This is an optimization exercise on Yosys and OpenROAD, whose aim is small area, not a production implementation. RTL that was checked went through simulation tests only; none was proved equivalent to the original. The series may have gaps, and a smaller design here may also do less where the tests do not look. The RTL of runs 3 and 5 to 7 was laid out without a check of its function.

$ cat design/flow/run.sh
#!/bin/bash
# synth_recipe.tcl (not shown) runs the flow's synth.tcl, then flattens the netlist and writes it again
# the make line also repeats each setting of config.mk as NAME=value (left out here)
make -C /OpenROAD-flow-scripts/flow DESIGN_CONFIG=/design/flow/config.mk WORK_HOME=/design/flow/orfs CLKGATE_MAP_FILE= SYNTH_SCRIPT=/design/flow/synth_recipe.tcl finish
$ cat design/flow/config.mk
export PLATFORM = sky130hd
export DESIGN_NAME = top
export DESIGN_NICKNAME = top
export VERILOG_FILES = /design/flow/design.v
export SDC_FILE = /design/flow/constraint.sdc
export NUM_CORES = 4
export LEC_CHECK = 0
export CAP_MARGIN = 20
export CORE_MARGIN = 2
export CORE_UTILIZATION = 55
export SLEW_MARGIN = 20
$ cat design/flow/constraint.sdc
create_clock -name core_clock -period 20.0 [get_ports {clk}]
set_input_delay 4.0000 -clock core_clock [delete_from_list [all_inputs] [get_ports {clk}]]
set_output_delay 4.0000 -clock core_clock [all_outputs]
set_load 0.01 [all_outputs]
$ cat design/flow/design.v
module  mixer (
    input  wire signed [7:0]  adc_input,
    input  wire signed [7:0] carrier_input,
    output wire signed [15:0] mixer_output
);
assign mixer_output = adc_input*carrier_input;
endmodule
module integrator
    #(parameter NIN     = 16,
      parameter NOUT    = 40,
      parameter SYS_CLK_FREQ = 6400_000,
      parameter MIXING_FREQ  = 320_000,
      parameter DEMOD_FREQ   = 16_000,
      parameter SAMPLE_RATE  = 800 )
    (
      input               clk ,
      input               rstn ,
      input               en ,
      input  signed [NIN-1:0]     din ,
      output              valid ,
      output signed [NOUT-1:0]   dout) ;
   localparam SAMPLE_DIV = SYS_CLK_FREQ / MIXING_FREQ;
   reg [31:0] sample_counter;
   reg sample_en;
   always @(posedge clk or negedge rstn) begin
      if(!rstn) begin
         sample_counter <= 0;
         sample_en <= 0;
      end else begin
         if(sample_counter == SAMPLE_DIV-1) begin
               sample_counter <= 0;
               sample_en <= 1;
         end else begin
               sample_counter <= sample_counter + 1;
               sample_en <= 0;
         end
      end
   end
   reg signed [NOUT-1:0]         int_d0  ;
   reg signed [NOUT-1:0]         int_d1  ;
   wire signed [NIN-1:0]        sxtx;
   assign sxtx = {{(NOUT-NIN){1'b0}}, din} ;
   reg [1:0]              en_r ;
   always @(posedge clk or negedge rstn) begin
      if (!rstn) begin
         en_r   <= 'b0 ;
      end
      else if(sample_en) begin
         en_r   <= {en_r[1:0], en};
      end else begin
         en_r  <= en_r;
      end
   end
   always @(posedge clk or negedge rstn) begin
      if (!rstn) begin
         int_d0        <= 'b0 ;
      end
      else if (sample_en&&en) begin
         int_d0        <= int_d0 + sxtx ;
      end
      else begin
         int_d0        <= int_d0;
      end
   end
   always @(posedge clk or negedge rstn) begin
      if (!rstn) begin
         int_d1        <= 'b0 ;
      end
      else if (sample_en&&en_r[0]) begin
         int_d1         <= int_d1 + int_d0 ;
      end else begin
         int_d1  <= int_d1;
      end
   end
    assign dout  = int_d1 ;
    assign valid = en_r[1];
endmodule
module  decimation
    #(parameter NDEC = 40,
      parameter SYS_CLK_FREQ = 6400_000,
      parameter MIXING_FREQ  = 320_000,
      parameter DEMOD_FREQ   = 16_000,
      parameter SAMPLE_RATE  = 800 )
    (
     input                             clk,
     input                            rstn,
     input                              en,
     input  signed[NDEC-1:0]           din,
     output wire                     valid,
     output wire signed[NDEC-1:0]    dout);
localparam SAMPLE_DIV = SYS_CLK_FREQ / MIXING_FREQ;
reg [31:0] sample_counter; 
reg sample_en; 
always @(posedge clk or negedge rstn) begin
    if(!rstn) begin
        sample_counter <= 0;
        sample_en <= 0;
    end else begin
        if(sample_counter == SAMPLE_DIV-1) begin
            sample_counter <= 0;
            sample_en <= 1;
        end else begin
            sample_counter <= sample_counter + 1;
            sample_en <= 0;
        end
    end
end
   reg                  valid_r ;
   reg [8:0]            cnt ;
   reg [NDEC-1:0]       dout_r ;
   always @(posedge clk or negedge rstn) begin
      if (!rstn) begin
         cnt <= 'b0;
      end else if (sample_en)begin
         if (en) begin
            if (cnt== 'd199) begin
               cnt <= 'b0 ;
            end
            else begin
               cnt <= cnt + 'd1 ;
            end
         end
      end else begin
          cnt <= cnt;
      end
   end
   always @(posedge clk or negedge rstn) begin
      if (!rstn) begin
         valid_r        <= 'd0 ;
         dout_r         <= 'd0 ;
      end
      else if (sample_en) begin
         if (en) begin
            if (cnt== 'd199) begin
               valid_r     <= 1'd1;
               dout_r      <= din;
            end
            else begin
               dout_r      <= dout_r;
               valid_r     <= 1'b0;
            end
         end else begin
               dout_r      <= dout_r;
               valid_r     <= 1'b0 ;
         end
      end else begin
               dout_r      <= dout_r;
               valid_r     <= 1'b0 ;
      end
   end
   assign dout          = dout_r ;
   assign valid         = valid_r ;
endmodule
module comb
    #(parameter NIN  = 40,
      parameter NOUT = 16,
      parameter SYS_CLK_FREQ = 6400_000,
      parameter MIXING_FREQ  = 320_000,
      parameter DEMOD_FREQ   = 16_000,
      parameter SAMPLE_RATE  = 800 )
    (
     input                             clk,
     input                            rstn,
     input                              en,
     input  signed[NIN-1:0]            din,
     output wire                     valid,
     output wire signed[NOUT-1:0]    dout);
   localparam SAMPLE_DIV = SYS_CLK_FREQ / MIXING_FREQ;
   reg [31:0] sample_counter;
   reg sample_en;
   always @(posedge clk or negedge rstn) begin
      if(!rstn) begin
         sample_counter <= 0;
         sample_en <= 0;
      end else begin
         if(sample_counter == SAMPLE_DIV-1) begin
               sample_counter <= 0;
               sample_en <= 0;
         end else if(sample_counter == 0) begin
               sample_counter <= 1;
               sample_en <= 0;
         end else begin
               sample_counter <= sample_counter + 1;
               sample_en <= 0;
         end
      end
   end
   reg [3:0]                 en_r ;
   always @(posedge clk or negedge rstn) begin
      if (!rstn) begin
         en_r <= 'b0 ;
      end
      else if (en) begin
         en_r <= {en_r[2:0], en} ;
      end else begin
         en_r <= en_r;
      end
   end
    reg  signed [NIN-1:0]            d1, d1_d, d2, d2_d ;
   always @(posedge clk or negedge rstn) begin
      if (!rstn)        d1     <= 'b0 ;
      else if (en)      d1     <= din ;
      else              d1 <= d1;
   end
   always @(posedge clk or negedge rstn) begin
      if (!rstn)        d1_d   <= 'b0 ;
      else if (en)      d1_d   <= d1 ;
      else              d1_d <= d1_d;
   end
   wire signed [NIN-1:0]      s1_out;
   assign s1_out = d1 - d1_d ;
   always @(posedge clk or negedge rstn) begin
      if (!rstn)        d2     <= 'b0 ;
      else if (en)      d2     <= s1_out ;
      else              d2 <= d2;
   end
   always @(posedge clk or negedge rstn) begin
      if (!rstn)        d2_d   <= 'b0 ;
      else if (en)      d2_d   <= d2 ;
      else              d2_d <= d2_d;
   end
   wire signed [NIN-1:0]      s2_out;
   assign s2_out = d2 - d2_d ;
    reg [NOUT-1:0]       dout_r ;
    reg                  valid_r ;
    always @(posedge clk or negedge rstn) begin
        if (!rstn) begin
            dout_r         <= 'b0 ;
            valid_r        <= 'b0 ;
        end
        else if (en) begin
            dout_r         <= s2_out[30:15] ;
            valid_r        <= 1'b1 ;
        end
        else begin
            dout_r         <= dout_r ;
            valid_r        <= 1'b0 ;
        end
    end
   assign       dout    = dout_r;
   assign       valid   = valid_r ;
endmodule
module cic
    #(parameter NIN  = 16,
      parameter NMAX = 40,
      parameter NOUT = 16,
      parameter SYS_CLK_FREQ = 6400_000,
      parameter MIXING_FREQ  = 320_000,
      parameter DEMOD_FREQ   = 16_000,
      parameter SAMPLE_RATE  = 800  )
    (
     input               clk,
     input               rstn,
     input               en,
     input signed[NIN-1:0]     din,
     output               valid,
     output signed[NOUT-1:0]   dout);
   wire signed [NMAX-1:0]      itg_out ;
   wire signed [NMAX-1:0]      dec_out ;
   wire [1:0]           en_r ;
   integrator   #(.NIN(NIN), .NOUT(NMAX), .SYS_CLK_FREQ(SYS_CLK_FREQ), .MIXING_FREQ(MIXING_FREQ), .DEMOD_FREQ(DEMOD_FREQ), .SAMPLE_RATE(SAMPLE_RATE))
   u_integrator (
       .clk         (clk),
       .rstn        (rstn),
       .en          (en),
       .din         (din),
       .valid       (en_r[0]),
       .dout        (itg_out));
   decimation   #(.NDEC(NMAX), .SYS_CLK_FREQ(SYS_CLK_FREQ), .MIXING_FREQ(MIXING_FREQ), .DEMOD_FREQ(DEMOD_FREQ), .SAMPLE_RATE(SAMPLE_RATE))
   u_decimator (
       .clk         (clk),
       .rstn        (rstn),
       .en          (en_r[0]),
       .din         (itg_out),
       .dout        (dec_out),
       .valid       (en_r[1]));
   comb         #(.NIN(NMAX), .NOUT(NOUT), .SYS_CLK_FREQ(SYS_CLK_FREQ), .MIXING_FREQ(MIXING_FREQ), .DEMOD_FREQ(DEMOD_FREQ), .SAMPLE_RATE(SAMPLE_RATE))
   u_comb (
       .clk         (clk),
       .rstn        (rstn),
       .en          (en_r[1]),
       .din         (dec_out),
       .valid       (valid),
       .dout        (dout));
endmodule
module hamming_filter#(
    parameter TAPS        = 16,
    parameter DATA_WIDTH  = 16,
    parameter SYS_CLK_FREQ = 6400_000,
    parameter MIXING_FREQ  = 320_000,
    parameter DEMOD_FREQ   = 16_000,
    parameter SAMPLE_RATE  = 800 
)(
    input clk,
    input rst,
    input start,
    input signed [DATA_WIDTH-1:0] sample_in,
    output wire signed [DATA_WIDTH-1:0] sample_out
    );
localparam SAMPLE_DIV = SYS_CLK_FREQ / SAMPLE_RATE;
reg [31:0] sample_counter;
reg sample_en;
always @(posedge clk or negedge rst) begin
    if(!rst) begin
        sample_counter <= 0;
        sample_en <= 0;
    end else begin
        if(sample_counter == SAMPLE_DIV-1) begin
            sample_counter <= 0;
            sample_en <= 1;
        end else begin
            sample_counter <= sample_counter + 1;
            sample_en <= 0;
        end
    end
end
    parameter h0  = 16'sd173;
    parameter h1  = 16'sd288;
    parameter h2  = 16'sd548;
    parameter h3  = 16'sd1001;
    parameter h4  = 16'sd1691;
    parameter h5  = 16'sd2633;
    parameter h6  = 16'sd3787;
    parameter h7  = 16'sd5053;
    parameter h8  = 16'sd5053;
    parameter h9  = 16'sd3787;
    parameter h10 = 16'sd2633;
    parameter h11 = 16'sd1691;
    parameter h12 = 16'sd1001;
    parameter h13 = 16'sd548;
    parameter h14 = 16'sd288;
    parameter h15 = 16'sd173;
    reg signed [DATA_WIDTH - 1:0] FIR [0:TAPS-1];
    reg signed [33:0] acc;
    integer i;
    always @ (posedge clk) begin
        if (!rst) begin  
            for (i = 0; i < TAPS; i = i + 1) FIR[i] <= 0; 
            acc <= 0;
        end
        else if(start && sample_en) begin
            FIR[0] <= sample_in;
            for (i = 1; i < TAPS; i = i + 1) FIR [i] <= FIR[i - 1];
            acc <=      h0   * FIR[0]  +
                        h1   * FIR[1]  +
                        h2   * FIR[2]  +
                        h3   * FIR[3]  +
                        h4   * FIR[4]  +
                        h5   * FIR[5]  +
                        h6   * FIR[6]  +
                        h7   * FIR[7]  +
                        h8   * FIR[8]  +
                        h9   * FIR[9]  +
                        h10  * FIR[10]  +
                        h11  * FIR[11]  +
                        h12  * FIR[12]  +
                        h13  * FIR[13]  +
                        h14  * FIR[14]  +
                        h15  * FIR[15];
        end else begin
            for (i = 0; i < TAPS; i = i + 1) FIR[i] <= FIR[i]; 
            acc <= acc;
        end
    end                
    assign sample_out = acc[32:17];
endmodule
module cordic(
input 			clk,
input 			rst_n,
input	[15:0]	angle,
input			start,
output wire finished,
output reg signed[7:0]	  Sin,
output reg signed[7:0]    Cos
);
parameter angle_0 = 32'd294912000;		 
parameter angle_1 = 32'd174099200;      
parameter angle_2 = 32'd91987200;       
parameter angle_3 = 32'd46694400;       
parameter angle_4 = 32'd23436800;       
parameter angle_5 = 32'd11731200;      
parameter angle_6 = 32'd5868800;       
parameter angle_7 = 32'd2931200;       
parameter pipeline = 8;
parameter K = 32'd3979690;			 
reg signed 	[31:0] 		x0,y0,z0;
reg signed 	[31:0] 		x1,y1,z1;
reg signed 	[31:0] 		x2,y2,z2;
reg signed 	[31:0] 		x3,y3,z3;
reg signed 	[31:0] 		x4,y4,z4;
reg signed 	[31:0] 		x5,y5,z5;
reg signed 	[31:0] 		x6,y6,z6;
reg signed 	[31:0] 		x7,y7,z7;
reg signed 	[31:0] 		x8,y8,z8;
reg  [3:0]           count;
reg  [15:0]           cordic_angle;
reg  sin_sign,cos_sign;
reg  signed [7:0] r_sin,r_cos;    
always @(*) begin
    if (angle <= 'd9000) begin  
        cordic_angle = angle;
        sin_sign = 0;
        cos_sign = 0;
    end else if (angle <= 'd18000) begin  
        cordic_angle = 'd18000 - angle;
        sin_sign = 0;
        cos_sign = 1;
    end else if (angle <= 'd27000) begin  
        cordic_angle = angle - 'd18000;
        sin_sign = 1;
        cos_sign = 1;
    end else begin  
        cordic_angle = 'd36000 - angle;
        sin_sign = 1;
        cos_sign = 0;
    end
end
always@(posedge clk or negedge rst_n)begin
	if(!rst_n)
		count <= 'b0;
	else if(start)begin
		if(count != 4'd8)
			count <= count + 1'b1;
		else if (finished)
			count <= 'b0;
		else 
			count <= count;
	end
end
assign finished = (count == 4'd8)?1'b1:1'b0;
always@(posedge clk or negedge rst_n)begin
	if(!rst_n)begin
		x0 <= 'b0;
		y0 <= 'b0;
		z0 <= 'b0;
	end
	else begin
		x0 <= K;
		y0 <= 32'd0;
		z0 <= cordic_angle << 16;
	end
end 
always@(posedge clk or negedge rst_n)begin
	if(!rst_n)begin
		x1 <= 'b0;
		y1 <= 'b0;
		z1 <= 'b0;
	end
	else if(z0[31]) begin
		x1 <= x0 + y0;
		y1 <= y0 - x0;
		z1 <= z0 + angle_0;
	end
	else begin
		x1 <= x0 - y0;
		y1 <= y0 + x0;
		z1 <= z0 - angle_0;		
	end
end 
always@(posedge clk or negedge rst_n)begin
	if(!rst_n)begin
		x2 <= 'b0;
		y2 <= 'b0;
		z2 <= 'b0;
	end
	else if(z1[31]) begin
		x2 <= x1 + (y1>>>1);
		y2 <= y1 - (x1>>>1);
		z2 <= z1 + angle_1;
	end
	else begin
		x2 <= x1 - (y1>>>1);
		y2 <= y1 + (x1>>>1);
		z2 <= z1 - angle_1;	
	end
end 
always@(posedge clk or negedge rst_n)begin 
	if(!rst_n)begin
		x3 <= 'b0;
		y3 <= 'b0;
		z3 <= 'b0;
	end
	else if(z2[31]) begin
		x3 <= x2 + (y2>>>2);
		y3 <= y2 - (x2>>>2);
		z3 <= z2 + angle_2;
	end
	else begin
		x3 <= x2 - (y2>>>2);
		y3 <= y2 + (x2>>>2);
		z3 <= z2 - angle_2;	
	end
end 
always@(posedge clk or negedge rst_n)begin 
	if(!rst_n)begin
		x4 <= 'b0;
		y4 <= 'b0;
		z4 <= 'b0;
	end
	else if(z3[31]) begin
		x4 <= x3 + (y3>>>3);
		y4 <= y3 - (x3>>>3);
		z4 <= z3 + angle_3;
	end
	else begin
		x4 <= x3 - (y3>>>3);
		y4 <= y3 + (x3>>>3);
		z4 <= z3 - angle_3;	
	end
end 
always@(posedge clk or negedge rst_n)begin 
	if(!rst_n)begin
		x5 <= 'b0;
		y5 <= 'b0;
		z5 <= 'b0;
	end
	else if(z4[31]) begin
		x5 <= x4 + (y4>>>4);
		y5 <= y4 - (x4>>>4);
		z5 <= z4 + angle_4;
	end
	else begin
		x5 <= x4 - (y4>>>4);
		y5 <= y4 + (x4>>>4);
		z5 <= z4 - angle_4;	
	end
end 
always@(posedge clk or negedge rst_n)begin 
	if(!rst_n)begin
		x6 <= 'b0;
		y6 <= 'b0;
		z6 <= 'b0;
	end
	else if(z5[31]) begin
		x6 <= x5 + (y5>>>5);
		y6 <= y5 - (x5>>>5);
		z6 <= z5 + angle_5;
	end
	else begin
		x6 <= x5 - (y5>>>5);
		y6 <= y5 + (x5>>>5);
		z6 <= z5 - angle_5;	
	end
end 
always@(posedge clk or negedge rst_n)begin 
	if(!rst_n)begin
		x7 <= 'b0;
		y7 <= 'b0;
		z7 <= 'b0;
	end
	else if(z6[31]) begin
		x7 <= x6 + (y6>>>6);
		y7 <= y6 - (x6>>>6);
		z7 <= z6 + angle_6;
	end
	else begin
		x7 <= x6 - (y6>>>6);
		y7 <= y6 + (x6>>>6);
		z7 <= z6 - angle_6;	
	end
end 
always@(posedge clk or negedge rst_n)begin 
	if(!rst_n)begin
		x8 <= 'b0;
		y8 <= 'b0;
		z8 <= 'b0;
	end
	else if(z7[31]) begin
		x8 <= x7 + (y7>>>7);
		y8 <= y7 - (x7>>>7);
		z8 <= z7 + angle_7;
	end
	else begin
		x8 <= x7 - (y7>>>7);
		y8 <= y7 + (x7>>>7);
		z8 <= z7 - angle_7;	
	end
end 
reg signed [7:0] x10_temp,y10_temp;
reg signed [7:0] x10_temp_neg,y10_temp_neg;
always@(*) begin
	x10_temp = $signed(x8[23:16]);
	y10_temp = $signed(y8[23:16]);
	x10_temp_neg = -$signed(x8[23:16]);
	y10_temp_neg = -$signed(y8[23:16]);
end
always@(posedge clk)begin
	if(!rst_n)begin
		r_sin <= 'b0;
		r_cos <= 'b0;
	end
	else begin
		if(sin_sign)
         		r_sin <=  y10_temp_neg;
		else	
			r_sin <=  y10_temp;
		if(cos_sign)		
         		r_cos <= x10_temp_neg;
		else
			r_cos <= x10_temp;    
	end
end 
always@(*) begin
	Sin = r_sin;
	Cos = r_cos;
end
endmodule
module dds_cordic
    (
    input           clk,             
    input           rstn ,           
    input           sweep_flag,      
    input [15:0]     f_word ,         
    output wire signed [7:0]    sin_dout,            
    output wire signed [7:0]    cos_dout           
);
    wire                  finished;     
    reg [15:0]            phase_acc_r ;
    parameter    IDLE = 3'd0;
    parameter    INIT= 3'd1;
    parameter    GEN = 3'd2;
    parameter    WAIT = 3'd3;
    parameter    DONE = 3'd4;
    parameter    REVERT = 3'd5;
    reg[2:0] state, next_state;
    always @(posedge clk or negedge rstn) begin
        if(!rstn) begin
            state <=IDLE;
        end else begin
            state <= next_state;
        end
    end
    always @(*) begin
        case (state)
            IDLE:  next_state = GEN;
            INIT:  next_state = GEN;
            GEN:   next_state = WAIT;
            WAIT:  next_state = (finished)? DONE:WAIT; 
            DONE:  next_state = (sweep_flag)? INIT:GEN;
            default: next_state = IDLE;
        endcase
    end
    always @(posedge clk or negedge rstn) begin
        if (!rstn) begin
            phase_acc_r    <= 'b0 ;
        end
        else if (state == INIT) begin
            phase_acc_r    <= 'b0 ;
        end
        else if (state == DONE) begin
                phase_acc_r <= phase_acc_r + f_word ;
        end
        else if (phase_acc_r > 'd36000) begin
                phase_acc_r <= phase_acc_r - 'd36000;
        end
        else begin
            phase_acc_r    <= phase_acc_r ;
        end
    end
   reg start;
    always @(*) begin
        case (state)
            IDLE:  start = 0;
            INIT:  start = 0;
            GEN:   start = 1;
            WAIT:  start = 1; 
            DONE:  start = 0;
            REVERT:start = 1;
            default: start = 0;
        endcase
    end
    wire signed [7:0] sin_dout_temp;
    wire signed [7:0] cos_dout_temp;
    reg signed [7:0] r_sin_out;
    reg signed [7:0] r_cos_out;
    cordic u_cordic(
        .clk (clk),
        .rst_n(rstn),
        .angle(phase_acc_r),
        .start(start),
        .finished(finished),
        .Sin(sin_dout_temp),
        .Cos(cos_dout_temp)
    );
    always @(posedge clk) begin
        if(state == DONE) begin
            r_sin_out <= sin_dout_temp;
            r_cos_out <= cos_dout_temp;
        end
        else begin
            r_sin_out <= r_sin_out;
            r_cos_out <= r_cos_out;
        end
    end
    assign       sin_dout = -1*r_sin_out; 
    assign       cos_dout = r_cos_out; 
endmodule
module downmixer_recovery 
    #(parameter CIC_NIN  = 16,
      parameter CIC_NMAX = 40,
      parameter CIC_NOUT = 16,
      parameter SYS_CLK_FREQ = 3200_000,
      parameter MIXING_FREQ  = 160_000,
      parameter DEMOD_FREQ   = 16_000,
      parameter SAMPLE_RATE  = 800 )(
      input clk,      
      input rst,
      input en,
      input  wire signed [7:0] adc_in,
      output wire signed [CIC_NOUT-1:0] I_out,
      output wire signed [CIC_NOUT-1:0] Q_out,
      output wire sweep_done
);
      localparam SAMPLE_DIV = SYS_CLK_FREQ / MIXING_FREQ;
      reg [31:0] sample_counter;
      reg sample_en;
      always @(posedge clk or negedge rst) begin
      if(!rst) begin
            sample_counter <= 0;
            sample_en <= 0;
      end else begin
            if(sample_counter == SAMPLE_DIV-1) begin
                  sample_counter <= 0;
                  sample_en <= 1;
            end else begin
                  sample_counter <= sample_counter + 1;
                  sample_en <= 0;
            end
      end
      end
      function [15:0] sweep_steps(input [3:0] idx);
            case (idx)
                  4'd0: sweep_steps = 16'd4386;
                  4'd1: sweep_steps = 16'd4410;
                  4'd2: sweep_steps = 16'd4432;
                  4'd3: sweep_steps = 16'd4454;
                  4'd4: sweep_steps = 16'd4476;
                  4'd5: sweep_steps = 16'd4500;
                  4'd6: sweep_steps = 16'd4522;
                  4'd7: sweep_steps = 16'd4546;
                  4'd8: sweep_steps = 16'd4568;
                  4'd9: sweep_steps = 16'd4590;
                  4'd10: sweep_steps = 16'd4612;
                  default: sweep_steps = 16'd0;
            endcase
      endfunction
      localparam IDLE         = 3'd1; 
      localparam START_SWEEP  = 3'd2; 
      localparam ACCUMULATE   = 3'd3; 
      localparam NEXT_FREQ    = 3'd4; 
      localparam DONE_SWEEP   = 3'd5; 
      localparam START_MIXING = 3'd6; 
      localparam MIXING       = 3'd7;
      reg [2:0] state,next_state;
      reg [3:0] sweep_index; 
      reg [15:0] current_step;
      wire signed [CIC_NOUT-1:0] I_out_cic;
      wire signed [CIC_NOUT-1:0] Q_out_cic;
      reg signed [CIC_NOUT-1:0] I_out_reg;
      reg signed [CIC_NOUT-1:0] Q_out_reg;
      wire signed [15:0] I_mixer;
      wire signed [15:0] Q_mixer;
      wire signed [7:0] sin_carrier;
      wire signed [7:0] cos_carrier;
      reg    sweep_flag ;
      reg    sweep_done_flag;
      wire [15:0]    step ;
      wire I_valid,Q_valid;
      reg [7:0] sample_count;    
      parameter SAMPLE_ACCUM_NUM = 50;   
      reg [37:0] best_energy;
      reg [15:0] best_step;
      wire finished_accumulate;
      always @(posedge clk or negedge rst) begin
            if(!rst) begin
                  state <=IDLE;
            end else if(sample_en)begin
                  state <= next_state;
            end else begin
                  state <= state;
            end
      end
    always @(*) begin
        case (state)
            IDLE:         next_state = START_SWEEP;
            START_SWEEP:  next_state = ACCUMULATE;
            ACCUMULATE:   next_state = (finished_accumulate)? NEXT_FREQ : ACCUMULATE;
            NEXT_FREQ:    next_state = (sweep_index == 10)? DONE_SWEEP:START_SWEEP; 
            DONE_SWEEP:   next_state = START_MIXING;
            START_MIXING: next_state = MIXING;
            MIXING:       next_state = MIXING;
            default:      next_state = IDLE;
        endcase
    end
      assign step     = current_step;
      reg unsigned [31:0] I_squared; 
      reg unsigned [31:0] Q_squared; 
      reg unsigned [32:0] magnitude_sq; 
      reg unsigned [37:0] accumulated_energy;
      always @(*) begin
                  I_squared = I_out_reg * I_out_reg;
                  Q_squared = Q_out_reg * Q_out_reg;
                  magnitude_sq = I_squared + Q_squared;
      end
      assign finished_accumulate = (sample_count == SAMPLE_ACCUM_NUM)? 1:0;
      always @(posedge clk) begin
                  if (state == IDLE) begin
                        sample_count       <= 0;
                        accumulated_energy <=0;
                        sweep_index  <= 0;
                        best_energy  <= 0;
                        best_step    <= 0;
                        current_step <= 0;
                        sweep_flag   <= 0;
                        sweep_done_flag <= 0;
                  end else if (state == ACCUMULATE && I_valid && Q_valid) begin
                        sample_count <= sample_count + 1;
                        accumulated_energy <= accumulated_energy + magnitude_sq;
                        sweep_index  <= sweep_index;
                        best_energy  <= best_energy;
                        best_step    <= best_step;
                        current_step <= sweep_steps(sweep_index);
                        sweep_flag   <= 0;
                        sweep_done_flag <= 0;
                  end else if (state == ACCUMULATE && sample_en) begin
                        sample_count <= sample_count;
                        accumulated_energy <= accumulated_energy;
                        sweep_index  <= sweep_index;
                        best_energy  <= best_energy;
                        best_step    <= best_step;
                        current_step <= current_step;
                        sweep_flag   <= 0;
                        sweep_done_flag <= 0;
                  end else if (state == NEXT_FREQ && sample_en) begin
                        sample_count <= sample_count;
                        sweep_index  <= sweep_index;
                        accumulated_energy <= accumulated_energy;
                        if(accumulated_energy > best_energy) begin
                              best_energy <= accumulated_energy;
                              best_step   <= sweep_steps(sweep_index);
                        end else begin
                              best_energy <= best_energy;
                              best_step   <= best_step;
                        end
                        current_step <= sweep_steps(sweep_index);
                        sweep_flag   <= 1;
                        sweep_done_flag <= 0;
                  end else if (state == START_SWEEP && sample_en) begin
                        sample_count <= 0;
                        sweep_index  <= sweep_index+1 ;
                        accumulated_energy <=0;
                        best_energy  <= best_energy;
                        best_step    <= best_step;
                        current_step <= sweep_steps(sweep_index);
                        sweep_flag <= 0;
                        sweep_done_flag <= 0;
                  end else if (state == DONE_SWEEP && sample_en) begin
                        sample_count <= 0;
                        sweep_index  <= 0 ;
                        accumulated_energy <=accumulated_energy;
                        best_energy  <= best_energy;
                        best_step    <= best_step;
                        current_step <= best_step;
                        sweep_flag   <= 0;
                        sweep_done_flag <= 1;
                  end else begin
                        sample_count <= sample_count;
                        sweep_index  <= sweep_index;
                        accumulated_energy <=accumulated_energy;
                        best_energy  <= best_energy;
                        best_step    <= best_step;
                        current_step <= current_step;
                        sweep_flag   <= sweep_flag;
                        sweep_done_flag <= sweep_done_flag;
                  end
      end
      mixer u_mixer_I(
         .adc_input(adc_in),
         .carrier_input(cos_carrier),
         .mixer_output(I_mixer)
      );
      mixer u_mixer_Q(
         .adc_input(adc_in),
         .carrier_input(sin_carrier),
         .mixer_output(Q_mixer)
      );
      dds_cordic u_dds_cordic(
         .clk (clk),
         .rstn(rst),
         .sweep_flag (sweep_flag),
         .f_word(step),
         .sin_dout(sin_carrier),
         .cos_dout(cos_carrier)
      );
      assign sweep_done = sweep_done_flag;
      cic #(.NIN(CIC_NIN), .NMAX(CIC_NMAX), .NOUT(CIC_NOUT), .SYS_CLK_FREQ(SYS_CLK_FREQ), .MIXING_FREQ(MIXING_FREQ), .DEMOD_FREQ(DEMOD_FREQ), .SAMPLE_RATE(SAMPLE_RATE))
      u_cic_I (
            .clk    (clk),
            .rstn   (rst),
            .en     (en),
            .din    (I_mixer),
            .valid  (I_valid),
            .dout   (I_out_cic)
      );
      cic #(.NIN(CIC_NIN), .NMAX(CIC_NMAX), .NOUT(CIC_NOUT), .SYS_CLK_FREQ(SYS_CLK_FREQ), .MIXING_FREQ(MIXING_FREQ), .DEMOD_FREQ(DEMOD_FREQ), .SAMPLE_RATE(SAMPLE_RATE))
      u_cic_Q (
            .clk    (clk),
            .rstn   (rst),
            .en     (en),
            .din    (Q_mixer),
            .valid  (Q_valid),
            .dout   (Q_out_cic)
      );
      hamming_filter #( .SYS_CLK_FREQ(SYS_CLK_FREQ), .MIXING_FREQ(MIXING_FREQ), .DEMOD_FREQ(DEMOD_FREQ), .SAMPLE_RATE(SAMPLE_RATE))
      real_filter (
      .clk        (clk),
      .rst        (rst),
      .start    	(en     ),
      .sample_in  (I_out_cic),
      .sample_out (I_out_reg)
      );
      hamming_filter #( .SYS_CLK_FREQ(SYS_CLK_FREQ), .MIXING_FREQ(MIXING_FREQ), .DEMOD_FREQ(DEMOD_FREQ), .SAMPLE_RATE(SAMPLE_RATE)) 
      imag_filter (
      .clk        (clk),
      .rst        (rst),
      .start    	(en     ),
      .sample_in  (Q_out_cic),
      .sample_out (Q_out_reg)
      );
      assign I_out = I_out_reg;
      assign Q_out = Q_out_reg;
endmodule
module cordic_vector#(
      parameter SYS_CLK_FREQ = 3200_000,
      parameter MIXING_FREQ  = 160_000,
      parameter DEMOD_FREQ   = 8_000,
      parameter SAMPLE_RATE  = 800 
)(
input 						clk,
input 						rst_n,
input	signed [15:0]		x,
input	signed [15:0]		y,
input						start,
output 	reg    [8:0]	    angle,
output	wire				finished
);
localparam SAMPLE_DIV = SYS_CLK_FREQ / DEMOD_FREQ;
reg [31:0] sample_counter;
reg sample_en;
always @(posedge clk or negedge rst_n) begin
    if(!rst_n) begin
        sample_counter <= 0;
        sample_en <= 0;
    end else begin
        if(sample_counter == SAMPLE_DIV-1) begin
            sample_counter <= 0;
            sample_en <= 1;
        end else begin
            sample_counter <= sample_counter + 1;
            sample_en <= 0;
        end
    end
end
    parameter angle_0 = 16'd11520;		 
    parameter angle_1 = 16'd6800;      
    parameter angle_2 = 16'd3593;       
    parameter angle_3 = 16'd1824;       
    parameter angle_4 = 16'd915;       
    parameter angle_5 = 16'd458;      
    parameter angle_6 = 16'd229;       
    parameter angle_7 = 16'd114;       
    reg signed 	[15:0] 		x0,y0,z0;
    reg signed 	[15:0] 		x1,y1,z1;
    reg signed 	[15:0] 		x2,y2,z2;
    reg signed 	[15:0] 		x3,y3,z3;
    reg signed 	[15:0] 		x4,y4,z4;
    reg signed 	[15:0] 		x5,y5,z5;
    reg signed 	[15:0] 		x6,y6,z6;
    reg signed 	[15:0] 		x7,y7,z7;
    reg  [4:0]           count;
    always@(posedge clk or negedge rst_n)begin
        if(!rst_n)
            count <= 'b0;
        else if(start && sample_en)begin
            if(count == 5'd19)
			    count <= 'b0;    
            else
                count <= count + 1'b1;        
        end else 
                count <= count;
    end
    assign finished  = (count == 5'd8)?1'b1:1'b0;
    reg  [8:0] angle_ref;
    reg signed [15:0] x_new,y_new;
    always@(*) begin
         case ({x[15], y[15]})
        2'b00: begin  
            x_new = x;
            y_new = y;
            angle_ref = 'd0;
        end
        2'b10: begin  
            x_new = y;
            y_new = -(x);
            angle_ref = 'd90;
        end
        2'b11: begin  
            x_new = -(x);
            y_new = -(y);
            angle_ref = 'd180;
        end
        2'b01: begin  
            x_new = -(y);
            y_new = (x);
            angle_ref = 'd270;
        end
        default: begin
            x_new = 0;
            y_new = 0;
            angle_ref = 'd0;
        end
    endcase
    end
    always@(posedge clk or negedge rst_n)begin
        if(!rst_n)begin
            x0 <= 'b0;
            y0 <= 'b0;
            z0 <= 'b0;
        end
        else if(start && sample_en)begin
            x0 <= x_new ;
            y0 <= y_new ;
            z0 <= 'b0;
        end else begin
            x0 <= x0;
            y0 <= y0;
            z0 <= z0;
        end
    end 
    always@(posedge clk or negedge rst_n)begin 
        if(!rst_n)begin
            x1 <= 'b0;
            y1 <= 'b0;
            z1 <= 'b0;
        end
        else if (start&&sample_en) begin
            if(!y0[15] ) begin					 
                x1 <= x0 + y0;
                y1 <= y0 - x0;
                z1 <= z0 + angle_0;
            end else begin
                x1 <= x0 - y0;
                y1 <= y0 + x0;
                z1 <= z0 - angle_0;		
            end
        end else begin
            x1 <= x1;
            y1 <= y1;
            z1 <= z1;	
        end
    end 
    always@(posedge clk or negedge rst_n)begin 
        if(!rst_n)begin
            x2 <= 'b0;
            y2 <= 'b0;
            z2 <= 'b0;
        end else if (start&&sample_en) begin
            if(!y1[15]) begin
                x2 <= x1 + (y1>>>1);
                y2 <= y1 - (x1>>>1);
                z2 <= z1 + angle_1;
            end else begin
                x2 <= x1 - (y1>>>1);
                y2 <= y1 + (x1>>>1);
                z2 <= z1 - angle_1;	
            end
        end else begin
            x2 <= x2;
            y2 <= y2;
            z2 <= z2;
        end
    end
    always@(posedge clk or negedge rst_n)begin 
        if(!rst_n)begin
            x3 <= 'b0;
            y3 <= 'b0;
            z3 <= 'b0;
        end else if (start&&sample_en) begin
            if(!y2[15]) begin
                x3 <= x2 + (y2>>>2);
                y3 <= y2 - (x2>>>2);
                z3 <= z2 + angle_2;
            end
            else begin
                x3 <= x2 - (y2>>>2);
                y3 <= y2 + (x2>>>2);
                z3 <= z2 - angle_2;	
            end
        end else begin
            x3 <= x3;
            y3 <= y3;
            z3 <= z3;
        end
    end 
    always@(posedge clk or negedge rst_n)begin 
        if(!rst_n)begin
            x4 <= 'b0;
            y4 <= 'b0;
            z4 <= 'b0;
        end else if (start&&sample_en) begin
            if(!y3[15]) begin
                x4 <= x3 + (y3>>>3);
                y4 <= y3 - (x3>>>3);
                z4 <= z3 + angle_3;
            end
            else begin
                x4 <= x3 - (y3>>>3);
                y4 <= y3 + (x3>>>3);
                z4 <= z3 - angle_3;	
            end
        end else begin
            x4 <= x4;
            y4 <= y4;
            z4 <= z4;
        end
    end 
    always@(posedge clk or negedge rst_n)begin 
        if(!rst_n)begin
            x5 <= 'b0;
            y5 <= 'b0;
            z5 <= 'b0;
        end else if (start&&sample_en) begin
            if(!y4[15]) begin
                x5 <= x4 + (y4>>>4);
                y5 <= y4 - (x4>>>4);
                z5 <= z4 + angle_4;
            end
            else begin
                x5 <= x4 - (y4>>>4);
                y5 <= y4 + (x4>>>4);
                z5 <= z4 - angle_4;	
            end
        end else begin
            x5 <= x5;
            y5 <= y5;
            z5 <= z5;
        end
    end 
    always@(posedge clk or negedge rst_n)begin 
        if(!rst_n)begin
            x6 <= 'b0;
            y6 <= 'b0;
            z6 <= 'b0;
        end else if (start&&sample_en) begin 
            if(!y5[15]) begin
            x6 <= x5 + (y5>>>5);
            y6 <= y5 - (x5>>>5);
            z6 <= z5 + angle_5;
            end
            else begin
                x6 <= x5 - (y5>>>5);
                y6 <= y5 + (x5>>>5);
                z6 <= z5 - angle_5;	
            end
        end else begin
            x6 <= x6;
            y6 <= y6;
            z6 <= z6;
        end
    end 
    always@(posedge clk or negedge rst_n)begin 
        if(!rst_n)begin
            x7 <= 'b0;
            y7 <= 'b0;
            z7 <= 'b0;
        end else if (start&&sample_en) begin 
            if(!y6[15]) begin
            x7 <= x6 + (y6>>>6);
            y7 <= y6 - (x6>>>6);
            z7 <= z6 + angle_6;
            end
            else begin
                x7 <= x6 - (y6>>>6);
                y7 <= y6 + (x6>>>6);
                z7 <= z6 - angle_6;	
            end
        end else begin
            x7 <= x7;
            y7 <= y7;
            z7 <= z7;
        end
    end 
    reg  [15:0]	angle_abs;
    always@(posedge clk or negedge rst_n)begin
        if(!rst_n)begin
            angle_abs <= 'b0;
        end
        else if (start&& sample_en)begin
            angle_abs <= z7;  
        end else begin
            angle_abs  <= angle_abs;
        end
    end 
    always @(*) begin
        if(angle_abs[15]==1)
            angle = angle_ref;
        else
            angle = angle_abs[15:8]+angle_ref;
    end
endmodule
module demod_gmsk #(
      parameter SYS_CLK_FREQ = 6400_000,
      parameter MIXING_FREQ  = 320_000,
      parameter DEMOD_FREQ   = 16_000,
      parameter SAMPLE_RATE  = 800,
      parameter TAPS         = 4 
)(
    input  signed [15:0] I,     
    input  signed [15:0] Q,    
    input         start,
    input         resetn,     
    input         clk,         
    output reg  [8:0] phase,   
    output wire signed  [6:0] freq 
);
localparam SAMPLE_DIV = SYS_CLK_FREQ / SAMPLE_RATE;
reg [31:0] sample_counter;
reg sample_en;
always @(posedge clk or negedge resetn) begin
    if(!resetn) begin
        sample_counter <= 0;
        sample_en <= 0;
    end else begin
        if(sample_counter == SAMPLE_DIV-1) begin
            sample_counter <= 0;
            sample_en <= 1;
        end else begin
            sample_counter <= sample_counter + 1;
            sample_en <= 0;
        end
    end
end
wire       cordic_valid;
wire       one_start;
wire [8:0] cordic_phase;
reg  [8:0]  prev_phase;
reg  signed [6:0]  freq_origin;
always @(posedge clk) begin
    if (!resetn) begin
        phase             <= 0;
        freq_origin       <= 0;
        prev_phase        <= 0;
    end 
    else if (sample_en && start ) begin
        phase               <= cordic_phase;
        if (({cordic_phase[8],cordic_phase[7]}=='b00) &&  (prev_phase[8]==1)) begin
            freq_origin     <= (cordic_phase - prev_phase) + 360;
        end 
        else if ((cordic_phase[8] == 1) &&({prev_phase[8],prev_phase[7]}=='b00)) begin
            freq_origin     <= (cordic_phase - prev_phase) - 360;
        end 
        else begin
            freq_origin     <= cordic_phase - prev_phase;
        end
        prev_phase          <= cordic_phase;
    end else begin
        freq_origin       <= freq_origin;
        prev_phase        <= prev_phase;
        phase             <= phase;
    end
end
cordic_vector#(
    .SYS_CLK_FREQ 	(SYS_CLK_FREQ  ),
    .MIXING_FREQ  	(MIXING_FREQ   ),
    .DEMOD_FREQ   	(DEMOD_FREQ    ),
    .SAMPLE_RATE  	(SAMPLE_RATE   ))
 u_cordic_vector(
    .clk      	(clk       ),
    .rst_n    	(resetn     ),
    .x        	(I         ),
    .y        	(Q         ),
    .start    	(start     ),
    .angle    	(cordic_phase  ),
    .finished 	(cordic_valid  )
);
assign freq = freq_origin;
endmodule
module clk_rec_zerox #(
    parameter IN_WIDTH = 6,
    parameter MAIN_CLK = 6400_000,
    parameter OSR = 8,
    parameter SYS_CLK_FREQ = 6400_000,
    parameter MIXING_FREQ  = 320_000,
    parameter DEMOD_FREQ   = 16_000,
    parameter SAMPLE_RATE  = 800 
)(
    input  wire                       clk,
    input  wire                       rst,
    input  wire                       enable,
    input  wire signed [IN_WIDTH-1:0] diff_phase_in,  
    output reg symbol_sample_tick,   
    output reg out_bit
);
localparam SAMPLE_DIV = SYS_CLK_FREQ / SAMPLE_RATE;
reg [31:0] enable_counter;
reg sample_en ;
always @(posedge clk or negedge rst) begin
    if(!rst) begin
        enable_counter <= 0;
        sample_en <= 0;
    end else begin
        if(enable_counter == SAMPLE_DIV-1) begin
            enable_counter <= 0;
            sample_en <= 1;
        end else begin
            enable_counter <= enable_counter + 1;
            sample_en <= 0;
        end
    end
end
    reg signed [IN_WIDTH-1:0] sample_previous; 
    reg [OSR-1:0] sample_counter;
    reg sample_valid;  
    always@(posedge clk)begin
        if (!rst) begin
        sample_previous <= 0;
        sample_valid <= 0;  
    end else begin
        if(sample_en)begin   
            sample_previous <= diff_phase_in;
            sample_valid <= 1;  
        end else begin
            sample_previous <= sample_previous;
            sample_valid <= sample_valid;  
        end
    end
    end
    localparam 
        IDLE        = 2'b00,
        SP_cross    = 2'b01,
        SP_wait     = 2'b10,
        SP_out      = 2'b11;
    reg [1:0] state,next_state;   
    always@(posedge clk)
     state <= (!rst) ? IDLE : next_state; 
    always @(posedge clk) begin
        if (!rst) begin
            next_state <= IDLE;
        end else begin
            if (sample_en) begin
                case (state)
                IDLE: begin
                    if (enable&&sample_valid&&(diff_phase_in[IN_WIDTH-1] != sample_previous[IN_WIDTH-1])) begin
                        next_state <= SP_cross;
                    end
                    else begin
                        next_state <= IDLE;
                    end
                end
                SP_cross:begin
                        next_state <= SP_wait;
                end
                SP_wait:begin
                    next_state <= (sample_counter==OSR-1)?SP_out:SP_wait;
                end
                SP_out:begin
                    next_state <= SP_wait;
                end
                default:begin
                    next_state <= IDLE;
                end 
                endcase     
            end
            else begin
                next_state <= next_state;
            end
        end
    end
    always @(posedge clk) begin
        if (!rst) begin
            sample_counter <= OSR>>1; 
        end else begin
            if (sample_en) begin
                case (state)
                IDLE: begin
                    if (enable) begin
                        sample_counter <= (sample_counter==OSR)?1:sample_counter+1; 
                    end
                    else begin
                        sample_counter <= sample_counter;
                    end
                end 
                SP_cross:begin
                    sample_counter <= (OSR>>1)+1; 
                end
                SP_wait: begin
                    sample_counter <= sample_counter+1;
                end
                SP_out: begin
                    sample_counter <= 1;
                end
                default: begin
                    sample_counter <= OSR>>1;
                end
                endcase
            end
            else begin
                sample_counter <= sample_counter;       
            end
        end
    end
    always @(posedge clk) begin
        if (!rst) begin
           out_bit <= 'b0;
           symbol_sample_tick <= 0;
        end
        else begin
            if (sample_en) begin
                symbol_sample_tick <= (sample_counter==OSR-1)?1:0;
                out_bit <= (symbol_sample_tick) ? (((diff_phase_in+sample_previous)>>>1)>0):out_bit;
            end
            else begin
                symbol_sample_tick <= symbol_sample_tick;
                out_bit <= out_bit;
            end
        end
    end
endmodule
module varicode_lut (
    input enable,
    input [9:0] varicode, 
    output reg [7:0] ascii  
);
    always @(*) begin
        if(enable==1) begin
        case(varicode)
            10'b1:          ascii = 8'h20;
            10'b111111111:  ascii = 8'h21; 
            10'b101011111:  ascii = 8'h22; 
            10'b111110101:  ascii = 8'h23; 
            10'b111011011:  ascii = 8'h24; 
            10'b1011010101: ascii = 8'h25; 
            10'b1010111011: ascii = 8'h26; 
            10'b101111111:  ascii = 8'h27; 
            10'b11111011:   ascii = 8'h28; 
            10'b11110111:   ascii = 8'h29; 
            10'b101101111:  ascii = 8'h2a; 
            10'b111011111:  ascii = 8'h2b; 
            10'b1110101:    ascii = 8'h2c; 
            10'b110101:     ascii = 8'h2d; 
            10'b1010111:    ascii = 8'h2e; 
            10'b110101111:  ascii = 8'h2f; 
            10'b10110111:   ascii = 8'h30; 
            10'b10111101:   ascii = 8'h31; 
            10'b11101101:   ascii = 8'h32; 
            10'b11111111:   ascii = 8'h33; 
            10'b101110111:  ascii = 8'h34; 
            10'b101011011:  ascii = 8'h35; 
            10'b101101011:  ascii = 8'h36; 
            10'b110101101:  ascii = 8'h37; 
            10'b110101011:  ascii = 8'h38; 
            10'b110110111:  ascii = 8'h39; 
            10'b11110101:   ascii = 8'h3a; 
            10'b110111101:  ascii = 8'h3b; 
            10'b111101101:  ascii = 8'h3c; 
            10'b1010101:    ascii = 8'h3d;
            10'b111010111:  ascii = 8'h3e;
            10'b1010101111: ascii = 8'h3f;
            10'b1010111101: ascii = 8'h40;
            10'b1111101:    ascii = 8'h41;
            10'b11101011:   ascii = 8'h42;
            10'b10101101:   ascii = 8'h43;
            10'b10110101:   ascii = 8'h44;
            10'b1110111:    ascii = 8'h45;
            10'b11011011:   ascii = 8'h46;
            10'b11111101:   ascii = 8'h47;
            10'b101010101:  ascii = 8'h48;
            10'b1111111:    ascii = 8'h49;
            10'b111111101:  ascii = 8'h4a;
            10'b101111101:  ascii = 8'h4b;
            10'b11010111:   ascii = 8'h4c;
            10'b10111011:   ascii = 8'h4d;
            10'b11011101:   ascii = 8'h4e;
            10'b10101011:   ascii = 8'h4f;
            10'b11010101:   ascii = 8'h50;
            10'b111011101:  ascii = 8'h51;
            10'b10101111:   ascii = 8'h52;
            10'b1101111:    ascii = 8'h53;
            10'b1101101:    ascii = 8'h54;
            10'b101010111:  ascii = 8'h55;
            10'b110110101:  ascii = 8'h56;
            10'b101011101:  ascii = 8'h57;
            10'b101110101:  ascii = 8'h58;
            10'b101111011:  ascii = 8'h59;
            10'b1010101101: ascii = 8'h5a;
            10'b111110111:  ascii = 8'h5b;
            10'b111101111:  ascii = 8'h5c;
            10'b111111011:  ascii = 8'h5d;
            10'b1010111111: ascii = 8'h5e;
            10'b101101101:  ascii = 8'h5f;
            10'b1011011111: ascii = 8'h60;
            10'b1011:       ascii = 8'h61;
            10'b1011111:    ascii = 8'h62;
            10'b101111:     ascii = 8'h63;
            10'b101101:     ascii = 8'h64;
            10'b11:         ascii = 8'h65;
            10'b111101:     ascii = 8'h66;
            10'b1011011:    ascii = 8'h67;
            10'b101011:     ascii = 8'h68;
            10'b1101:       ascii = 8'h69;
            10'b111101011:  ascii = 8'h6a;
            10'b10111111:   ascii = 8'h6b;
            10'b11011:      ascii = 8'h6c;
            10'b111011:     ascii = 8'h6d;
            10'b1111:       ascii = 8'h6e;
            10'b111:        ascii = 8'h6f;
            10'b111111:     ascii = 8'h70;
            10'b110111111:  ascii = 8'h71;
            10'b10101:      ascii = 8'h72;
            10'b10111:      ascii = 8'h73;
            10'b101:        ascii = 8'h74;
            10'b110111:     ascii = 8'h75;
            10'b1111011:    ascii = 8'h76;
            10'b1101011:    ascii = 8'h77;
            10'b11011111:   ascii = 8'h78;
            10'b1011101:    ascii = 8'h79;
            10'b111010101:  ascii = 8'h7a;
            10'b1010110111: ascii = 8'h7b;
            10'b110111011:  ascii = 8'h7c;
            10'b1010110101: ascii = 8'h7d;
            10'b1011010111: ascii = 8'h7e;
            10'b1110110101: ascii = 8'h7f;
            default:        ascii = 8'h00;   
        endcase
        end
        else begin
            ascii = 8'h00; 
        end
    end
endmodule
module varicode_decoder#(
    parameter OSR = 8,
    parameter BR  = 100,
    parameter SYS_CLK_FREQ = 6400_000,
    parameter MIXING_FREQ  = 320_000,
    parameter DEMOD_FREQ   = 16_000,
    parameter SAMPLE_RATE  = 800   
)(
    input wire clk,
    input wire rst,
    input wire bit_in,                
    input wire bit_valid,             
    output wire [7:0] char_out,   
    output reg char_valid        
    );
localparam SAMPLE_DIV = SYS_CLK_FREQ / SAMPLE_RATE;
reg [31:0] enable_counter;
reg sample_en;
always @(posedge clk or negedge rst) begin
    if(!rst) begin
        enable_counter <= 0;
        sample_en <= 0;
    end else begin
        if(enable_counter == SAMPLE_DIV-1) begin
            enable_counter <= 0;
            sample_en <= 1;
        end else begin
            enable_counter <= enable_counter + 1;
            sample_en <= 0;
        end
    end
end
reg [15:0] shift_reg;    
reg [3:0] bit_count;      
reg [1:0] zero_count;     
reg [1:0] previous_two;
reg [9:0] varicode; 
wire [7:0] ascii;
varicode_lut u_varicode_lut(
    .enable   	(char_valid),
    .varicode 	(varicode  ),
    .ascii    	(ascii  )
);
localparam 
    IDLE        = 3'b000,
    RECV        = 3'b001,
    END_CHECK   = 3'b010,
    DECODE      = 3'b011,
    ERROR       = 3'b100;
reg [2:0] state;    
always @(posedge clk or negedge rst) begin
    if (!rst) begin
      state<= IDLE;
    end else begin
        if(bit_valid&&sample_en)begin
            case (state)
            IDLE: 
                begin
                    if ((shift_reg[1:0]==2'b00)&&(bit_in!=0)) begin  
                        state<= RECV;
                    end else begin
                        state<= IDLE;
                    end
                end
            RECV:
                begin
                    if (bit_in==1) begin
                        state<= RECV;
                    end else begin
                        state<= END_CHECK;
                    end
                end
            END_CHECK:
                begin
                    if (bit_in==1) begin
                        state<= RECV;
                    end else begin
                        state<= DECODE;
                    end
                end       
            DECODE:
                begin
                    if (bit_in==1) begin
                        state<= RECV;
                    end else begin
                        state<= IDLE;
                    end
                end 
            default: 
                state<= IDLE;
            endcase
        end else begin
            state<= state;
        end
end
end
always @(posedge clk) begin
    if (!rst) begin
        shift_reg <= 16'b11111111_11111111;
    end else begin
        shift_reg <=(bit_valid&&sample_en)?{shift_reg[14:0],bit_in}:shift_reg;
    end
end
always @(posedge clk) begin
    if (!rst) begin
        bit_count <= 0;
        varicode <= 10'b0;
        char_valid <= 0;
    end
    else begin
        if (bit_valid&&sample_en) begin
           case (state)
            IDLE:
            begin
                bit_count  <= 0;
                varicode   <= varicode;
                char_valid <= 0;
            end
            RECV:
            begin
                bit_count<= bit_count+1;
                varicode <= varicode;
                char_valid <= 0;
            end
            END_CHECK:
            begin
                bit_count<= bit_count+1;
                varicode <= varicode;
                char_valid <= 0;
            end       
            DECODE:
            begin 
                case (bit_count-1)
                1: varicode <= {9'd0, shift_reg[2]};
                2: varicode <= {8'd0, shift_reg[3:2]};
                3: varicode <= {7'd0, shift_reg[4:2]};
                4: varicode <= {6'd0, shift_reg[5:2]};
                5: varicode <= {5'd0, shift_reg[6:2]};
                6: varicode <= {4'd0, shift_reg[7:2]};
                7: varicode <= {3'd0, shift_reg[8:2]};
                8: varicode <= {2'd0, shift_reg[9:2]};
                9: varicode <= {1'd0, shift_reg[10:2]};
                10: varicode <= shift_reg[11:2];
                default: varicode <= 10'd0;
                endcase
                bit_count <= 0;  
                char_valid <= 1;
            end
            default: 
            begin
                bit_count <= 0;
                varicode <= 10'b0;
            end   
            endcase   
        end else begin
            bit_count<= bit_count;
            varicode <= varicode;
            char_valid <= char_valid;
        end
    end 
end
assign char_out = ascii;  
endmodule
module top#(
      parameter CIC_NIN  = 16,
      parameter CIC_NMAX = 40,
      parameter CIC_NOUT = 16,
      parameter DEMOD_OUT = 7,
      parameter CLOCK_REC_OSR = 8,
      parameter SYS_CLK_FREQ = 6400_000,
      parameter MIXING_FREQ  = 320_000,
      parameter DEMOD_FREQ   = 8_000,
      parameter SAMPLE_RATE  = 800,
      parameter SWEEP_SAMPLE_ACCUM_NUM = 32,
      parameter TAPS = 12 
)(
    input  clk,      
    input  rst,
    input  en,
    input  signed [7:0] adc_in,
    output wire [7:0] char_out,   
    output wire char_valid,
    output wire signed [CIC_NOUT-1:0] I_out,
    output wire signed [CIC_NOUT-1:0] Q_out,
    output wire sweep_done,
    output wire signed [DEMOD_OUT-1:0] freq,
    output wire bit_tick,
    output wire bit_out
);
    wire [8:0]  phase;
    wire symbol_sample_tick;
    wire out_bit;
    assign bit_tick = symbol_sample_tick;
    assign bit_out  = out_bit;
    downmixer_recovery #(
        .CIC_NIN              	(CIC_NIN                        ),
        .CIC_NMAX             	(CIC_NMAX                       ),
        .CIC_NOUT             	(CIC_NOUT                       ),
        .SYS_CLK_FREQ     	    (SYS_CLK_FREQ                   ),
        .MIXING_FREQ      	    (MIXING_FREQ                    ),
        .DEMOD_FREQ       	    (DEMOD_FREQ                     ),
        .SAMPLE_RATE      	    (SAMPLE_RATE                    ))
    u_downmixer_recovery(
        .clk        	(clk         ),
        .rst        	(rst         ),
        .en         	(en          ),
        .adc_in     	(adc_in      ),
        .I_out      	(I_out       ),
        .Q_out      	(Q_out       ),
        .sweep_done 	(sweep_done  )
    );
    demod_gmsk#(
        .SYS_CLK_FREQ     	    (SYS_CLK_FREQ                   ),
        .MIXING_FREQ      	    (MIXING_FREQ                    ),
        .DEMOD_FREQ       	    (DEMOD_FREQ                     ),
        .SAMPLE_RATE      	    (SAMPLE_RATE                    ))
     u_demod_gmsk(
        .I      	(I_out     ),
        .Q      	(Q_out     ),
        .start      (sweep_done),
        .resetn 	(rst       ),
        .clk    	(clk       ),
        .phase  	(phase     ),
        .freq   	(freq      )
    );
    clk_rec_zerox #(
    .SYS_CLK_FREQ     	    (SYS_CLK_FREQ                   ),
    .MIXING_FREQ      	    (MIXING_FREQ                    ),
    .DEMOD_FREQ       	    (DEMOD_FREQ                     ),
    .SAMPLE_RATE      	    (SAMPLE_RATE                    ),
    .IN_WIDTH 	(DEMOD_OUT  ),
    .OSR      	(CLOCK_REC_OSR  ))
    u_clk_rec_zerox(
        .clk                	(clk                 ),
        .rst                	(rst                 ),
        .enable             	(sweep_done              ),
        .diff_phase_in      	(freq       ),
        .symbol_sample_tick 	(symbol_sample_tick  ),
        .out_bit            	(out_bit             )
    );
    varicode_decoder #(
        .SYS_CLK_FREQ     	    (SYS_CLK_FREQ                   ),
        .MIXING_FREQ      	    (MIXING_FREQ                    ),
        .DEMOD_FREQ       	    (DEMOD_FREQ                     ),
        .SAMPLE_RATE      	    (SAMPLE_RATE                    ))
    u_varicode_decoder(
        .clk        	(clk         ),
        .rst        	(rst         ),
        .bit_in     	(out_bit      ),
        .bit_valid  	(symbol_sample_tick   ),
        .char_out   	(char_out    ),
        .char_valid 	(char_valid  )
    );
endmodule  
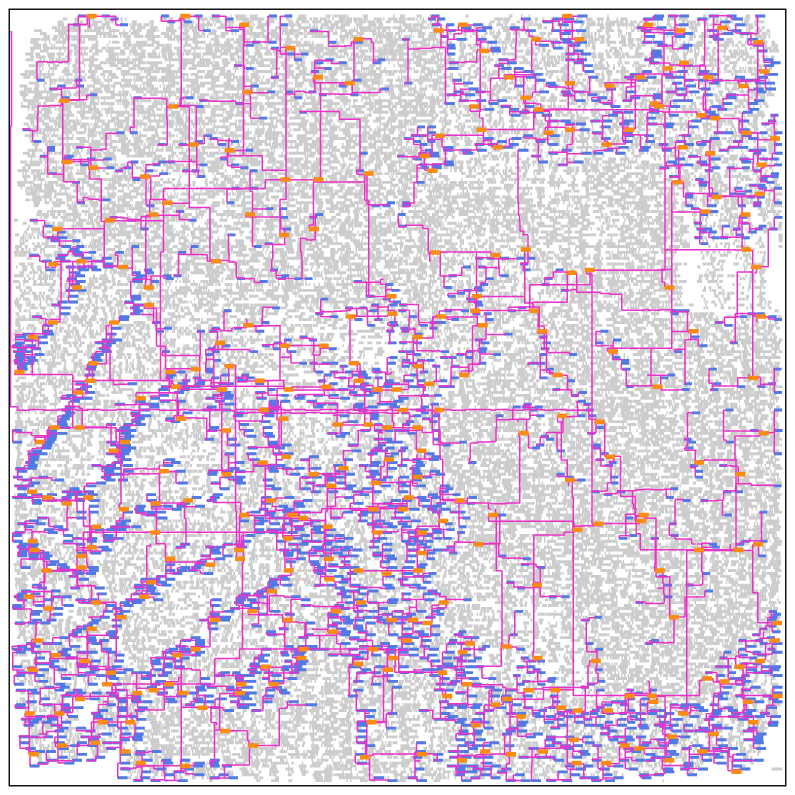
Run 1: clock wires, drivers and flops
[blue] flip-flops | count: 2,465
[orange] cells driving clock nets | count: 315
[magenta] clock wires | length: 42.3 mm
routed clock nets: 316

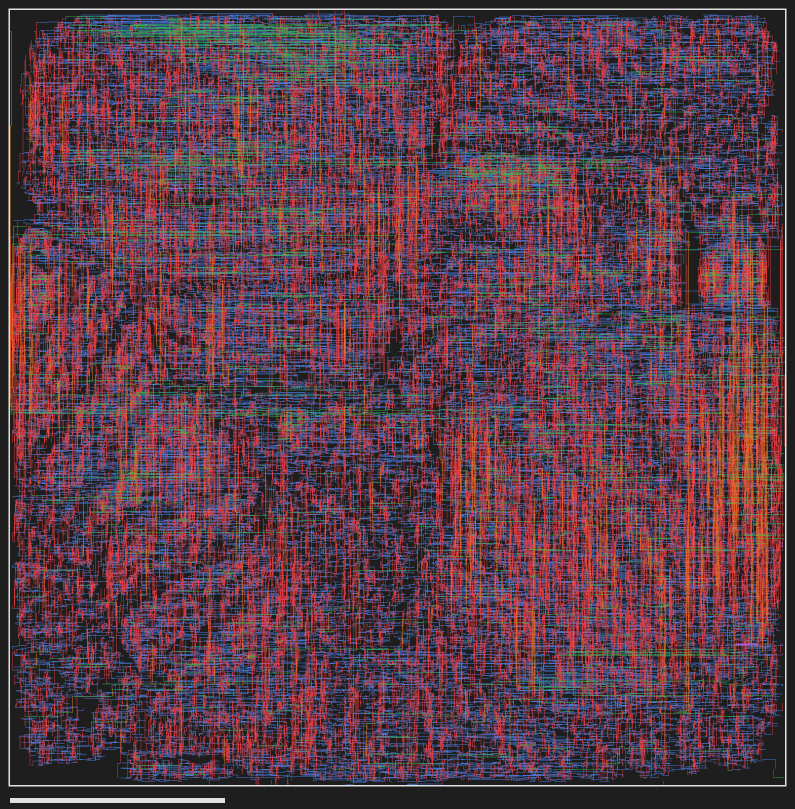
Run 1: wiring by layer
The bar under the picture is 200 microns long.
[blue] met1 | wire length: 345 mm
[orange] met4 | wire length: 24.3 mm
[red] met2 | wire length: 348 mm
[green] met3 | wire length: 39.7 mm
[purple] met5 | wire length: 44.2 microns
Avg WL per Cell: 20.7 microns
via count: 199,492
GR Util All Layers: 29.6%
routed wire length: 757,000 microns

==> reports/metrics.yaml, run 1 <==
inv_count: 5855
async_flop_share_pct: 69.1
hold_slack_ns: 0.349
min_period_over_period_pct: 56.5
crit_family: "adder cells"
seq_share_pct: 19.1
antenna_found_initial: 19
cts.sinks: 2465
die-area_sq_um: 522000
seqCellArea_sq_um: 58100
final_cells: 36579
multi_input_area_share_pct: 66.4
clk_path_buf_depth: 4
netlist_area_sq_um: 284000
use_met1_pct: 42.1
die_h_microns: 722
drtAntennaViolNets: 0
clockBufferCount: 422
reg2regPathDepth: 39
yosysTopAreaCell: "fa_1"
worstSetupPathType: "flip-flop to flip-flop"
syn_inst: 29615
cts_root_buffer: "clkbuf_16"
grt_pass1_vias: 206491
synthTopCellsByCount: "5,837 x inv_1, 3,954 x fa_1, 3,608 x ha_1"
synth_top_family_by_area: "adder cells"
report.final.slew_viol_count: 0
die_x_microns: 722
largest_class: "multi-input gates"
n_all_buffers: 280
finalHoldViolations: 0
fin_area_sq_um: 303000
synth_flop_cell: "dfrtp_1"
synth_enable_flop_cells: 16
final_util_pct: 59.1
cp-start-kind: "flip-flop"
place_area_sq_um: 292000
start_util_pct: 55.3
grt_pass1_wl_microns: 1210000
portBuffers: 60
max_freq_mhz: 88.5
num-nets-final: 37124
holdPathEnd: "u_downmixer_recovery.u_dds_cordic.u_cordic.z4[8]"
synth_fa_ha_area_share_pct: 43.8
max_slew_margin_pct: 23.8
cp-endpoint: "u_downmixer_recovery.imag_filter.acc[32]"
synth_compound_gate_area_share_pct: 9.74
m1WireLength_microns: 345000
status: "finished clean"
wl_met3_microns: 39700
drc: 0
skew_ns: 0.0952
synth_most_common_cell: "inv_1"
ys_seq_area_share_pct: 20.5
startpoint: "u_downmixer_recovery.imag_filter.FIR[2][4]"
rsz0062_at_grt: "no"
setup_viol: 0
topRoutingLayerUsed: "met5"
area_growth_pct: 6.88
muxShareOfSynthArea_pct: 1.28
cts_made_buffers: 315
fp-row-count: 263
critical-path-max-stage-delay_ns: 0.65
min_period_ns: 11.30
tritoncts: "built"
hold_start: "u_downmixer_recovery.u_dds_cordic.u_cordic.z3[8]"
clk_latency_ns: 1.01
yosysTopAreaCellShare_pct: 27.9
synth_area_per_cell_sq_um: 9.58
place_inst: 35987
yosys.area_share.simple_pct: 9.78
required_ns: 20.83
hold_depth: 0
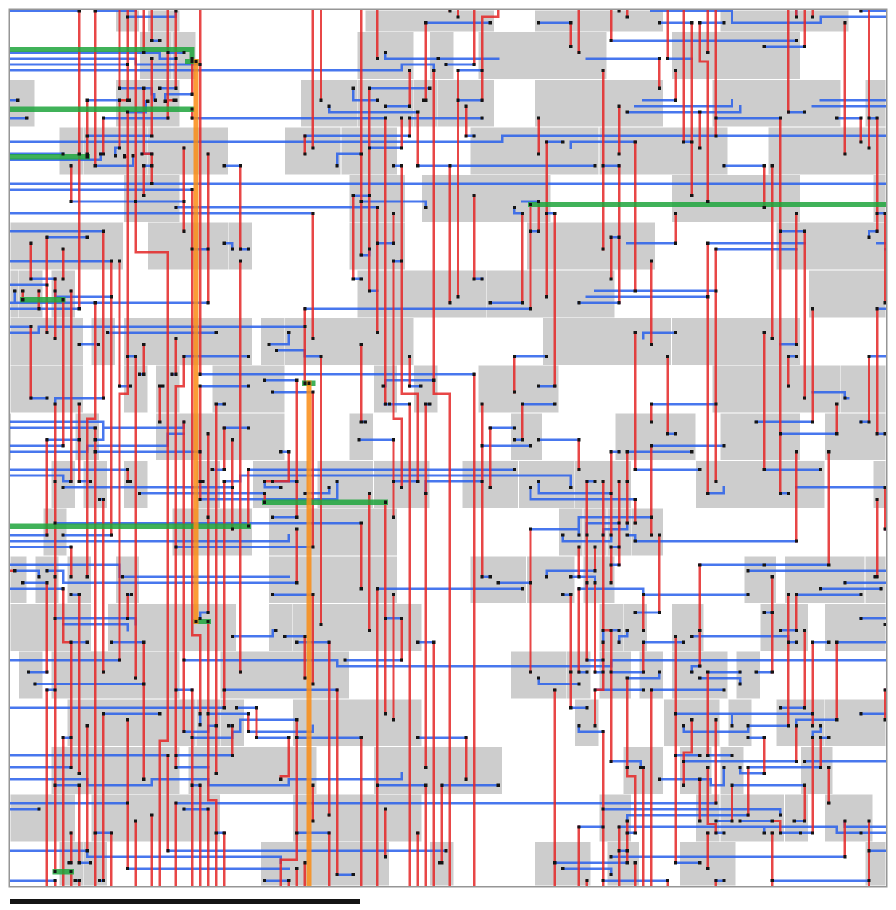
Run 1: a small window of the routed layout
The bar under the picture is 20 microns long. Window x 517 to 567, y 517 to 567 microns. Cells in grey, sequential cells in the stronger grey; small squares are vias.
[orange] met4
[green] met3
[red] met2
[blue] met1
sequential cells in the window: 0
most frequent: fa_1 (40), inv_1 (22), xnor2_1 (14)
cells with their middle in the window: 136

--- run 2 (changed files replaced; the others as in run 1) ---
==> design/flow/design.v <==
module clk_rec_zerox #(
    parameter IN_WIDTH = 7,
    parameter OSR = 8
)(
    input  wire                       clk,
    input  wire                       rst,
    input  wire                       sample_en,
    input  wire                       enable,
    input  wire signed [IN_WIDTH-1:0] diff_phase_in,
    output reg symbol_sample_tick,
    output reg out_bit
);
    reg signed [IN_WIDTH-1:0] sample_previous;
    reg [3:0] sample_counter;
    reg sample_valid;
    always @(posedge clk) begin
        if (!rst) begin
            sample_previous <= 0;
            sample_valid <= 0;
        end else if (sample_en) begin
            sample_previous <= diff_phase_in;
            sample_valid <= 1;
        end
    end
    localparam IDLE = 2'b00, SP_cross = 2'b01, SP_wait = 2'b10, SP_out = 2'b11;
    reg [1:0] state, next_state;
    always @(posedge clk)
        state <= (!rst) ? IDLE : next_state;
    always @(posedge clk) begin
        if (!rst) begin
            next_state <= IDLE;
        end else if (sample_en) begin
            case (state)
                IDLE:     next_state <= (enable && sample_valid &&
                                         (diff_phase_in[IN_WIDTH-1] != sample_previous[IN_WIDTH-1])) ? SP_cross : IDLE;
                SP_cross: next_state <= SP_wait;
                SP_wait:  next_state <= (sample_counter == OSR-1) ? SP_out : SP_wait;
                default:  next_state <= SP_wait;
            endcase
        end
    end
    always @(posedge clk) begin
        if (!rst) begin
            sample_counter <= OSR >> 1;
        end else if (sample_en) begin
            case (state)
                IDLE:     if (enable) sample_counter <= (sample_counter == OSR) ? 4'd1 : sample_counter + 4'd1;
                SP_cross: sample_counter <= (OSR >> 1) + 1;
                SP_wait:  sample_counter <= sample_counter + 4'd1;
                default:  sample_counter <= 4'd1;
            endcase
        end
    end
    always @(posedge clk) begin
        if (!rst) begin
            out_bit <= 1'b0;
            symbol_sample_tick <= 1'b0;
        end else if (sample_en) begin
            symbol_sample_tick <= (sample_counter == OSR-1) ? 1'b1 : 1'b0;
            out_bit <= (symbol_sample_tick) ? (((diff_phase_in + sample_previous) >>> 1) > 0) : out_bit;
        end
    end
endmodule
module varicode_lut (
    input enable,
    input [9:0] varicode, 
    output reg [7:0] ascii  
);
    always @(*) begin
        if(enable==1) begin
        case(varicode)
            10'b1:          ascii = 8'h20;
            10'b111111111:  ascii = 8'h21; 
            10'b101011111:  ascii = 8'h22; 
            10'b111110101:  ascii = 8'h23; 
            10'b111011011:  ascii = 8'h24; 
            10'b1011010101: ascii = 8'h25; 
            10'b1010111011: ascii = 8'h26; 
            10'b101111111:  ascii = 8'h27; 
            10'b11111011:   ascii = 8'h28; 
            10'b11110111:   ascii = 8'h29; 
            10'b101101111:  ascii = 8'h2a; 
            10'b111011111:  ascii = 8'h2b; 
            10'b1110101:    ascii = 8'h2c; 
            10'b110101:     ascii = 8'h2d; 
            10'b1010111:    ascii = 8'h2e; 
            10'b110101111:  ascii = 8'h2f; 
            10'b10110111:   ascii = 8'h30; 
            10'b10111101:   ascii = 8'h31; 
            10'b11101101:   ascii = 8'h32; 
            10'b11111111:   ascii = 8'h33; 
            10'b101110111:  ascii = 8'h34; 
            10'b101011011:  ascii = 8'h35; 
            10'b101101011:  ascii = 8'h36; 
            10'b110101101:  ascii = 8'h37; 
            10'b110101011:  ascii = 8'h38; 
            10'b110110111:  ascii = 8'h39; 
            10'b11110101:   ascii = 8'h3a; 
            10'b110111101:  ascii = 8'h3b; 
            10'b111101101:  ascii = 8'h3c; 
            10'b1010101:    ascii = 8'h3d;
            10'b111010111:  ascii = 8'h3e;
            10'b1010101111: ascii = 8'h3f;
            10'b1010111101: ascii = 8'h40;
            10'b1111101:    ascii = 8'h41;
            10'b11101011:   ascii = 8'h42;
            10'b10101101:   ascii = 8'h43;
            10'b10110101:   ascii = 8'h44;
            10'b1110111:    ascii = 8'h45;
            10'b11011011:   ascii = 8'h46;
            10'b11111101:   ascii = 8'h47;
            10'b101010101:  ascii = 8'h48;
            10'b1111111:    ascii = 8'h49;
            10'b111111101:  ascii = 8'h4a;
            10'b101111101:  ascii = 8'h4b;
            10'b11010111:   ascii = 8'h4c;
            10'b10111011:   ascii = 8'h4d;
            10'b11011101:   ascii = 8'h4e;
            10'b10101011:   ascii = 8'h4f;
            10'b11010101:   ascii = 8'h50;
            10'b111011101:  ascii = 8'h51;
            10'b10101111:   ascii = 8'h52;
            10'b1101111:    ascii = 8'h53;
            10'b1101101:    ascii = 8'h54;
            10'b101010111:  ascii = 8'h55;
            10'b110110101:  ascii = 8'h56;
            10'b101011101:  ascii = 8'h57;
            10'b101110101:  ascii = 8'h58;
            10'b101111011:  ascii = 8'h59;
            10'b1010101101: ascii = 8'h5a;
            10'b111110111:  ascii = 8'h5b;
            10'b111101111:  ascii = 8'h5c;
            10'b111111011:  ascii = 8'h5d;
            10'b1010111111: ascii = 8'h5e;
            10'b101101101:  ascii = 8'h5f;
            10'b1011011111: ascii = 8'h60;
            10'b1011:       ascii = 8'h61;
            10'b1011111:    ascii = 8'h62;
            10'b101111:     ascii = 8'h63;
            10'b101101:     ascii = 8'h64;
            10'b11:         ascii = 8'h65;
            10'b111101:     ascii = 8'h66;
            10'b1011011:    ascii = 8'h67;
            10'b101011:     ascii = 8'h68;
            10'b1101:       ascii = 8'h69;
            10'b111101011:  ascii = 8'h6a;
            10'b10111111:   ascii = 8'h6b;
            10'b11011:      ascii = 8'h6c;
            10'b111011:     ascii = 8'h6d;
            10'b1111:       ascii = 8'h6e;
            10'b111:        ascii = 8'h6f;
            10'b111111:     ascii = 8'h70;
            10'b110111111:  ascii = 8'h71;
            10'b10101:      ascii = 8'h72;
            10'b10111:      ascii = 8'h73;
            10'b101:        ascii = 8'h74;
            10'b110111:     ascii = 8'h75;
            10'b1111011:    ascii = 8'h76;
            10'b1101011:    ascii = 8'h77;
            10'b11011111:   ascii = 8'h78;
            10'b1011101:    ascii = 8'h79;
            10'b111010101:  ascii = 8'h7a;
            10'b1010110111: ascii = 8'h7b;
            10'b110111011:  ascii = 8'h7c;
            10'b1010110101: ascii = 8'h7d;
            10'b1011010111: ascii = 8'h7e;
            10'b1110110101: ascii = 8'h7f;
            default:        ascii = 8'h00;   
        endcase
        end
        else begin
            ascii = 8'h00; 
        end
    end
endmodule
module varicode_decoder (
    input wire clk,
    input wire rst,
    input wire sample_en,
    input wire bit_in,
    input wire bit_valid,
    output wire [7:0] char_out,
    output reg char_valid
);
    reg [11:0] shift_reg;
    reg [3:0] bit_count;
    reg [9:0] varicode;
    varicode_lut u_varicode_lut (
        .enable   (char_valid),
        .varicode (varicode),
        .ascii    (char_out)
    );
    localparam IDLE = 3'b000, RECV = 3'b001, END_CHECK = 3'b010, DECODE = 3'b011;
    reg [2:0] state;
    wire step = bit_valid && sample_en;
    always @(posedge clk or negedge rst) begin
        if (!rst) begin
            state <= IDLE;
        end else if (step) begin
            case (state)
                IDLE:      state <= ((shift_reg[1:0] == 2'b00) && (bit_in != 0)) ? RECV : IDLE;
                RECV:      state <= bit_in ? RECV : END_CHECK;
                END_CHECK: state <= bit_in ? RECV : DECODE;
                DECODE:    state <= bit_in ? RECV : IDLE;
                default:   state <= IDLE;
            endcase
        end
    end
    always @(posedge clk) begin
        if (!rst) shift_reg <= 12'hfff;
        else if (step) shift_reg <= {shift_reg[10:0], bit_in};
    end
    always @(posedge clk) begin
        if (!rst) begin
            bit_count <= 0;
            varicode <= 10'b0;
            char_valid <= 0;
        end else if (step) begin
            case (state)
                IDLE: begin
                    bit_count <= 0;
                    char_valid <= 0;
                end
                RECV, END_CHECK: begin
                    bit_count <= bit_count + 4'd1;
                    char_valid <= 0;
                end
                DECODE: begin
                    case (bit_count - 4'd1)
                        4'd1: varicode <= {9'd0, shift_reg[2]};
                        4'd2: varicode <= {8'd0, shift_reg[3:2]};
                        4'd3: varicode <= {7'd0, shift_reg[4:2]};
                        4'd4: varicode <= {6'd0, shift_reg[5:2]};
                        4'd5: varicode <= {5'd0, shift_reg[6:2]};
                        4'd6: varicode <= {4'd0, shift_reg[7:2]};
                        4'd7: varicode <= {3'd0, shift_reg[8:2]};
                        4'd8: varicode <= {2'd0, shift_reg[9:2]};
                        4'd9: varicode <= {1'd0, shift_reg[10:2]};
                        4'd10: varicode <= shift_reg[11:2];
                        default: varicode <= 10'd0;
                    endcase
                    bit_count <= 0;
                    char_valid <= 1;
                end
                default: begin
                    bit_count <= 0;
                    varicode <= 10'b0;
                end
            endcase
        end
    end
endmodule
module top (
    input  clk,
    input  rst,
    input  en,
    input  signed [7:0] adc_in,
    output wire [7:0] char_out,
    output wire char_valid,
    output wire signed [15:0] I_out,
    output wire signed [15:0] Q_out,
    output wire sweep_done,
    output wire signed [6:0] freq,
    output wire bit_tick,
    output wire bit_out
);
    reg [4:0] c20;
    reg [5:0] c40;
    reg [3:0] c10;
    reg en20, en800, en8000;
    wire w20 = (c20 == 5'd19);
    wire w40 = (c40 == 6'd39);
    wire w10 = (c10 == 4'd9);
    always @(posedge clk or negedge rst) begin
        if (!rst) begin
            c20 <= 0; c40 <= 0; c10 <= 0;
            en20 <= 0; en800 <= 0; en8000 <= 0;
        end else begin
            c20 <= w20 ? 5'd0 : c20 + 5'd1;
            if (w20) c40 <= w40 ? 6'd0 : c40 + 6'd1;
            if (w20 && w40) c10 <= w10 ? 4'd0 : c10 + 4'd1;
            en20   <= w20;
            en800  <= w20 && w40;
            en8000 <= w20 && w40 && w10;
        end
    end
    wire fhead = (c10 == 4'd0) && (c40 == 6'd0);
    wire f_mac = (c10 == 4'd0) && (c40 == 6'd1) && (c20 == 5'd11);    
    localparam IDLE = 3'd1, START_SWEEP = 3'd2, ACCUMULATE = 3'd3, NEXT_FREQ = 3'd4,
               DONE_SWEEP = 3'd5, START_MIXING = 3'd6, MIXING = 3'd7;
    reg [2:0] st;
    reg [5:0] scount;
    reg [3:0] sidx, bcode, ccode;
    reg [32:0] eacc, ebest;
    reg sflag, sdone;
    reg [27:0] mag;
    wire cvalid;
    function [15:0] sweep_steps(input [3:0] idx);
        case (idx)
            4'd0: sweep_steps = 16'd4386;
            4'd1: sweep_steps = 16'd4410;
            4'd2: sweep_steps = 16'd4432;
            4'd3: sweep_steps = 16'd4454;
            4'd4: sweep_steps = 16'd4476;
            4'd5: sweep_steps = 16'd4500;
            4'd6: sweep_steps = 16'd4522;
            4'd7: sweep_steps = 16'd4546;
            4'd8: sweep_steps = 16'd4568;
            4'd9: sweep_steps = 16'd4590;
            4'd10: sweep_steps = 16'd4612;
            default: sweep_steps = 16'd0;
        endcase
    endfunction
    always @(posedge clk or negedge rst) begin
        if (!rst) st <= IDLE;
        else if (en20) begin
            case (st)
                IDLE:         st <= START_SWEEP;
                START_SWEEP:  st <= ACCUMULATE;
                ACCUMULATE:   st <= (scount == 6'd50) ? NEXT_FREQ : ACCUMULATE;
                NEXT_FREQ:    st <= (sidx == 4'd10) ? DONE_SWEEP : START_SWEEP;
                DONE_SWEEP:   st <= START_MIXING;
                START_MIXING: st <= MIXING;
                MIXING:       st <= MIXING;
                default:      st <= IDLE;
            endcase
        end
    end
    always @(posedge clk) begin
        if (st == IDLE) begin
            scount <= 0; eacc <= 0; sidx <= 0; ebest <= 0;
            bcode <= 4'd15; ccode <= 4'd15; sflag <= 0; sdone <= 0;
        end else if (st == ACCUMULATE && cvalid) begin
            scount <= scount + 6'd1;
            eacc   <= eacc + mag;
            ccode  <= sidx;
            sflag  <= 0; sdone <= 0;
        end else if (st == ACCUMULATE && en20) begin
            sflag  <= 0; sdone <= 0;
        end else if (st == NEXT_FREQ && en20) begin
            if (eacc > ebest) begin
                ebest <= eacc;
                bcode <= sidx;
            end
            ccode <= sidx;
            sflag <= 1; sdone <= 0;
        end else if (st == START_SWEEP && en20) begin
            scount <= 0;
            sidx   <= sidx + 4'd1;
            eacc   <= 0;
            ccode  <= sidx;
            sflag  <= 0; sdone <= 0;
        end else if (st == DONE_SWEEP && en20) begin
            scount <= 0;
            sidx   <= 0;
            ccode  <= bcode;
            sflag  <= 0; sdone <= 1;
        end
    end
    assign sweep_done = sdone;
    reg [3:0] ds;
    always @(posedge clk or negedge rst) begin
        if (!rst) ds <= 4'd0;
        else if (ds == 4'd10) ds <= sflag ? 4'd11 : 4'd1;
        else if (ds == 4'd11) ds <= 4'd1;
        else ds <= ds + 4'd1;
    end
    wire ds_done = (ds == 4'd10);
    wire ds_load = (ds == 4'd0) || (ds == 4'd10) || (ds == 4'd11);
    reg [15:0] pacc;
    wire [15:0] fword = sweep_steps(ccode);
    always @(posedge clk or negedge rst) begin
        if (!rst) pacc <= 16'd0;
        else if (ds == 4'd11) pacc <= 16'd0;
        else if (ds_done) pacc <= pacc + fword;
        else if (pacc > 16'd36000) pacc <= pacc - 16'd36000;
    end
    reg [15:0] cang;
    reg ssign, csign;
    always @(*) begin
        if (pacc <= 16'd9000) begin
            cang = pacc; ssign = 1'b0; csign = 1'b0;
        end else if (pacc <= 16'd18000) begin
            cang = 16'd18000 - pacc; ssign = 1'b0; csign = 1'b1;
        end else if (pacc <= 16'd27000) begin
            cang = pacc - 16'd18000; ssign = 1'b1; csign = 1'b1;
        end else begin
            cang = 16'd36000 - pacc; ssign = 1'b1; csign = 1'b0;
        end
    end
    reg [23:0] dz;
    reg [7:0] dd;
    reg [23:0] za;
    always @(*) begin
        case (ds[2:0])
            3'd1: za = 24'd1152000;
            3'd2: za = 24'd680075;
            3'd3: za = 24'd359325;
            3'd4: za = 24'd182400;
            3'd5: za = 24'd91550;
            3'd6: za = 24'd45825;
            3'd7: za = 24'd22925;
            default: za = 24'd11450;
        endcase
    end
    always @(posedge clk) begin
        if (ds_load) dz <= {cang, 8'd0};
        else begin
            dz <= dz[23] ? dz + za : dz - za;
            if (ds <= 4'd8) dd <= {dd[6:0], dz[23]};
        end
    end
    reg [15:0] xy;
    always @(*) begin
        case (dd)
      8'd0: xy = 16'hef62;
      8'd1: xy = 16'hf162;
      8'd2: xy = 16'hf263;
      8'd3: xy = 16'hf463;
      8'd4: xy = 16'hf563;
      8'd5: xy = 16'hf763;
      8'd6: xy = 16'hf863;
      8'd7: xy = 16'hfa63;
      8'd8: xy = 16'hfc63;
      8'd9: xy = 16'hfd63;
      8'd10: xy = 16'hff63;
      8'd11: xy = 16'h0063;
      8'd12: xy = 16'h0263;
      8'd13: xy = 16'h0363;
      8'd14: xy = 16'h0563;
      8'd15: xy = 16'h0663;
      8'd16: xy = 16'h0863;
      8'd17: xy = 16'h0963;
      8'd18: xy = 16'h0b63;
      8'd19: xy = 16'h0d63;
      8'd20: xy = 16'h0e62;
      8'd21: xy = 16'h1062;
      8'd22: xy = 16'h1162;
      8'd23: xy = 16'h1362;
      8'd24: xy = 16'h1461;
      8'd25: xy = 16'h1661;
      8'd26: xy = 16'h1761;
      8'd27: xy = 16'h1960;
      8'd28: xy = 16'h1a60;
      8'd29: xy = 16'h1c5f;
      8'd30: xy = 16'h1d5f;
      8'd31: xy = 16'h1f5e;
      8'd32: xy = 16'h1f5e;
      8'd33: xy = 16'h215e;
      8'd34: xy = 16'h225d;
      8'd35: xy = 16'h245d;
      8'd36: xy = 16'h255c;
      8'd37: xy = 16'h275b;
      8'd38: xy = 16'h285b;
      8'd39: xy = 16'h2a5a;
      8'd40: xy = 16'h2b5a;
      8'd41: xy = 16'h2c59;
      8'd42: xy = 16'h2e58;
      8'd43: xy = 16'h2f57;
      8'd44: xy = 16'h3157;
      8'd45: xy = 16'h3256;
      8'd46: xy = 16'h3355;
      8'd47: xy = 16'h3554;
      8'd48: xy = 16'h3653;
      8'd49: xy = 16'h3753;
      8'd50: xy = 16'h3852;
      8'd51: xy = 16'h3a51;
      8'd52: xy = 16'h3b50;
      8'd53: xy = 16'h3c4f;
      8'd54: xy = 16'h3d4e;
      8'd55: xy = 16'h3f4d;
      8'd56: xy = 16'h404c;
      8'd57: xy = 16'h414b;
      8'd58: xy = 16'h424a;
      8'd59: xy = 16'h4349;
      8'd60: xy = 16'h4448;
      8'd61: xy = 16'h4647;
      8'd62: xy = 16'h4746;
      8'd63: xy = 16'h4845;
      8'd64: xy = 16'h4548;
      8'd65: xy = 16'h4647;
      8'd66: xy = 16'h4746;
      8'd67: xy = 16'h4844;
      8'd68: xy = 16'h4943;
      8'd69: xy = 16'h4a42;
      8'd70: xy = 16'h4b41;
      8'd71: xy = 16'h4c40;
      8'd72: xy = 16'h4d3f;
      8'd73: xy = 16'h4e3d;
      8'd74: xy = 16'h4f3c;
      8'd75: xy = 16'h503b;
      8'd76: xy = 16'h513a;
      8'd77: xy = 16'h5238;
      8'd78: xy = 16'h5337;
      8'd79: xy = 16'h5336;
      8'd80: xy = 16'h5435;
      8'd81: xy = 16'h5533;
      8'd82: xy = 16'h5632;
      8'd83: xy = 16'h5731;
      8'd84: xy = 16'h572f;
      8'd85: xy = 16'h582e;
      8'd86: xy = 16'h592c;
      8'd87: xy = 16'h5a2b;
      8'd88: xy = 16'h5a2a;
      8'd89: xy = 16'h5b28;
      8'd90: xy = 16'h5b27;
      8'd91: xy = 16'h5c25;
      8'd92: xy = 16'h5d24;
      8'd93: xy = 16'h5d22;
      8'd94: xy = 16'h5e21;
      8'd95: xy = 16'h5e1f;
      8'd96: xy = 16'h5e1f;
      8'd97: xy = 16'h5f1d;
      8'd98: xy = 16'h5f1c;
      8'd99: xy = 16'h601a;
      8'd100: xy = 16'h6019;
      8'd101: xy = 16'h6117;
      8'd102: xy = 16'h6116;
      8'd103: xy = 16'h6114;
      8'd104: xy = 16'h6213;
      8'd105: xy = 16'h6211;
      8'd106: xy = 16'h6210;
      8'd107: xy = 16'h620e;
      8'd108: xy = 16'h630d;
      8'd109: xy = 16'h630b;
      8'd110: xy = 16'h6309;
      8'd111: xy = 16'h6308;
      8'd112: xy = 16'h6306;
      8'd113: xy = 16'h6305;
      8'd114: xy = 16'h6303;
      8'd115: xy = 16'h6302;
      8'd116: xy = 16'h6300;
      8'd117: xy = 16'h63ff;
      8'd118: xy = 16'h63fd;
      8'd119: xy = 16'h63fc;
      8'd120: xy = 16'h63fa;
      8'd121: xy = 16'h63f8;
      8'd122: xy = 16'h63f7;
      8'd123: xy = 16'h63f5;
      8'd124: xy = 16'h63f4;
      8'd125: xy = 16'h63f2;
      8'd126: xy = 16'h62f1;
      8'd127: xy = 16'h62ef;
      8'd128: xy = 16'h6210;
      8'd129: xy = 16'h620e;
      8'd130: xy = 16'h630d;
      8'd131: xy = 16'h630b;
      8'd132: xy = 16'h630a;
      8'd133: xy = 16'h6308;
      8'd134: xy = 16'h6307;
      8'd135: xy = 16'h6305;
      8'd136: xy = 16'h6303;
      8'd137: xy = 16'h6302;
      8'd138: xy = 16'h6300;
      8'd139: xy = 16'h63ff;
      8'd140: xy = 16'h63fd;
      8'd141: xy = 16'h63fc;
      8'd142: xy = 16'h63fa;
      8'd143: xy = 16'h63f9;
      8'd144: xy = 16'h63f7;
      8'd145: xy = 16'h63f6;
      8'd146: xy = 16'h63f4;
      8'd147: xy = 16'h63f2;
      8'd148: xy = 16'h62f1;
      8'd149: xy = 16'h62ef;
      8'd150: xy = 16'h62ee;
      8'd151: xy = 16'h62ec;
      8'd152: xy = 16'h61eb;
      8'd153: xy = 16'h61e9;
      8'd154: xy = 16'h61e8;
      8'd155: xy = 16'h60e6;
      8'd156: xy = 16'h60e5;
      8'd157: xy = 16'h5fe3;
      8'd158: xy = 16'h5fe2;
      8'd159: xy = 16'h5ee0;
      8'd160: xy = 16'h5ee0;
      8'd161: xy = 16'h5ede;
      8'd162: xy = 16'h5ddd;
      8'd163: xy = 16'h5ddb;
      8'd164: xy = 16'h5cda;
      8'd165: xy = 16'h5bd8;
      8'd166: xy = 16'h5bd7;
      8'd167: xy = 16'h5ad5;
      8'd168: xy = 16'h5ad4;
      8'd169: xy = 16'h59d3;
      8'd170: xy = 16'h58d1;
      8'd171: xy = 16'h57d0;
      8'd172: xy = 16'h57ce;
      8'd173: xy = 16'h56cd;
      8'd174: xy = 16'h55cc;
      8'd175: xy = 16'h54ca;
      8'd176: xy = 16'h53c9;
      8'd177: xy = 16'h53c8;
      8'd178: xy = 16'h52c7;
      8'd179: xy = 16'h51c5;
      8'd180: xy = 16'h50c4;
      8'd181: xy = 16'h4fc3;
      8'd182: xy = 16'h4ec2;
      8'd183: xy = 16'h4dc0;
      8'd184: xy = 16'h4cbf;
      8'd185: xy = 16'h4bbe;
      8'd186: xy = 16'h4abd;
      8'd187: xy = 16'h49bc;
      8'd188: xy = 16'h48bb;
      8'd189: xy = 16'h47b9;
      8'd190: xy = 16'h46b8;
      8'd191: xy = 16'h45b7;
      8'd192: xy = 16'h48ba;
      8'd193: xy = 16'h47b9;
      8'd194: xy = 16'h46b8;
      8'd195: xy = 16'h44b7;
      8'd196: xy = 16'h43b6;
      8'd197: xy = 16'h42b5;
      8'd198: xy = 16'h41b4;
      8'd199: xy = 16'h40b3;
      8'd200: xy = 16'h3fb2;
      8'd201: xy = 16'h3db1;
      8'd202: xy = 16'h3cb0;
      8'd203: xy = 16'h3baf;
      8'd204: xy = 16'h3aae;
      8'd205: xy = 16'h38ad;
      8'd206: xy = 16'h37ac;
      8'd207: xy = 16'h36ac;
      8'd208: xy = 16'h35ab;
      8'd209: xy = 16'h33aa;
      8'd210: xy = 16'h32a9;
      8'd211: xy = 16'h31a8;
      8'd212: xy = 16'h2fa8;
      8'd213: xy = 16'h2ea7;
      8'd214: xy = 16'h2ca6;
      8'd215: xy = 16'h2ba5;
      8'd216: xy = 16'h2aa5;
      8'd217: xy = 16'h28a4;
      8'd218: xy = 16'h27a4;
      8'd219: xy = 16'h25a3;
      8'd220: xy = 16'h24a2;
      8'd221: xy = 16'h22a2;
      8'd222: xy = 16'h21a1;
      8'd223: xy = 16'h1fa1;
      8'd224: xy = 16'h1fa1;
      8'd225: xy = 16'h1da0;
      8'd226: xy = 16'h1ca0;
      8'd227: xy = 16'h1a9f;
      8'd228: xy = 16'h199f;
      8'd229: xy = 16'h179e;
      8'd230: xy = 16'h169e;
      8'd231: xy = 16'h149e;
      8'd232: xy = 16'h139d;
      8'd233: xy = 16'h119d;
      8'd234: xy = 16'h109d;
      8'd235: xy = 16'h0e9d;
      8'd236: xy = 16'h0d9c;
      8'd237: xy = 16'h0b9c;
      8'd238: xy = 16'h099c;
      8'd239: xy = 16'h089c;
      8'd240: xy = 16'h069c;
      8'd241: xy = 16'h059c;
      8'd242: xy = 16'h039c;
      8'd243: xy = 16'h029c;
      8'd244: xy = 16'h009c;
      8'd245: xy = 16'hff9c;
      8'd246: xy = 16'hfd9c;
      8'd247: xy = 16'hfc9c;
      8'd248: xy = 16'hfa9c;
      8'd249: xy = 16'hf89c;
      8'd250: xy = 16'hf79c;
      8'd251: xy = 16'hf59c;
      8'd252: xy = 16'hf49c;
      8'd253: xy = 16'hf29c;
      8'd254: xy = 16'hf19d;
      8'd255: xy = 16'hef9d;
        endcase
    end
    wire [7:0] lx = xy[15:8];
    wire [7:0] ly = xy[7:0];
    reg signed [7:0] nsin, cosr;    
    always @(posedge clk) begin
        if (ds_done) begin
            nsin <= ssign ? ly : 8'd0 - ly;
            cosr <= csign ? 8'd0 - lx : lx;
        end
    end
    wire signed [15:0] I_mix = adc_in * cosr;
    wire signed [15:0] Q_mix = adc_in * nsin;
    reg [1:0] enr;
    reg [7:0] dcnt;
    reg dvalid, cvalid_r;
    wire de = en20 && enr[1] && (dcnt == 8'd199);
    always @(posedge clk or negedge rst) begin
        if (!rst) begin
            enr <= 0; dcnt <= 0; dvalid <= 0; cvalid_r <= 0;
        end else begin
            if (en20) enr <= {enr[0], en};
            if (en20 && enr[1]) dcnt <= (dcnt == 8'd199) ? 8'd0 : dcnt + 8'd1;
            dvalid   <= de;
            cvalid_r <= dvalid;
        end
    end
    assign cvalid = cvalid_r;
    wire [15:0] combI, combQ;
    cic_ch u_cic_I (.clk(clk), .rst(rst), .int0_en(en20 && en), .int1_en(en20 && enr[0]),
                    .enr0(enr[0]), .de(de), .din(I_mix), .dout(combI));
    cic_ch u_cic_Q (.clk(clk), .rst(rst), .int0_en(en20 && en), .int1_en(en20 && enr[0]),
                    .enr0(enr[0]), .de(de), .din(Q_mix), .dout(combQ));
    wire ins = en && en8000;       
    reg [3:0] rho, wptr;
    reg [4:0] nval;
    reg insf;
    reg [15:0] holdI, holdQ;
    reg [255:0] ringI, ringQ;
    wire wr = insf && (rho == wptr);
    always @(posedge clk or negedge rst) begin
        if (!rst) begin
            rho <= 0; wptr <= 0; nval <= 0; insf <= 0;
        end else begin
            rho <= rho + 4'd1;
            if (ins) begin
                insf <= 1'b1;
                if (nval != 5'd16) nval <= nval + 5'd1;
            end else if (wr) begin
                insf <= 1'b0;
                wptr <= wptr - 4'd1;
            end
        end
    end
    always @(posedge clk) begin
        if (ins) begin
            holdI <= combI;
            holdQ <= combQ;
        end
        ringI <= {ringI[239:0], wr ? holdI : ringI[255:240]};
        ringQ <= {ringQ[239:0], wr ? holdQ : ringQ[255:240]};
    end
    wire [15:0] tapI = ringI[255:240];
    wire [15:0] tapQ = ringQ[255:240];
    wire [3:0] jl = rho - wptr - 4'd1;
    wire jv = ({1'b0, jl} < nval);
    reg [12:0] hc;
    always @(*) begin
        case (jl)
            4'd0, 4'd15: hc = 13'd173;
            4'd1, 4'd14: hc = 13'd288;
            4'd2, 4'd13: hc = 13'd548;
            4'd3, 4'd12: hc = 13'd1001;
            4'd4, 4'd11: hc = 13'd1691;
            4'd5, 4'd10: hc = 13'd2633;
            4'd6, 4'd9:  hc = 13'd3787;
            default:     hc = 13'd5053;
        endcase
    end
    reg [30:0] acc;
    reg [1:0] mph;       
    reg [3:0] pb;
    reg mtog;
    reg [13:0] Inext, Qnext, Iout, Qout;
    wire hb = hc[pb];
    wire [15:0] tap = mph[0] ? tapQ : tapI;
    wire [13:0] mop = mtog ? Qnext : Inext;
    wire mbit = mop[pb];
    reg [30:0] term;
    reg [30:0] abase;
    always @(*) begin
        term = 31'd0;
        abase = acc;
        if (mph[1] == 1'b0) begin
            if (hb && jv) term = {{15{tap[15]}}, tap};
            if (rho == 4'd0) abase = (pb == 4'd12) ? 31'd0 : {acc[29:0], 1'b0};
        end else begin
            if (mbit) term = (pb == 4'd13) ? 31'd0 - {{17{mop[13]}}, mop} : {{17{mop[13]}}, mop};
            if (!mtog) abase = {acc[29:0], 1'b0};
        end
    end
    wire [30:0] asum = abase + term;
    always @(posedge clk or negedge rst) begin
        if (!rst) begin
            mph <= 2'd3; pb <= 0; mtog <= 0;
        end else if (f_mac) begin
            mph <= 2'd0; pb <= 4'd12; mtog <= 0;
        end else if (mph[1] == 1'b0) begin
            if (rho == 4'd15) begin
                if (pb == 4'd0) begin
                    mph <= mph + 2'd1;
                    pb  <= mph[0] ? 4'd14 : 4'd12;
                end else pb <= pb - 4'd1;
            end
        end else if (mph == 2'd2) begin
            if (pb == 4'd14) begin
                pb <= 4'd13; mtog <= 0;
            end else begin
                mtog <= ~mtog;
                if (mtog) begin
                    if (pb == 4'd0) mph <= 2'd3;
                    else pb <= pb - 4'd1;
                end
            end
        end
    end
    always @(posedge clk) begin
        if (mph[1] == 1'b0) begin
            acc <= asum;
            if (mph[0] && pb == 4'd12 && rho == 4'd0) Inext <= acc[30:17];
        end else if (mph == 2'd2) begin
            if (pb == 4'd14) begin
                Qnext <= acc[30:17];
                acc <= 31'd0;
            end else acc <= asum;
        end
    end
    always @(posedge clk) begin
        if (!rst) begin
            Iout <= 0; Qout <= 0; mag <= 0;
        end else if (ins) begin
            Iout <= Inext; Qout <= Qnext; mag <= acc[27:0];
        end
    end
    assign I_out = {{2{Iout[13]}}, Iout};
    assign Q_out = {{2{Qout[13]}}, Qout};
    reg  [8:0] aref;
    reg signed [15:0] xnew, ynew;
    always @(*) begin
        case ({I_out[15], Q_out[15]})
            2'b00: begin xnew = I_out;  ynew = Q_out;  aref = 9'd0;   end
            2'b10: begin xnew = Q_out;  ynew = -I_out; aref = 9'd90;  end
            2'b11: begin xnew = -I_out; ynew = -Q_out; aref = 9'd180; end
            default: begin xnew = -Q_out; ynew = I_out; aref = 9'd270; end
        endcase
    end
    reg signed [15:0] vx, vy;
    reg [15:0] vz;
    wire [2:0] vi = c20[2:0] - 3'd2;
    wire vload = fhead && (c20 == 5'd1);
    wire vrun  = fhead && (c20 >= 5'd2) && (c20 <= 5'd8);
    reg [15:0] va;
    always @(*) begin
        case (vi)
            3'd0: va = 16'd11520;
            3'd1: va = 16'd6800;
            3'd2: va = 16'd3593;
            3'd3: va = 16'd1824;
            3'd4: va = 16'd915;
            3'd5: va = 16'd458;
            default: va = 16'd229;
        endcase
    end
    wire signed [15:0] vys = vy >>> vi;
    wire signed [15:0] vxs = vx >>> vi;
    always @(posedge clk) begin
        if (vload) begin
            vx <= xnew; vy <= ynew; vz <= 16'd0;
        end else if (vrun) begin
            if (!vy[15]) begin
                vx <= vx + vys; vy <= vy - vxs; vz <= vz + va;
            end else begin
                vx <= vx - vys; vy <= vy + vxs; vz <= vz - va;
            end
        end
    end
    reg [3:0] actc;
    always @(posedge clk or negedge rst) begin
        if (!rst) actc <= 0;
        else if (en800 && sdone && actc != 4'd9) actc <= actc + 4'd1;
    end
    reg [15:0] aabs;
    always @(*) begin
        case (actc)
            4'd0, 4'd1: aabs = 16'd0;
            4'd2: aabs = 16'd229;
            4'd3: aabs = 16'd687;
            4'd4: aabs = 16'd1602;
            4'd5: aabs = 16'd3426;
            4'd6: aabs = 16'd7019;
            4'd7: aabs = 16'd13819;
            4'd8: aabs = 16'd25339;
            default: aabs = vz;
        endcase
    end
    wire [8:0] cphase = aabs[15] ? aref : aabs[15:8] + aref;
    reg [8:0] prev_phase;
    reg signed [6:0] freq_origin;
    always @(posedge clk) begin
        if (!rst) begin
            freq_origin <= 0;
            prev_phase  <= 0;
        end else if (en8000 && sdone) begin
            if (({cphase[8], cphase[7]} == 2'b00) && (prev_phase[8] == 1))
                freq_origin <= (cphase - prev_phase) + 360;
            else if ((cphase[8] == 1) && ({prev_phase[8], prev_phase[7]} == 2'b00))
                freq_origin <= (cphase - prev_phase) - 360;
            else
                freq_origin <= cphase - prev_phase;
            prev_phase <= cphase;
        end
    end
    assign freq = freq_origin;
    clk_rec_zerox u_clk_rec_zerox (
        .clk(clk), .rst(rst), .sample_en(en8000), .enable(sdone),
        .diff_phase_in(freq_origin), .symbol_sample_tick(bit_tick), .out_bit(bit_out));
    varicode_decoder u_varicode_decoder (
        .clk(clk), .rst(rst), .sample_en(en8000), .bit_in(bit_out), .bit_valid(bit_tick),
        .char_out(char_out), .char_valid(char_valid));
endmodule
module cic_ch (
    input clk,
    input rst,
    input int0_en,
    input int1_en,
    input enr0,
    input de,
    input signed [15:0] din,
    output wire [15:0] dout
);
    reg [30:0] int0, facc, fprev;
    reg [15:0] h1, h2, dreg;
    wire [30:0] gk = facc - fprev;
    always @(posedge clk or negedge rst) begin
        if (!rst) begin
            int0 <= 0; facc <= 0; fprev <= 0; h1 <= 0; h2 <= 0; dreg <= 0;
        end else begin
            if (int0_en) int0 <= int0 + {{15{din[15]}}, din};
            if (de) begin
                fprev <= facc;
                h1 <= gk[30:15];
                h2 <= h1;
                dreg <= h2;
                facc <= enr0 ? int0 : 31'd0;
            end else if (int1_en) begin
                facc <= facc + int0;
            end
        end
    end
    assign dout = dreg;
endmodule
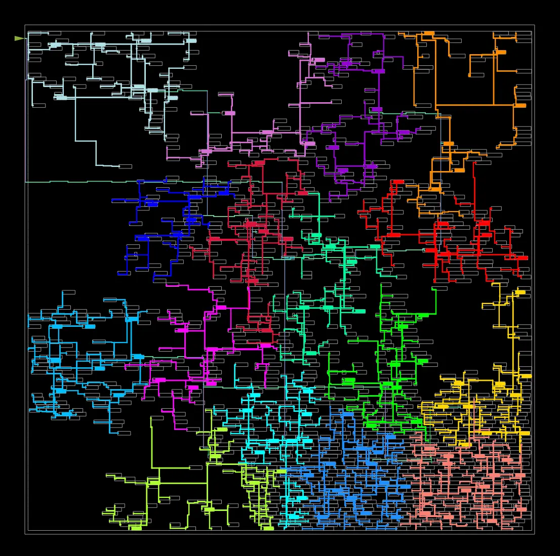
Run 2: clock tree branches
CTS Root Buffer Type: clkbuf_16
Num Clock Sinks: 1,289
H-Tree Depth: 4
total CTS buffers: 138

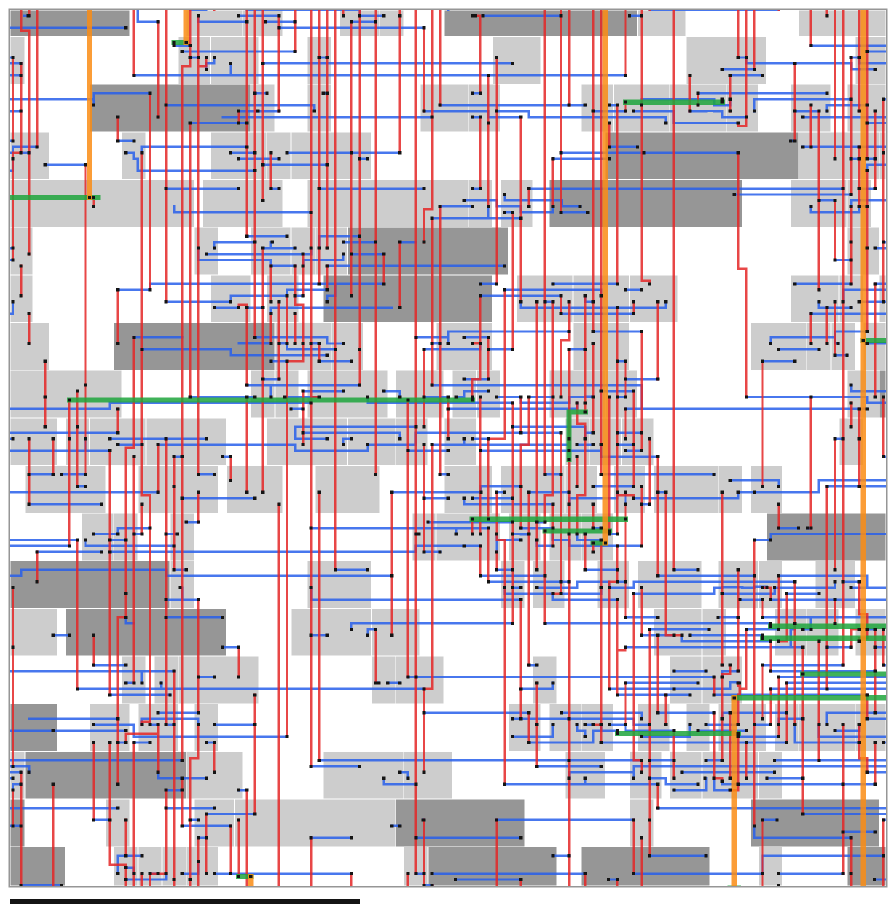
Run 2: a small window of the routed layout
The bar under the picture is 20 microns long. Window x 248 to 298, y 248 to 298 microns. Cells in grey, sequential cells in the stronger grey; small squares are vias.
[blue] met1
[orange] met4
[red] met2
[green] met3
cells with their middle in the window: 164
netlist names of flops here include: c20 (4), vy (4), c40 (3)
most frequent: nand2_1 (18), a21oi_1 (14), o21ai_0 (13)
sequential cells in the window: 16

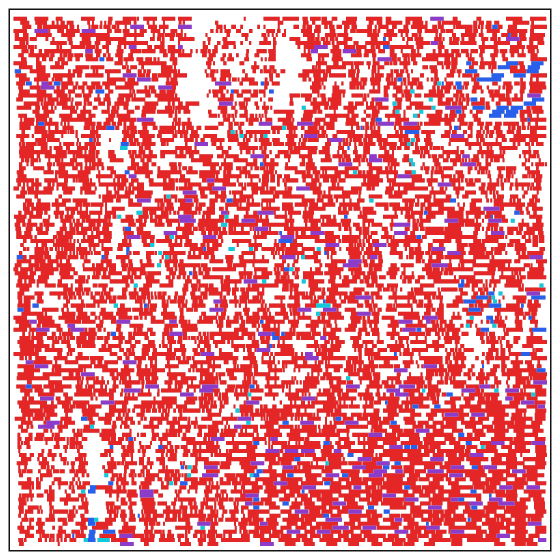
Run 2: sizing map
[cyan] drive 3 to 4 | cells: 70 | share: 0.90% | most used: buf_4
[red] drive 1 or less | cells: 7,390 | share: 95% | most used: nand2_1
[blue] drive 2 | cells: 156 | share: 2.0% | most used: mux2_2
[purple] drive 6 and up | cells: 199 | share: 2.5% | most used: clkbuf_16
final worst slack: 9.00 ns
Synth-to-Final Area Change: 9.62%

==> run 2 against run 1 <==
Net effect: critical endpoint is now u_cic_I.int0[30]; count of clock-buffer cells in the layout down 223; critical path type is now input pin to flip-flop; cell count is 74% lower; fmax rose by 2.7%; clock skew shrank 0.044 ns; via count shrank 73%; highest routed layer unchanged; area after synthesis decreased by 75%; core utilization up 1.8 points; first-iteration DRC count fell by 70%.
==> reports/metrics.yaml, run 2 <==
status: "finished clean"
hpwl_microns: 121000
drive_above_1_share_pct: 5.44
largest_class: "multi-input gates"
portBuffers: 60
drtAntennaViolNets: 0
synth_enable_flop_cells: 147
cp_common_cell: "a21o_1"
io_pins: 62
synth_most_common_cell: "nand2_1"
start_util_pct: 55.6
die_h_microns: 364
die_x_microns: 364
crit_family: "adder cells"
seq_cell_count: 1289
synth_flop_cell: "dfxtp_1"
wl_per_cell_microns: 17.7
clk_path_buf_depth: 3
routed_wl_microns: 169000
drc: 0
slowest_stage: "clkdlybuf4s50_1"
wl_met3_microns: 5830
critical-path-max-stage-delay_ns: 0.86
via_count: 54444
yosysTopAreaCell: "dfxtp_1"
clk_latency_ns: 0.79
report.final.slew_viol_count: 0
num-nets-final: 8368
m1WireLength_microns: 78000
synth_top_family_by_area: "compound AO/OA/AOI/OAI gates"
routed_via_density: 5.70
diodes: 0
synthTopCellsByCount: "950 x nand2_1, 781 x dfxtp_1, 547 x nor2_1"
fp-row-count: 131
cp-endpoint: "u_cic_I.int0[30]"
min_period_over_period_pct: 55.0
synth_area_per_cell_sq_um: 9.13
reg.largest.list: "ringI: 256 flops, ringQ: 256 flops"
final_util_pct: 60.9
met2WireLength_microns: 80100
topRoutingLayerUsed: "met5"
reg2regPathDepth: 28
skew_ns: 0.0515
hold_slack_ns: 0.310
yosysTopAreaCellShare_pct: 22.0
use_met3_pct: 3.16
die-area_sq_um: 132000
ys_seq_area_share_pct: 40.9
netlist_area_sq_um: 71100
layout_common_cells: "947 x nand2_1, 781 x dfxtp_1, 544 x nor2_1"
grt_max_degree: 172
synth_fa_ha_area_share_pct: 12.8
setup_viol: 0
synth_compound_gate_area_share_pct: 18.0
grt_pass1_vias: 52616
seq_share_pct: 37.3
max_slew_margin_pct: 33.2
gr-total-overflow: 0
place_inst: 9292
grt_pass1_wl_microns: 277000
min_period_ns: 11.00
hold_depth: 0
fill_cells: 11109
n_all_buffers: 117
path_max_fanout: 16
yosys.area_share.simple_pct: 15.0
async_flop_share_pct: 28.0
hold_start: "ringI[89]"
inv_count: 498
fin_area_sq_um: 78000
max_freq_mhz: 90.9
place_area_sq_um: 73000
required_ns: 20.71
startpoint: "adc_in[1]"
syn_inst: 7794
min_path_type: "flip-flop to flip-flop"
multi_input_area_sq_um: 38900
multi_input_area_share_pct: 49.9
antenna_found_initial: 1
finalHoldViolations: 0
muxShareOfSynthArea_pct: 3.47
worstSetupPathType: "input pin to flip-flop"
worst_slew_pin_slew_ns: 0.977
use_met1_pct: 34.1
clockBufferCount: 199
cp-start-kind: "input pin"
seqCellArea_sq_um: 29100
hold_buffers: 0
rsz0062_at_grt: "no"
tritoncts: "built"
grt_usage_pct: 25.6
final_cells: 9544
holdPathEnd: "ringI[105]"
## Run 3: what changed since run 2
--- a/design/flow/design.v
+++ b/design/flow/design.v
@@ -377,35 +377,43 @@
     end
-    reg [15:0] cang;
-    reg ssign, csign;
-    always @(*) begin
-        if (pacc <= 16'd9000) begin
-            cang = pacc; ssign = 1'b0; csign = 1'b0;
-        end else if (pacc <= 16'd18000) begin
-            cang = 16'd18000 - pacc; ssign = 1'b0; csign = 1'b1;
-        end else if (pacc <= 16'd27000) begin
-            cang = pacc - 16'd18000; ssign = 1'b1; csign = 1'b1;
-        end else begin
-            cang = 16'd36000 - pacc; ssign = 1'b1; csign = 1'b0;
-        end
-    end
+    wire q_le1 = (pacc <= 16'd9000);
+    wire q_le2 = (pacc <= 16'd18000);
+    wire q_le3 = (pacc <= 16'd27000);
+    wire ssign = !q_le2;
+    wire csign = !q_le1 && q_le3;
     reg [23:0] dz;
     reg [7:0] dd;
-    reg [23:0] za;
+    reg [1:0] qd;
+    reg [23:0] zk;
+    reg inva, invb;
     always @(*) begin
-        case (ds[2:0])
-            3'd1: za = 24'd1152000;
-            3'd2: za = 24'd680075;
-            3'd3: za = 24'd359325;
-            3'd4: za = 24'd182400;
-            3'd5: za = 24'd91550;
-            3'd6: za = 24'd45825;
-            3'd7: za = 24'd22925;
-            default: za = 24'd11450;
-        endcase
+        inva = 1'b0; invb = 1'b0;
+        if (ds == 4'd1) begin
+            case (qd)
+                2'd0: zk = 24'd0;
+                2'd1: begin zk = 24'd4608000; inva = 1'b1; end
+                2'd2: begin zk = 24'd4608000; invb = 1'b1; end
+                default: begin zk = 24'd9216000; inva = 1'b1; end
+            endcase
+        end else begin
+            case (ds[2:0])
+                3'd2: zk = 24'd1152000;
+                3'd3: zk = 24'd680075;
+                3'd4: zk = 24'd359325;
+                3'd5: zk = 24'd182400;
+                3'd6: zk = 24'd91550;
+                3'd7: zk = 24'd45825;
+                3'd0: zk = 24'd22925;
+                default: zk = 24'd11450;
+            endcase
+            invb = ~dz[23];
+        end
     end
+    wire [23:0] dz_n = (dz ^ {24{inva}}) + (zk ^ {24{invb}}) + {23'd0, inva | invb};
     always @(posedge clk) begin
-        if (ds_load) dz <= {cang, 8'd0};
-        else begin
-            dz <= dz[23] ? dz + za : dz - za;
-            if (ds <= 4'd8) dd <= {dd[6:0], dz[23]};
+        if (ds_load) begin
+            dz <= {pacc, 8'd0};
+            qd <= q_le1 ? 2'd0 : q_le2 ? 2'd1 : q_le3 ? 2'd2 : 2'd3;
+        end else begin
+            dz <= dz_n;
+            if (ds >= 4'd2 && ds <= 4'd9) dd <= {dd[6:0], dz[23]};
         end
@@ -675,11 +683,12 @@
     wire [7:0] ly = xy[7:0];
-    reg signed [7:0] nsin, cosr;    
+    reg signed [7:0] nsin, cosr;
+    reg done_d, ssign_d;
     always @(posedge clk) begin
+        done_d <= ds_done;
         if (ds_done) begin
-            nsin <= ssign ? ly : 8'd0 - ly;
+            ssign_d <= ssign;
             cosr <= csign ? 8'd0 - lx : lx;
         end
+        if (done_d) nsin <= ssign_d ? ly : 8'd0 - ly;
     end
-    wire signed [15:0] I_mix = adc_in * cosr;
-    wire signed [15:0] Q_mix = adc_in * nsin;
     reg [1:0] enr;
@@ -699,9 +708,39 @@
     assign cvalid = cvalid_r;
-    wire [15:0] combI, combQ;
-    cic_ch u_cic_I (.clk(clk), .rst(rst), .int0_en(en20 && en), .int1_en(en20 && enr[0]),
-                    .enr0(enr[0]), .de(de), .din(I_mix), .dout(combI));
-    cic_ch u_cic_Q (.clk(clk), .rst(rst), .int0_en(en20 && en), .int1_en(en20 && enr[0]),
-                    .enr0(enr[0]), .de(de), .din(Q_mix), .dout(combQ));
+    reg tick_d;
+    reg en_d, enr0_d, de_d;
+    reg signed [7:0] adc_d;
+    always @(posedge clk or negedge rst) begin
+        if (!rst) tick_d <= 1'b0;
+        else tick_d <= en20;
+    end
+    always @(posedge clk) begin
+        en_d <= en; enr0_d <= enr[0]; de_d <= de; adc_d <= adc_in;
+    end
+    wire u_int0 = en20 ? en : (tick_d && en_d);
+    wire u_int1 = en20 ? enr[0] : (tick_d && enr0_d);
+    wire u_de   = en20 ? de : (tick_d && de_d);
+    wire signed [7:0] m_a = en20 ? adc_in : adc_d;
+    wire signed [7:0] m_b = en20 ? cosr : nsin;
+    wire signed [15:0] mix = m_a * m_b;
+    reg zr_d;
+    always @(posedge clk) zr_d <= ~rst;
+    wire zr = ~rst | zr_d;
+    reg [30:0] int0_0, int0_1, facc_0, facc_1, fprev_0, fprev_1;
+    reg [15:0] h1_0, h1_1, h2_0, h2_1, dreg_0, dreg_1;
+    wire [30:0] gk = facc_0 - fprev_0;
+    wire [30:0] int0_n = (zr ? 31'd0 : int0_0) + (u_int0 ? {{15{mix[15]}}, mix} : 31'd0);
+    wire [30:0] facc_n = ((u_de | zr) ? 31'd0 : facc_0) + (u_int1 ? int0_0 : 31'd0);
+    always @(posedge clk) begin
+        int0_0 <= int0_1;  int0_1 <= int0_n;
+        facc_0 <= facc_1;  facc_1 <= facc_n;
+        fprev_0 <= fprev_1; fprev_1 <= zr ? 31'd0 : u_de ? facc_0 : fprev_0;
+        h1_0 <= h1_1;      h1_1 <= zr ? 16'd0 : u_de ? gk[30:15] : h1_0;
+        h2_0 <= h2_1;      h2_1 <= zr ? 16'd0 : u_de ? h1_0 : h2_0;
+        dreg_0 <= dreg_1;  dreg_1 <= zr ? 16'd0 : u_de ? h2_0 : dreg_0;
+    end
+    wire [15:0] combI = dreg_0;
+    wire [15:0] combQ = dreg_1;
     wire ins = en && en8000;       
-    reg [3:0] rho, wptr;
+    reg [3:0] wptr;
+    wire [3:0] rho = c20[3:0] + {c40[1:0], 2'b00};
     reg [4:0] nval;
@@ -713,5 +752,4 @@
         if (!rst) begin
-            rho <= 0; wptr <= 0; nval <= 0; insf <= 0;
+            wptr <= 0; nval <= 0; insf <= 0;
         end else begin
-            rho <= rho + 4'd1;
             if (ins) begin
@@ -761,2 +799,3 @@
     reg [30:0] abase;
+    reg tneg;
     always @(*) begin
@@ -764,2 +803,3 @@
         abase = acc;
+        tneg = 1'b0;
         if (mph[1] == 1'b0) begin
@@ -768,3 +808,4 @@
         end else begin
-            if (mbit) term = (pb == 4'd13) ? 31'd0 - {{17{mop[13]}}, mop} : {{17{mop[13]}}, mop};
+            if (mbit) term = {{17{mop[13]}}, mop};
+            tneg = mbit && (pb == 4'd13);
             if (!mtog) abase = {acc[29:0], 1'b0};
@@ -772,3 +813,3 @@
     end
-    wire [30:0] asum = abase + term;
+    wire [30:0] asum = abase + (term ^ {31{tneg}}) + {30'd0, tneg};
     always @(posedge clk or negedge rst) begin
@@ -817,41 +858,191 @@
     assign Q_out = {{2{Qout[13]}}, Qout};
-    reg  [8:0] aref;
-    reg signed [15:0] xnew, ynew;
+    reg [8:0] aref;
     always @(*) begin
         case ({I_out[15], Q_out[15]})
-            2'b00: begin xnew = I_out;  ynew = Q_out;  aref = 9'd0;   end
-            2'b10: begin xnew = Q_out;  ynew = -I_out; aref = 9'd90;  end
-            2'b11: begin xnew = -I_out; ynew = -Q_out; aref = 9'd180; end
-            default: begin xnew = -Q_out; ynew = I_out; aref = 9'd270; end
+            2'b00: aref = 9'd0;
+            2'b10: aref = 9'd90;
+            2'b11: aref = 9'd180;
+            default: aref = 9'd270;
         endcase
     end
-    reg signed [15:0] vx, vy;
-    reg [15:0] vz;
-    wire [2:0] vi = c20[2:0] - 3'd2;
-    wire vload = fhead && (c20 == 5'd1);
-    wire vrun  = fhead && (c20 >= 5'd2) && (c20 <= 5'd8);
-    reg [15:0] va;
+    wire vload = fhead && (c20 == 5'd15);
+    reg [15:0] X, Y;
+    reg [3:0] vp;
+    reg cx, cy, vs;
+    reg [6:0] dv;
+    wire [2:0] vi = vp[2:0] - 3'd1;
+    wire [3:0] lim = 4'd15 - rho;
+    wire [3:0] tpos = ({1'b0, vi} < lim) ? {1'b0, vi} : lim;
+    wire xt = X[tpos];
+    wire yt = Y[tpos];
+    wire k0 = (rho == 4'd0);
+    wire vs_n = k0 ? ~Y[15] : vs;
+    reg xa, xb, xc0, ya, yb, yc0;
     always @(*) begin
-        case (vi)
-            3'd0: va = 16'd11520;
-            3'd1: va = 16'd6800;
-            3'd2: va = 16'd3593;
-            3'd3: va = 16'd1824;
-            3'd4: va = 16'd915;
-            3'd5: va = 16'd458;
-            default: va = 16'd229;
-        endcase
+        if (vp == 4'd0) begin
+            xb = 1'b0; yb = 1'b0;
+            case ({Iout[13], Qout[13]})
+                2'b00: begin xa = X[0];  xc0 = 1'b0; ya = Y[0];  yc0 = 1'b0; end
+                2'b10: begin xa = Y[0];  xc0 = 1'b0; ya = ~X[0]; yc0 = 1'b1; end
+                2'b11: begin xa = ~X[0]; xc0 = 1'b1; ya = ~Y[0]; yc0 = 1'b1; end
+                default: begin xa = ~Y[0]; xc0 = 1'b1; ya = X[0]; yc0 = 1'b0; end
+            endcase
+        end else begin
+            xa = X[0]; xb = vs_n ? yt : ~yt; xc0 = ~vs_n;
+            ya = Y[0]; yb = vs_n ? ~xt : xt; yc0 = vs_n;
+        end
     end
-    wire signed [15:0] vys = vy >>> vi;
-    wire signed [15:0] vxs = vx >>> vi;
+    wire xci = k0 ? xc0 : cx;
+    wire yci = k0 ? yc0 : cy;
+    wire xs = xa ^ xb ^ xci;
+    wire ys = ya ^ yb ^ yci;
     always @(posedge clk) begin
         if (vload) begin
-            vx <= xnew; vy <= ynew; vz <= 16'd0;
-        end else if (vrun) begin
-            if (!vy[15]) begin
-                vx <= vx + vys; vy <= vy - vxs; vz <= vz + va;
-            end else begin
-                vx <= vx - vys; vy <= vy + vxs; vz <= vz - va;
-            end
+            X <= I_out; Y <= Q_out;
+        end else begin
+            X <= {xs, X[15:1]};
+            Y <= {ys, Y[15:1]};
         end
+        cx <= (xa & xb) | (xa & xci) | (xb & xci);
+        cy <= (ya & yb) | (ya & yci) | (yb & yci);
+        vs <= vs_n;
+        if (k0 && vp != 4'd0 && vp[3] == 1'b0) dv <= {dv[5:0], ~Y[15]};
+    end
+    always @(posedge clk or negedge rst) begin
+        if (!rst) vp <= 4'd8;
+        else if (vload) vp <= 4'd0;
+        else if (rho == 4'd15 && vp[3] == 1'b0) vp <= vp + 4'd1;
+    end
+    reg [8:0] zl;
+    always @(*) begin
+        case (dv)
+            7'd0: zl = 9'h19d;
+            7'd1: zl = 9'h19e;
+            7'd2: zl = 9'h1a0;
+            7'd3: zl = 9'h1a2;
+            7'd4: zl = 9'h1a4;
+            7'd5: zl = 9'h1a5;
+            7'd6: zl = 9'h1a7;
+            7'd7: zl = 9'h1a9;
+            7'd8: zl = 9'h1ab;
+            7'd9: zl = 9'h1ad;
+            7'd10: zl = 9'h1ae;
+            7'd11: zl = 9'h1b0;
+            7'd12: zl = 9'h1b2;
+            7'd13: zl = 9'h1b4;
+            7'd14: zl = 9'h1b5;
+            7'd15: zl = 9'h1b7;
+            7'd16: zl = 9'h1b9;
+            7'd17: zl = 9'h1ba;
+            7'd18: zl = 9'h1bc;
+            7'd19: zl = 9'h1be;
+            7'd20: zl = 9'h1c0;
+            7'd21: zl = 9'h1c2;
+            7'd22: zl = 9'h1c3;
+            7'd23: zl = 9'h1c5;
+            7'd24: zl = 9'h1c7;
+            7'd25: zl = 9'h1c9;
+            7'd26: zl = 9'h1ca;
+            7'd27: zl = 9'h1cc;
+            7'd28: zl = 9'h1ce;
+            7'd29: zl = 9'h1d0;
+            7'd30: zl = 9'h1d2;
+            7'd31: zl = 9'h1d3;
+            7'd32: zl = 9'h1d2;
+            7'd33: zl = 9'h1d3;
+            7'd34: zl = 9'h1d5;
+            7'd35: zl = 9'h1d7;
+            7'd36: zl = 9'h1d9;
+            7'd37: zl = 9'h1db;
+            7'd38: zl = 9'h1dc;
+            7'd39: zl = 9'h1de;
+            7'd40: zl = 9'h1e0;
+            7'd41: zl = 9'h1e2;
+            7'd42: zl = 9'h1e3;
+            7'd43: zl = 9'h1e5;
+            7'd44: zl = 9'h1e7;
+            7'd45: zl = 9'h1e9;
+            7'd46: zl = 9'h1eb;
+            7'd47: zl = 9'h1ec;
+            7'd48: zl = 9'h1ee;
+            7'd49: zl = 9'h1f0;
+            7'd50: zl = 9'h1f1;
+            7'd51: zl = 9'h1f3;
+            7'd52: zl = 9'h1f5;
+            7'd53: zl = 9'h1f7;
+            7'd54: zl = 9'h1f8;
+            7'd55: zl = 9'h1fa;
+            7'd56: zl = 9'h1fc;
+            7'd57: zl = 9'h1fe;
+            7'd58: zl = 9'h000;
+            7'd59: zl = 9'h001;
+            7'd60: zl = 9'h003;
+            7'd61: zl = 9'h005;
+            7'd62: zl = 9'h007;
+            7'd63: zl = 9'h008;
+            7'd64: zl = 9'h1f7;
+            7'd65: zl = 9'h1f8;
+            7'd66: zl = 9'h1fa;
+            7'd67: zl = 9'h1fc;
+            7'd68: zl = 9'h1fe;
+            7'd69: zl = 9'h1ff;
+            7'd70: zl = 9'h001;
+            7'd71: zl = 9'h003;
+            7'd72: zl = 9'h005;
+            7'd73: zl = 9'h007;
+            7'd74: zl = 9'h008;
+            7'd75: zl = 9'h00a;
+            7'd76: zl = 9'h00c;
+            7'd77: zl = 9'h00e;
+            7'd78: zl = 9'h00f;
+            7'd79: zl = 9'h011;
+            7'd80: zl = 9'h013;
+            7'd81: zl = 9'h014;
+            7'd82: zl = 9'h016;
+            7'd83: zl = 9'h018;
+            7'd84: zl = 9'h01a;
+            7'd85: zl = 9'h01c;
+            7'd86: zl = 9'h01d;
+            7'd87: zl = 9'h01f;
+            7'd88: zl = 9'h021;
+            7'd89: zl = 9'h023;
+            7'd90: zl = 9'h024;
+            7'd91: zl = 9'h026;
+            7'd92: zl = 9'h028;
+            7'd93: zl = 9'h02a;
+            7'd94: zl = 9'h02c;
+            7'd95: zl = 9'h02d;
+            7'd96: zl = 9'h02c;
+            7'd97: zl = 9'h02d;
+            7'd98: zl = 9'h02f;
+            7'd99: zl = 9'h031;
+            7'd100: zl = 9'h033;
+            7'd101: zl = 9'h035;
+            7'd102: zl = 9'h036;
+            7'd103: zl = 9'h038;
+            7'd104: zl = 9'h03a;
+            7'd105: zl = 9'h03c;
+            7'd106: zl = 9'h03d;
+            7'd107: zl = 9'h03f;
+            7'd108: zl = 9'h041;
+            7'd109: zl = 9'h043;
+            7'd110: zl = 9'h045;
+            7'd111: zl = 9'h046;
+            7'd112: zl = 9'h048;
+            7'd113: zl = 9'h04a;
+            7'd114: zl = 9'h04b;
+            7'd115: zl = 9'h04d;
+            7'd116: zl = 9'h04f;
+            7'd117: zl = 9'h051;
+            7'd118: zl = 9'h052;
+            7'd119: zl = 9'h054;
+            7'd120: zl = 9'h056;
+            7'd121: zl = 9'h058;
+            7'd122: zl = 9'h05a;
+            7'd123: zl = 9'h05b;
+            7'd124: zl = 9'h05d;
+            7'd125: zl = 9'h05f;
+            7'd126: zl = 9'h061;
+            7'd127: zl = 9'h062;
+        endcase
     end
@@ -862,17 +1053,16 @@
     end
-    reg [15:0] aabs;
+    reg [8:0] aabs;    
     always @(*) begin
         case (actc)
-            4'd0, 4'd1: aabs = 16'd0;
-            4'd2: aabs = 16'd229;
-            4'd3: aabs = 16'd687;
-            4'd4: aabs = 16'd1602;
-            4'd5: aabs = 16'd3426;
-            4'd6: aabs = 16'd7019;
-            4'd7: aabs = 16'd13819;
-            4'd8: aabs = 16'd25339;
-            default: aabs = vz;
+            4'd0, 4'd1, 4'd2: aabs = 9'd0;
+            4'd3: aabs = 9'd2;
+            4'd4: aabs = 9'd6;
+            4'd5: aabs = 9'd13;
+            4'd6: aabs = 9'd27;
+            4'd7: aabs = 9'd53;
+            4'd8: aabs = 9'd98;
+            default: aabs = zl;
         endcase
     end
-    wire [8:0] cphase = aabs[15] ? aref : aabs[15:8] + aref;
+    wire [8:0] cphase = aabs[8] ? aref : aabs[7:0] + aref;
     reg [8:0] prev_phase;
@@ -901,32 +1091 @@
 endmodule
-module cic_ch (
-    input clk,
-    input rst,
-    input int0_en,
-    input int1_en,
-    input enr0,
-    input de,
-    input signed [15:0] din,
-    output wire [15:0] dout
-);
-    reg [30:0] int0, facc, fprev;
-    reg [15:0] h1, h2, dreg;
-    wire [30:0] gk = facc - fprev;
-    always @(posedge clk or negedge rst) begin
-        if (!rst) begin
-            int0 <= 0; facc <= 0; fprev <= 0; h1 <= 0; h2 <= 0; dreg <= 0;
-        end else begin
-            if (int0_en) int0 <= int0 + {{15{din[15]}}, din};
-            if (de) begin
-                fprev <= facc;
-                h1 <= gk[30:15];
-                h2 <= h1;
-                dreg <= h2;
-                facc <= enr0 ? int0 : 31'd0;
-            end else if (int1_en) begin
-                facc <= facc + int0;
-            end
-        end
-    end
-    assign dout = dreg;
-endmodule
--- a/design/flow/config.mk
+++ b/design/flow/config.mk
@@ -7,2 +7,3 @@
 export LEC_CHECK = 0
+export ABC_AREA = 1
 export CAP_MARGIN = 20
@@ -10,2 +11,4 @@
 export CORE_UTILIZATION = 55
+export CTS_BUF_LIST = sky130_fd_sc_hd__clkbuf_4
+export CTS_CLUSTER_SIZE = 20
 export SLEW_MARGIN = 20
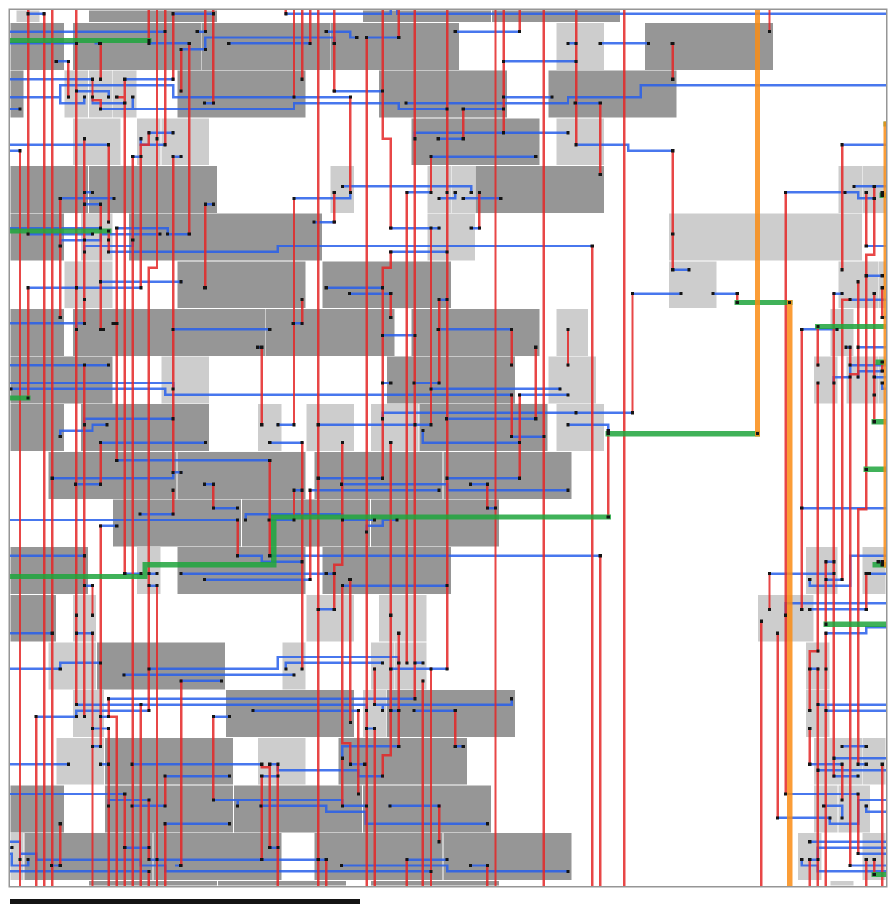
Run 3: a small window of the routed layout
The bar under the picture is 20 microns long. Window x 220 to 270, y 220 to 270 microns. Cells in grey, sequential cells in the stronger grey; small squares are vias.
[green] met3
[orange] met4
[red] met2
[blue] met1
most frequent: dfxtp_1 (41), clkbuf_4 (17), nand2_1 (12)
netlist names of flops here include: ringQ (23), ringI (17)
sequential cells in the window: 43
cells with their middle in the window: 96

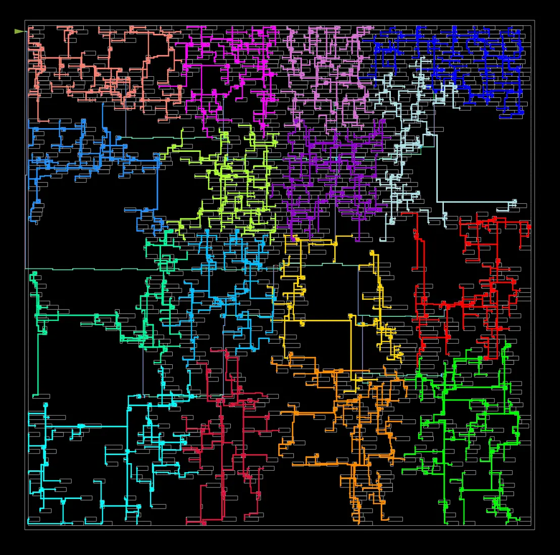
Run 3: clock tree branches
total CTS buffers: 345
H-Tree Depth: 5
Num Clock Sinks: 1,308
flip-flop and latch count: 1,308

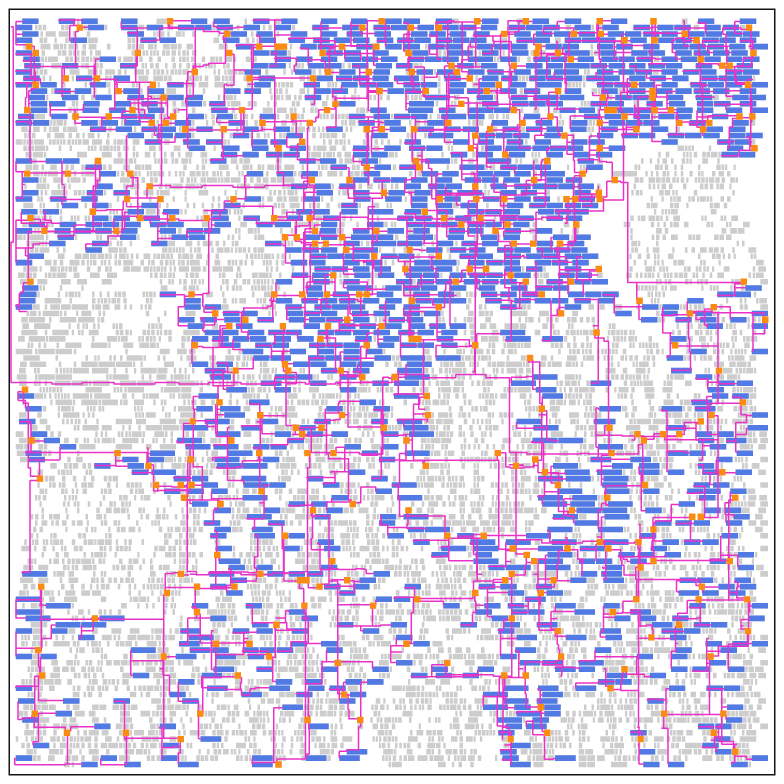
Run 3: clock wires, drivers and flops
[blue] flip-flops | count: 1,308
[magenta] clock wires | length: 16,500 microns
[orange] cells driving clock nets | count: 345
flops lie: widely spread

==> run 3 against run 2 <==
Net effect: critical endpoint is now int0_1[23]; non-clock buffer count decreased by 23; design area fell by 18%; core utilization increased by 0.51 points; routed wire length decreased by 22%; synthesized cell count fell by 13%; still clean; flip-flop and latch count is 19 higher; critical path depth is 1 lower; clock skew is 0.087 ns higher; largest cell class is now sequential cells.
==> reports/metrics.yaml, run 3 <==
tritoncts: "built"
synth_enable_flop_cells: 125
rsz0062_at_grt: "no"
drive_above_1_share_pct: 9.78
num-nets-final: 7433
seqCellArea_sq_um: 27800
reg2regPathDepth: 30
path_max_fanout: 17
met2WireLength_microns: 60700
clockBufferCount: 516
cp-start-kind: "input pin"
status: "finished clean"
setup_ws_ns: 10.26
synthTopCellsByCount: "1,103 x dfxtp_1, 987 x nand2_1, 847 x nor2_1"
required_ns: 21.05
place_inst: 8035
cts_root_buffer: "clkbuf_4"
synth_most_common_cell: "dfxtp_1"
final_cells: 8634
drtAntennaViolNets: 0
grt_pass1_vias: 44345
grt_pass1_wl_microns: 220000
n_all_buffers: 94
hpwl_microns: 93700
min_period_over_period_pct: 48.7
crit_family: "adder cells"
slowest_stage: "fa_1"
diodes: 13
min_period_ns: 9.75
worstSetupPathType: "input pin to flip-flop"
muxShareOfSynthArea_pct: 0.157
report.final.slew_viol_count: 0
layout_common_cells: "1,103 x dfxtp_1, 985 x nand2_1, 846 x nor2_1"
portBuffers: 60
hold_buffers: 0
startpoint: "adc_in[7]"
max_slew_margin_pct: 30.6
clk_path_buf_depth: 4
routed_via_density: 5.24
setup_viol: 0
synth_fa_ha_area_share_pct: 10.0
grt_usage_pct: 24.8
async_flop_share_pct: 6.12
fill_cells: 9309
## Run 4: what changed since run 3
--- a/design/flow/design.v
+++ b/design/flow/design.v
@@ -724,5 +724,2 @@
     wire signed [15:0] mix = m_a * m_b;
-    reg zr_d;
-    always @(posedge clk) zr_d <= ~rst;
-    wire zr = ~rst | zr_d;
     reg [30:0] int0_0, int0_1, facc_0, facc_1, fprev_0, fprev_1;
@@ -730,11 +727,16 @@
     wire [30:0] gk = facc_0 - fprev_0;
-    wire [30:0] int0_n = (zr ? 31'd0 : int0_0) + (u_int0 ? {{15{mix[15]}}, mix} : 31'd0);
-    wire [30:0] facc_n = ((u_de | zr) ? 31'd0 : facc_0) + (u_int1 ? int0_0 : 31'd0);
-    always @(posedge clk) begin
-        int0_0 <= int0_1;  int0_1 <= int0_n;
-        facc_0 <= facc_1;  facc_1 <= facc_n;
-        fprev_0 <= fprev_1; fprev_1 <= zr ? 31'd0 : u_de ? facc_0 : fprev_0;
-        h1_0 <= h1_1;      h1_1 <= zr ? 16'd0 : u_de ? gk[30:15] : h1_0;
-        h2_0 <= h2_1;      h2_1 <= zr ? 16'd0 : u_de ? h1_0 : h2_0;
-        dreg_0 <= dreg_1;  dreg_1 <= zr ? 16'd0 : u_de ? h2_0 : dreg_0;
+    wire [30:0] int0_n = int0_0 + (u_int0 ? {{15{mix[15]}}, mix} : 31'd0);
+    wire [30:0] facc_n = (u_de ? 31'd0 : facc_0) + (u_int1 ? int0_0 : 31'd0);
+    always @(posedge clk or negedge rst) begin
+        if (!rst) begin
+            int0_0 <= 0; int0_1 <= 0; facc_0 <= 0; facc_1 <= 0; fprev_0 <= 0; fprev_1 <= 0;
+            h1_0 <= 0; h1_1 <= 0; h2_0 <= 0; h2_1 <= 0; dreg_0 <= 0; dreg_1 <= 0;
+        end else begin
+            int0_0 <= int0_1;  int0_1 <= int0_n;
+            facc_0 <= facc_1;  facc_1 <= facc_n;
+            fprev_0 <= fprev_1; fprev_1 <= u_de ? facc_0 : fprev_0;
+            h1_0 <= h1_1;      h1_1 <= u_de ? gk[30:15] : h1_0;
+            h2_0 <= h2_1;      h2_1 <= u_de ? h1_0 : h2_0;
+            dreg_0 <= dreg_1;  dreg_1 <= u_de ? h2_0 : dreg_0;
+        end
     end
@@ -743,4 +745,3 @@
     wire ins = en && en8000;       
-    reg [3:0] wptr;
-    wire [3:0] rho = c20[3:0] + {c40[1:0], 2'b00};
+    reg [3:0] rho, wptr;
     reg [4:0] nval;
@@ -752,4 +753,5 @@
         if (!rst) begin
-            wptr <= 0; nval <= 0; insf <= 0;
+            rho <= 0; wptr <= 0; nval <= 0; insf <= 0;
         end else begin
+            rho <= rho + 4'd1;
             if (ins) begin
--- a/design/flow/config.mk
+++ b/design/flow/config.mk
@@ -11,4 +11,2 @@
 export CORE_UTILIZATION = 55
-export CTS_BUF_LIST = sky130_fd_sc_hd__clkbuf_4
-export CTS_CLUSTER_SIZE = 20
 export SLEW_MARGIN = 20
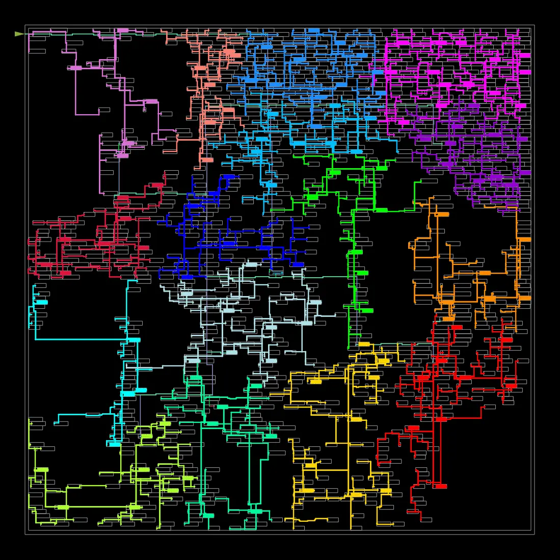
Run 4: clock tree branches
flip-flop and latch count: 1,311
H-Tree Depth: 4
total CTS buffers: 135

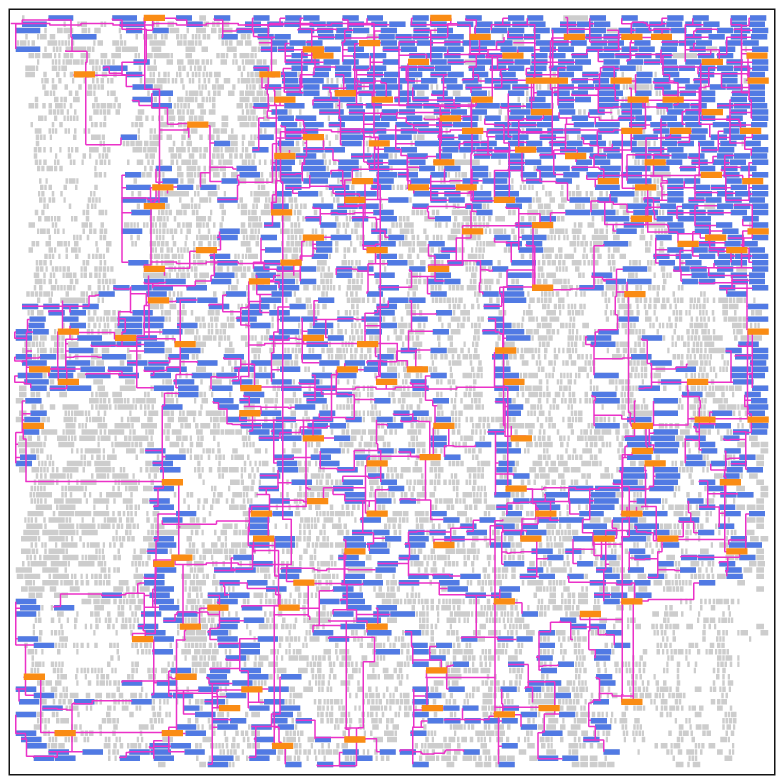
Run 4: clock wires, drivers and flops
[magenta] clock wires | length: 14,900 microns
[orange] cells driving clock nets | count: 135
[blue] flip-flops | count: 1,311
flops lie: widely spread
worst skew pair latency: 0.76 ns
clock skew: 0.0516 ns

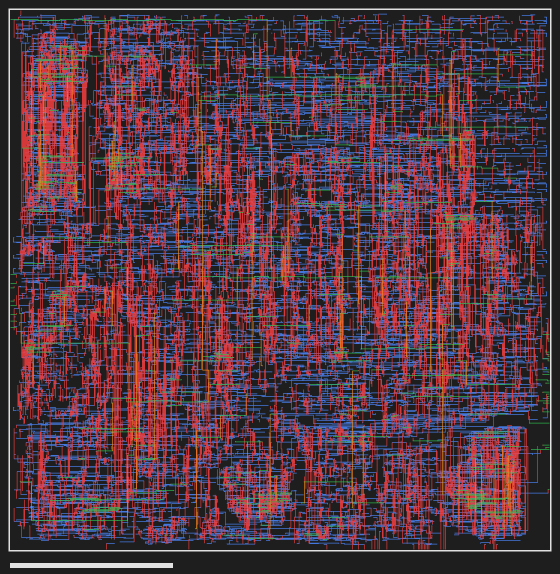
Run 4: wiring by layer
The bar under the picture is 100 microns long.
[green] met3 | wire length: 5,190 microns
[blue] met1 | wire length: 61.8 mm
[red] met2 | wire length: 65.2 mm
[orange] met4 | wire length: 4,000 microns

==> run 4 against run 3 <==
Net effect: still clean on timing, DRC and antenna; register-to-register slack better by 0.12 ns; routed wire length is 3.1% higher; worst hold slack gained 0.035 ns; setup slack got worse by 0.34 ns; design area is 3.3% higher; synthesized cell count is 0.15% higher; critical endpoint is now int0_1[29].
==> reports/metrics.yaml, run 4 <==
topRoutingLayerUsed: "met4"
netlist_area_sq_um: 58900
max_slew_margin_pct: 31.5
gr-total-overflow: 0
inv_count: 890
hold_buffers: 0
synth_enable_flop_cells: 125
cp-start-kind: "input pin"
layout_common_cells: "1,183 x nand2_1, 868 x inv_1, 820 x dfxtp_1"
yosysTopAreaCellShare_pct: 27.9
largest_class: "sequential cells"
status: "finished clean"
crit_family: "adder cells"
place_inst: 8080
met2WireLength_microns: 65200
cp-endpoint: "int0_1[29]"
muxShareOfSynthArea_pct: 0.769
required_ns: 20.63
wl_per_cell_microns: 16.4
m1WireLength_microns: 61800
final_cells: 8331
routed_wl_microns: 136000
synthTopCellsByCount: "1,185 x nand2_1, 870 x inv_1, 820 x dfxtp_1"
yosys.area_share.simple_pct: 16.6
yosysTopAreaCell: "dfxtp_1"
hold_slack_ns: 0.301
max_freq_mhz: 99.2
slowest_stage: "mux2i_1"
fin_area_sq_um: 65600
wl_met3_microns: 5190
grt_max_degree: 122
rsz0062_at_grt: "no"
synth_most_common_cell: "nand2_1"
multi_input_area_sq_um: 25500
fp-row-count: 120
antenna_found_initial: 1
routed_via_density: 5.31
min_period_over_period_pct: 50.4
report.final.slew_viol_count: 0
via_count: 44271
cts.sinks: 1311
num-nets-final: 7239
async_flop_share_pct: 27.9
hpwl_microns: 98800
multi_input_area_share_pct: 38.9
setup_viol: 0
start_util_pct: 55.2
clk_path_buf_depth: 3
grt_pass1_vias: 43164
synth_top_family_by_area: "simple AND/OR/NAND/NOR gates"
path_max_fanout: 8
layout.nonclk_buf_share_pct: 1.36
worst_slew_pin_slew_ns: 1.02
drive_above_1_share_pct: 5.77
holdPathEnd: "ringQ[31]"
area_growth_pct: 11.5
place_area_sq_um: 60900
synth_fa_ha_area_share_pct: 9.66
syn_inst: 6756
min_path_type: "flip-flop to flip-flop"
fill_cells: 9319
grt_usage_pct: 24.6
reg2regPathDepth: 40
reg.largest.list: "ringI: 256 flops, ringQ: 256 flops"
hold_depth: 0
synth_area_per_cell_sq_um: 8.72
die-area_sq_um: 110000
ff2ff_setup_slack_ns: 12.26
diodes: 0
setup_ws_ns: 9.92
tritoncts: "built"
use_met1_pct: 32.6
portBuffers: 60
hold_start: "ringQ[15]"
die_h_microns: 331
synth_flop_cell: "dfxtp_1"
startpoint: "adc_in[0]"
drc: 0
drtAntennaViolNets: 0
cts_root_buffer: "clkbuf_16"
grt_pass1_wl_microns: 222000
worstSetupPathType: "input pin to flip-flop"
die_x_microns: 331
io_pins: 62
use_met3_pct: 3.06
## Run 5: what changed since run 4
--- a/design/flow/design.v
+++ b/design/flow/design.v
@@ -287,3 +287,3 @@
     wire fhead = (c10 == 4'd0) && (c40 == 6'd0);
-    wire f_mac = (c10 == 4'd0) && (c40 == 6'd1) && (c20 == 5'd11);    
+    wire f_mac = (c10 == 4'd9) && (c40 == 6'd17) && (c20 == 5'd11);   
     localparam IDLE = 3'd1, START_SWEEP = 3'd2, ACCUMULATE = 3'd3, NEXT_FREQ = 3'd4,
@@ -371,2 +371,3 @@
     wire [15:0] fword = sweep_steps(ccode);
+    wire [15:0] padd = pacc + (ds_done ? fword : 16'd29536);
     always @(posedge clk or negedge rst) begin
@@ -374,4 +375,3 @@
         else if (ds == 4'd11) pacc <= 16'd0;
-        else if (ds_done) pacc <= pacc + fword;
-        else if (pacc > 16'd36000) pacc <= pacc - 16'd36000;
+        else if (ds_done || (pacc > 16'd36000)) pacc <= padd;
     end
@@ -724,2 +724,5 @@
     wire signed [15:0] mix = m_a * m_b;
+    reg zr_d;
+    always @(posedge clk) zr_d <= ~rst;
+    wire zr = ~rst | zr_d;
     reg [30:0] int0_0, int0_1, facc_0, facc_1, fprev_0, fprev_1;
@@ -727,16 +730,11 @@
     wire [30:0] gk = facc_0 - fprev_0;
-    wire [30:0] int0_n = int0_0 + (u_int0 ? {{15{mix[15]}}, mix} : 31'd0);
-    wire [30:0] facc_n = (u_de ? 31'd0 : facc_0) + (u_int1 ? int0_0 : 31'd0);
-    always @(posedge clk or negedge rst) begin
-        if (!rst) begin
-            int0_0 <= 0; int0_1 <= 0; facc_0 <= 0; facc_1 <= 0; fprev_0 <= 0; fprev_1 <= 0;
-            h1_0 <= 0; h1_1 <= 0; h2_0 <= 0; h2_1 <= 0; dreg_0 <= 0; dreg_1 <= 0;
-        end else begin
-            int0_0 <= int0_1;  int0_1 <= int0_n;
-            facc_0 <= facc_1;  facc_1 <= facc_n;
-            fprev_0 <= fprev_1; fprev_1 <= u_de ? facc_0 : fprev_0;
-            h1_0 <= h1_1;      h1_1 <= u_de ? gk[30:15] : h1_0;
-            h2_0 <= h2_1;      h2_1 <= u_de ? h1_0 : h2_0;
-            dreg_0 <= dreg_1;  dreg_1 <= u_de ? h2_0 : dreg_0;
-        end
+    wire [30:0] int0_n = (zr ? 31'd0 : int0_0) + (u_int0 ? {{15{mix[15]}}, mix} : 31'd0);
+    wire [30:0] facc_n = ((u_de | zr) ? 31'd0 : facc_0) + (u_int1 ? int0_0 : 31'd0);
+    always @(posedge clk) begin
+        int0_0 <= int0_1;  int0_1 <= int0_n;
+        facc_0 <= facc_1;  facc_1 <= facc_n;
+        fprev_0 <= fprev_1; fprev_1 <= zr ? 31'd0 : u_de ? facc_0 : fprev_0;
+        h1_0 <= h1_1;      h1_1 <= zr ? 16'd0 : u_de ? gk[30:15] : h1_0;
+        h2_0 <= h2_1;      h2_1 <= zr ? 16'd0 : u_de ? h1_0 : h2_0;
+        dreg_0 <= dreg_1;  dreg_1 <= zr ? 16'd0 : u_de ? h2_0 : dreg_0;
     end
@@ -745,3 +743,4 @@
     wire ins = en && en8000;       
-    reg [3:0] rho, wptr;
+    reg [3:0] wptr;
+    wire [3:0] rho = c20[3:0] + {c40[1:0], 2'b00};
     reg [4:0] nval;
@@ -753,5 +752,4 @@
         if (!rst) begin
-            rho <= 0; wptr <= 0; nval <= 0; insf <= 0;
+            wptr <= 0; nval <= 0; insf <= 0;
         end else begin
-            rho <= rho + 4'd1;
             if (ins) begin
@@ -765,7 +763,9 @@
     end
+    wire capI = (mph == 2'd1) && (pb == 4'd12) && (rho == 4'd0);
+    wire capQ = (mph == 2'd2) && (pb == 4'd15) && !mtog;
     always @(posedge clk) begin
-        if (ins) begin
-            holdI <= combI;
-            holdQ <= combQ;
-        end
+        if (ins) holdI <= combI;
+        else if (capI) holdI <= {2'b00, acc[30:17]};
+        if (ins) holdQ <= combQ;
+        else if (capQ) holdQ <= {2'b00, acc[30:17]};
         ringI <= {ringI[239:0], wr ? holdI : ringI[255:240]};
@@ -794,7 +794,7 @@
     reg mtog;
-    reg [13:0] Inext, Qnext, Iout, Qout;
+    reg [13:0] Iout, Qout;
     wire hb = hc[pb];
     wire [15:0] tap = mph[0] ? tapQ : tapI;
-    wire [13:0] mop = mtog ? Qnext : Inext;
-    wire mbit = mop[pb];
+    wire [13:0] mop = mtog ? holdQ[13:0] : holdI[13:0];
+    wire mbit = (pb <= 4'd13) ? mop[pb] : 1'b0;
     reg [30:0] term;
@@ -809,6 +809,6 @@
             if (rho == 4'd0) abase = (pb == 4'd12) ? 31'd0 : {acc[29:0], 1'b0};
-        end else begin
+        end else if (mph == 2'd2) begin
             if (mbit) term = {{17{mop[13]}}, mop};
             tneg = mbit && (pb == 4'd13);
-            if (!mtog) abase = {acc[29:0], 1'b0};
+            if (!mtog) abase = (pb == 4'd15) ? 31'd0 : {acc[29:0], 1'b0};
         end
@@ -816,2 +816,3 @@
     wire [30:0] asum = abase + (term ^ {31{tneg}}) + {30'd0, tneg};
+    always @(posedge clk) acc <= asum;
     always @(posedge clk or negedge rst) begin
@@ -825,3 +826,3 @@
                     mph <= mph + 2'd1;
-                    pb  <= mph[0] ? 4'd14 : 4'd12;
+                    pb  <= mph[0] ? 4'd15 : 4'd12;
                 end else pb <= pb - 4'd1;
@@ -829,10 +830,6 @@
         end else if (mph == 2'd2) begin
-            if (pb == 4'd14) begin
-                pb <= 4'd13; mtog <= 0;
-            end else begin
-                mtog <= ~mtog;
-                if (mtog) begin
-                    if (pb == 4'd0) mph <= 2'd3;
-                    else pb <= pb - 4'd1;
-                end
+            mtog <= ~mtog;
+            if (mtog) begin
+                if (pb == 4'd0) mph <= 2'd3;
+                else pb <= pb - 4'd1;
             end
@@ -841,13 +838,2 @@
     always @(posedge clk) begin
-        if (mph[1] == 1'b0) begin
-            acc <= asum;
-            if (mph[0] && pb == 4'd12 && rho == 4'd0) Inext <= acc[30:17];
-        end else if (mph == 2'd2) begin
-            if (pb == 4'd14) begin
-                Qnext <= acc[30:17];
-                acc <= 31'd0;
-            end else acc <= asum;
-        end
-    end
-    always @(posedge clk) begin
         if (!rst) begin
@@ -855,3 +841,3 @@
         end else if (ins) begin
-            Iout <= Inext; Qout <= Qnext; mag <= acc[27:0];
+            Iout <= holdI[13:0]; Qout <= holdQ[13:0]; mag <= acc[27:0];
         end
==> design/flow/flow/run.sh (new file) <==
#!/bin/bash
# The standard layout (standard.sh), with two synthesis changes: adders keep
# Yosys's default carry logic instead of the Kogge-Stone carry map (a non-empty
# SYNTH_OPERATIONS_ARGS replaces ORFS's "-extra-map lcu_kogge_stone.v"), and no
# full/half-adder cell extraction (empty ADDER_MAP_FILE), leaving adders to abc.
# Registers are mapped exactly as in the standard synthesis.
set -euo pipefail
export SYNTH_OPERATIONS_ARGS="-nofsm"
export ADDER_MAP_FILE=""
bash standard.sh > standard.log 2>&1
==> design/flow/standard.sh (new file) <==
#!/bin/bash
# synth_recipe.tcl (not shown) runs the flow's synth.tcl, then flattens the netlist and writes it again
# the make line also repeats each setting of config.mk as NAME=value (left out here)
make -C /OpenROAD-flow-scripts/flow DESIGN_CONFIG=/design/flow/config.mk WORK_HOME=/design/flow/orfs CLKGATE_MAP_FILE= SYNTH_SCRIPT=/design/flow/synth_recipe.tcl "${@:-finish}"
removed: design/flow/run.sh
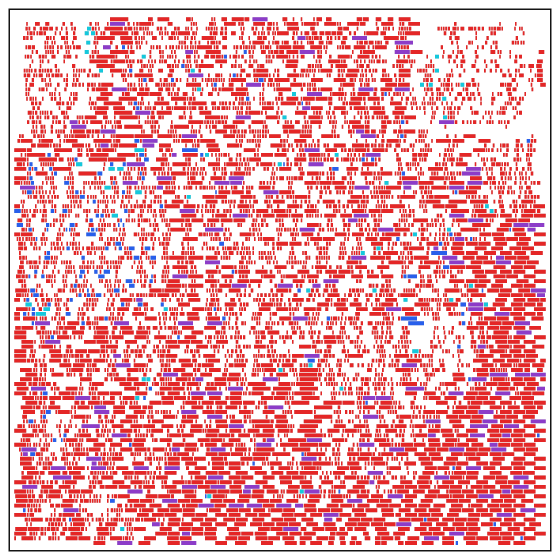
Run 5: sizing map
[cyan] drive 3 to 4 | cells: 56 | share: 0.79% | most used: buf_4
[purple] drive 6 and up | cells: 186 | share: 2.6% | most used: clkbuf_16
[blue] drive 2 | cells: 168 | share: 2.4% | most used: nand2_2
[red] drive 1 or less | cells: 6,645 | share: 94% | most used: nand2_1

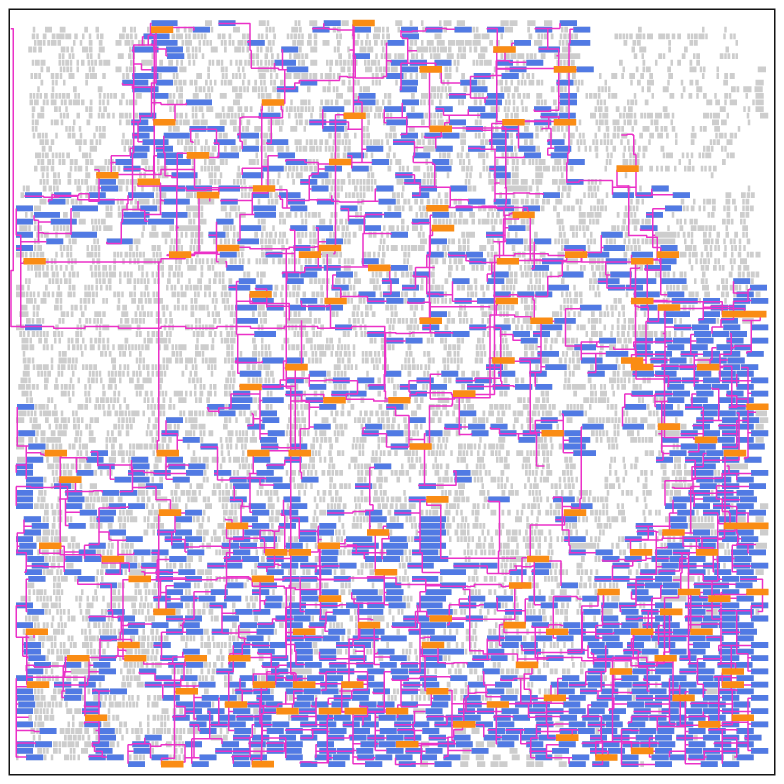
Run 5: clock wires, drivers and flops
[magenta] clock wires | length: 14,500 microns
[orange] cells driving clock nets | count: 130
[blue] flip-flops | count: 1,280
routed clock nets: 131
flops lie: widely spread
clock skew: 0.0435 ns
worst skew pair latency: 0.74 ns

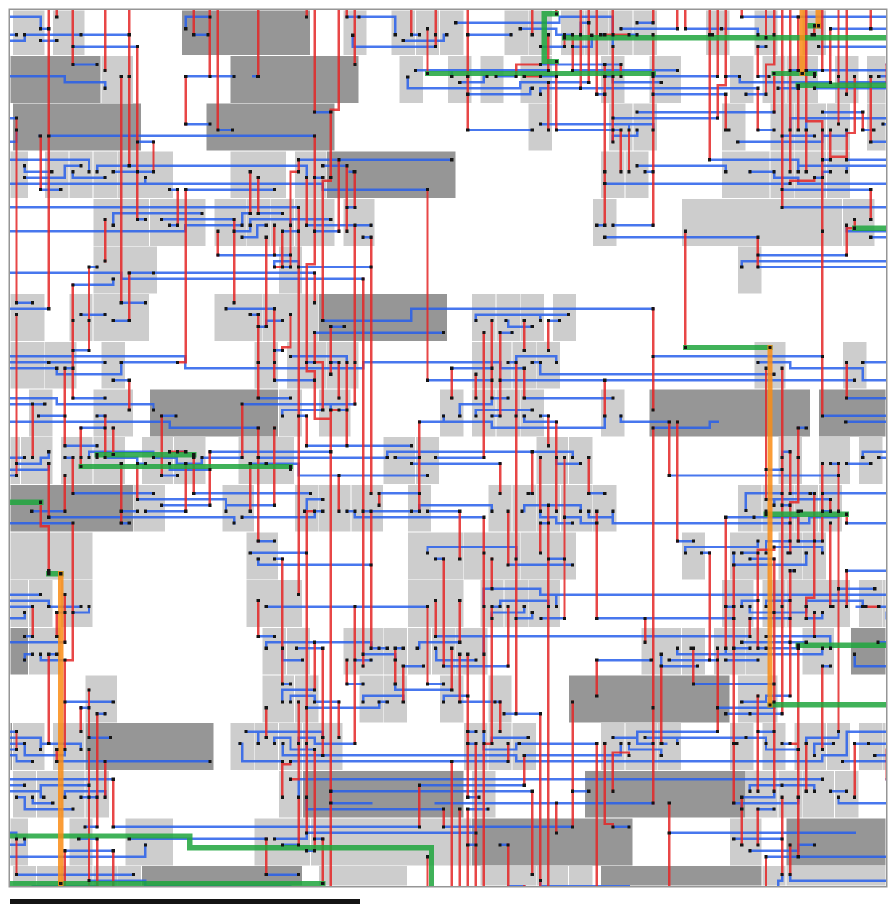
Run 5: a small window of the routed layout
The bar under the picture is 20 microns long. Window x 211 to 261, y 211 to 261 microns. Cells in grey, sequential cells in the stronger grey; small squares are vias.
[red] met2
[blue] met1
[green] met3
[orange] met4
cells with their middle in the window: 207
sequential cells in the window: 17
netlist names of flops here include: prev_phase (5), actc (4), u_varicode_decoder.varicode (2)
most frequent: nand2_1 (43), inv_1 (34), nor2_1 (33)

==> run 5 against run 4 <==
Net effect: setup slack improved by 1.5 ns; synthesized cell count increased by 2.2%; worst hold slack improved by 0.0026 ns; routed wire length decreased by 8.3%; register-to-register slack improved by 1.9 ns; cell count decreased by 0.13%; first-iteration DRC count increased by 12%; die area decreased by 10%; core utilization increased by 0.51 points; still clean on timing, DRC and antenna.
==> reports/metrics.yaml, run 5 <==
required_ns: 20.62
fin_area_sq_um: 59100
startpoint: "rst"
rsz0062_at_grt: "no"
start_util_pct: 55.6
layout.nonclk_buf_share_pct: 1.55
use_met3_pct: 3.44
yosys.area_share.simple_pct: 23.3
routed_wl_microns: 125000
final_util_pct: 62.1
synth_most_common_cell: "nand2_1"
largest_class: "sequential cells"
routed_via_density: 5.23
ys_seq_area_share_pct: 50.5
tritoncts: "built"
die_h_microns: 314
clk_path_buf_depth: 3
die-area_sq_um: 98700
diodes: 0
ctsHtreeMaxLevel: 4
setup_ws_ns: 11.38
grt_pass1_wl_microns: 203000
max_freq_mhz: 116
fill_cells: 8529
portBuffers: 60
seq_cell_count: 1280
muxShareOfSynthArea_pct: 0.0568
cp-endpoint: "facc_1[30]"
crit_family: "simple AND/OR/NAND/NOR gates"
topRoutingLayerUsed: "met4"
cts_root_buffer: "clkbuf_16"
min_path_type: "flip-flop to flip-flop"
yosysTopAreaCell: "dfxtp_1"
report.final.slew_viol_count: 0
status: "finished clean"
use_met1_pct: 34.4
async_flop_share_pct: 6.25
finalHoldViolations: 0
min_period_ns: 8.62
multi_input_area_share_pct: 37.2
path_max_fanout: 53
grt_usage_pct: 25.1
seqCellArea_sq_um: 26700
area_growth_pct: 11.7
synth_top_family_by_area: "simple AND/OR/NAND/NOR gates"
holdPathEnd: "ringQ[157]"
m1WireLength_microns: 58600
worstSetupPathType: "input pin to flip-flop"
hold_buffers: 0
critical-path-max-stage-delay_ns: 0.55
## Run 6: what changed since run 5
--- a/design/flow/config.mk
+++ b/design/flow/config.mk
@@ -11,2 +11,5 @@
 export CORE_UTILIZATION = 55
+export CTS_BUF_LIST = sky130_fd_sc_hd__clkbuf_16
+export CTS_CLUSTER_DIAMETER = 100
+export CTS_CLUSTER_SIZE = 22
 export SLEW_MARGIN = 20
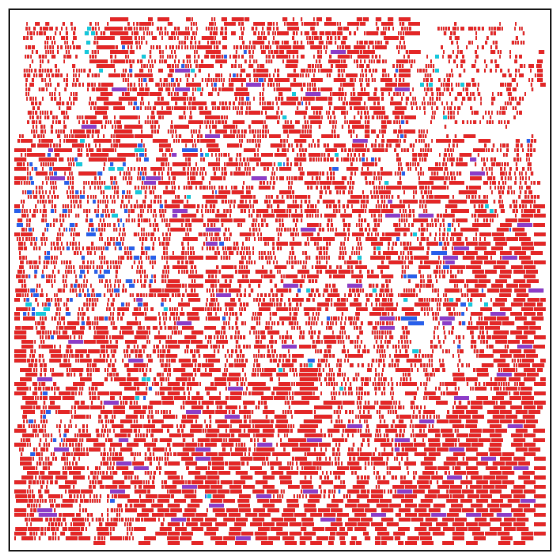
Run 6: sizing map
[blue] drive 2 | cells: 148 | share: 2.1% | most used: nand2_2
[red] drive 1 or less | cells: 6,638 | share: 96% | most used: nand2_1
[cyan] drive 3 to 4 | cells: 54 | share: 0.78% | most used: buf_4
[purple] drive 6 and up | cells: 86 | share: 1.2% | most used: clkbuf_16
final worst slack: 11.31 ns
Design Area, Final: 56,700 sq um
Synth-to-Final Area Change: 7.19%
Non-clk bufs: 102

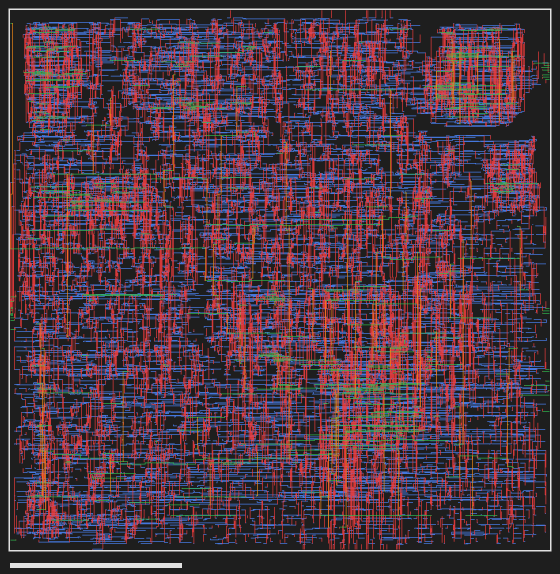
Run 6: wiring by layer
The bar under the picture is 100 microns long.
[blue] met1 | wire length: 58.2 mm
[green] met3 | wire length: 5,280 microns
[red] met2 | wire length: 55.4 mm
[orange] met4 | wire length: 2,970 microns

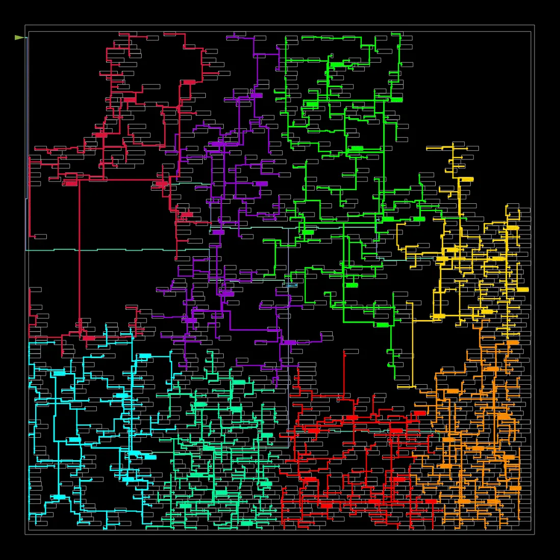
Run 6: clock tree branches
total CTS buffers: 70
H-Tree Depth: 3

==> run 6 against run 5 <==
Net effect: design area decreased by 4.0%; routed wire length is 2.6% lower; register-to-register slack better by 0.03 ns; non-clock buffer count unchanged; first-iteration DRC count down 2.5%; critical path type unchanged; via count down 1.7%.
==> reports/metrics.yaml, run 6 <==
async_flop_share_pct: 6.25
startpoint: "rst"
cp-start-kind: "input pin"
yosysTopAreaCellShare_pct: 42.9
required_ns: 20.55
wl_per_cell_microns: 14.9
hold_start: "int0_1[15]"
hold_depth: 0
holdPathEnd: "int0_0[15]"
netlist_area_sq_um: 52900
ys_seq_area_share_pct: 50.5
cp-endpoint: "facc_1[30]"
rsz0062_at_grt: "no"
io_pins: 62
via_count: 42818
use_met1_pct: 34.0
slowest_stage: "clkinv_2"
routed_via_density: 5.23
min_period_over_period_pct: 43.4
gr-total-overflow: 0
muxShareOfSynthArea_pct: 0.0568
final_util_pct: 59.6
ff2ff_setup_slack_ns: 14.18
max_freq_mhz: 115
reg2regPathDepth: 36
drtAntennaViolNets: 0
yosys.area_share.simple_pct: 23.3
worstSetupPathType: "input pin to flip-flop"
finalHoldViolations: 0
min_path_type: "flip-flop to flip-flop"
skew_ns: 0.0376
diodes: 1
drc: 0
synth_area_per_cell_sq_um: 7.66
place_area_sq_um: 54600
crit_family: "simple AND/OR/NAND/NOR gates"
synth_top_family_by_area: "simple AND/OR/NAND/NOR gates"
grt_pass1_wl_microns: 198000
drive_above_1_share_pct: 4.16
die_h_microns: 314
num-nets-final: 6901
hold_slack_ns: 0.311
clk_latency_ns: 0.67
multi_input_area_sq_um: 21900
synthTopCellsByCount: "1,622 x nand2_1, 1,134 x dfxtp_1, 890 x inv_1"
routed_wl_microns: 122000
synth_compound_gate_area_share_pct: 14.0
clk_path_buf_depth: 3
seq_share_pct: 47.1
status: "finished clean"
layout.nonclk_buf_share_pct: 1.62
hpwl_microns: 87400
wl_met3_microns: 5280
antenna_found_initial: 1
die-area_sq_um: 98700
multi_input_area_share_pct: 38.7
seq_cell_count: 1280
die_x_microns: 314
largest_class: "sequential cells"
max_slew_margin_pct: 32.1
fill_cells: 8828
topRoutingLayerUsed: "met4"
syn_inst: 6905
inv_count: 921
min_period_ns: 8.69
report.final.slew_viol_count: 0
synth_fa_ha_area_share_pct: 0.135
cts.sinks: 1280
final_cells: 8192
fp-row-count: 113
layout_common_cells: "1,620 x nand2_1, 1,134 x dfxtp_1, 910 x inv_1"
yosysTopAreaCell: "dfxtp_1"
## Run 7: what changed since run 6
==> design/flow/flow/run.sh (replaced) <==
#!/bin/bash
# The standard layout (standard.sh) with these synthesis changes only:
#  - adders keep Yosys's default carry logic: a non-empty SYNTH_OPERATIONS_ARGS
#    replaces ORFS's "-extra-map lcu_kogge_stone.v";
#  - no full/half-adder cell extraction (empty ADDER_MAP_FILE);
#  - abc maps logic with Yosys's default area-oriented liberty script
#    (flow/abc_area.script) instead of ORFS's abc_area.script.
# The ORFS scripts are used from a copy in which only abc_area.script differs.
# Registers are mapped exactly as in the standard synthesis.
set -euo pipefail
rm -rf scripts_mod
cp -r "$FLOW_HOME/scripts" scripts_mod
cp flow/abc_area.script scripts_mod/abc_area.script
export SYNTH_OPERATIONS_ARGS="-nofsm"
export ADDER_MAP_FILE=""
bash standard.sh SCRIPTS_DIR="$PWD/scripts_mod" finish > standard.log 2>&1
==> design/flow/flow/abc_area.script (new file) <==
strash
&get -n
&fraig -x
&put
scorr
dc2
dretime
strash
&get -n
&dch -f
&nf
&put
--- a/design/flow/config.mk
+++ b/design/flow/config.mk
@@ -11,5 +11,2 @@
 export CORE_UTILIZATION = 55
-export CTS_BUF_LIST = sky130_fd_sc_hd__clkbuf_16
-export CTS_CLUSTER_DIAMETER = 100
-export CTS_CLUSTER_SIZE = 22
 export SLEW_MARGIN = 20
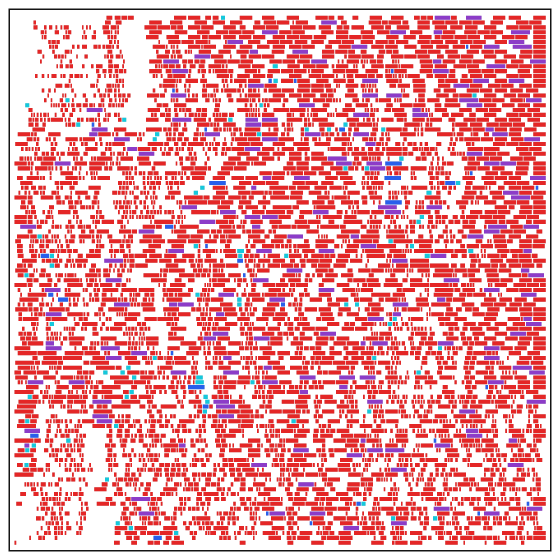
Run 7: sizing map
[blue] drive 2 | cells: 35 | share: 0.66% | most used: clkinv_2
[cyan] drive 3 to 4 | cells: 78 | share: 1.5% | most used: buf_4
[purple] drive 6 and up | cells: 183 | share: 3.5% | most used: clkbuf_16
[red] drive 1 or less | cells: 4,991 | share: 94% | most used: dfxtp_1

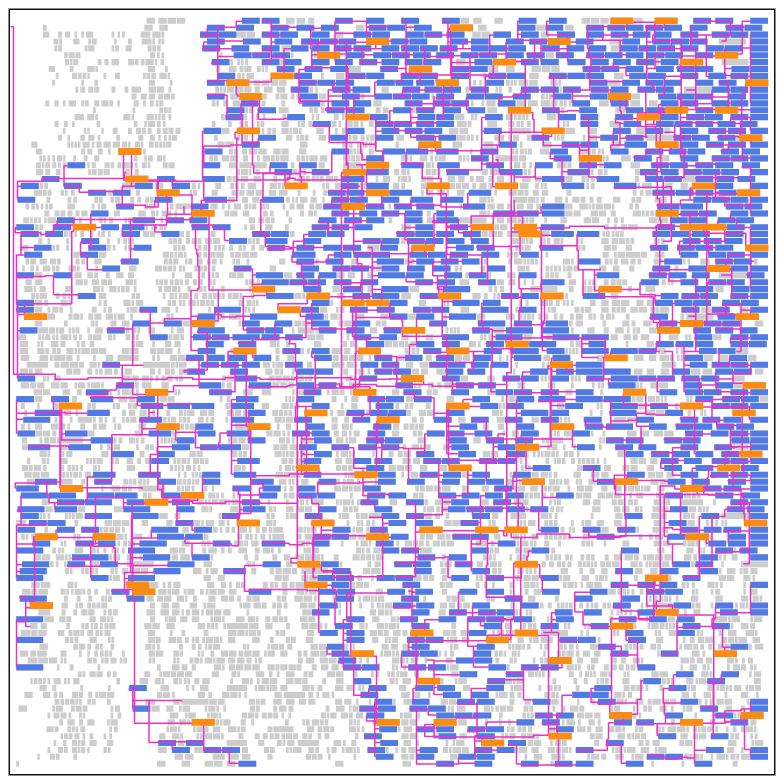
Run 7: clock wires, drivers and flops
[orange] cells driving clock nets | count: 130
[magenta] clock wires | length: 13,900 microns
[blue] flip-flops | count: 1,280
flops lie: widely spread
routed clock nets: 131
clock skew: 0.0349 ns

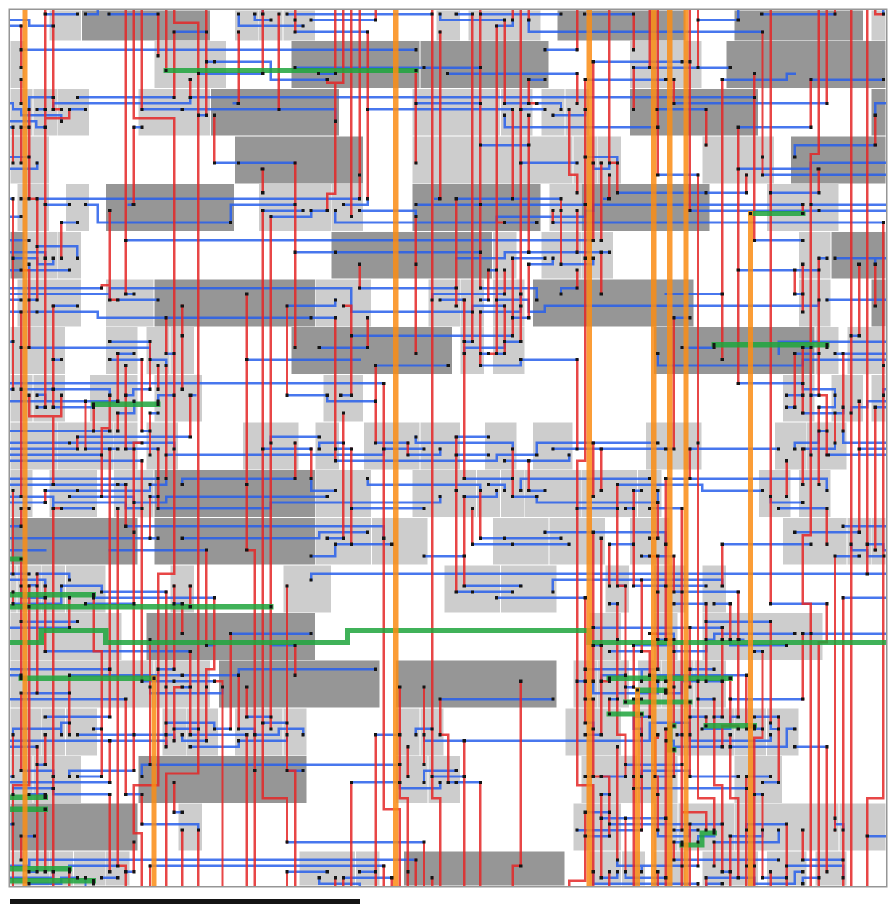
Run 7: a small window of the routed layout
The bar under the picture is 20 microns long. Window x 202 to 252, y 202 to 252 microns. Cells in grey, sequential cells in the stronger grey; small squares are vias.
[orange] met4
[blue] met1
[red] met2
[green] met3
cells with their middle in the window: 173
sequential cells in the window: 27
netlist names of flops here include: Y (5), wptr (4), vp (3)
most frequent: nor2_1 (23), o21ai_0 (17), nand2_1 (16)

==> run 7 against run 6 <==
Net effect: still clean on timing, DRC and antenna; die area decreased by 7.5%; global-route usage down 0.97 points; sequential share of layout area increased by 0.58 points; via count down 17%; cell count decreased by 21%; routed wire length shrank 12%; synthesized cell count shrank 28%; non-clock buffer count up 17; flip-flop and latch count did not move; area after synthesis is 7.6% lower; setup slack lost 4.6 ns; highest routed layer unchanged.
==> reports/metrics.yaml, run 7 <==
syn_inst: 4939
status: "finished clean"
tritoncts: "built"
synth_fa_ha_area_share_pct: 1.74
met2WireLength_microns: 49500
n_all_buffers: 119
largest_class: "sequential cells"
layout_common_cells: "1,134 x dfxtp_1, 609 x nor2_1, 498 x nand2_1"
seq_cell_count: 1280
slowest_stage: "mux2i_1"
grt_pass1_wl_microns: 173000
hold_start: "ringI[112]"
fp-row-count: 109
max_freq_mhz: 75.2
reg2regPathDepth: 34
synthTopCellsByCount: "1,134 x dfxtp_1, 611 x nor2_1, 499 x nand2_1"
synth_compound_gate_area_share_pct: 14.5
portBuffers: 60
multi_input_area_share_pct: 39.0
synth_flop_cell: "dfxtp_1"
synth_area_per_cell_sq_um: 9.90
m1WireLength_microns: 49800
topRoutingLayerUsed: "met4"
io_pins: 62
cp-start-kind: "input pin"
die_x_microns: 302
yosysTopAreaCellShare_pct: 46.4
die_h_microns: 302
report.final.slew_viol_count: 0
start_util_pct: 55.4
grt_pass1_vias: 33245
required_ns: 20.62
setup_ws_ns: 6.71
drive_above_1_share_pct: 5.60
min_path_type: "flip-flop to flip-flop"
use_met1_pct: 31.5
async_flop_share_pct: 6.25
hold_buffers: 0
startpoint: "adc_in[2]"
final_cells: 6452
cp-endpoint: "int0_1[30]"
cts_made_buffers: 130
worstSetupPathType: "input pin to flip-flop"
grt_usage_pct: 23.4
area_growth_pct: 14.6
wl_per_cell_microns: 16.6
layout.nonclk_buf_share_pct: 1.87
critical-path-max-stage-delay_ns: 0.75
clk_latency_ns: 0.74
path_max_fanout: 12
ys_seq_area_share_pct: 54.6
yosys.area_share.simple_pct: 15.6
multi_input_area_sq_um: 21800
num-nets-final: 5196
synth_top_family_by_area: "simple AND/OR/NAND/NOR gates"
cp_common_cell: "maj3_1"
## Run 8: what changed since run 7
--- a/design/flow/design.v
+++ b/design/flow/design.v
@@ -186,8 +186,11 @@
     reg [3:0] bit_count;
-    reg [9:0] varicode;
+    reg [9:0] vnext;
+    reg [7:0] ascii_r;
+    wire [7:0] ascii;
     varicode_lut u_varicode_lut (
-        .enable   (char_valid),
-        .varicode (varicode),
-        .ascii    (char_out)
+        .enable   (1'b1),
+        .varicode (vnext),
+        .ascii    (ascii)
     );
+    assign char_out = ascii_r;
     localparam IDLE = 3'b000, RECV = 3'b001, END_CHECK = 3'b010, DECODE = 3'b011;
@@ -212,2 +215,17 @@
     end
+    always @(*) begin
+        case (bit_count - 4'd1)
+            4'd1: vnext = {9'd0, shift_reg[2]};
+            4'd2: vnext = {8'd0, shift_reg[3:2]};
+            4'd3: vnext = {7'd0, shift_reg[4:2]};
+            4'd4: vnext = {6'd0, shift_reg[5:2]};
+            4'd5: vnext = {5'd0, shift_reg[6:2]};
+            4'd6: vnext = {4'd0, shift_reg[7:2]};
+            4'd7: vnext = {3'd0, shift_reg[8:2]};
+            4'd8: vnext = {2'd0, shift_reg[9:2]};
+            4'd9: vnext = {1'd0, shift_reg[10:2]};
+            4'd10: vnext = shift_reg[11:2];
+            default: vnext = 10'd0;
+        endcase
+    end
     always @(posedge clk) begin
@@ -215,3 +233,3 @@
             bit_count <= 0;
-            varicode <= 10'b0;
+            ascii_r <= 8'd0;
             char_valid <= 0;
@@ -221,2 +239,3 @@
                     bit_count <= 0;
+                    ascii_r <= 8'd0;
                     char_valid <= 0;
@@ -225,2 +244,3 @@
                     bit_count <= bit_count + 4'd1;
+                    ascii_r <= 8'd0;
                     char_valid <= 0;
@@ -228,16 +248,4 @@
                 DECODE: begin
-                    case (bit_count - 4'd1)
-                        4'd1: varicode <= {9'd0, shift_reg[2]};
-                        4'd2: varicode <= {8'd0, shift_reg[3:2]};
-                        4'd3: varicode <= {7'd0, shift_reg[4:2]};
-                        4'd4: varicode <= {6'd0, shift_reg[5:2]};
-                        4'd5: varicode <= {5'd0, shift_reg[6:2]};
-                        4'd6: varicode <= {4'd0, shift_reg[7:2]};
-                        4'd7: varicode <= {3'd0, shift_reg[8:2]};
-                        4'd8: varicode <= {2'd0, shift_reg[9:2]};
-                        4'd9: varicode <= {1'd0, shift_reg[10:2]};
-                        4'd10: varicode <= shift_reg[11:2];
-                        default: varicode <= 10'd0;
-                    endcase
                     bit_count <= 0;
+                    ascii_r <= ascii;
                     char_valid <= 1;
@@ -246,3 +254,3 @@
                     bit_count <= 0;
-                    varicode <= 10'b0;
+                    if (char_valid) ascii_r <= 8'd0;
                 end
--- a/design/flow/flow/run.sh
+++ b/design/flow/flow/run.sh
@@ -2,3 +2,4 @@
 # The standard layout (standard.sh) with these synthesis changes only:
-#  - adders keep Yosys's default carry logic: a non-empty SYNTH_OPERATIONS_ARGS
+#  - multipliers are Booth-encoded and adders keep Yosys's default carry logic:
+#    SYNTH_OPERATIONS_ARGS="-booth"
 #    replaces ORFS's "-extra-map lcu_kogge_stone.v";
@@ -13,3 +14,3 @@
 cp flow/abc_area.script scripts_mod/abc_area.script
-export SYNTH_OPERATIONS_ARGS="-nofsm"
+export SYNTH_OPERATIONS_ARGS="-booth"
 export ADDER_MAP_FILE=""
--- a/design/flow/config.mk
+++ b/design/flow/config.mk
@@ -11,2 +11,5 @@
 export CORE_UTILIZATION = 55
+export CTS_BUF_LIST = sky130_fd_sc_hd__clkbuf_16
+export CTS_CLUSTER_DIAMETER = 110
+export CTS_CLUSTER_SIZE = 28
 export SLEW_MARGIN = 20
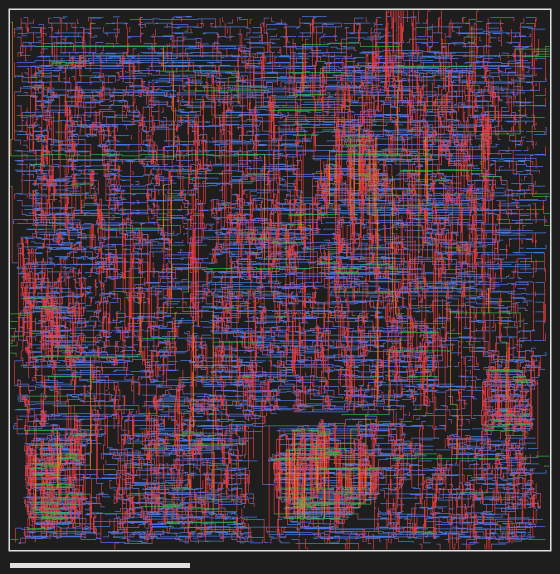
Run 8: wiring by layer
The bar under the picture is 100 microns long.
[green] met3 | wire length: 3,700 microns
[orange] met4 | wire length: 2,180 microns
[red] met2 | wire length: 45.2 mm
[blue] met1 | wire length: 50.8 mm
Avg WL per Cell: 16.3 microns
GR Util All Layers: 22.4%
routed wire length: 102,000 microns

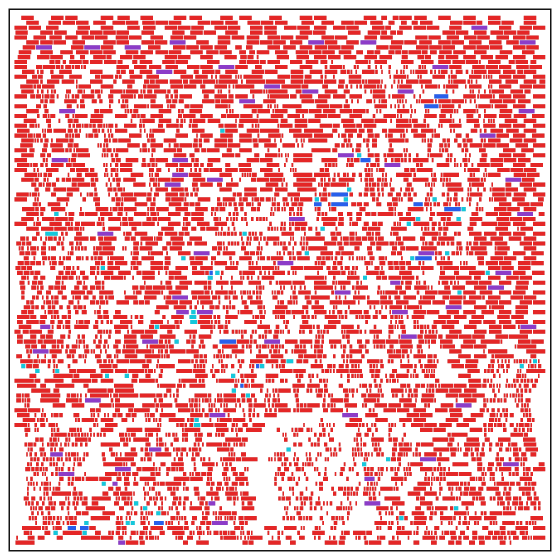
Run 8: sizing map
[purple] drive 6 and up | cells: 63 | share: 1.2% | most used: clkbuf_16
[red] drive 1 or less | cells: 4,971 | share: 97% | most used: dfxtp_1
[blue] drive 2 | cells: 16 | share: 0.31% | most used: dfstp_2
[cyan] drive 3 to 4 | cells: 57 | share: 1.1% | most used: buf_4
Non-clk bufs: 112
Synth-to-Final Area Change: 8.41%
Design Area, Final: 52,100 sq um
final worst slack: 6.11 ns

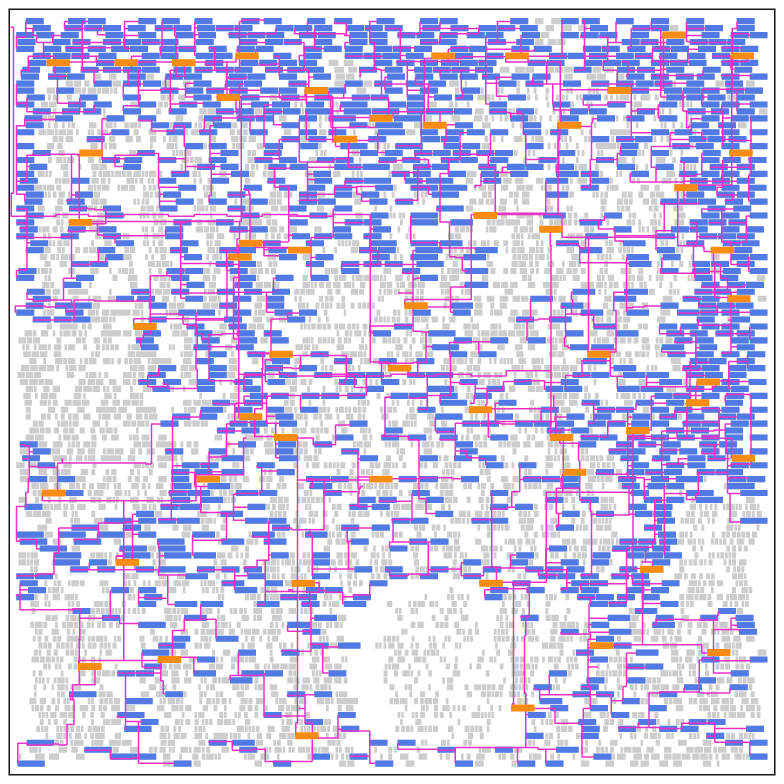
Run 8: clock wires, drivers and flops
[blue] flip-flops | count: 1,277
[orange] cells driving clock nets | count: 53
[magenta] clock wires | length: 12,200 microns
routed clock nets: 54
flops lie: widely spread

==> run 8 against run 7 <==
Net effect: still clean on timing, DRC and antenna; design area down 7.0%; via count is 3.3% lower; first-iteration DRC count down 14%; flip-flop and latch count shrank 3; clock skew up 0.0031 ns; cell count fell by 2.9%; die area down 1.7%; register-to-register slack worse by 0.09 ns; core utilization down 3.4 points; area after synthesis shrank 1.8%; non-clock buffer count is 7 lower; critical path type unchanged; highest routed layer unchanged.
==> reports/metrics.yaml, run 8 <==
status: "finished clean"
cp_common_cell: "maj3_1"
use_met3_pct: 2.13
yosys.area_share.simple_pct: 15.4
grt_max_degree: 129
rsz0062_at_grt: "no"
reg.largest.list: "ringI: 256 flops, ringQ: 256 flops"
synthTopCellsByCount: "1,131 x dfxtp_1, 620 x nand2_1, 579 x nor2_1"
clockBufferCount: 54
seq_share_pct: 51.1
syn_inst: 4918
topRoutingLayerUsed: "met4"
skew_ns: 0.0379
finalHoldViolations: 0
place_area_sq_um: 50500
async_flop_share_pct: 6.26
die-area_sq_um: 89700
max_freq_mhz: 72.0
fill_cells: 7551
yosysTopAreaCell: "dfxtp_1"
seqCellArea_sq_um: 26600
ys_seq_area_share_pct: 55.4
met2WireLength_microns: 45200
worst_slew_pin_slew_ns: 1.09
critical-path-max-stage-delay_ns: 0.68
grt_pass1_vias: 31727
required_ns: 20.53
grt_pass1_wl_microns: 167000
synth_flop_cell: "dfxtp_1"
cts.sinks: 1277
netlist_area_sq_um: 48000
startpoint: "rst"
drc: 0
m1WireLength_microns: 50800
slowest_stage: "clkinv_1"
gr-total-overflow: 0
yosysTopAreaCellShare_pct: 47.1
cp-endpoint: "int0_1[30]"
wl_met3_microns: 3700
muxShareOfSynthArea_pct: 2.82
die_h_microns: 300
report.final.slew_viol_count: 0
holdPathEnd: "ringQ[245]"
ff2ff_setup_slack_ns: 8.05
drtAntennaViolNets: 0
min_period_ns: 13.89
crit_family: "adder cells"
synth_fa_ha_area_share_pct: 1.77
routed_via_density: 5.49
layout_common_cells: "1,131 x dfxtp_1, 618 x nand2_1, 574 x nor2_1"
multi_input_area_share_pct: 40.2
min_period_over_period_pct: 69.4
inv_count: 133
synth_top_family_by_area: "simple AND/OR/NAND/NOR gates"
hold_slack_ns: 0.313
layout.nonclk_buf_share_pct: 1.93
clk_path_buf_depth: 3
drive_above_1_share_pct: 2.66
use_met1_pct: 33.0
num-nets-final: 5091
setup_viol: 0
io_pins: 62
cts_root_buffer: "clkbuf_16"
cp-start-kind: "input pin"
antenna_found_initial: 0
hold_depth: 0
max_slew_margin_pct: 26.2
tritoncts: "built"
multi_input_area_sq_um: 20900
min_path_type: "flip-flop to flip-flop"
synth_area_per_cell_sq_um: 9.77
diodes: 0
place_inst: 6180
path_max_fanout: 56
portBuffers: 60
## Run 9: what changed since run 8
--- a/design/flow/config.mk
+++ b/design/flow/config.mk
@@ -10,6 +10,6 @@
 export CORE_MARGIN = 2
-export CORE_UTILIZATION = 55
+export CORE_UTILIZATION = 65
 export CTS_BUF_LIST = sky130_fd_sc_hd__clkbuf_16
-export CTS_CLUSTER_DIAMETER = 110
-export CTS_CLUSTER_SIZE = 28
+export CTS_CLUSTER_DIAMETER = 100
+export CTS_CLUSTER_SIZE = 25
 export SLEW_MARGIN = 20
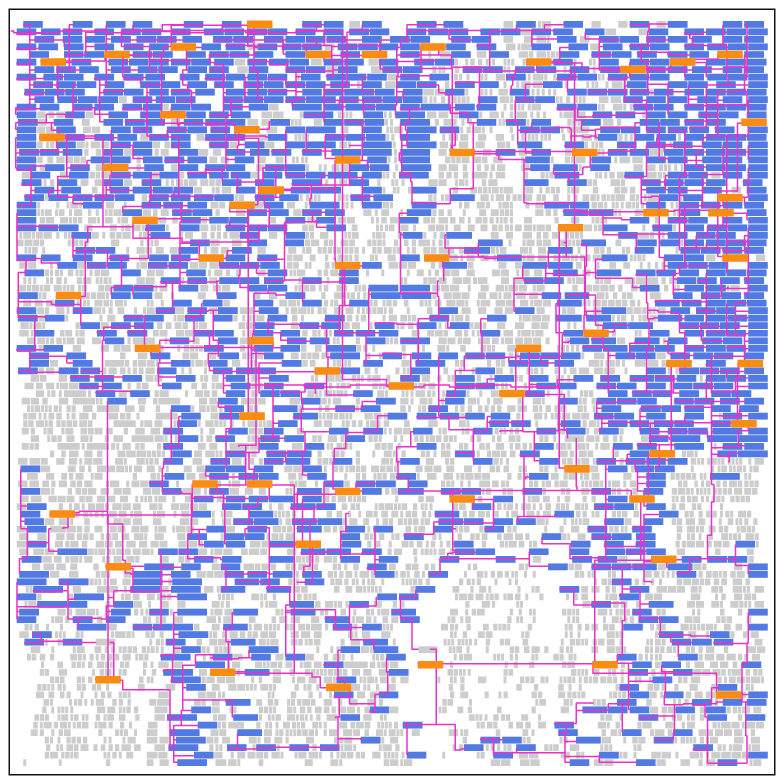
Run 9: clock wires, drivers and flops
[orange] cells driving clock nets | count: 59
[magenta] clock wires | length: 11,700 microns
[blue] flip-flops | count: 1,277
routed clock nets: 60
worst skew pair latency: 0.67 ns
clock skew: 0.0193 ns

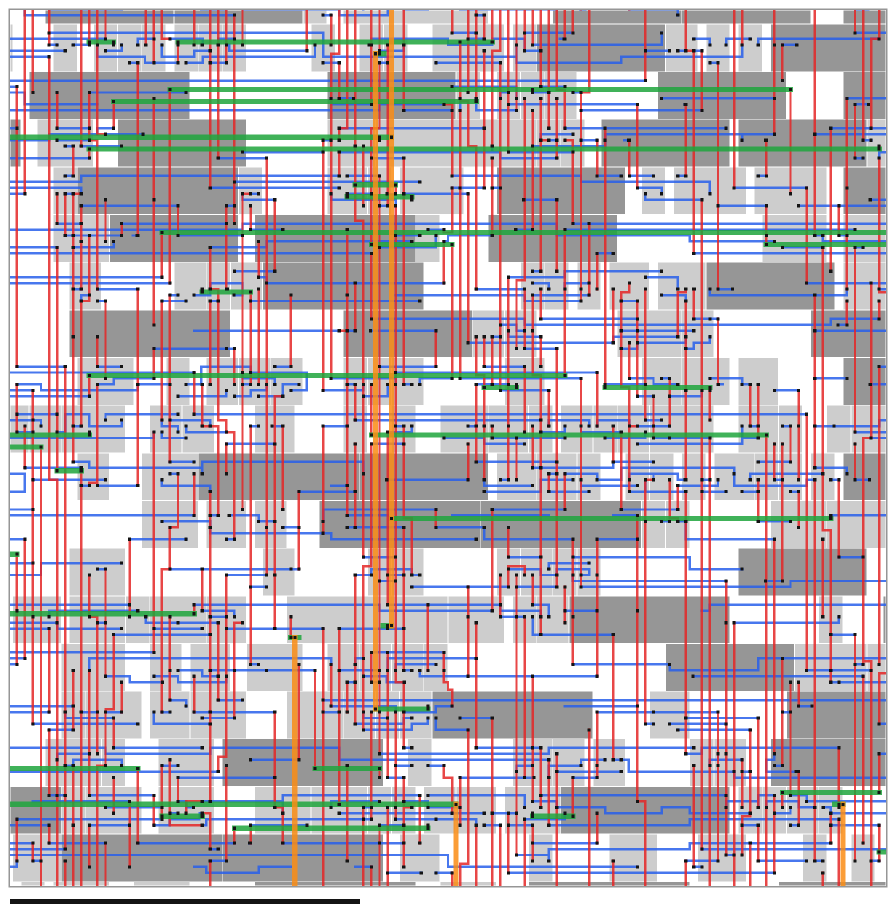
Run 9: a small window of the routed layout
The bar under the picture is 20 microns long. Window x 182 to 232, y 182 to 232 microns. Cells in grey, sequential cells in the stronger grey; small squares are vias.
[orange] met4
[green] met3
[blue] met1
[red] met2
sequential cells in the window: 32
most frequent: nand2_1 (38), nor2_1 (24), dfxtp_1 (18)
cells with their middle in the window: 197
netlist names of flops here include: X (5), nval (5), Y (3)

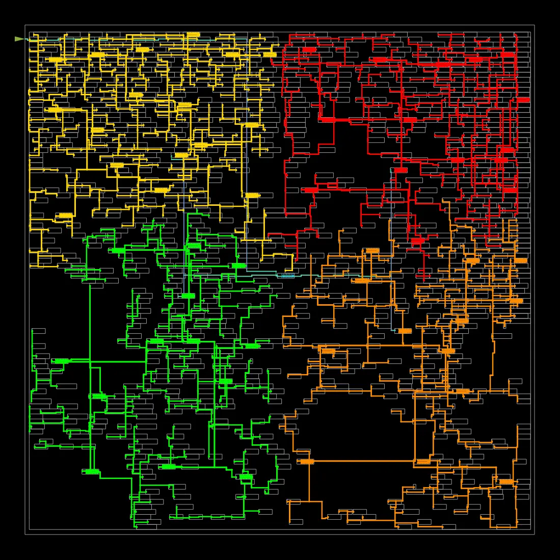
Run 9: clock tree branches
Num Clock Sinks: 1,277
flip-flop and latch count: 1,277
total CTS buffers: 59
H-Tree Depth: 2

==> run 9 against run 8 <==
Net effect: non-clock buffer count is 6 lower; die area fell by 15%; still clean; cell count decreased by 3.0%.
==> reports/metrics.yaml, run 9 <==
min_period_over_period_pct: 68.6
seqCellArea_sq_um: 26600
start_util_pct: 65.7
status: "finished clean"
synth_enable_flop_cells: 66
setup_viol: 0
wl_met3_microns: 4840
drtAntennaViolNets: 0
grt_usage_pct: 26.6
via_count: 35302
clk_path_buf_depth: 3
n_all_buffers: 106
fp-row-count: 99
place_inst: 5977
topRoutingLayerUsed: "met4"
startpoint: "rst"
max_slew_margin_pct: 27.5
hold_buffers: 0
fin_area_sq_um: 51900
hold_depth: 0
synth_flop_cell: "dfxtp_1"
crit_family: "adder cells"
num-nets-final: 5091
synthTopCellsByCount: "1,131 x dfxtp_1, 620 x nand2_1, 579 x nor2_1"
reg2regPathDepth: 35
io_pins: 62
use_met1_pct: 37.6
layout.nonclk_buf_share_pct: 1.82
netlist_area_sq_um: 48000
layout_common_cells: "1,131 x dfxtp_1, 618 x nand2_1, 574 x nor2_1"
synth_top_family_by_area: "simple AND/OR/NAND/NOR gates"
required_ns: 20.56
cp-start-kind: "input pin"
antenna_found_initial: 1
routed_wl_microns: 103000
setup_ws_ns: 6.29
muxShareOfSynthArea_pct: 2.82
worst_slew_pin_slew_ns: 1.07
place_area_sq_um: 50200
reg.largest.list: "ringI: 256 flops, ringQ: 256 flops"
## Run 10: what changed since run 9
--- a/design/flow/flow/run.sh
+++ b/design/flow/flow/run.sh
@@ -2,4 +2,3 @@
 # The standard layout (standard.sh) with these synthesis changes only:
-#  - multipliers are Booth-encoded and adders keep Yosys's default carry logic:
-#    SYNTH_OPERATIONS_ARGS="-booth"
+#  - adders keep Yosys's default carry logic: a non-empty SYNTH_OPERATIONS_ARGS
 #    replaces ORFS's "-extra-map lcu_kogge_stone.v";
@@ -14,3 +13,3 @@
 cp flow/abc_area.script scripts_mod/abc_area.script
-export SYNTH_OPERATIONS_ARGS="-booth"
+export SYNTH_OPERATIONS_ARGS="-nofsm"
 export ADDER_MAP_FILE=""
--- a/design/flow/config.mk
+++ b/design/flow/config.mk
@@ -10,6 +10,6 @@
 export CORE_MARGIN = 2
-export CORE_UTILIZATION = 65
+export CORE_UTILIZATION = 55
 export CTS_BUF_LIST = sky130_fd_sc_hd__clkbuf_16
 export CTS_CLUSTER_DIAMETER = 100
-export CTS_CLUSTER_SIZE = 25
+export CTS_CLUSTER_SIZE = 22
 export SLEW_MARGIN = 20
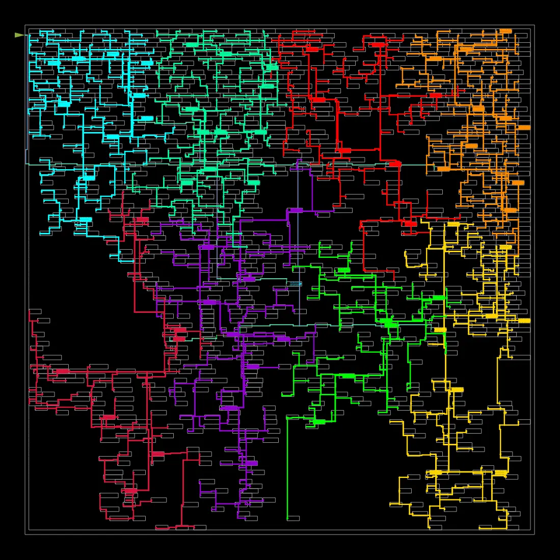
Run 10: clock tree branches
total CTS buffers: 69
H-Tree Depth: 3

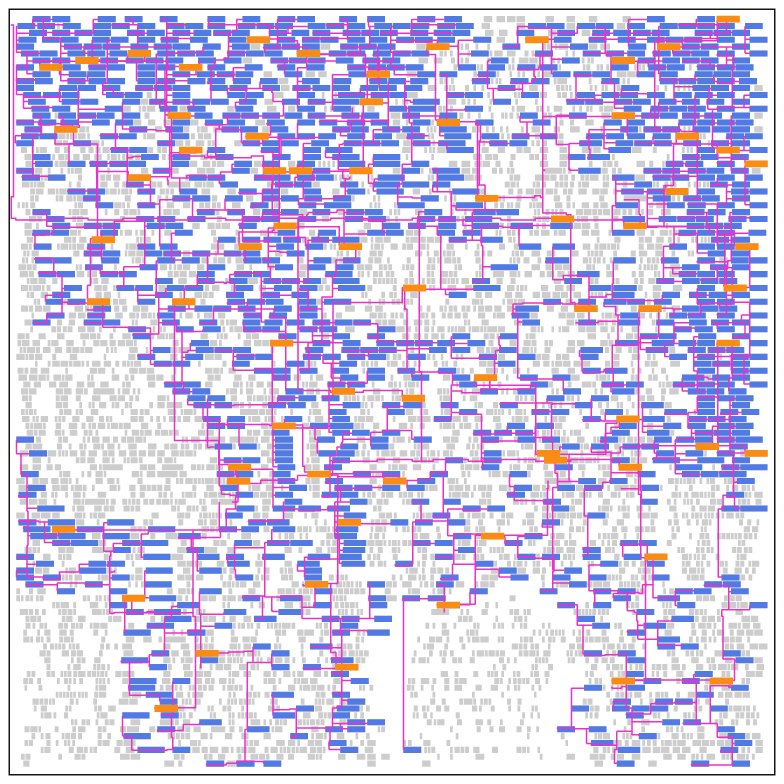
Run 10: clock wires, drivers and flops
[magenta] clock wires | length: 12,700 microns
[blue] flip-flops | count: 1,277
[orange] cells driving clock nets | count: 69
flops lie: widely spread

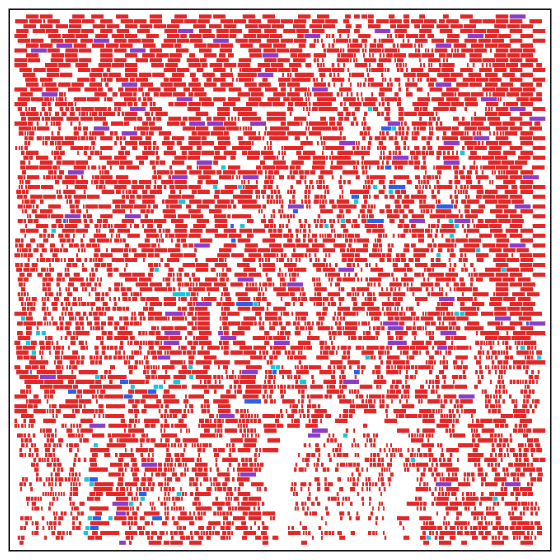
Run 10: sizing map
[blue] drive 2 | cells: 25 | share: 0.48% | most used: mux2i_2
[purple] drive 6 and up | cells: 80 | share: 1.5% | most used: clkbuf_16
[cyan] drive 3 to 4 | cells: 58 | share: 1.1% | most used: buf_4
[red] drive 1 or less | cells: 5,047 | share: 97% | most used: dfxtp_1

==> run 10 against run 9 <==
Net effect: critical path type unchanged; core utilization down 11 points; non-clock buffer count grew 9; critical endpoint unchanged; critical path depth unchanged; clock skew grew 0.010 ns; routed wire length rose by 2.0%; global-route usage fell by 3.6 points; highest routed layer unchanged; first-iteration DRC count is 3.6% lower; worst hold slack got worse by 0.0070 ns.
==> reports/metrics.yaml, run 10 <==
critical-path-max-stage-delay_ns: 0.81
max_slew_margin_pct: 27.6
grt_pass1_vias: 32708
min_period_over_period_pct: 70.9
final_cells: 6376
hold_buffers: 0
max_freq_mhz: 70.5
min_path_type: "flip-flop to flip-flop"
cts.sinks: 1277
met2WireLength_microns: 46600
status: "finished clean"
synth_fa_ha_area_share_pct: 1.87
fill_cells: 7607
setup_viol: 0
worstSetupPathType: "input pin to flip-flop"
final_util_pct: 60.5
holdPathEnd: "ringQ[227]"
fp-row-count: 109
grt_usage_pct: 22.9
drc: 0
seq_share_pct: 50.0
via_count: 35012
cp-endpoint: "int0_1[30]"
cp-start-kind: "input pin"
wl_met3_microns: 3700
slowest_stage: "clkinv_1"
drtAntennaViolNets: 0
finalHoldViolations: 0
place_area_sq_um: 51200
area_growth_pct: 9.39
hold_start: "ringQ[211]"
layout.nonclk_buf_share_pct: 1.94
synth_flop_cell: "dfxtp_1"
die-area_sq_um: 90900
hold_depth: 0
synth_enable_flop_cells: 66
wl_per_cell_microns: 16.5
required_ns: 20.52
report.final.slew_viol_count: 0
startpoint: "rst"
min_period_ns: 14.18
place_inst: 6270
die_x_microns: 301
hold_slack_ns: 0.316
setup_ws_ns: 5.82
multi_input_area_sq_um: 21700
use_met1_pct: 33.3
yosys.area_share.simple_pct: 16.0
yosysTopAreaCellShare_pct: 46.5
skew_ns: 0.0296
use_met3_pct: 2.61
hpwl_microns: 72200
fin_area_sq_um: 53200
grt_max_degree: 106
reg.largest.list: "ringI: 256 flops, ringQ: 256 flops"
drive_above_1_share_pct: 3.13
synth_top_family_by_area: "simple AND/OR/NAND/NOR gates"
antenna_found_initial: 2
gr-total-overflow: 0
m1WireLength_microns: 52000
tritoncts: "built"
multi_input_area_share_pct: 40.8
largest_class: "sequential cells"
synth_area_per_cell_sq_um: 9.74
layout_common_cells: "1,131 x dfxtp_1, 644 x nor2_1, 618 x nand2_1"
reg2regPathDepth: 35
portBuffers: 60
cp_common_cell: "maj3_1"
## Run 11: what changed since run 10
==> design/flow/flow/run.sh (replaced) <==
#!/bin/bash
# The standard layout (standard.sh) with these synthesis changes only:
#  - multipliers are Booth-encoded and adders keep Yosys's default carry logic:
#    SYNTH_OPERATIONS_ARGS="-booth"
#    replaces ORFS's "-extra-map lcu_kogge_stone.v";
#  - no full/half-adder cell extraction (empty ADDER_MAP_FILE);
#  - abc maps logic with an area-oriented script (flow/abc_area.script:
#    Yosys's default liberty-mapping script with extra AIG rewriting and
#    area recovery) instead of ORFS's abc_area.script.
# The ORFS scripts are used from a copy in which only abc_area.script differs.
# Registers are mapped exactly as in the standard synthesis.
set -euo pipefail
rm -rf scripts_mod
cp -r "$FLOW_HOME/scripts" scripts_mod
cp flow/abc_area.script scripts_mod/abc_area.script
export SYNTH_OPERATIONS_ARGS="-booth"
export ADDER_MAP_FILE=""
bash standard.sh SCRIPTS_DIR="$PWD/scripts_mod" finish > standard.log 2>&1
==> design/flow/flow/abc_area.script (replaced) <==
strash
&get -n
&fraig -x
&put
scorr
dc2
dretime
strash
balance
rewrite
refactor
balance
rewrite
rewrite -z
balance
refactor -z
rewrite -z
balance
dc2
balance
rewrite
refactor
balance
rewrite
rewrite -z
balance
refactor -z
rewrite -z
balance
dc2
strash
&get -n
&dch -f
&nf -R 1000
&put
strash
&get -n
&dch -f
&nf -R 1000
&put
--- a/design/flow/config.mk
+++ b/design/flow/config.mk
@@ -13,3 +13,3 @@
 export CTS_CLUSTER_DIAMETER = 100
-export CTS_CLUSTER_SIZE = 22
+export CTS_CLUSTER_SIZE = 25
 export SLEW_MARGIN = 20
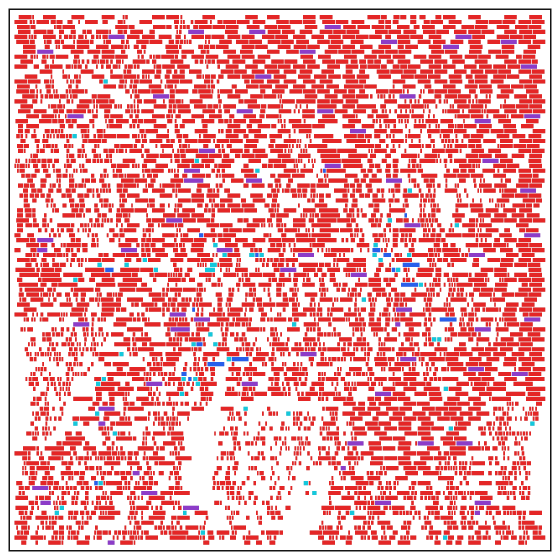
Run 11: sizing map
[purple] drive 6 and up | cells: 69 | share: 1.4% | most used: clkbuf_16
[blue] drive 2 | cells: 18 | share: 0.36% | most used: dfstp_2
[cyan] drive 3 to 4 | cells: 56 | share: 1.1% | most used: buf_4
[red] drive 1 or less | cells: 4,803 | share: 97% | most used: dfxtp_1
Design Area, Final: 51,100 sq um
final worst slack: 5.43 ns
Synth-to-Final Area Change: 8.80%

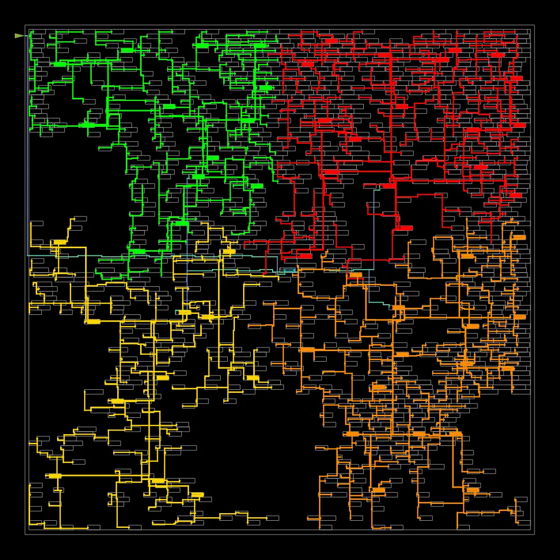
Run 11: clock tree branches
H-Tree Depth: 2
total CTS buffers: 59

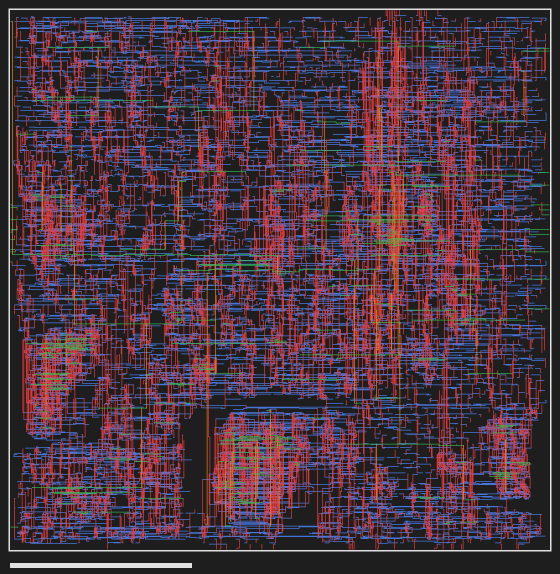
Run 11: wiring by layer
The bar under the picture is 100 microns long.
[green] met3 | wire length: 3,700 microns
[red] met2 | wire length: 46.8 mm
[orange] met4 | wire length: 2,200 microns
[blue] met1 | wire length: 48.9 mm
routed wire length: 102,000 microns
Avg WL per Cell: 16.7 microns

==> run 11 against run 10 <==
Net effect: clock skew grew 0.015 ns; core utilization shrank 0.27 points; synthesized cell count shrank 4.9%; design area shrank 3.9%; fmax shrank 2.7%; via count shrank 4.2%.
==> reports/metrics.yaml, run 11 <==
reg.largest.list: "ringI: 256 flops, ringQ: 256 flops"
clk_latency_ns: 0.69
synth_fa_ha_area_share_pct: 1.75
synth_compound_gate_area_share_pct: 15.5
layout_common_cells: "1,131 x dfxtp_1, 613 x nor2_1, 486 x nand2_1"
yosysTopAreaCellShare_pct: 48.2
ys_seq_area_share_pct: 56.7
routed_via_density: 5.51
diodes: 0
worstSetupPathType: "input pin to flip-flop"
drtAntennaViolNets: 0
cp-endpoint: "facc_1[30]"
netlist_area_sq_um: 47000
hold_depth: 0
largest_class: "sequential cells"
num-nets-final: 4931
drive_above_1_share_pct: 2.89
portBuffers: 60
use_met1_pct: 31.9
yosys.area_share.simple_pct: 14.2
inv_count: 118
grt_usage_pct: 22.8
rsz0062_at_grt: "no"
start_util_pct: 55.4
async_flop_share_pct: 6.26
reg2regPathDepth: 55
report.final.slew_viol_count: 0
seq_share_pct: 52.1
io_pins: 62
synth_top_family_by_area: "compound AO/OA/AOI/OAI gates"
status: "finished clean"
seq_cell_count: 1277
synth_most_common_cell: "dfxtp_1"
die_x_microns: 296
max_slew_margin_pct: 31.2
final_util_pct: 60.2
gr-total-overflow: 0
finalHoldViolations: 0
drc: 0
min_period_ns: 14.57
## Run 12: what changed since run 11
--- a/design/flow/design.v
+++ b/design/flow/design.v
@@ -867,3 +867,2 @@
     reg cx, cy, vs;
-    reg [6:0] dv;
     wire [2:0] vi = vp[2:0] - 3'd1;
@@ -894,2 +893,20 @@
     wire ys = ya ^ yb ^ yci;
+    reg [15:0] Z;
+    reg cz;
+    reg [15:0] vang;
+    always @(*) begin
+        case (vi)
+            3'd0: vang = 16'd11520;
+            3'd1: vang = 16'd6800;
+            3'd2: vang = 16'd3593;
+            3'd3: vang = 16'd1824;
+            3'd4: vang = 16'd915;
+            3'd5: vang = 16'd458;
+            default: vang = 16'd229;
+        endcase
+    end
+    wire za_ = Z[0];
+    wire zb_ = (vang[rho] & (vp[3] == 1'b0)) ^ ~vs_n;
+    wire zci = k0 ? ~vs_n : cz;
+    wire zs = (vp == 4'd0) ? 1'b0 : (vp[3] ? Z[0] : (za_ ^ zb_ ^ zci));
     always @(posedge clk) begin
@@ -904,3 +921,4 @@
         vs <= vs_n;
-        if (k0 && vp != 4'd0 && vp[3] == 1'b0) dv <= {dv[5:0], ~Y[15]};
+        Z <= {zs, Z[15:1]};
+        cz <= (za_ & zb_) | (za_ & zci) | (zb_ & zci);
     end
@@ -911,135 +929,3 @@
     end
-    reg [8:0] zl;
-    always @(*) begin
-        case (dv)
-            7'd0: zl = 9'h19d;
-            7'd1: zl = 9'h19e;
-            7'd2: zl = 9'h1a0;
-            7'd3: zl = 9'h1a2;
-            7'd4: zl = 9'h1a4;
-            7'd5: zl = 9'h1a5;
-            7'd6: zl = 9'h1a7;
-            7'd7: zl = 9'h1a9;
-            7'd8: zl = 9'h1ab;
-            7'd9: zl = 9'h1ad;
-            7'd10: zl = 9'h1ae;
-            7'd11: zl = 9'h1b0;
-            7'd12: zl = 9'h1b2;
-            7'd13: zl = 9'h1b4;
-            7'd14: zl = 9'h1b5;
-            7'd15: zl = 9'h1b7;
-            7'd16: zl = 9'h1b9;
-            7'd17: zl = 9'h1ba;
-            7'd18: zl = 9'h1bc;
-            7'd19: zl = 9'h1be;
-            7'd20: zl = 9'h1c0;
-            7'd21: zl = 9'h1c2;
-            7'd22: zl = 9'h1c3;
-            7'd23: zl = 9'h1c5;
-            7'd24: zl = 9'h1c7;
-            7'd25: zl = 9'h1c9;
-            7'd26: zl = 9'h1ca;
-            7'd27: zl = 9'h1cc;
-            7'd28: zl = 9'h1ce;
-            7'd29: zl = 9'h1d0;
-            7'd30: zl = 9'h1d2;
-            7'd31: zl = 9'h1d3;
-            7'd32: zl = 9'h1d2;
-            7'd33: zl = 9'h1d3;
-            7'd34: zl = 9'h1d5;
-            7'd35: zl = 9'h1d7;
-            7'd36: zl = 9'h1d9;
-            7'd37: zl = 9'h1db;
-            7'd38: zl = 9'h1dc;
-            7'd39: zl = 9'h1de;
-            7'd40: zl = 9'h1e0;
-            7'd41: zl = 9'h1e2;
-            7'd42: zl = 9'h1e3;
-            7'd43: zl = 9'h1e5;
-            7'd44: zl = 9'h1e7;
-            7'd45: zl = 9'h1e9;
-            7'd46: zl = 9'h1eb;
-            7'd47: zl = 9'h1ec;
-            7'd48: zl = 9'h1ee;
-            7'd49: zl = 9'h1f0;
-            7'd50: zl = 9'h1f1;
-            7'd51: zl = 9'h1f3;
-            7'd52: zl = 9'h1f5;
-            7'd53: zl = 9'h1f7;
-            7'd54: zl = 9'h1f8;
-            7'd55: zl = 9'h1fa;
-            7'd56: zl = 9'h1fc;
-            7'd57: zl = 9'h1fe;
-            7'd58: zl = 9'h000;
-            7'd59: zl = 9'h001;
-            7'd60: zl = 9'h003;
-            7'd61: zl = 9'h005;
-            7'd62: zl = 9'h007;
-            7'd63: zl = 9'h008;
-            7'd64: zl = 9'h1f7;
-            7'd65: zl = 9'h1f8;
-            7'd66: zl = 9'h1fa;
-            7'd67: zl = 9'h1fc;
-            7'd68: zl = 9'h1fe;
-            7'd69: zl = 9'h1ff;
-            7'd70: zl = 9'h001;
-            7'd71: zl = 9'h003;
-            7'd72: zl = 9'h005;
-            7'd73: zl = 9'h007;
-            7'd74: zl = 9'h008;
-            7'd75: zl = 9'h00a;
-            7'd76: zl = 9'h00c;
-            7'd77: zl = 9'h00e;
-            7'd78: zl = 9'h00f;
-            7'd79: zl = 9'h011;
-            7'd80: zl = 9'h013;
-            7'd81: zl = 9'h014;
-            7'd82: zl = 9'h016;
-            7'd83: zl = 9'h018;
-            7'd84: zl = 9'h01a;
-            7'd85: zl = 9'h01c;
-            7'd86: zl = 9'h01d;
-            7'd87: zl = 9'h01f;
-            7'd88: zl = 9'h021;
-            7'd89: zl = 9'h023;
-            7'd90: zl = 9'h024;
-            7'd91: zl = 9'h026;
-            7'd92: zl = 9'h028;
-            7'd93: zl = 9'h02a;
-            7'd94: zl = 9'h02c;
-            7'd95: zl = 9'h02d;
-            7'd96: zl = 9'h02c;
-            7'd97: zl = 9'h02d;
-            7'd98: zl = 9'h02f;
-            7'd99: zl = 9'h031;
-            7'd100: zl = 9'h033;
-            7'd101: zl = 9'h035;
-            7'd102: zl = 9'h036;
-            7'd103: zl = 9'h038;
-            7'd104: zl = 9'h03a;
-            7'd105: zl = 9'h03c;
-            7'd106: zl = 9'h03d;
-            7'd107: zl = 9'h03f;
-            7'd108: zl = 9'h041;
-            7'd109: zl = 9'h043;
-            7'd110: zl = 9'h045;
-            7'd111: zl = 9'h046;
-            7'd112: zl = 9'h048;
-            7'd113: zl = 9'h04a;
-            7'd114: zl = 9'h04b;
-            7'd115: zl = 9'h04d;
-            7'd116: zl = 9'h04f;
-            7'd117: zl = 9'h051;
-            7'd118: zl = 9'h052;
-            7'd119: zl = 9'h054;
-            7'd120: zl = 9'h056;
-            7'd121: zl = 9'h058;
-            7'd122: zl = 9'h05a;
-            7'd123: zl = 9'h05b;
-            7'd124: zl = 9'h05d;
-            7'd125: zl = 9'h05f;
-            7'd126: zl = 9'h061;
-            7'd127: zl = 9'h062;
-        endcase
-    end
+    wire [8:0] zl = {Z[15], Z[15:8]};
     reg [3:0] actc;
--- a/design/flow/config.mk
+++ b/design/flow/config.mk
@@ -8,3 +8,3 @@
 export ABC_AREA = 1
-export CAP_MARGIN = 20
+export CAP_MARGIN = 5
 export CORE_MARGIN = 2
@@ -14,2 +14,2 @@
 export CTS_CLUSTER_SIZE = 25
-export SLEW_MARGIN = 20
+export SLEW_MARGIN = 5
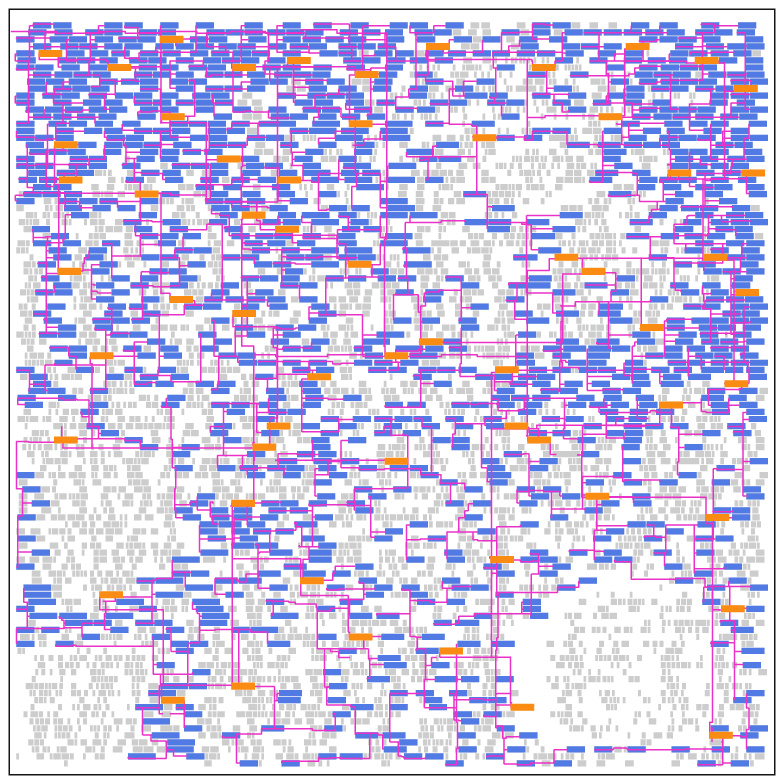
Run 12: clock wires, drivers and flops
[blue] flip-flops | count: 1,279
[orange] cells driving clock nets | count: 59
[magenta] clock wires | length: 12,400 microns
routed clock nets: 60
flops lie: widely spread
worst skew pair latency: 0.68 ns
clock skew: 0.0518 ns

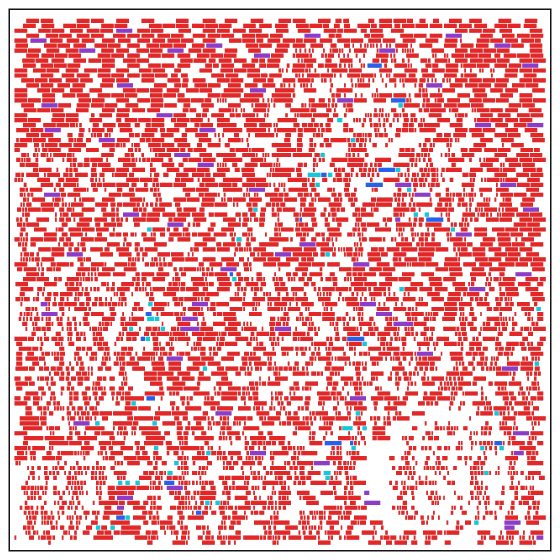
Run 12: sizing map
[blue] drive 2 | cells: 18 | share: 0.37% | most used: dfstp_2
[purple] drive 6 and up | cells: 68 | share: 1.4% | most used: clkbuf_16
[red] drive 1 or less | cells: 4,756 | share: 97% | most used: dfxtp_1
[cyan] drive 3 to 4 | cells: 54 | share: 1.1% | most used: buf_4

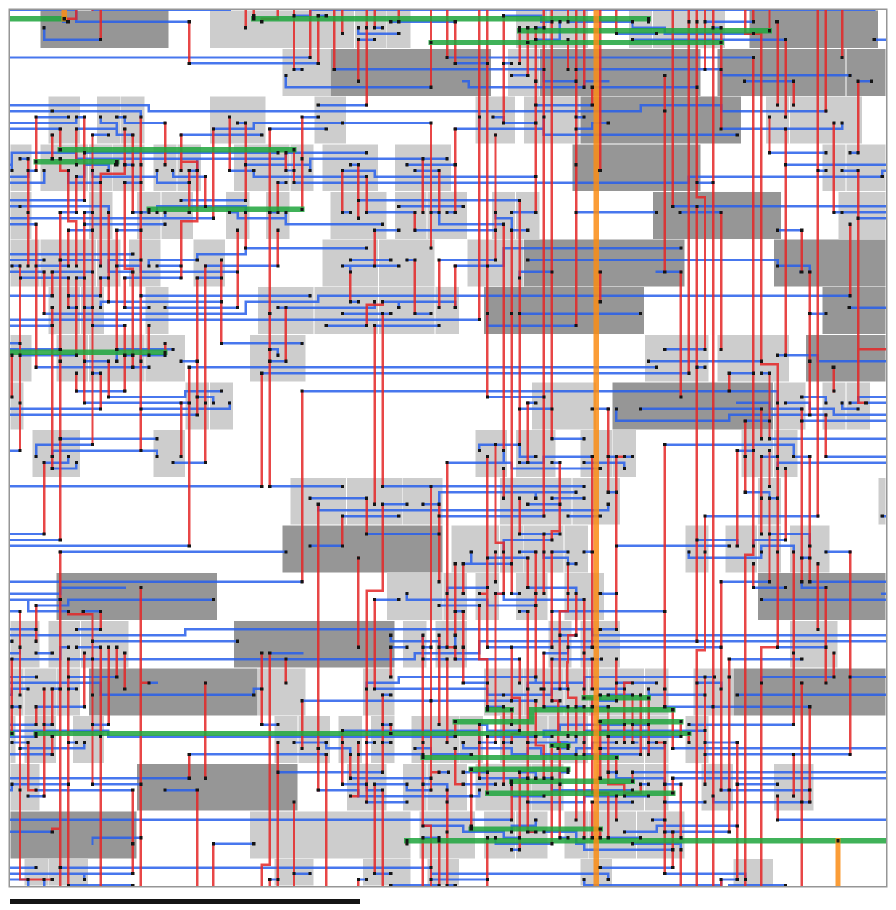
Run 12: a small window of the routed layout
The bar under the picture is 20 microns long. Window x 197 to 247, y 197 to 247 microns. Cells in grey, sequential cells in the stronger grey; small squares are vias.
[blue] met1
[red] met2
[green] met3
[orange] met4
most frequent: nor2_1 (28), nand2_1 (20), o21ai_0 (15)
cells with their middle in the window: 173
sequential cells in the window: 21
netlist names of flops here include: wptr (4), c20 (3), ringI (3)

==> run 12 against run 11 <==
Net effect: still clean; area after synthesis is 0.46% lower; worst hold slack worse by 0.017 ns; flip-flop and latch count is 2 higher; critical path type unchanged; critical endpoint unchanged; largest cell class unchanged.
==> reports/metrics.yaml, run 12 <==
ctsHtreeMaxLevel: 2
synth_most_common_cell: "dfxtp_1"
synth_fa_ha_area_share_pct: 1.50
report.final.slew_viol_count: 0
topRoutingLayerUsed: "met4"
hold_buffers: 0
syn_inst: 4704
place_area_sq_um: 49200
crit_family: "adder cells"
tritoncts: "built"
drive_above_1_share_pct: 2.86
cts_made_buffers: 59
use_met1_pct: 33.3
hpwl_microns: 68800
reg2regPathDepth: 63
finalHoldViolations: 0
reg2reg_from: "c20[0]"
io_pins: 62
layout_common_cells: "1,140 x dfxtp_1, 643 x nor2_1, 490 x nand2_1"
cp-endpoint: "facc_1[30]"
cp_common_cell: "maj3_1"
setup_ws_ns: 5.35
required_ns: 20.56
die_h_microns: 296
grt_pass1_vias: 30301
min_path_type: "flip-flop to flip-flop"
final_util_pct: 60.6
clockBufferCount: 59
drc: 0
antenna_found_initial: 3
worstSetupPathType: "input pin to flip-flop"
diodes: 1
final_cells: 6031
yosysTopAreaCellShare_pct: 48.8
layout.nonclk_buf_share_pct: 1.88
met2WireLength_microns: 43600
ys_seq_area_share_pct: 56.9
synth_enable_flop_cells: 59
yosys.area_share.simple_pct: 14.4
routed_via_density: 5.47
die_x_microns: 296
reg.largest.list: "ringI: 256 flops, ringQ: 256 flops"
wl_per_cell_microns: 16.5
gr-total-overflow: 0
fill_cells: 7272
status: "finished clean"
path_max_fanout: 71
setup_viol: 0
wl_met3_microns: 3680
portBuffers: 60
netlist_area_sq_um: 46800
seqCellArea_sq_um: 26600
grt_usage_pct: 22.4
via_count: 32963
worst_slew_pin_slew_ns: 1.13
multi_input_area_sq_um: 19800
synth_compound_gate_area_share_pct: 14.6
cp-start-kind: "input pin"
use_met3_pct: 2.32
place_inst: 5940
async_flop_share_pct: 6.25
fin_area_sq_um: 50900
grt_pass1_wl_microns: 160000
muxShareOfSynthArea_pct: 3.09
die-area_sq_um: 87400
max_slew_margin_pct: 23.8
num-nets-final: 4878
seq_cell_count: 1279
startpoint: "rst"
m1WireLength_microns: 50100
synthTopCellsByCount: "1,140 x dfxtp_1, 646 x nor2_1, 491 x nand2_1"
routed_wl_microns: 99500
hold_slack_ns: 0.295
drtAntennaViolNets: 0
area_growth_pct: 8.82
max_freq_mhz: 68.3
holdPathEnd: "ringI[47]"
synth_top_family_by_area: "compound AO/OA/AOI/OAI gates"
multi_input_area_share_pct: 38.8
min_period_ns: 14.65
start_util_pct: 55.7
inv_count: 121
synth_area_per_cell_sq_um: 9.94
seq_share_pct: 52.3
ff2ff_setup_slack_ns: 7.83
grt_max_degree: 76
slowest_stage: "buf_4"
multi_input_cells: 3299
hold_start: "ringI[31]"
cts_root_buffer: "clkbuf_16"
synth_flop_cell: "dfxtp_1"
hold_depth: 0
n_all_buffers: 107
critical-path-max-stage-delay_ns: 0.70
cts.sinks: 1279
## Run 13: what changed since run 12
--- a/design/flow/config.mk
+++ b/design/flow/config.mk
@@ -8,3 +8,3 @@
 export ABC_AREA = 1
-export CAP_MARGIN = 5
+export CAP_MARGIN = 20
 export CORE_MARGIN = 2
@@ -14,2 +14,2 @@
 export CTS_CLUSTER_SIZE = 25
-export SLEW_MARGIN = 5
+export SLEW_MARGIN = 20
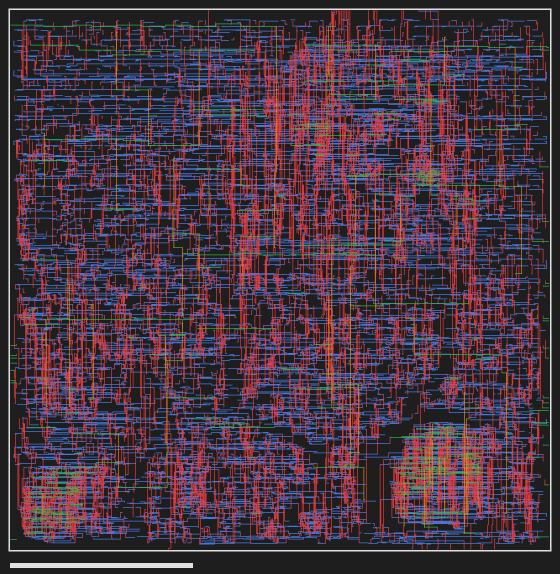
Run 13: wiring by layer
The bar under the picture is 100 microns long.
[red] met2 | wire length: 43.6 mm
[orange] met4 | wire length: 2,100 microns
[blue] met1 | wire length: 50.1 mm
[green] met3 | wire length: 3,710 microns

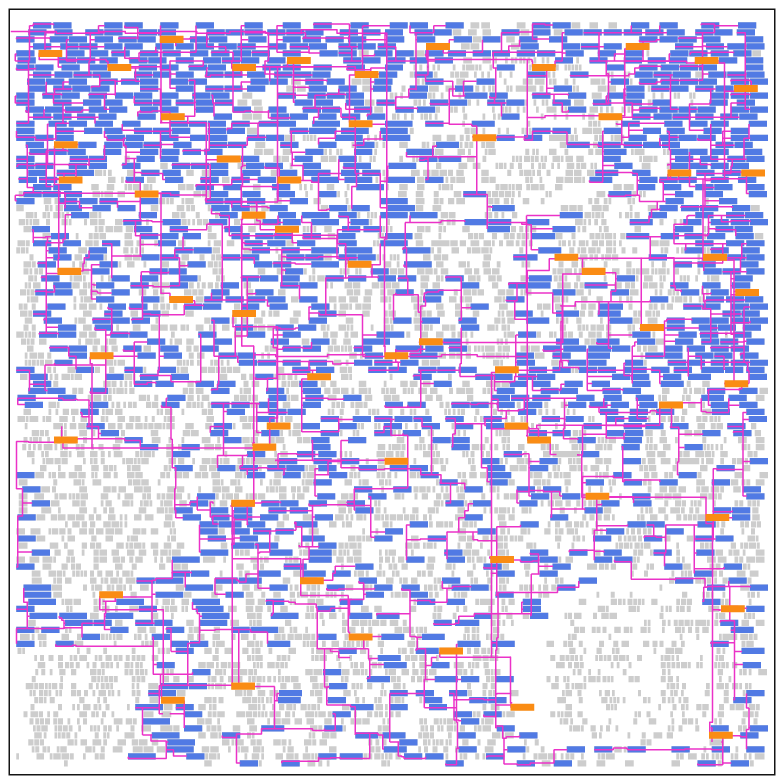
Run 13: clock wires, drivers and flops
[magenta] clock wires | length: 12,400 microns
[blue] flip-flops | count: 1,279
[orange] cells driving clock nets | count: 59
routed clock nets: 60
flops lie: widely spread

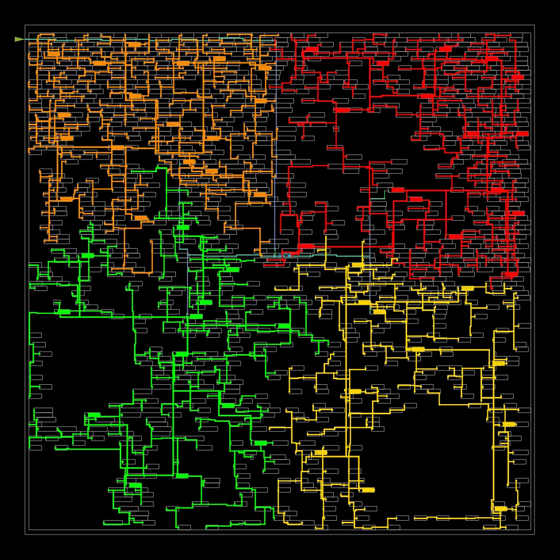
Run 13: clock tree branches
Num Clock Sinks: 1,279
flip-flop and latch count: 1,279

==> run 13 against run 12 <==
Net effect: still clean on timing, DRC and antenna; global-route usage is the same; design area unchanged; flip-flop and latch count did not move; routed wire length is essentially flat; first-iteration DRC count hardly changed; worst hold slack worse by 0.00051 ns; register-to-register slack barely moved; critical path depth did not move; clock skew barely moved; critical path type unchanged.
==> reports/metrics.yaml, run 13 <==
critical-path-max-stage-delay_ns: 0.70
setup_ws_ns: 5.35
antenna_found_initial: 3
portBuffers: 60
muxShareOfSynthArea_pct: 3.09
drc: 0
min_period_ns: 14.65
final_cells: 6031
holdPathEnd: "ringI[47]"
via_count: 32968
yosys.area_share.simple_pct: 14.4
hold_buffers: 0
hpwl_microns: 68800
hold_start: "ringI[31]"
met2WireLength_microns: 43600
die-area_sq_um: 87400
clk_latency_ns: 0.68
drive_above_1_share_pct: 2.86
place_area_sq_um: 49200
status: "finished clean"
hold_slack_ns: 0.295
finalHoldViolations: 0
reg.largest.list: "ringI: 256 flops, ringQ: 256 flops"
cp-endpoint: "facc_1[30]"
io_pins: 62
yosysTopAreaCell: "dfxtp_1"
clockBufferCount: 59
ff2ff_setup_slack_ns: 7.83
synthTopCellsByCount: "1,140 x dfxtp_1, 646 x nor2_1, 491 x nand2_1"
fin_area_sq_um: 50900
fp-row-count: 106
netlist_area_sq_um: 46800
place_inst: 5940
grt_pass1_vias: 30301
layout.nonclk_buf_share_pct: 1.88
multi_input_area_share_pct: 38.8
seqCellArea_sq_um: 26600
report.final.slew_viol_count: 0
layout_common_cells: "1,140 x dfxtp_1, 643 x nor2_1, 490 x nand2_1"
startpoint: "rst"
synth_most_common_cell: "dfxtp_1"
final_util_pct: 60.6
## Run 14: what changed since run 13
--- a/design/flow/flow/abc_area.script
+++ b/design/flow/flow/abc_area.script
@@ -40 +40,6 @@
 &put
+strash
+&get -n
+&dch -f
+&nf -R 1000
+&put
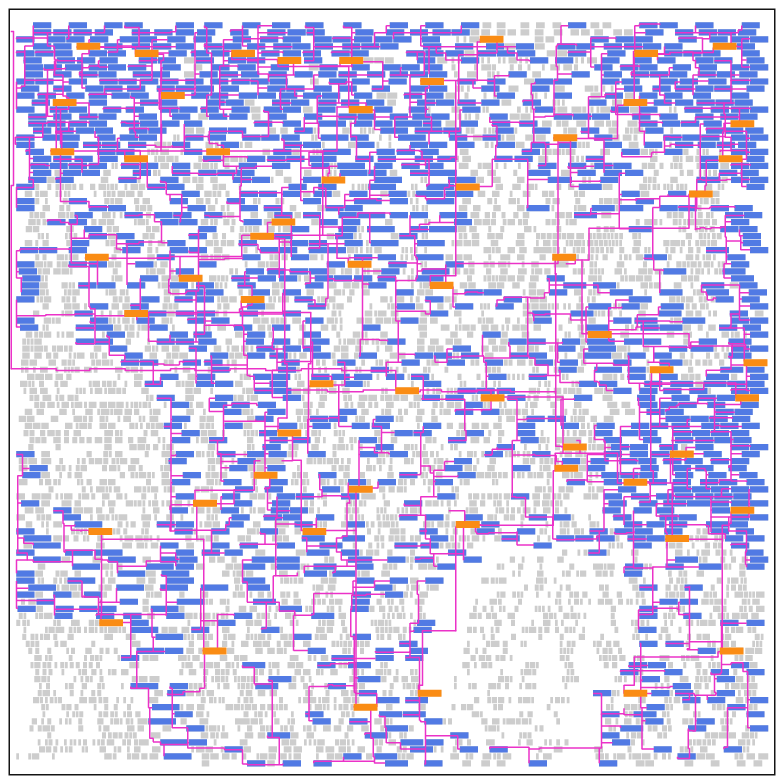
Run 14: clock wires, drivers and flops
[orange] cells driving clock nets | count: 57
[magenta] clock wires | length: 12,200 microns
[blue] flip-flops | count: 1,279
flops lie: widely spread
routed clock nets: 58
clock skew: 0.0287 ns

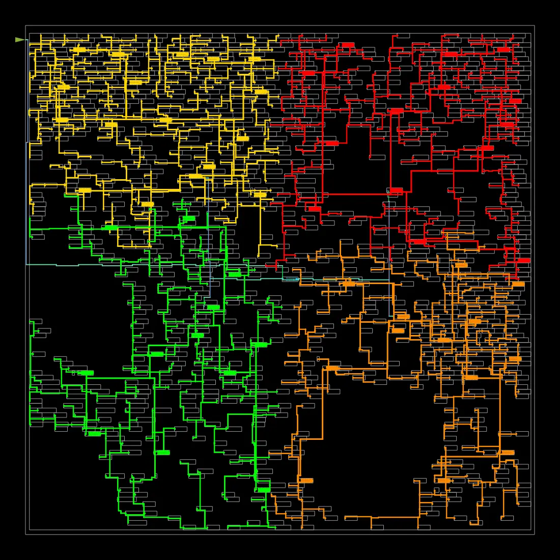
Run 14: clock tree branches
total CTS buffers: 57

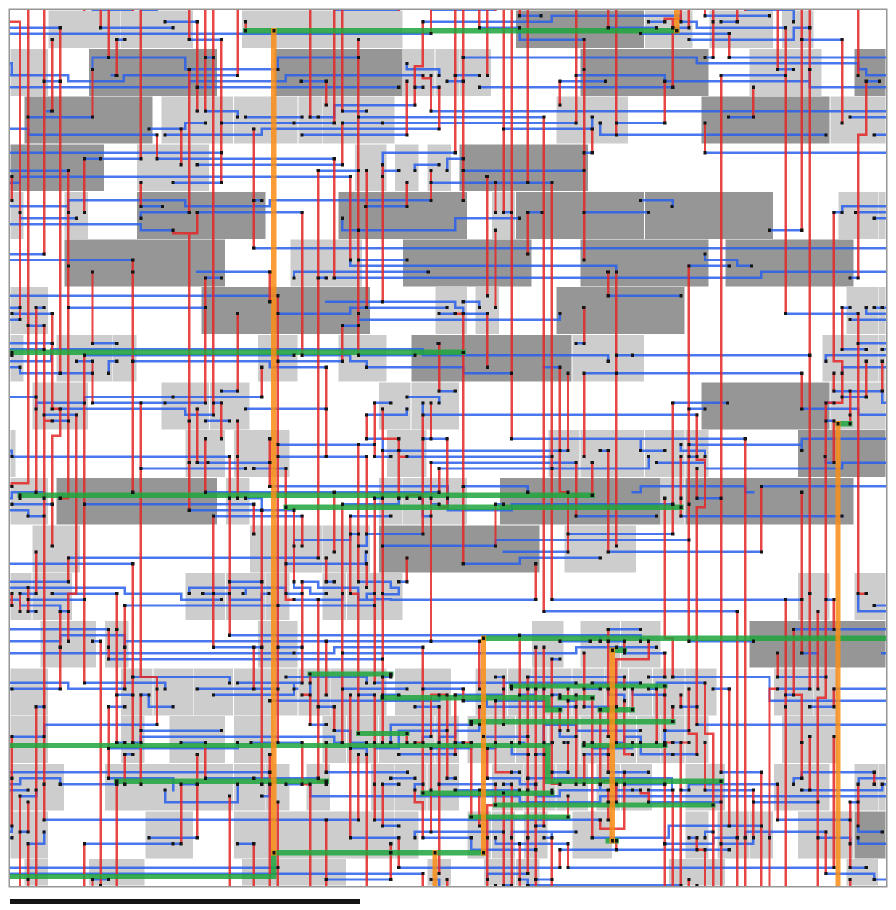
Run 14: a small window of the routed layout
The bar under the picture is 20 microns long. Window x 197 to 247, y 197 to 247 microns. Cells in grey, sequential cells in the stronger grey; small squares are vias.
[orange] met4
[blue] met1
[red] met2
[green] met3
most frequent: nor2_1 (26), dfxtp_1 (18), o21ai_0 (16)
sequential cells in the window: 26
netlist names of flops here include: ringQ (5), X (4), pb (4)
cells with their middle in the window: 170

==> run 14 against run 13 <==
Net effect: cell count fell by 0.56%; flip-flop and latch count unchanged.
==> reports/metrics.yaml, run 14 <==
status: "finished clean"
yosysTopAreaCell: "dfxtp_1"
muxShareOfSynthArea_pct: 3.61
place_area_sq_um: 49200
n_all_buffers: 110
clk_path_buf_depth: 3
grt_max_degree: 75
fill_cells: 7214
hold_start: "ringI[96]"
cp-endpoint: "facc_1[30]"
crit_family: "compound AO/OA/AOI/OAI gates"
hold_depth: 0
tritoncts: "built"
cp-start-kind: "input pin"
reg.largest.list: "ringI: 256 flops, ringQ: 256 flops"
clockBufferCount: 57
seq_cell_count: 1279
antenna_found_initial: 2
drc: 0
max_slew_margin_pct: 32.6
multi_input_cells: 3276
synth_fa_ha_area_share_pct: 1.41
netlist_area_sq_um: 46800
grt_usage_pct: 22.2
layout.nonclk_buf_share_pct: 1.92
area_growth_pct: 8.60
startpoint: "rst"
min_period_ns: 14.26
required_ns: 20.55
holdPathEnd: "ringI[112]"
min_period_over_period_pct: 71.3
io_pins: 62
clk_latency_ns: 0.68
start_util_pct: 55.7
report.final.slew_viol_count: 0
seq_share_pct: 52.4
synth_flop_cell: "dfxtp_1"
drtAntennaViolNets: 0
max_freq_mhz: 70.1
wl_per_cell_microns: 16.3
reg2reg_from: "c20[0]"
hold_slack_ns: 0.310
met2WireLength_microns: 43800
ctsHtreeMaxLevel: 2
diodes: 0
seqCellArea_sq_um: 26600
syn_inst: 4674
die_x_microns: 296
reg2regPathDepth: 49
layout_common_cells: "1,140 x dfxtp_1, 572 x nor2_1, 502 x nand2_1"
fin_area_sq_um: 50800
place_inst: 5913
multi_input_area_sq_um: 19800
synth_top_family_by_area: "compound AO/OA/AOI/OAI gates"
largest_class: "sequential cells"
worst_slew_pin_slew_ns: 1.01
routed_via_density: 5.47
grt_pass1_wl_microns: 159000
## Run 15: what changed since run 14
--- a/design/flow/flow/abc_area.script
+++ b/design/flow/flow/abc_area.script
@@ -40,6 +40 @@
 &put
-strash
-&get -n
-&dch -f
-&nf -R 1000
-&put
--- a/design/flow/config.mk
+++ b/design/flow/config.mk
@@ -14,2 +14,4 @@
 export CTS_CLUSTER_SIZE = 25
+export GPL_ROUTABILITY_DRIVEN = 0
+export GPL_TIMING_DRIVEN = 0
 export SLEW_MARGIN = 20
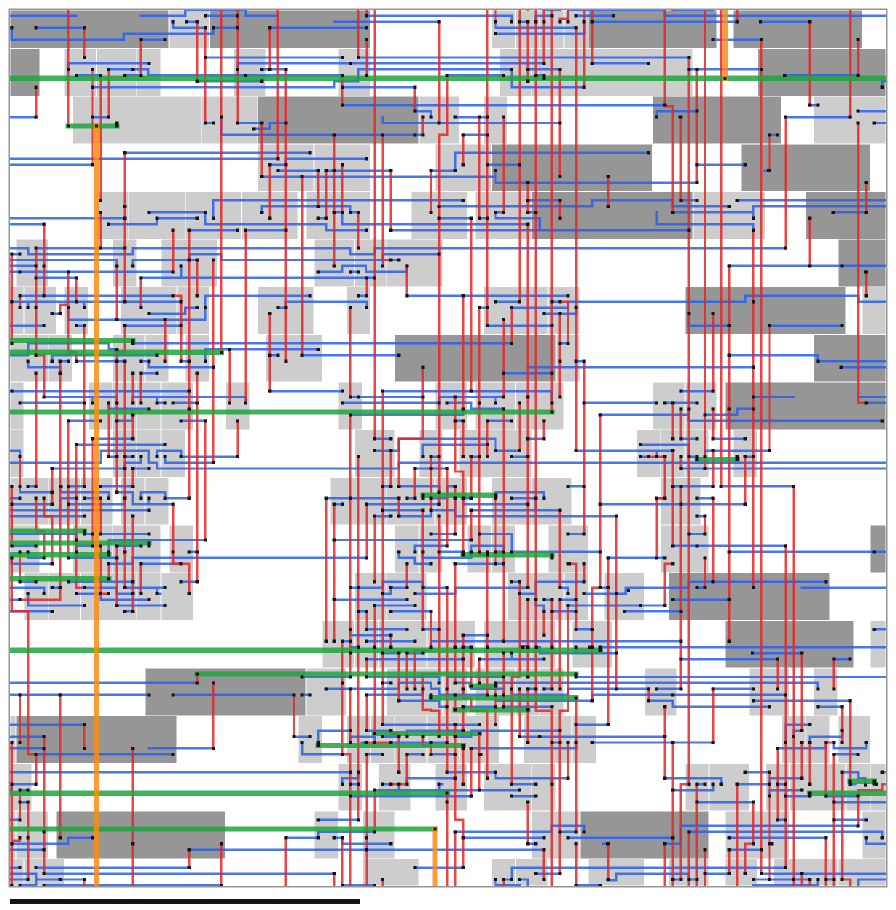
Run 15: a small window of the routed layout
The bar under the picture is 20 microns long. Window x 197 to 247, y 197 to 247 microns. Cells in grey, sequential cells in the stronger grey; small squares are vias.
[green] met3
[blue] met1
[red] met2
[orange] met4
netlist names of flops here include: ringQ (4), wptr (4), vp (3)
cells with their middle in the window: 177
most frequent: nor2_1 (33), nand2_1 (23), a21oi_1 (13)
sequential cells in the window: 21

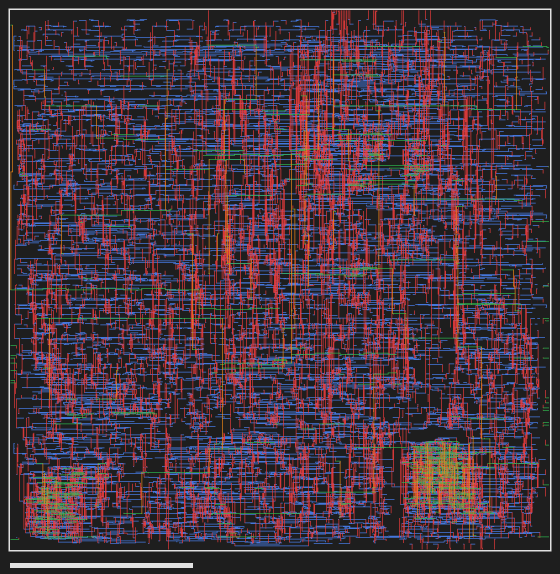
Run 15: wiring by layer
The bar under the picture is 100 microns long.
[orange] met4 | wire length: 2,430 microns
[blue] met1 | wire length: 47.7 mm
[green] met3 | wire length: 4,010 microns
[red] met2 | wire length: 41.8 mm

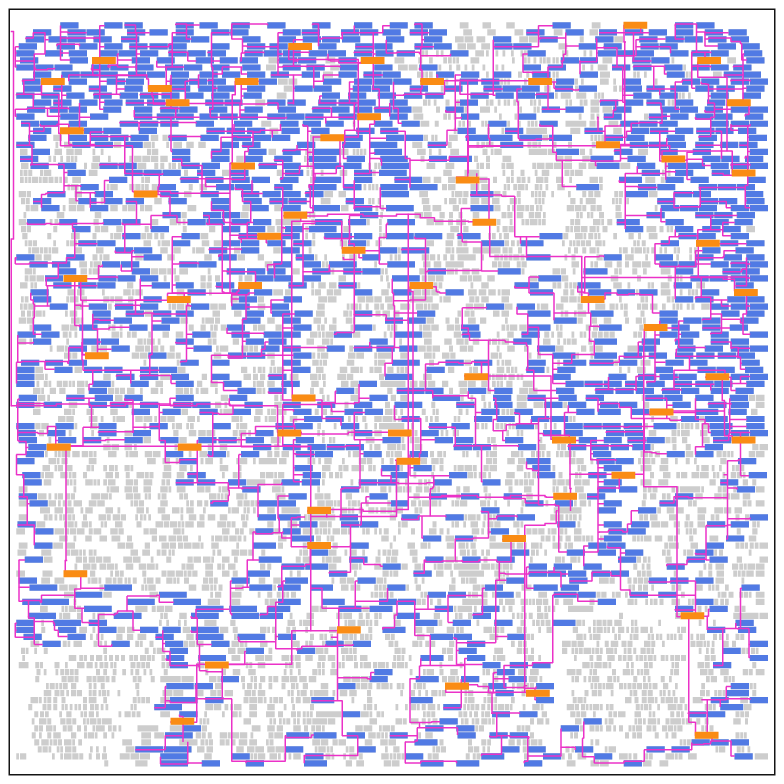
Run 15: clock wires, drivers and flops
[orange] cells driving clock nets | count: 58
[magenta] clock wires | length: 12,300 microns
[blue] flip-flops | count: 1,279
routed clock nets: 59

==> run 15 against run 14 <==
Net effect: via count up 1.1%; count of clock-buffer cells in the layout up 2; global-route usage down 0.42 points; synthesized cell count up 0.64%; register-to-register slack better by 1.5 ns; non-clock buffer count down 8; die area about the same; largest cell class unchanged.
==> reports/metrics.yaml, run 15 <==
hpwl_microns: 66600
antenna_found_initial: 2
worstSetupPathType: "input pin to flip-flop"
synth_most_common_cell: "dfxtp_1"
die_x_microns: 296
synthTopCellsByCount: "1,140 x dfxtp_1, 646 x nor2_1, 491 x nand2_1"
ff2ff_setup_slack_ns: 7.46
m1WireLength_microns: 47700
yosysTopAreaCell: "dfxtp_1"
min_path_type: "flip-flop to flip-flop"
seqCellArea_sq_um: 26600
tritoncts: "built"
async_flop_share_pct: 6.25
grt_pass1_vias: 30425
clk_latency_ns: 0.70
place_area_sq_um: 49500
ys_seq_area_share_pct: 56.9
grt_usage_pct: 21.8
synth_area_per_cell_sq_um: 9.94
io_pins: 62
cp_common_cell: "maj3_1"
multi_input_cells: 3299
layout_common_cells: "1,140 x dfxtp_1, 643 x nor2_1, 488 x nand2_1"
hold_slack_ns: 0.281
cp-start-kind: "input pin"
fill_cells: 7249
synth_enable_flop_cells: 59
yosysTopAreaCellShare_pct: 48.8
fin_area_sq_um: 51200
ctsHtreeMaxLevel: 2
setup_ws_ns: 4.39
routed_wl_microns: 96000
critical-path-max-stage-delay_ns: 0.86
worst_slew_pin_slew_ns: 1.09
rsz0062_at_grt: "no"
multi_input_area_share_pct: 38.7
min_period_over_period_pct: 78.1
place_inst: 5935
reg.largest.list: "ringI: 256 flops, ringQ: 256 flops"
startpoint: "rst"
muxShareOfSynthArea_pct: 3.09
topRoutingLayerUsed: "met4"
met2WireLength_microns: 41800
n_all_buffers: 102
holdPathEnd: "fprev_0[9]"
synth_compound_gate_area_share_pct: 14.6
drtAntennaViolNets: 0
max_freq_mhz: 64.1
clockBufferCount: 59
use_met1_pct: 31.9
via_count: 33168
die-area_sq_um: 87400
hold_depth: 0
area_growth_pct: 9.54
report.final.slew_viol_count: 0
cts.sinks: 1279
final_util_pct: 61.0
gr-total-overflow: 0
min_period_ns: 15.61
finalHoldViolations: 0
skew_ns: 0.0603
die_h_microns: 296
synth_fa_ha_area_share_pct: 1.50
cts_made_buffers: 58
path_max_fanout: 98
cp-endpoint: "facc_1[30]"
synth_flop_cell: "dfxtp_1"
fp-row-count: 106
cts_root_buffer: "clkbuf_16"
setup_viol: 0
use_met3_pct: 2.44
status: "finished clean"
slowest_stage: "clkinv_1"
required_ns: 20.60
synth_top_family_by_area: "compound AO/OA/AOI/OAI gates"
syn_inst: 4704
hold_start: "fprev_1[9]"
hold_buffers: 0
## Run 16: what changed since run 15
--- a/design/flow/flow/abc_area.script
+++ b/design/flow/flow/abc_area.script
@@ -40 +40,6 @@
 &put
+strash
+&get -n
+&dch -f
+&nf -R 1000
+&put
--- a/design/flow/config.mk
+++ b/design/flow/config.mk
@@ -11,7 +11,5 @@
 export CORE_UTILIZATION = 55
-export CTS_BUF_LIST = sky130_fd_sc_hd__clkbuf_16
+export CTS_BUF_LIST = sky130_fd_sc_hd__clkbuf_8 sky130_fd_sc_hd__clkbuf_16
 export CTS_CLUSTER_DIAMETER = 100
 export CTS_CLUSTER_SIZE = 25
-export GPL_ROUTABILITY_DRIVEN = 0
-export GPL_TIMING_DRIVEN = 0
 export SLEW_MARGIN = 20
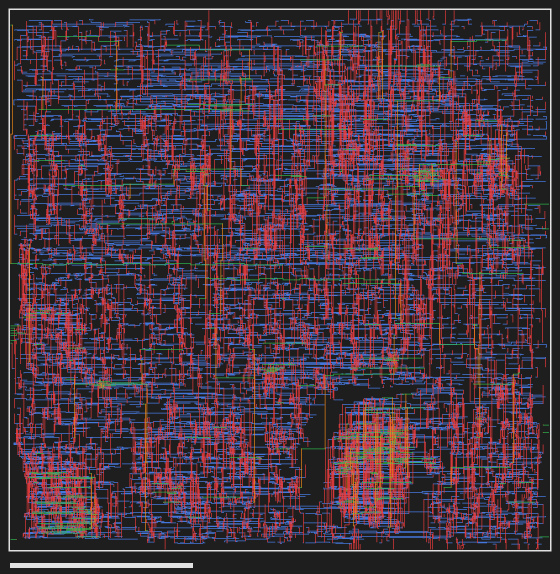
Run 16: wiring by layer
The bar under the picture is 100 microns long.
[red] met2 | wire length: 43.8 mm
[orange] met4 | wire length: 2,160 microns
[green] met3 | wire length: 3,490 microns
[blue] met1 | wire length: 48.2 mm

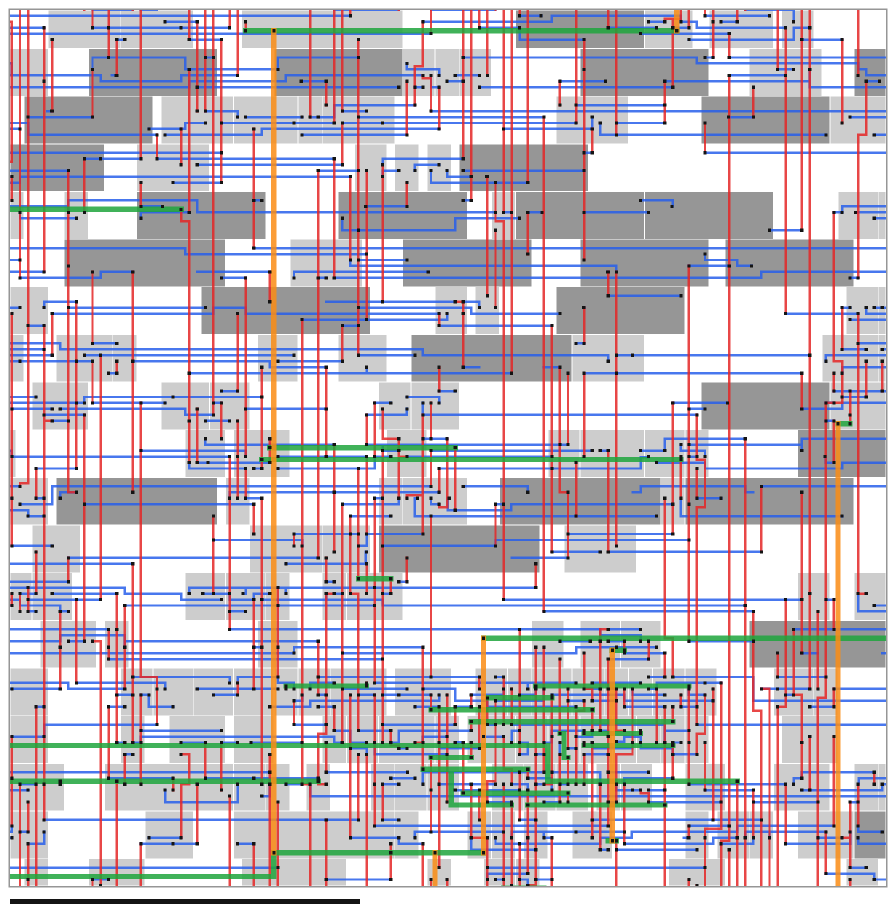
Run 16: a small window of the routed layout
The bar under the picture is 20 microns long. Window x 197 to 247, y 197 to 247 microns. Cells in grey, sequential cells in the stronger grey; small squares are vias.
[green] met3
[orange] met4
[red] met2
[blue] met1
netlist names of flops here include: ringQ (5), X (4), pb (4)
most frequent: nor2_1 (26), dfxtp_1 (18), o21ai_0 (16)
sequential cells in the window: 26
cells with their middle in the window: 170

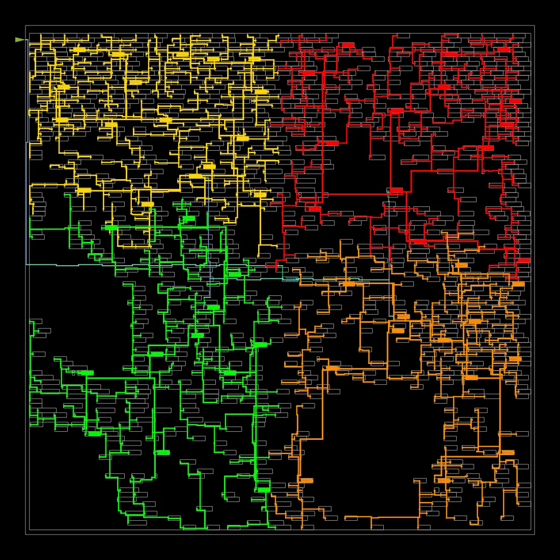
Run 16: clock tree branches

==> run 16 against run 15 <==
Net effect: critical path type unchanged; clock skew fell by 0.030 ns; die area barely moved; flip-flop and latch count did not move; design area fell by 0.86%.
==> reports/metrics.yaml, run 16 <==
muxShareOfSynthArea_pct: 3.61
required_ns: 20.55
synth_fa_ha_area_share_pct: 1.41
seq_cell_count: 1279
topRoutingLayerUsed: "met4"
report.final.slew_viol_count: 0
portBuffers: 60
cts_root_buffer: "clkbuf_16"
area_growth_pct: 8.62
cp-start-kind: "input pin"
worstSetupPathType: "input pin to flip-flop"
crit_family: "compound AO/OA/AOI/OAI gates"
slowest_stage: "clkinv_1"
wl_per_cell_microns: 16.3
hold_depth: 0
yosysTopAreaCellShare_pct: 48.8
clockBufferCount: 58
die_x_microns: 296
grt_pass1_vias: 30637
min_period_ns: 14.26
hold_start: "ringI[96]"
synth_most_common_cell: "dfxtp_1"
fill_cells: 7212
synthTopCellsByCount: "1,140 x dfxtp_1, 574 x nor2_1, 503 x nand2_1"
clk_path_buf_depth: 3
startpoint: "rst"
ff2ff_setup_slack_ns: 5.99
worst_slew_pin_slew_ns: 1.01
grt_usage_pct: 22.2
grt_pass1_wl_microns: 159000
cts.sinks: 1279
drc: 0
die-area_sq_um: 87400
use_met3_pct: 2.28
synth_flop_cell: "dfxtp_1"
routed_via_density: 5.48
ys_seq_area_share_pct: 56.9
reg.largest.list: "ringI: 256 flops, ringQ: 256 flops"
fin_area_sq_um: 50800
routed_wl_microns: 97700
cts_made_buffers: 57
setup_viol: 0
finalHoldViolations: 0
setup_ws_ns: 5.74
cp-endpoint: "facc_1[30]"
final_util_pct: 60.5
met2WireLength_microns: 43800
fp-row-count: 106
start_util_pct: 55.7
reg2reg_from: "c20[0]"
layout.nonclk_buf_share_pct: 1.92
multi_input_area_sq_um: 19800
drtAntennaViolNets: 0
netlist_area_sq_um: 46800
path_max_fanout: 62
wl_met3_microns: 3490
async_flop_share_pct: 6.25
place_area_sq_um: 49200
num-nets-final: 4849
layout_common_cells: "1,140 x dfxtp_1, 572 x nor2_1, 502 x nand2_1"
tritoncts: "built"
hold_buffers: 0
multi_input_cells: 3276
status: "finished clean"
gr-total-overflow: 0
seqCellArea_sq_um: 26600
hpwl_microns: 68000
ctsHtreeMaxLevel: 2
syn_inst: 4674
diodes: 0
synth_area_per_cell_sq_um: 10.0
inv_count: 114
max_freq_mhz: 70.1
seq_share_pct: 52.4
die_h_microns: 296
skew_ns: 0.0298
final_cells: 5997
critical-path-max-stage-delay_ns: 0.75
antenna_found_initial: 2
rsz0062_at_grt: "no"
grt_max_degree: 75
use_met1_pct: 31.8
clk_latency_ns: 0.68
n_all_buffers: 110
yosys.area_share.simple_pct: 14.3

==> screenshots <==
Clock tree branches.
(a)
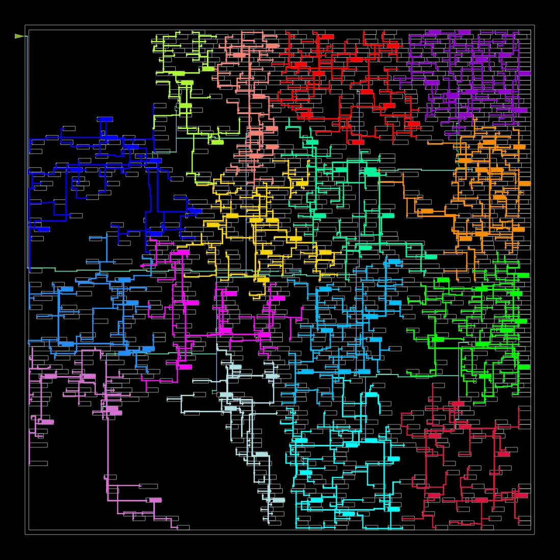
(b)
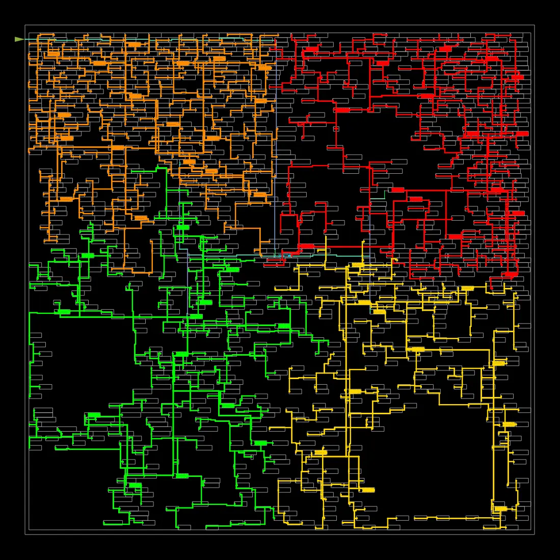
(c)
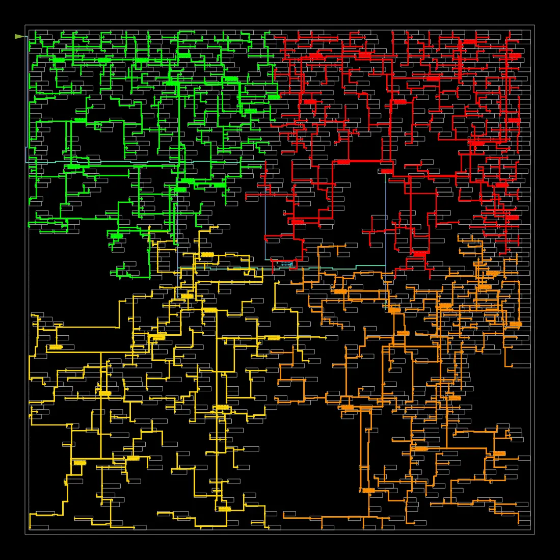
(d)
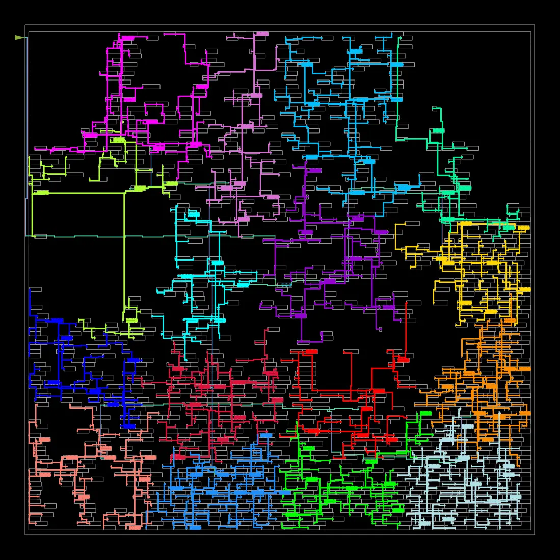
(e)
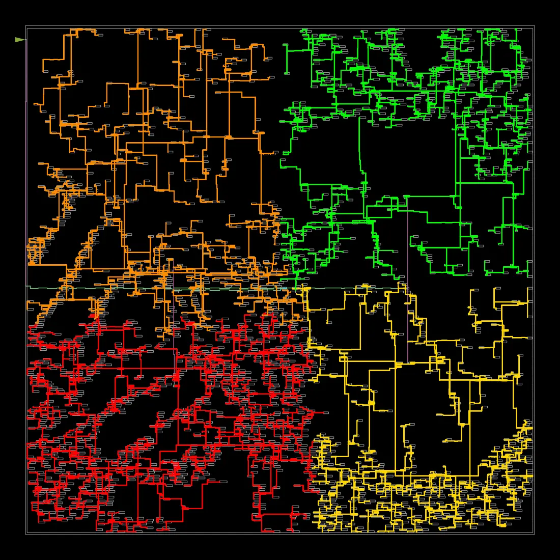
Of these, most sequential cells: (e)
For run 1, see (e).
For run 8, see (c).
For run 7, see (a).
For run 5, see (d).
For run 12, see (b).

## static timing again, ports no longer ideal
The flow's constraints put no driver on any port. The routed layouts listed below were extracted and timed again, unchanged, in two steps.
Step 1: set_driving_cell puts a clkbuf_16 on clk and a buf_2 on each other input, an assumption about the parent block.
Step 2, shift: input delay + t, output delay - t, t = (earliest + latest rising clock arrival at the registers) / 2. This alone moves slack from input paths to output paths.
Three values: no drivers, after step 1, after step 2; two values: the first two.
run | shift t [ns] | setup slack, ns | worst register clock-pin slew, ns
run 1 | 1.099 | 8.703 / 8.703 / 8.703 | 0.07 / 0.07
run 2 | 0.847 | 9.001 / 9.055 / 8.209 | 0.07 / 0.07
run 3 | 1.228 | 10.255 / 10.297 / 9.070 | 0.08 / 0.08
run 4 | 0.808 | 9.917 / 9.970 / 9.162 | 0.07 / 0.07
run 5 | 0.790 | 11.378 / 11.309 / 10.519 | 0.07 / 0.07
run 6 | 0.717 | 11.312 / 11.238 / 10.521 | 0.10 / 0.10
run 7 | 0.784 | 6.707 / 6.750 / 5.966 | 0.07 / 0.07
run 8 | 0.714 | 6.111 / 6.139 / 5.425 | 0.12 / 0.12
run 9 | 0.726 | 6.286 / 6.315 / 5.589 | 0.11 / 0.11
run 10 | 0.709 | 5.820 / 5.850 / 5.141 | 0.10 / 0.10
run 11 | 0.730 | 5.430 / 5.460 / 4.730 | 0.11 / 0.11
run 12 | 0.726 | 5.348 / 5.378 / 4.652 | 0.11 / 0.11
run 13 | 0.726 | 5.349 / 5.379 / 4.653 | 0.11 / 0.11
run 14 | 0.722 | 5.743 / 5.769 / 5.047 | 0.11 / 0.11
run 15 | 0.732 | 4.388 / 4.406 / 3.673 | 0.11 / 0.11
run 16 | 0.722 | 5.739 / 5.765 / 5.043 | 0.11 / 0.11
After both steps setup and hold are still met in every run listed. The setup slack of run 3, which loses most, moves by +0.042 ns with the drivers and by -1.185 ns with both steps.
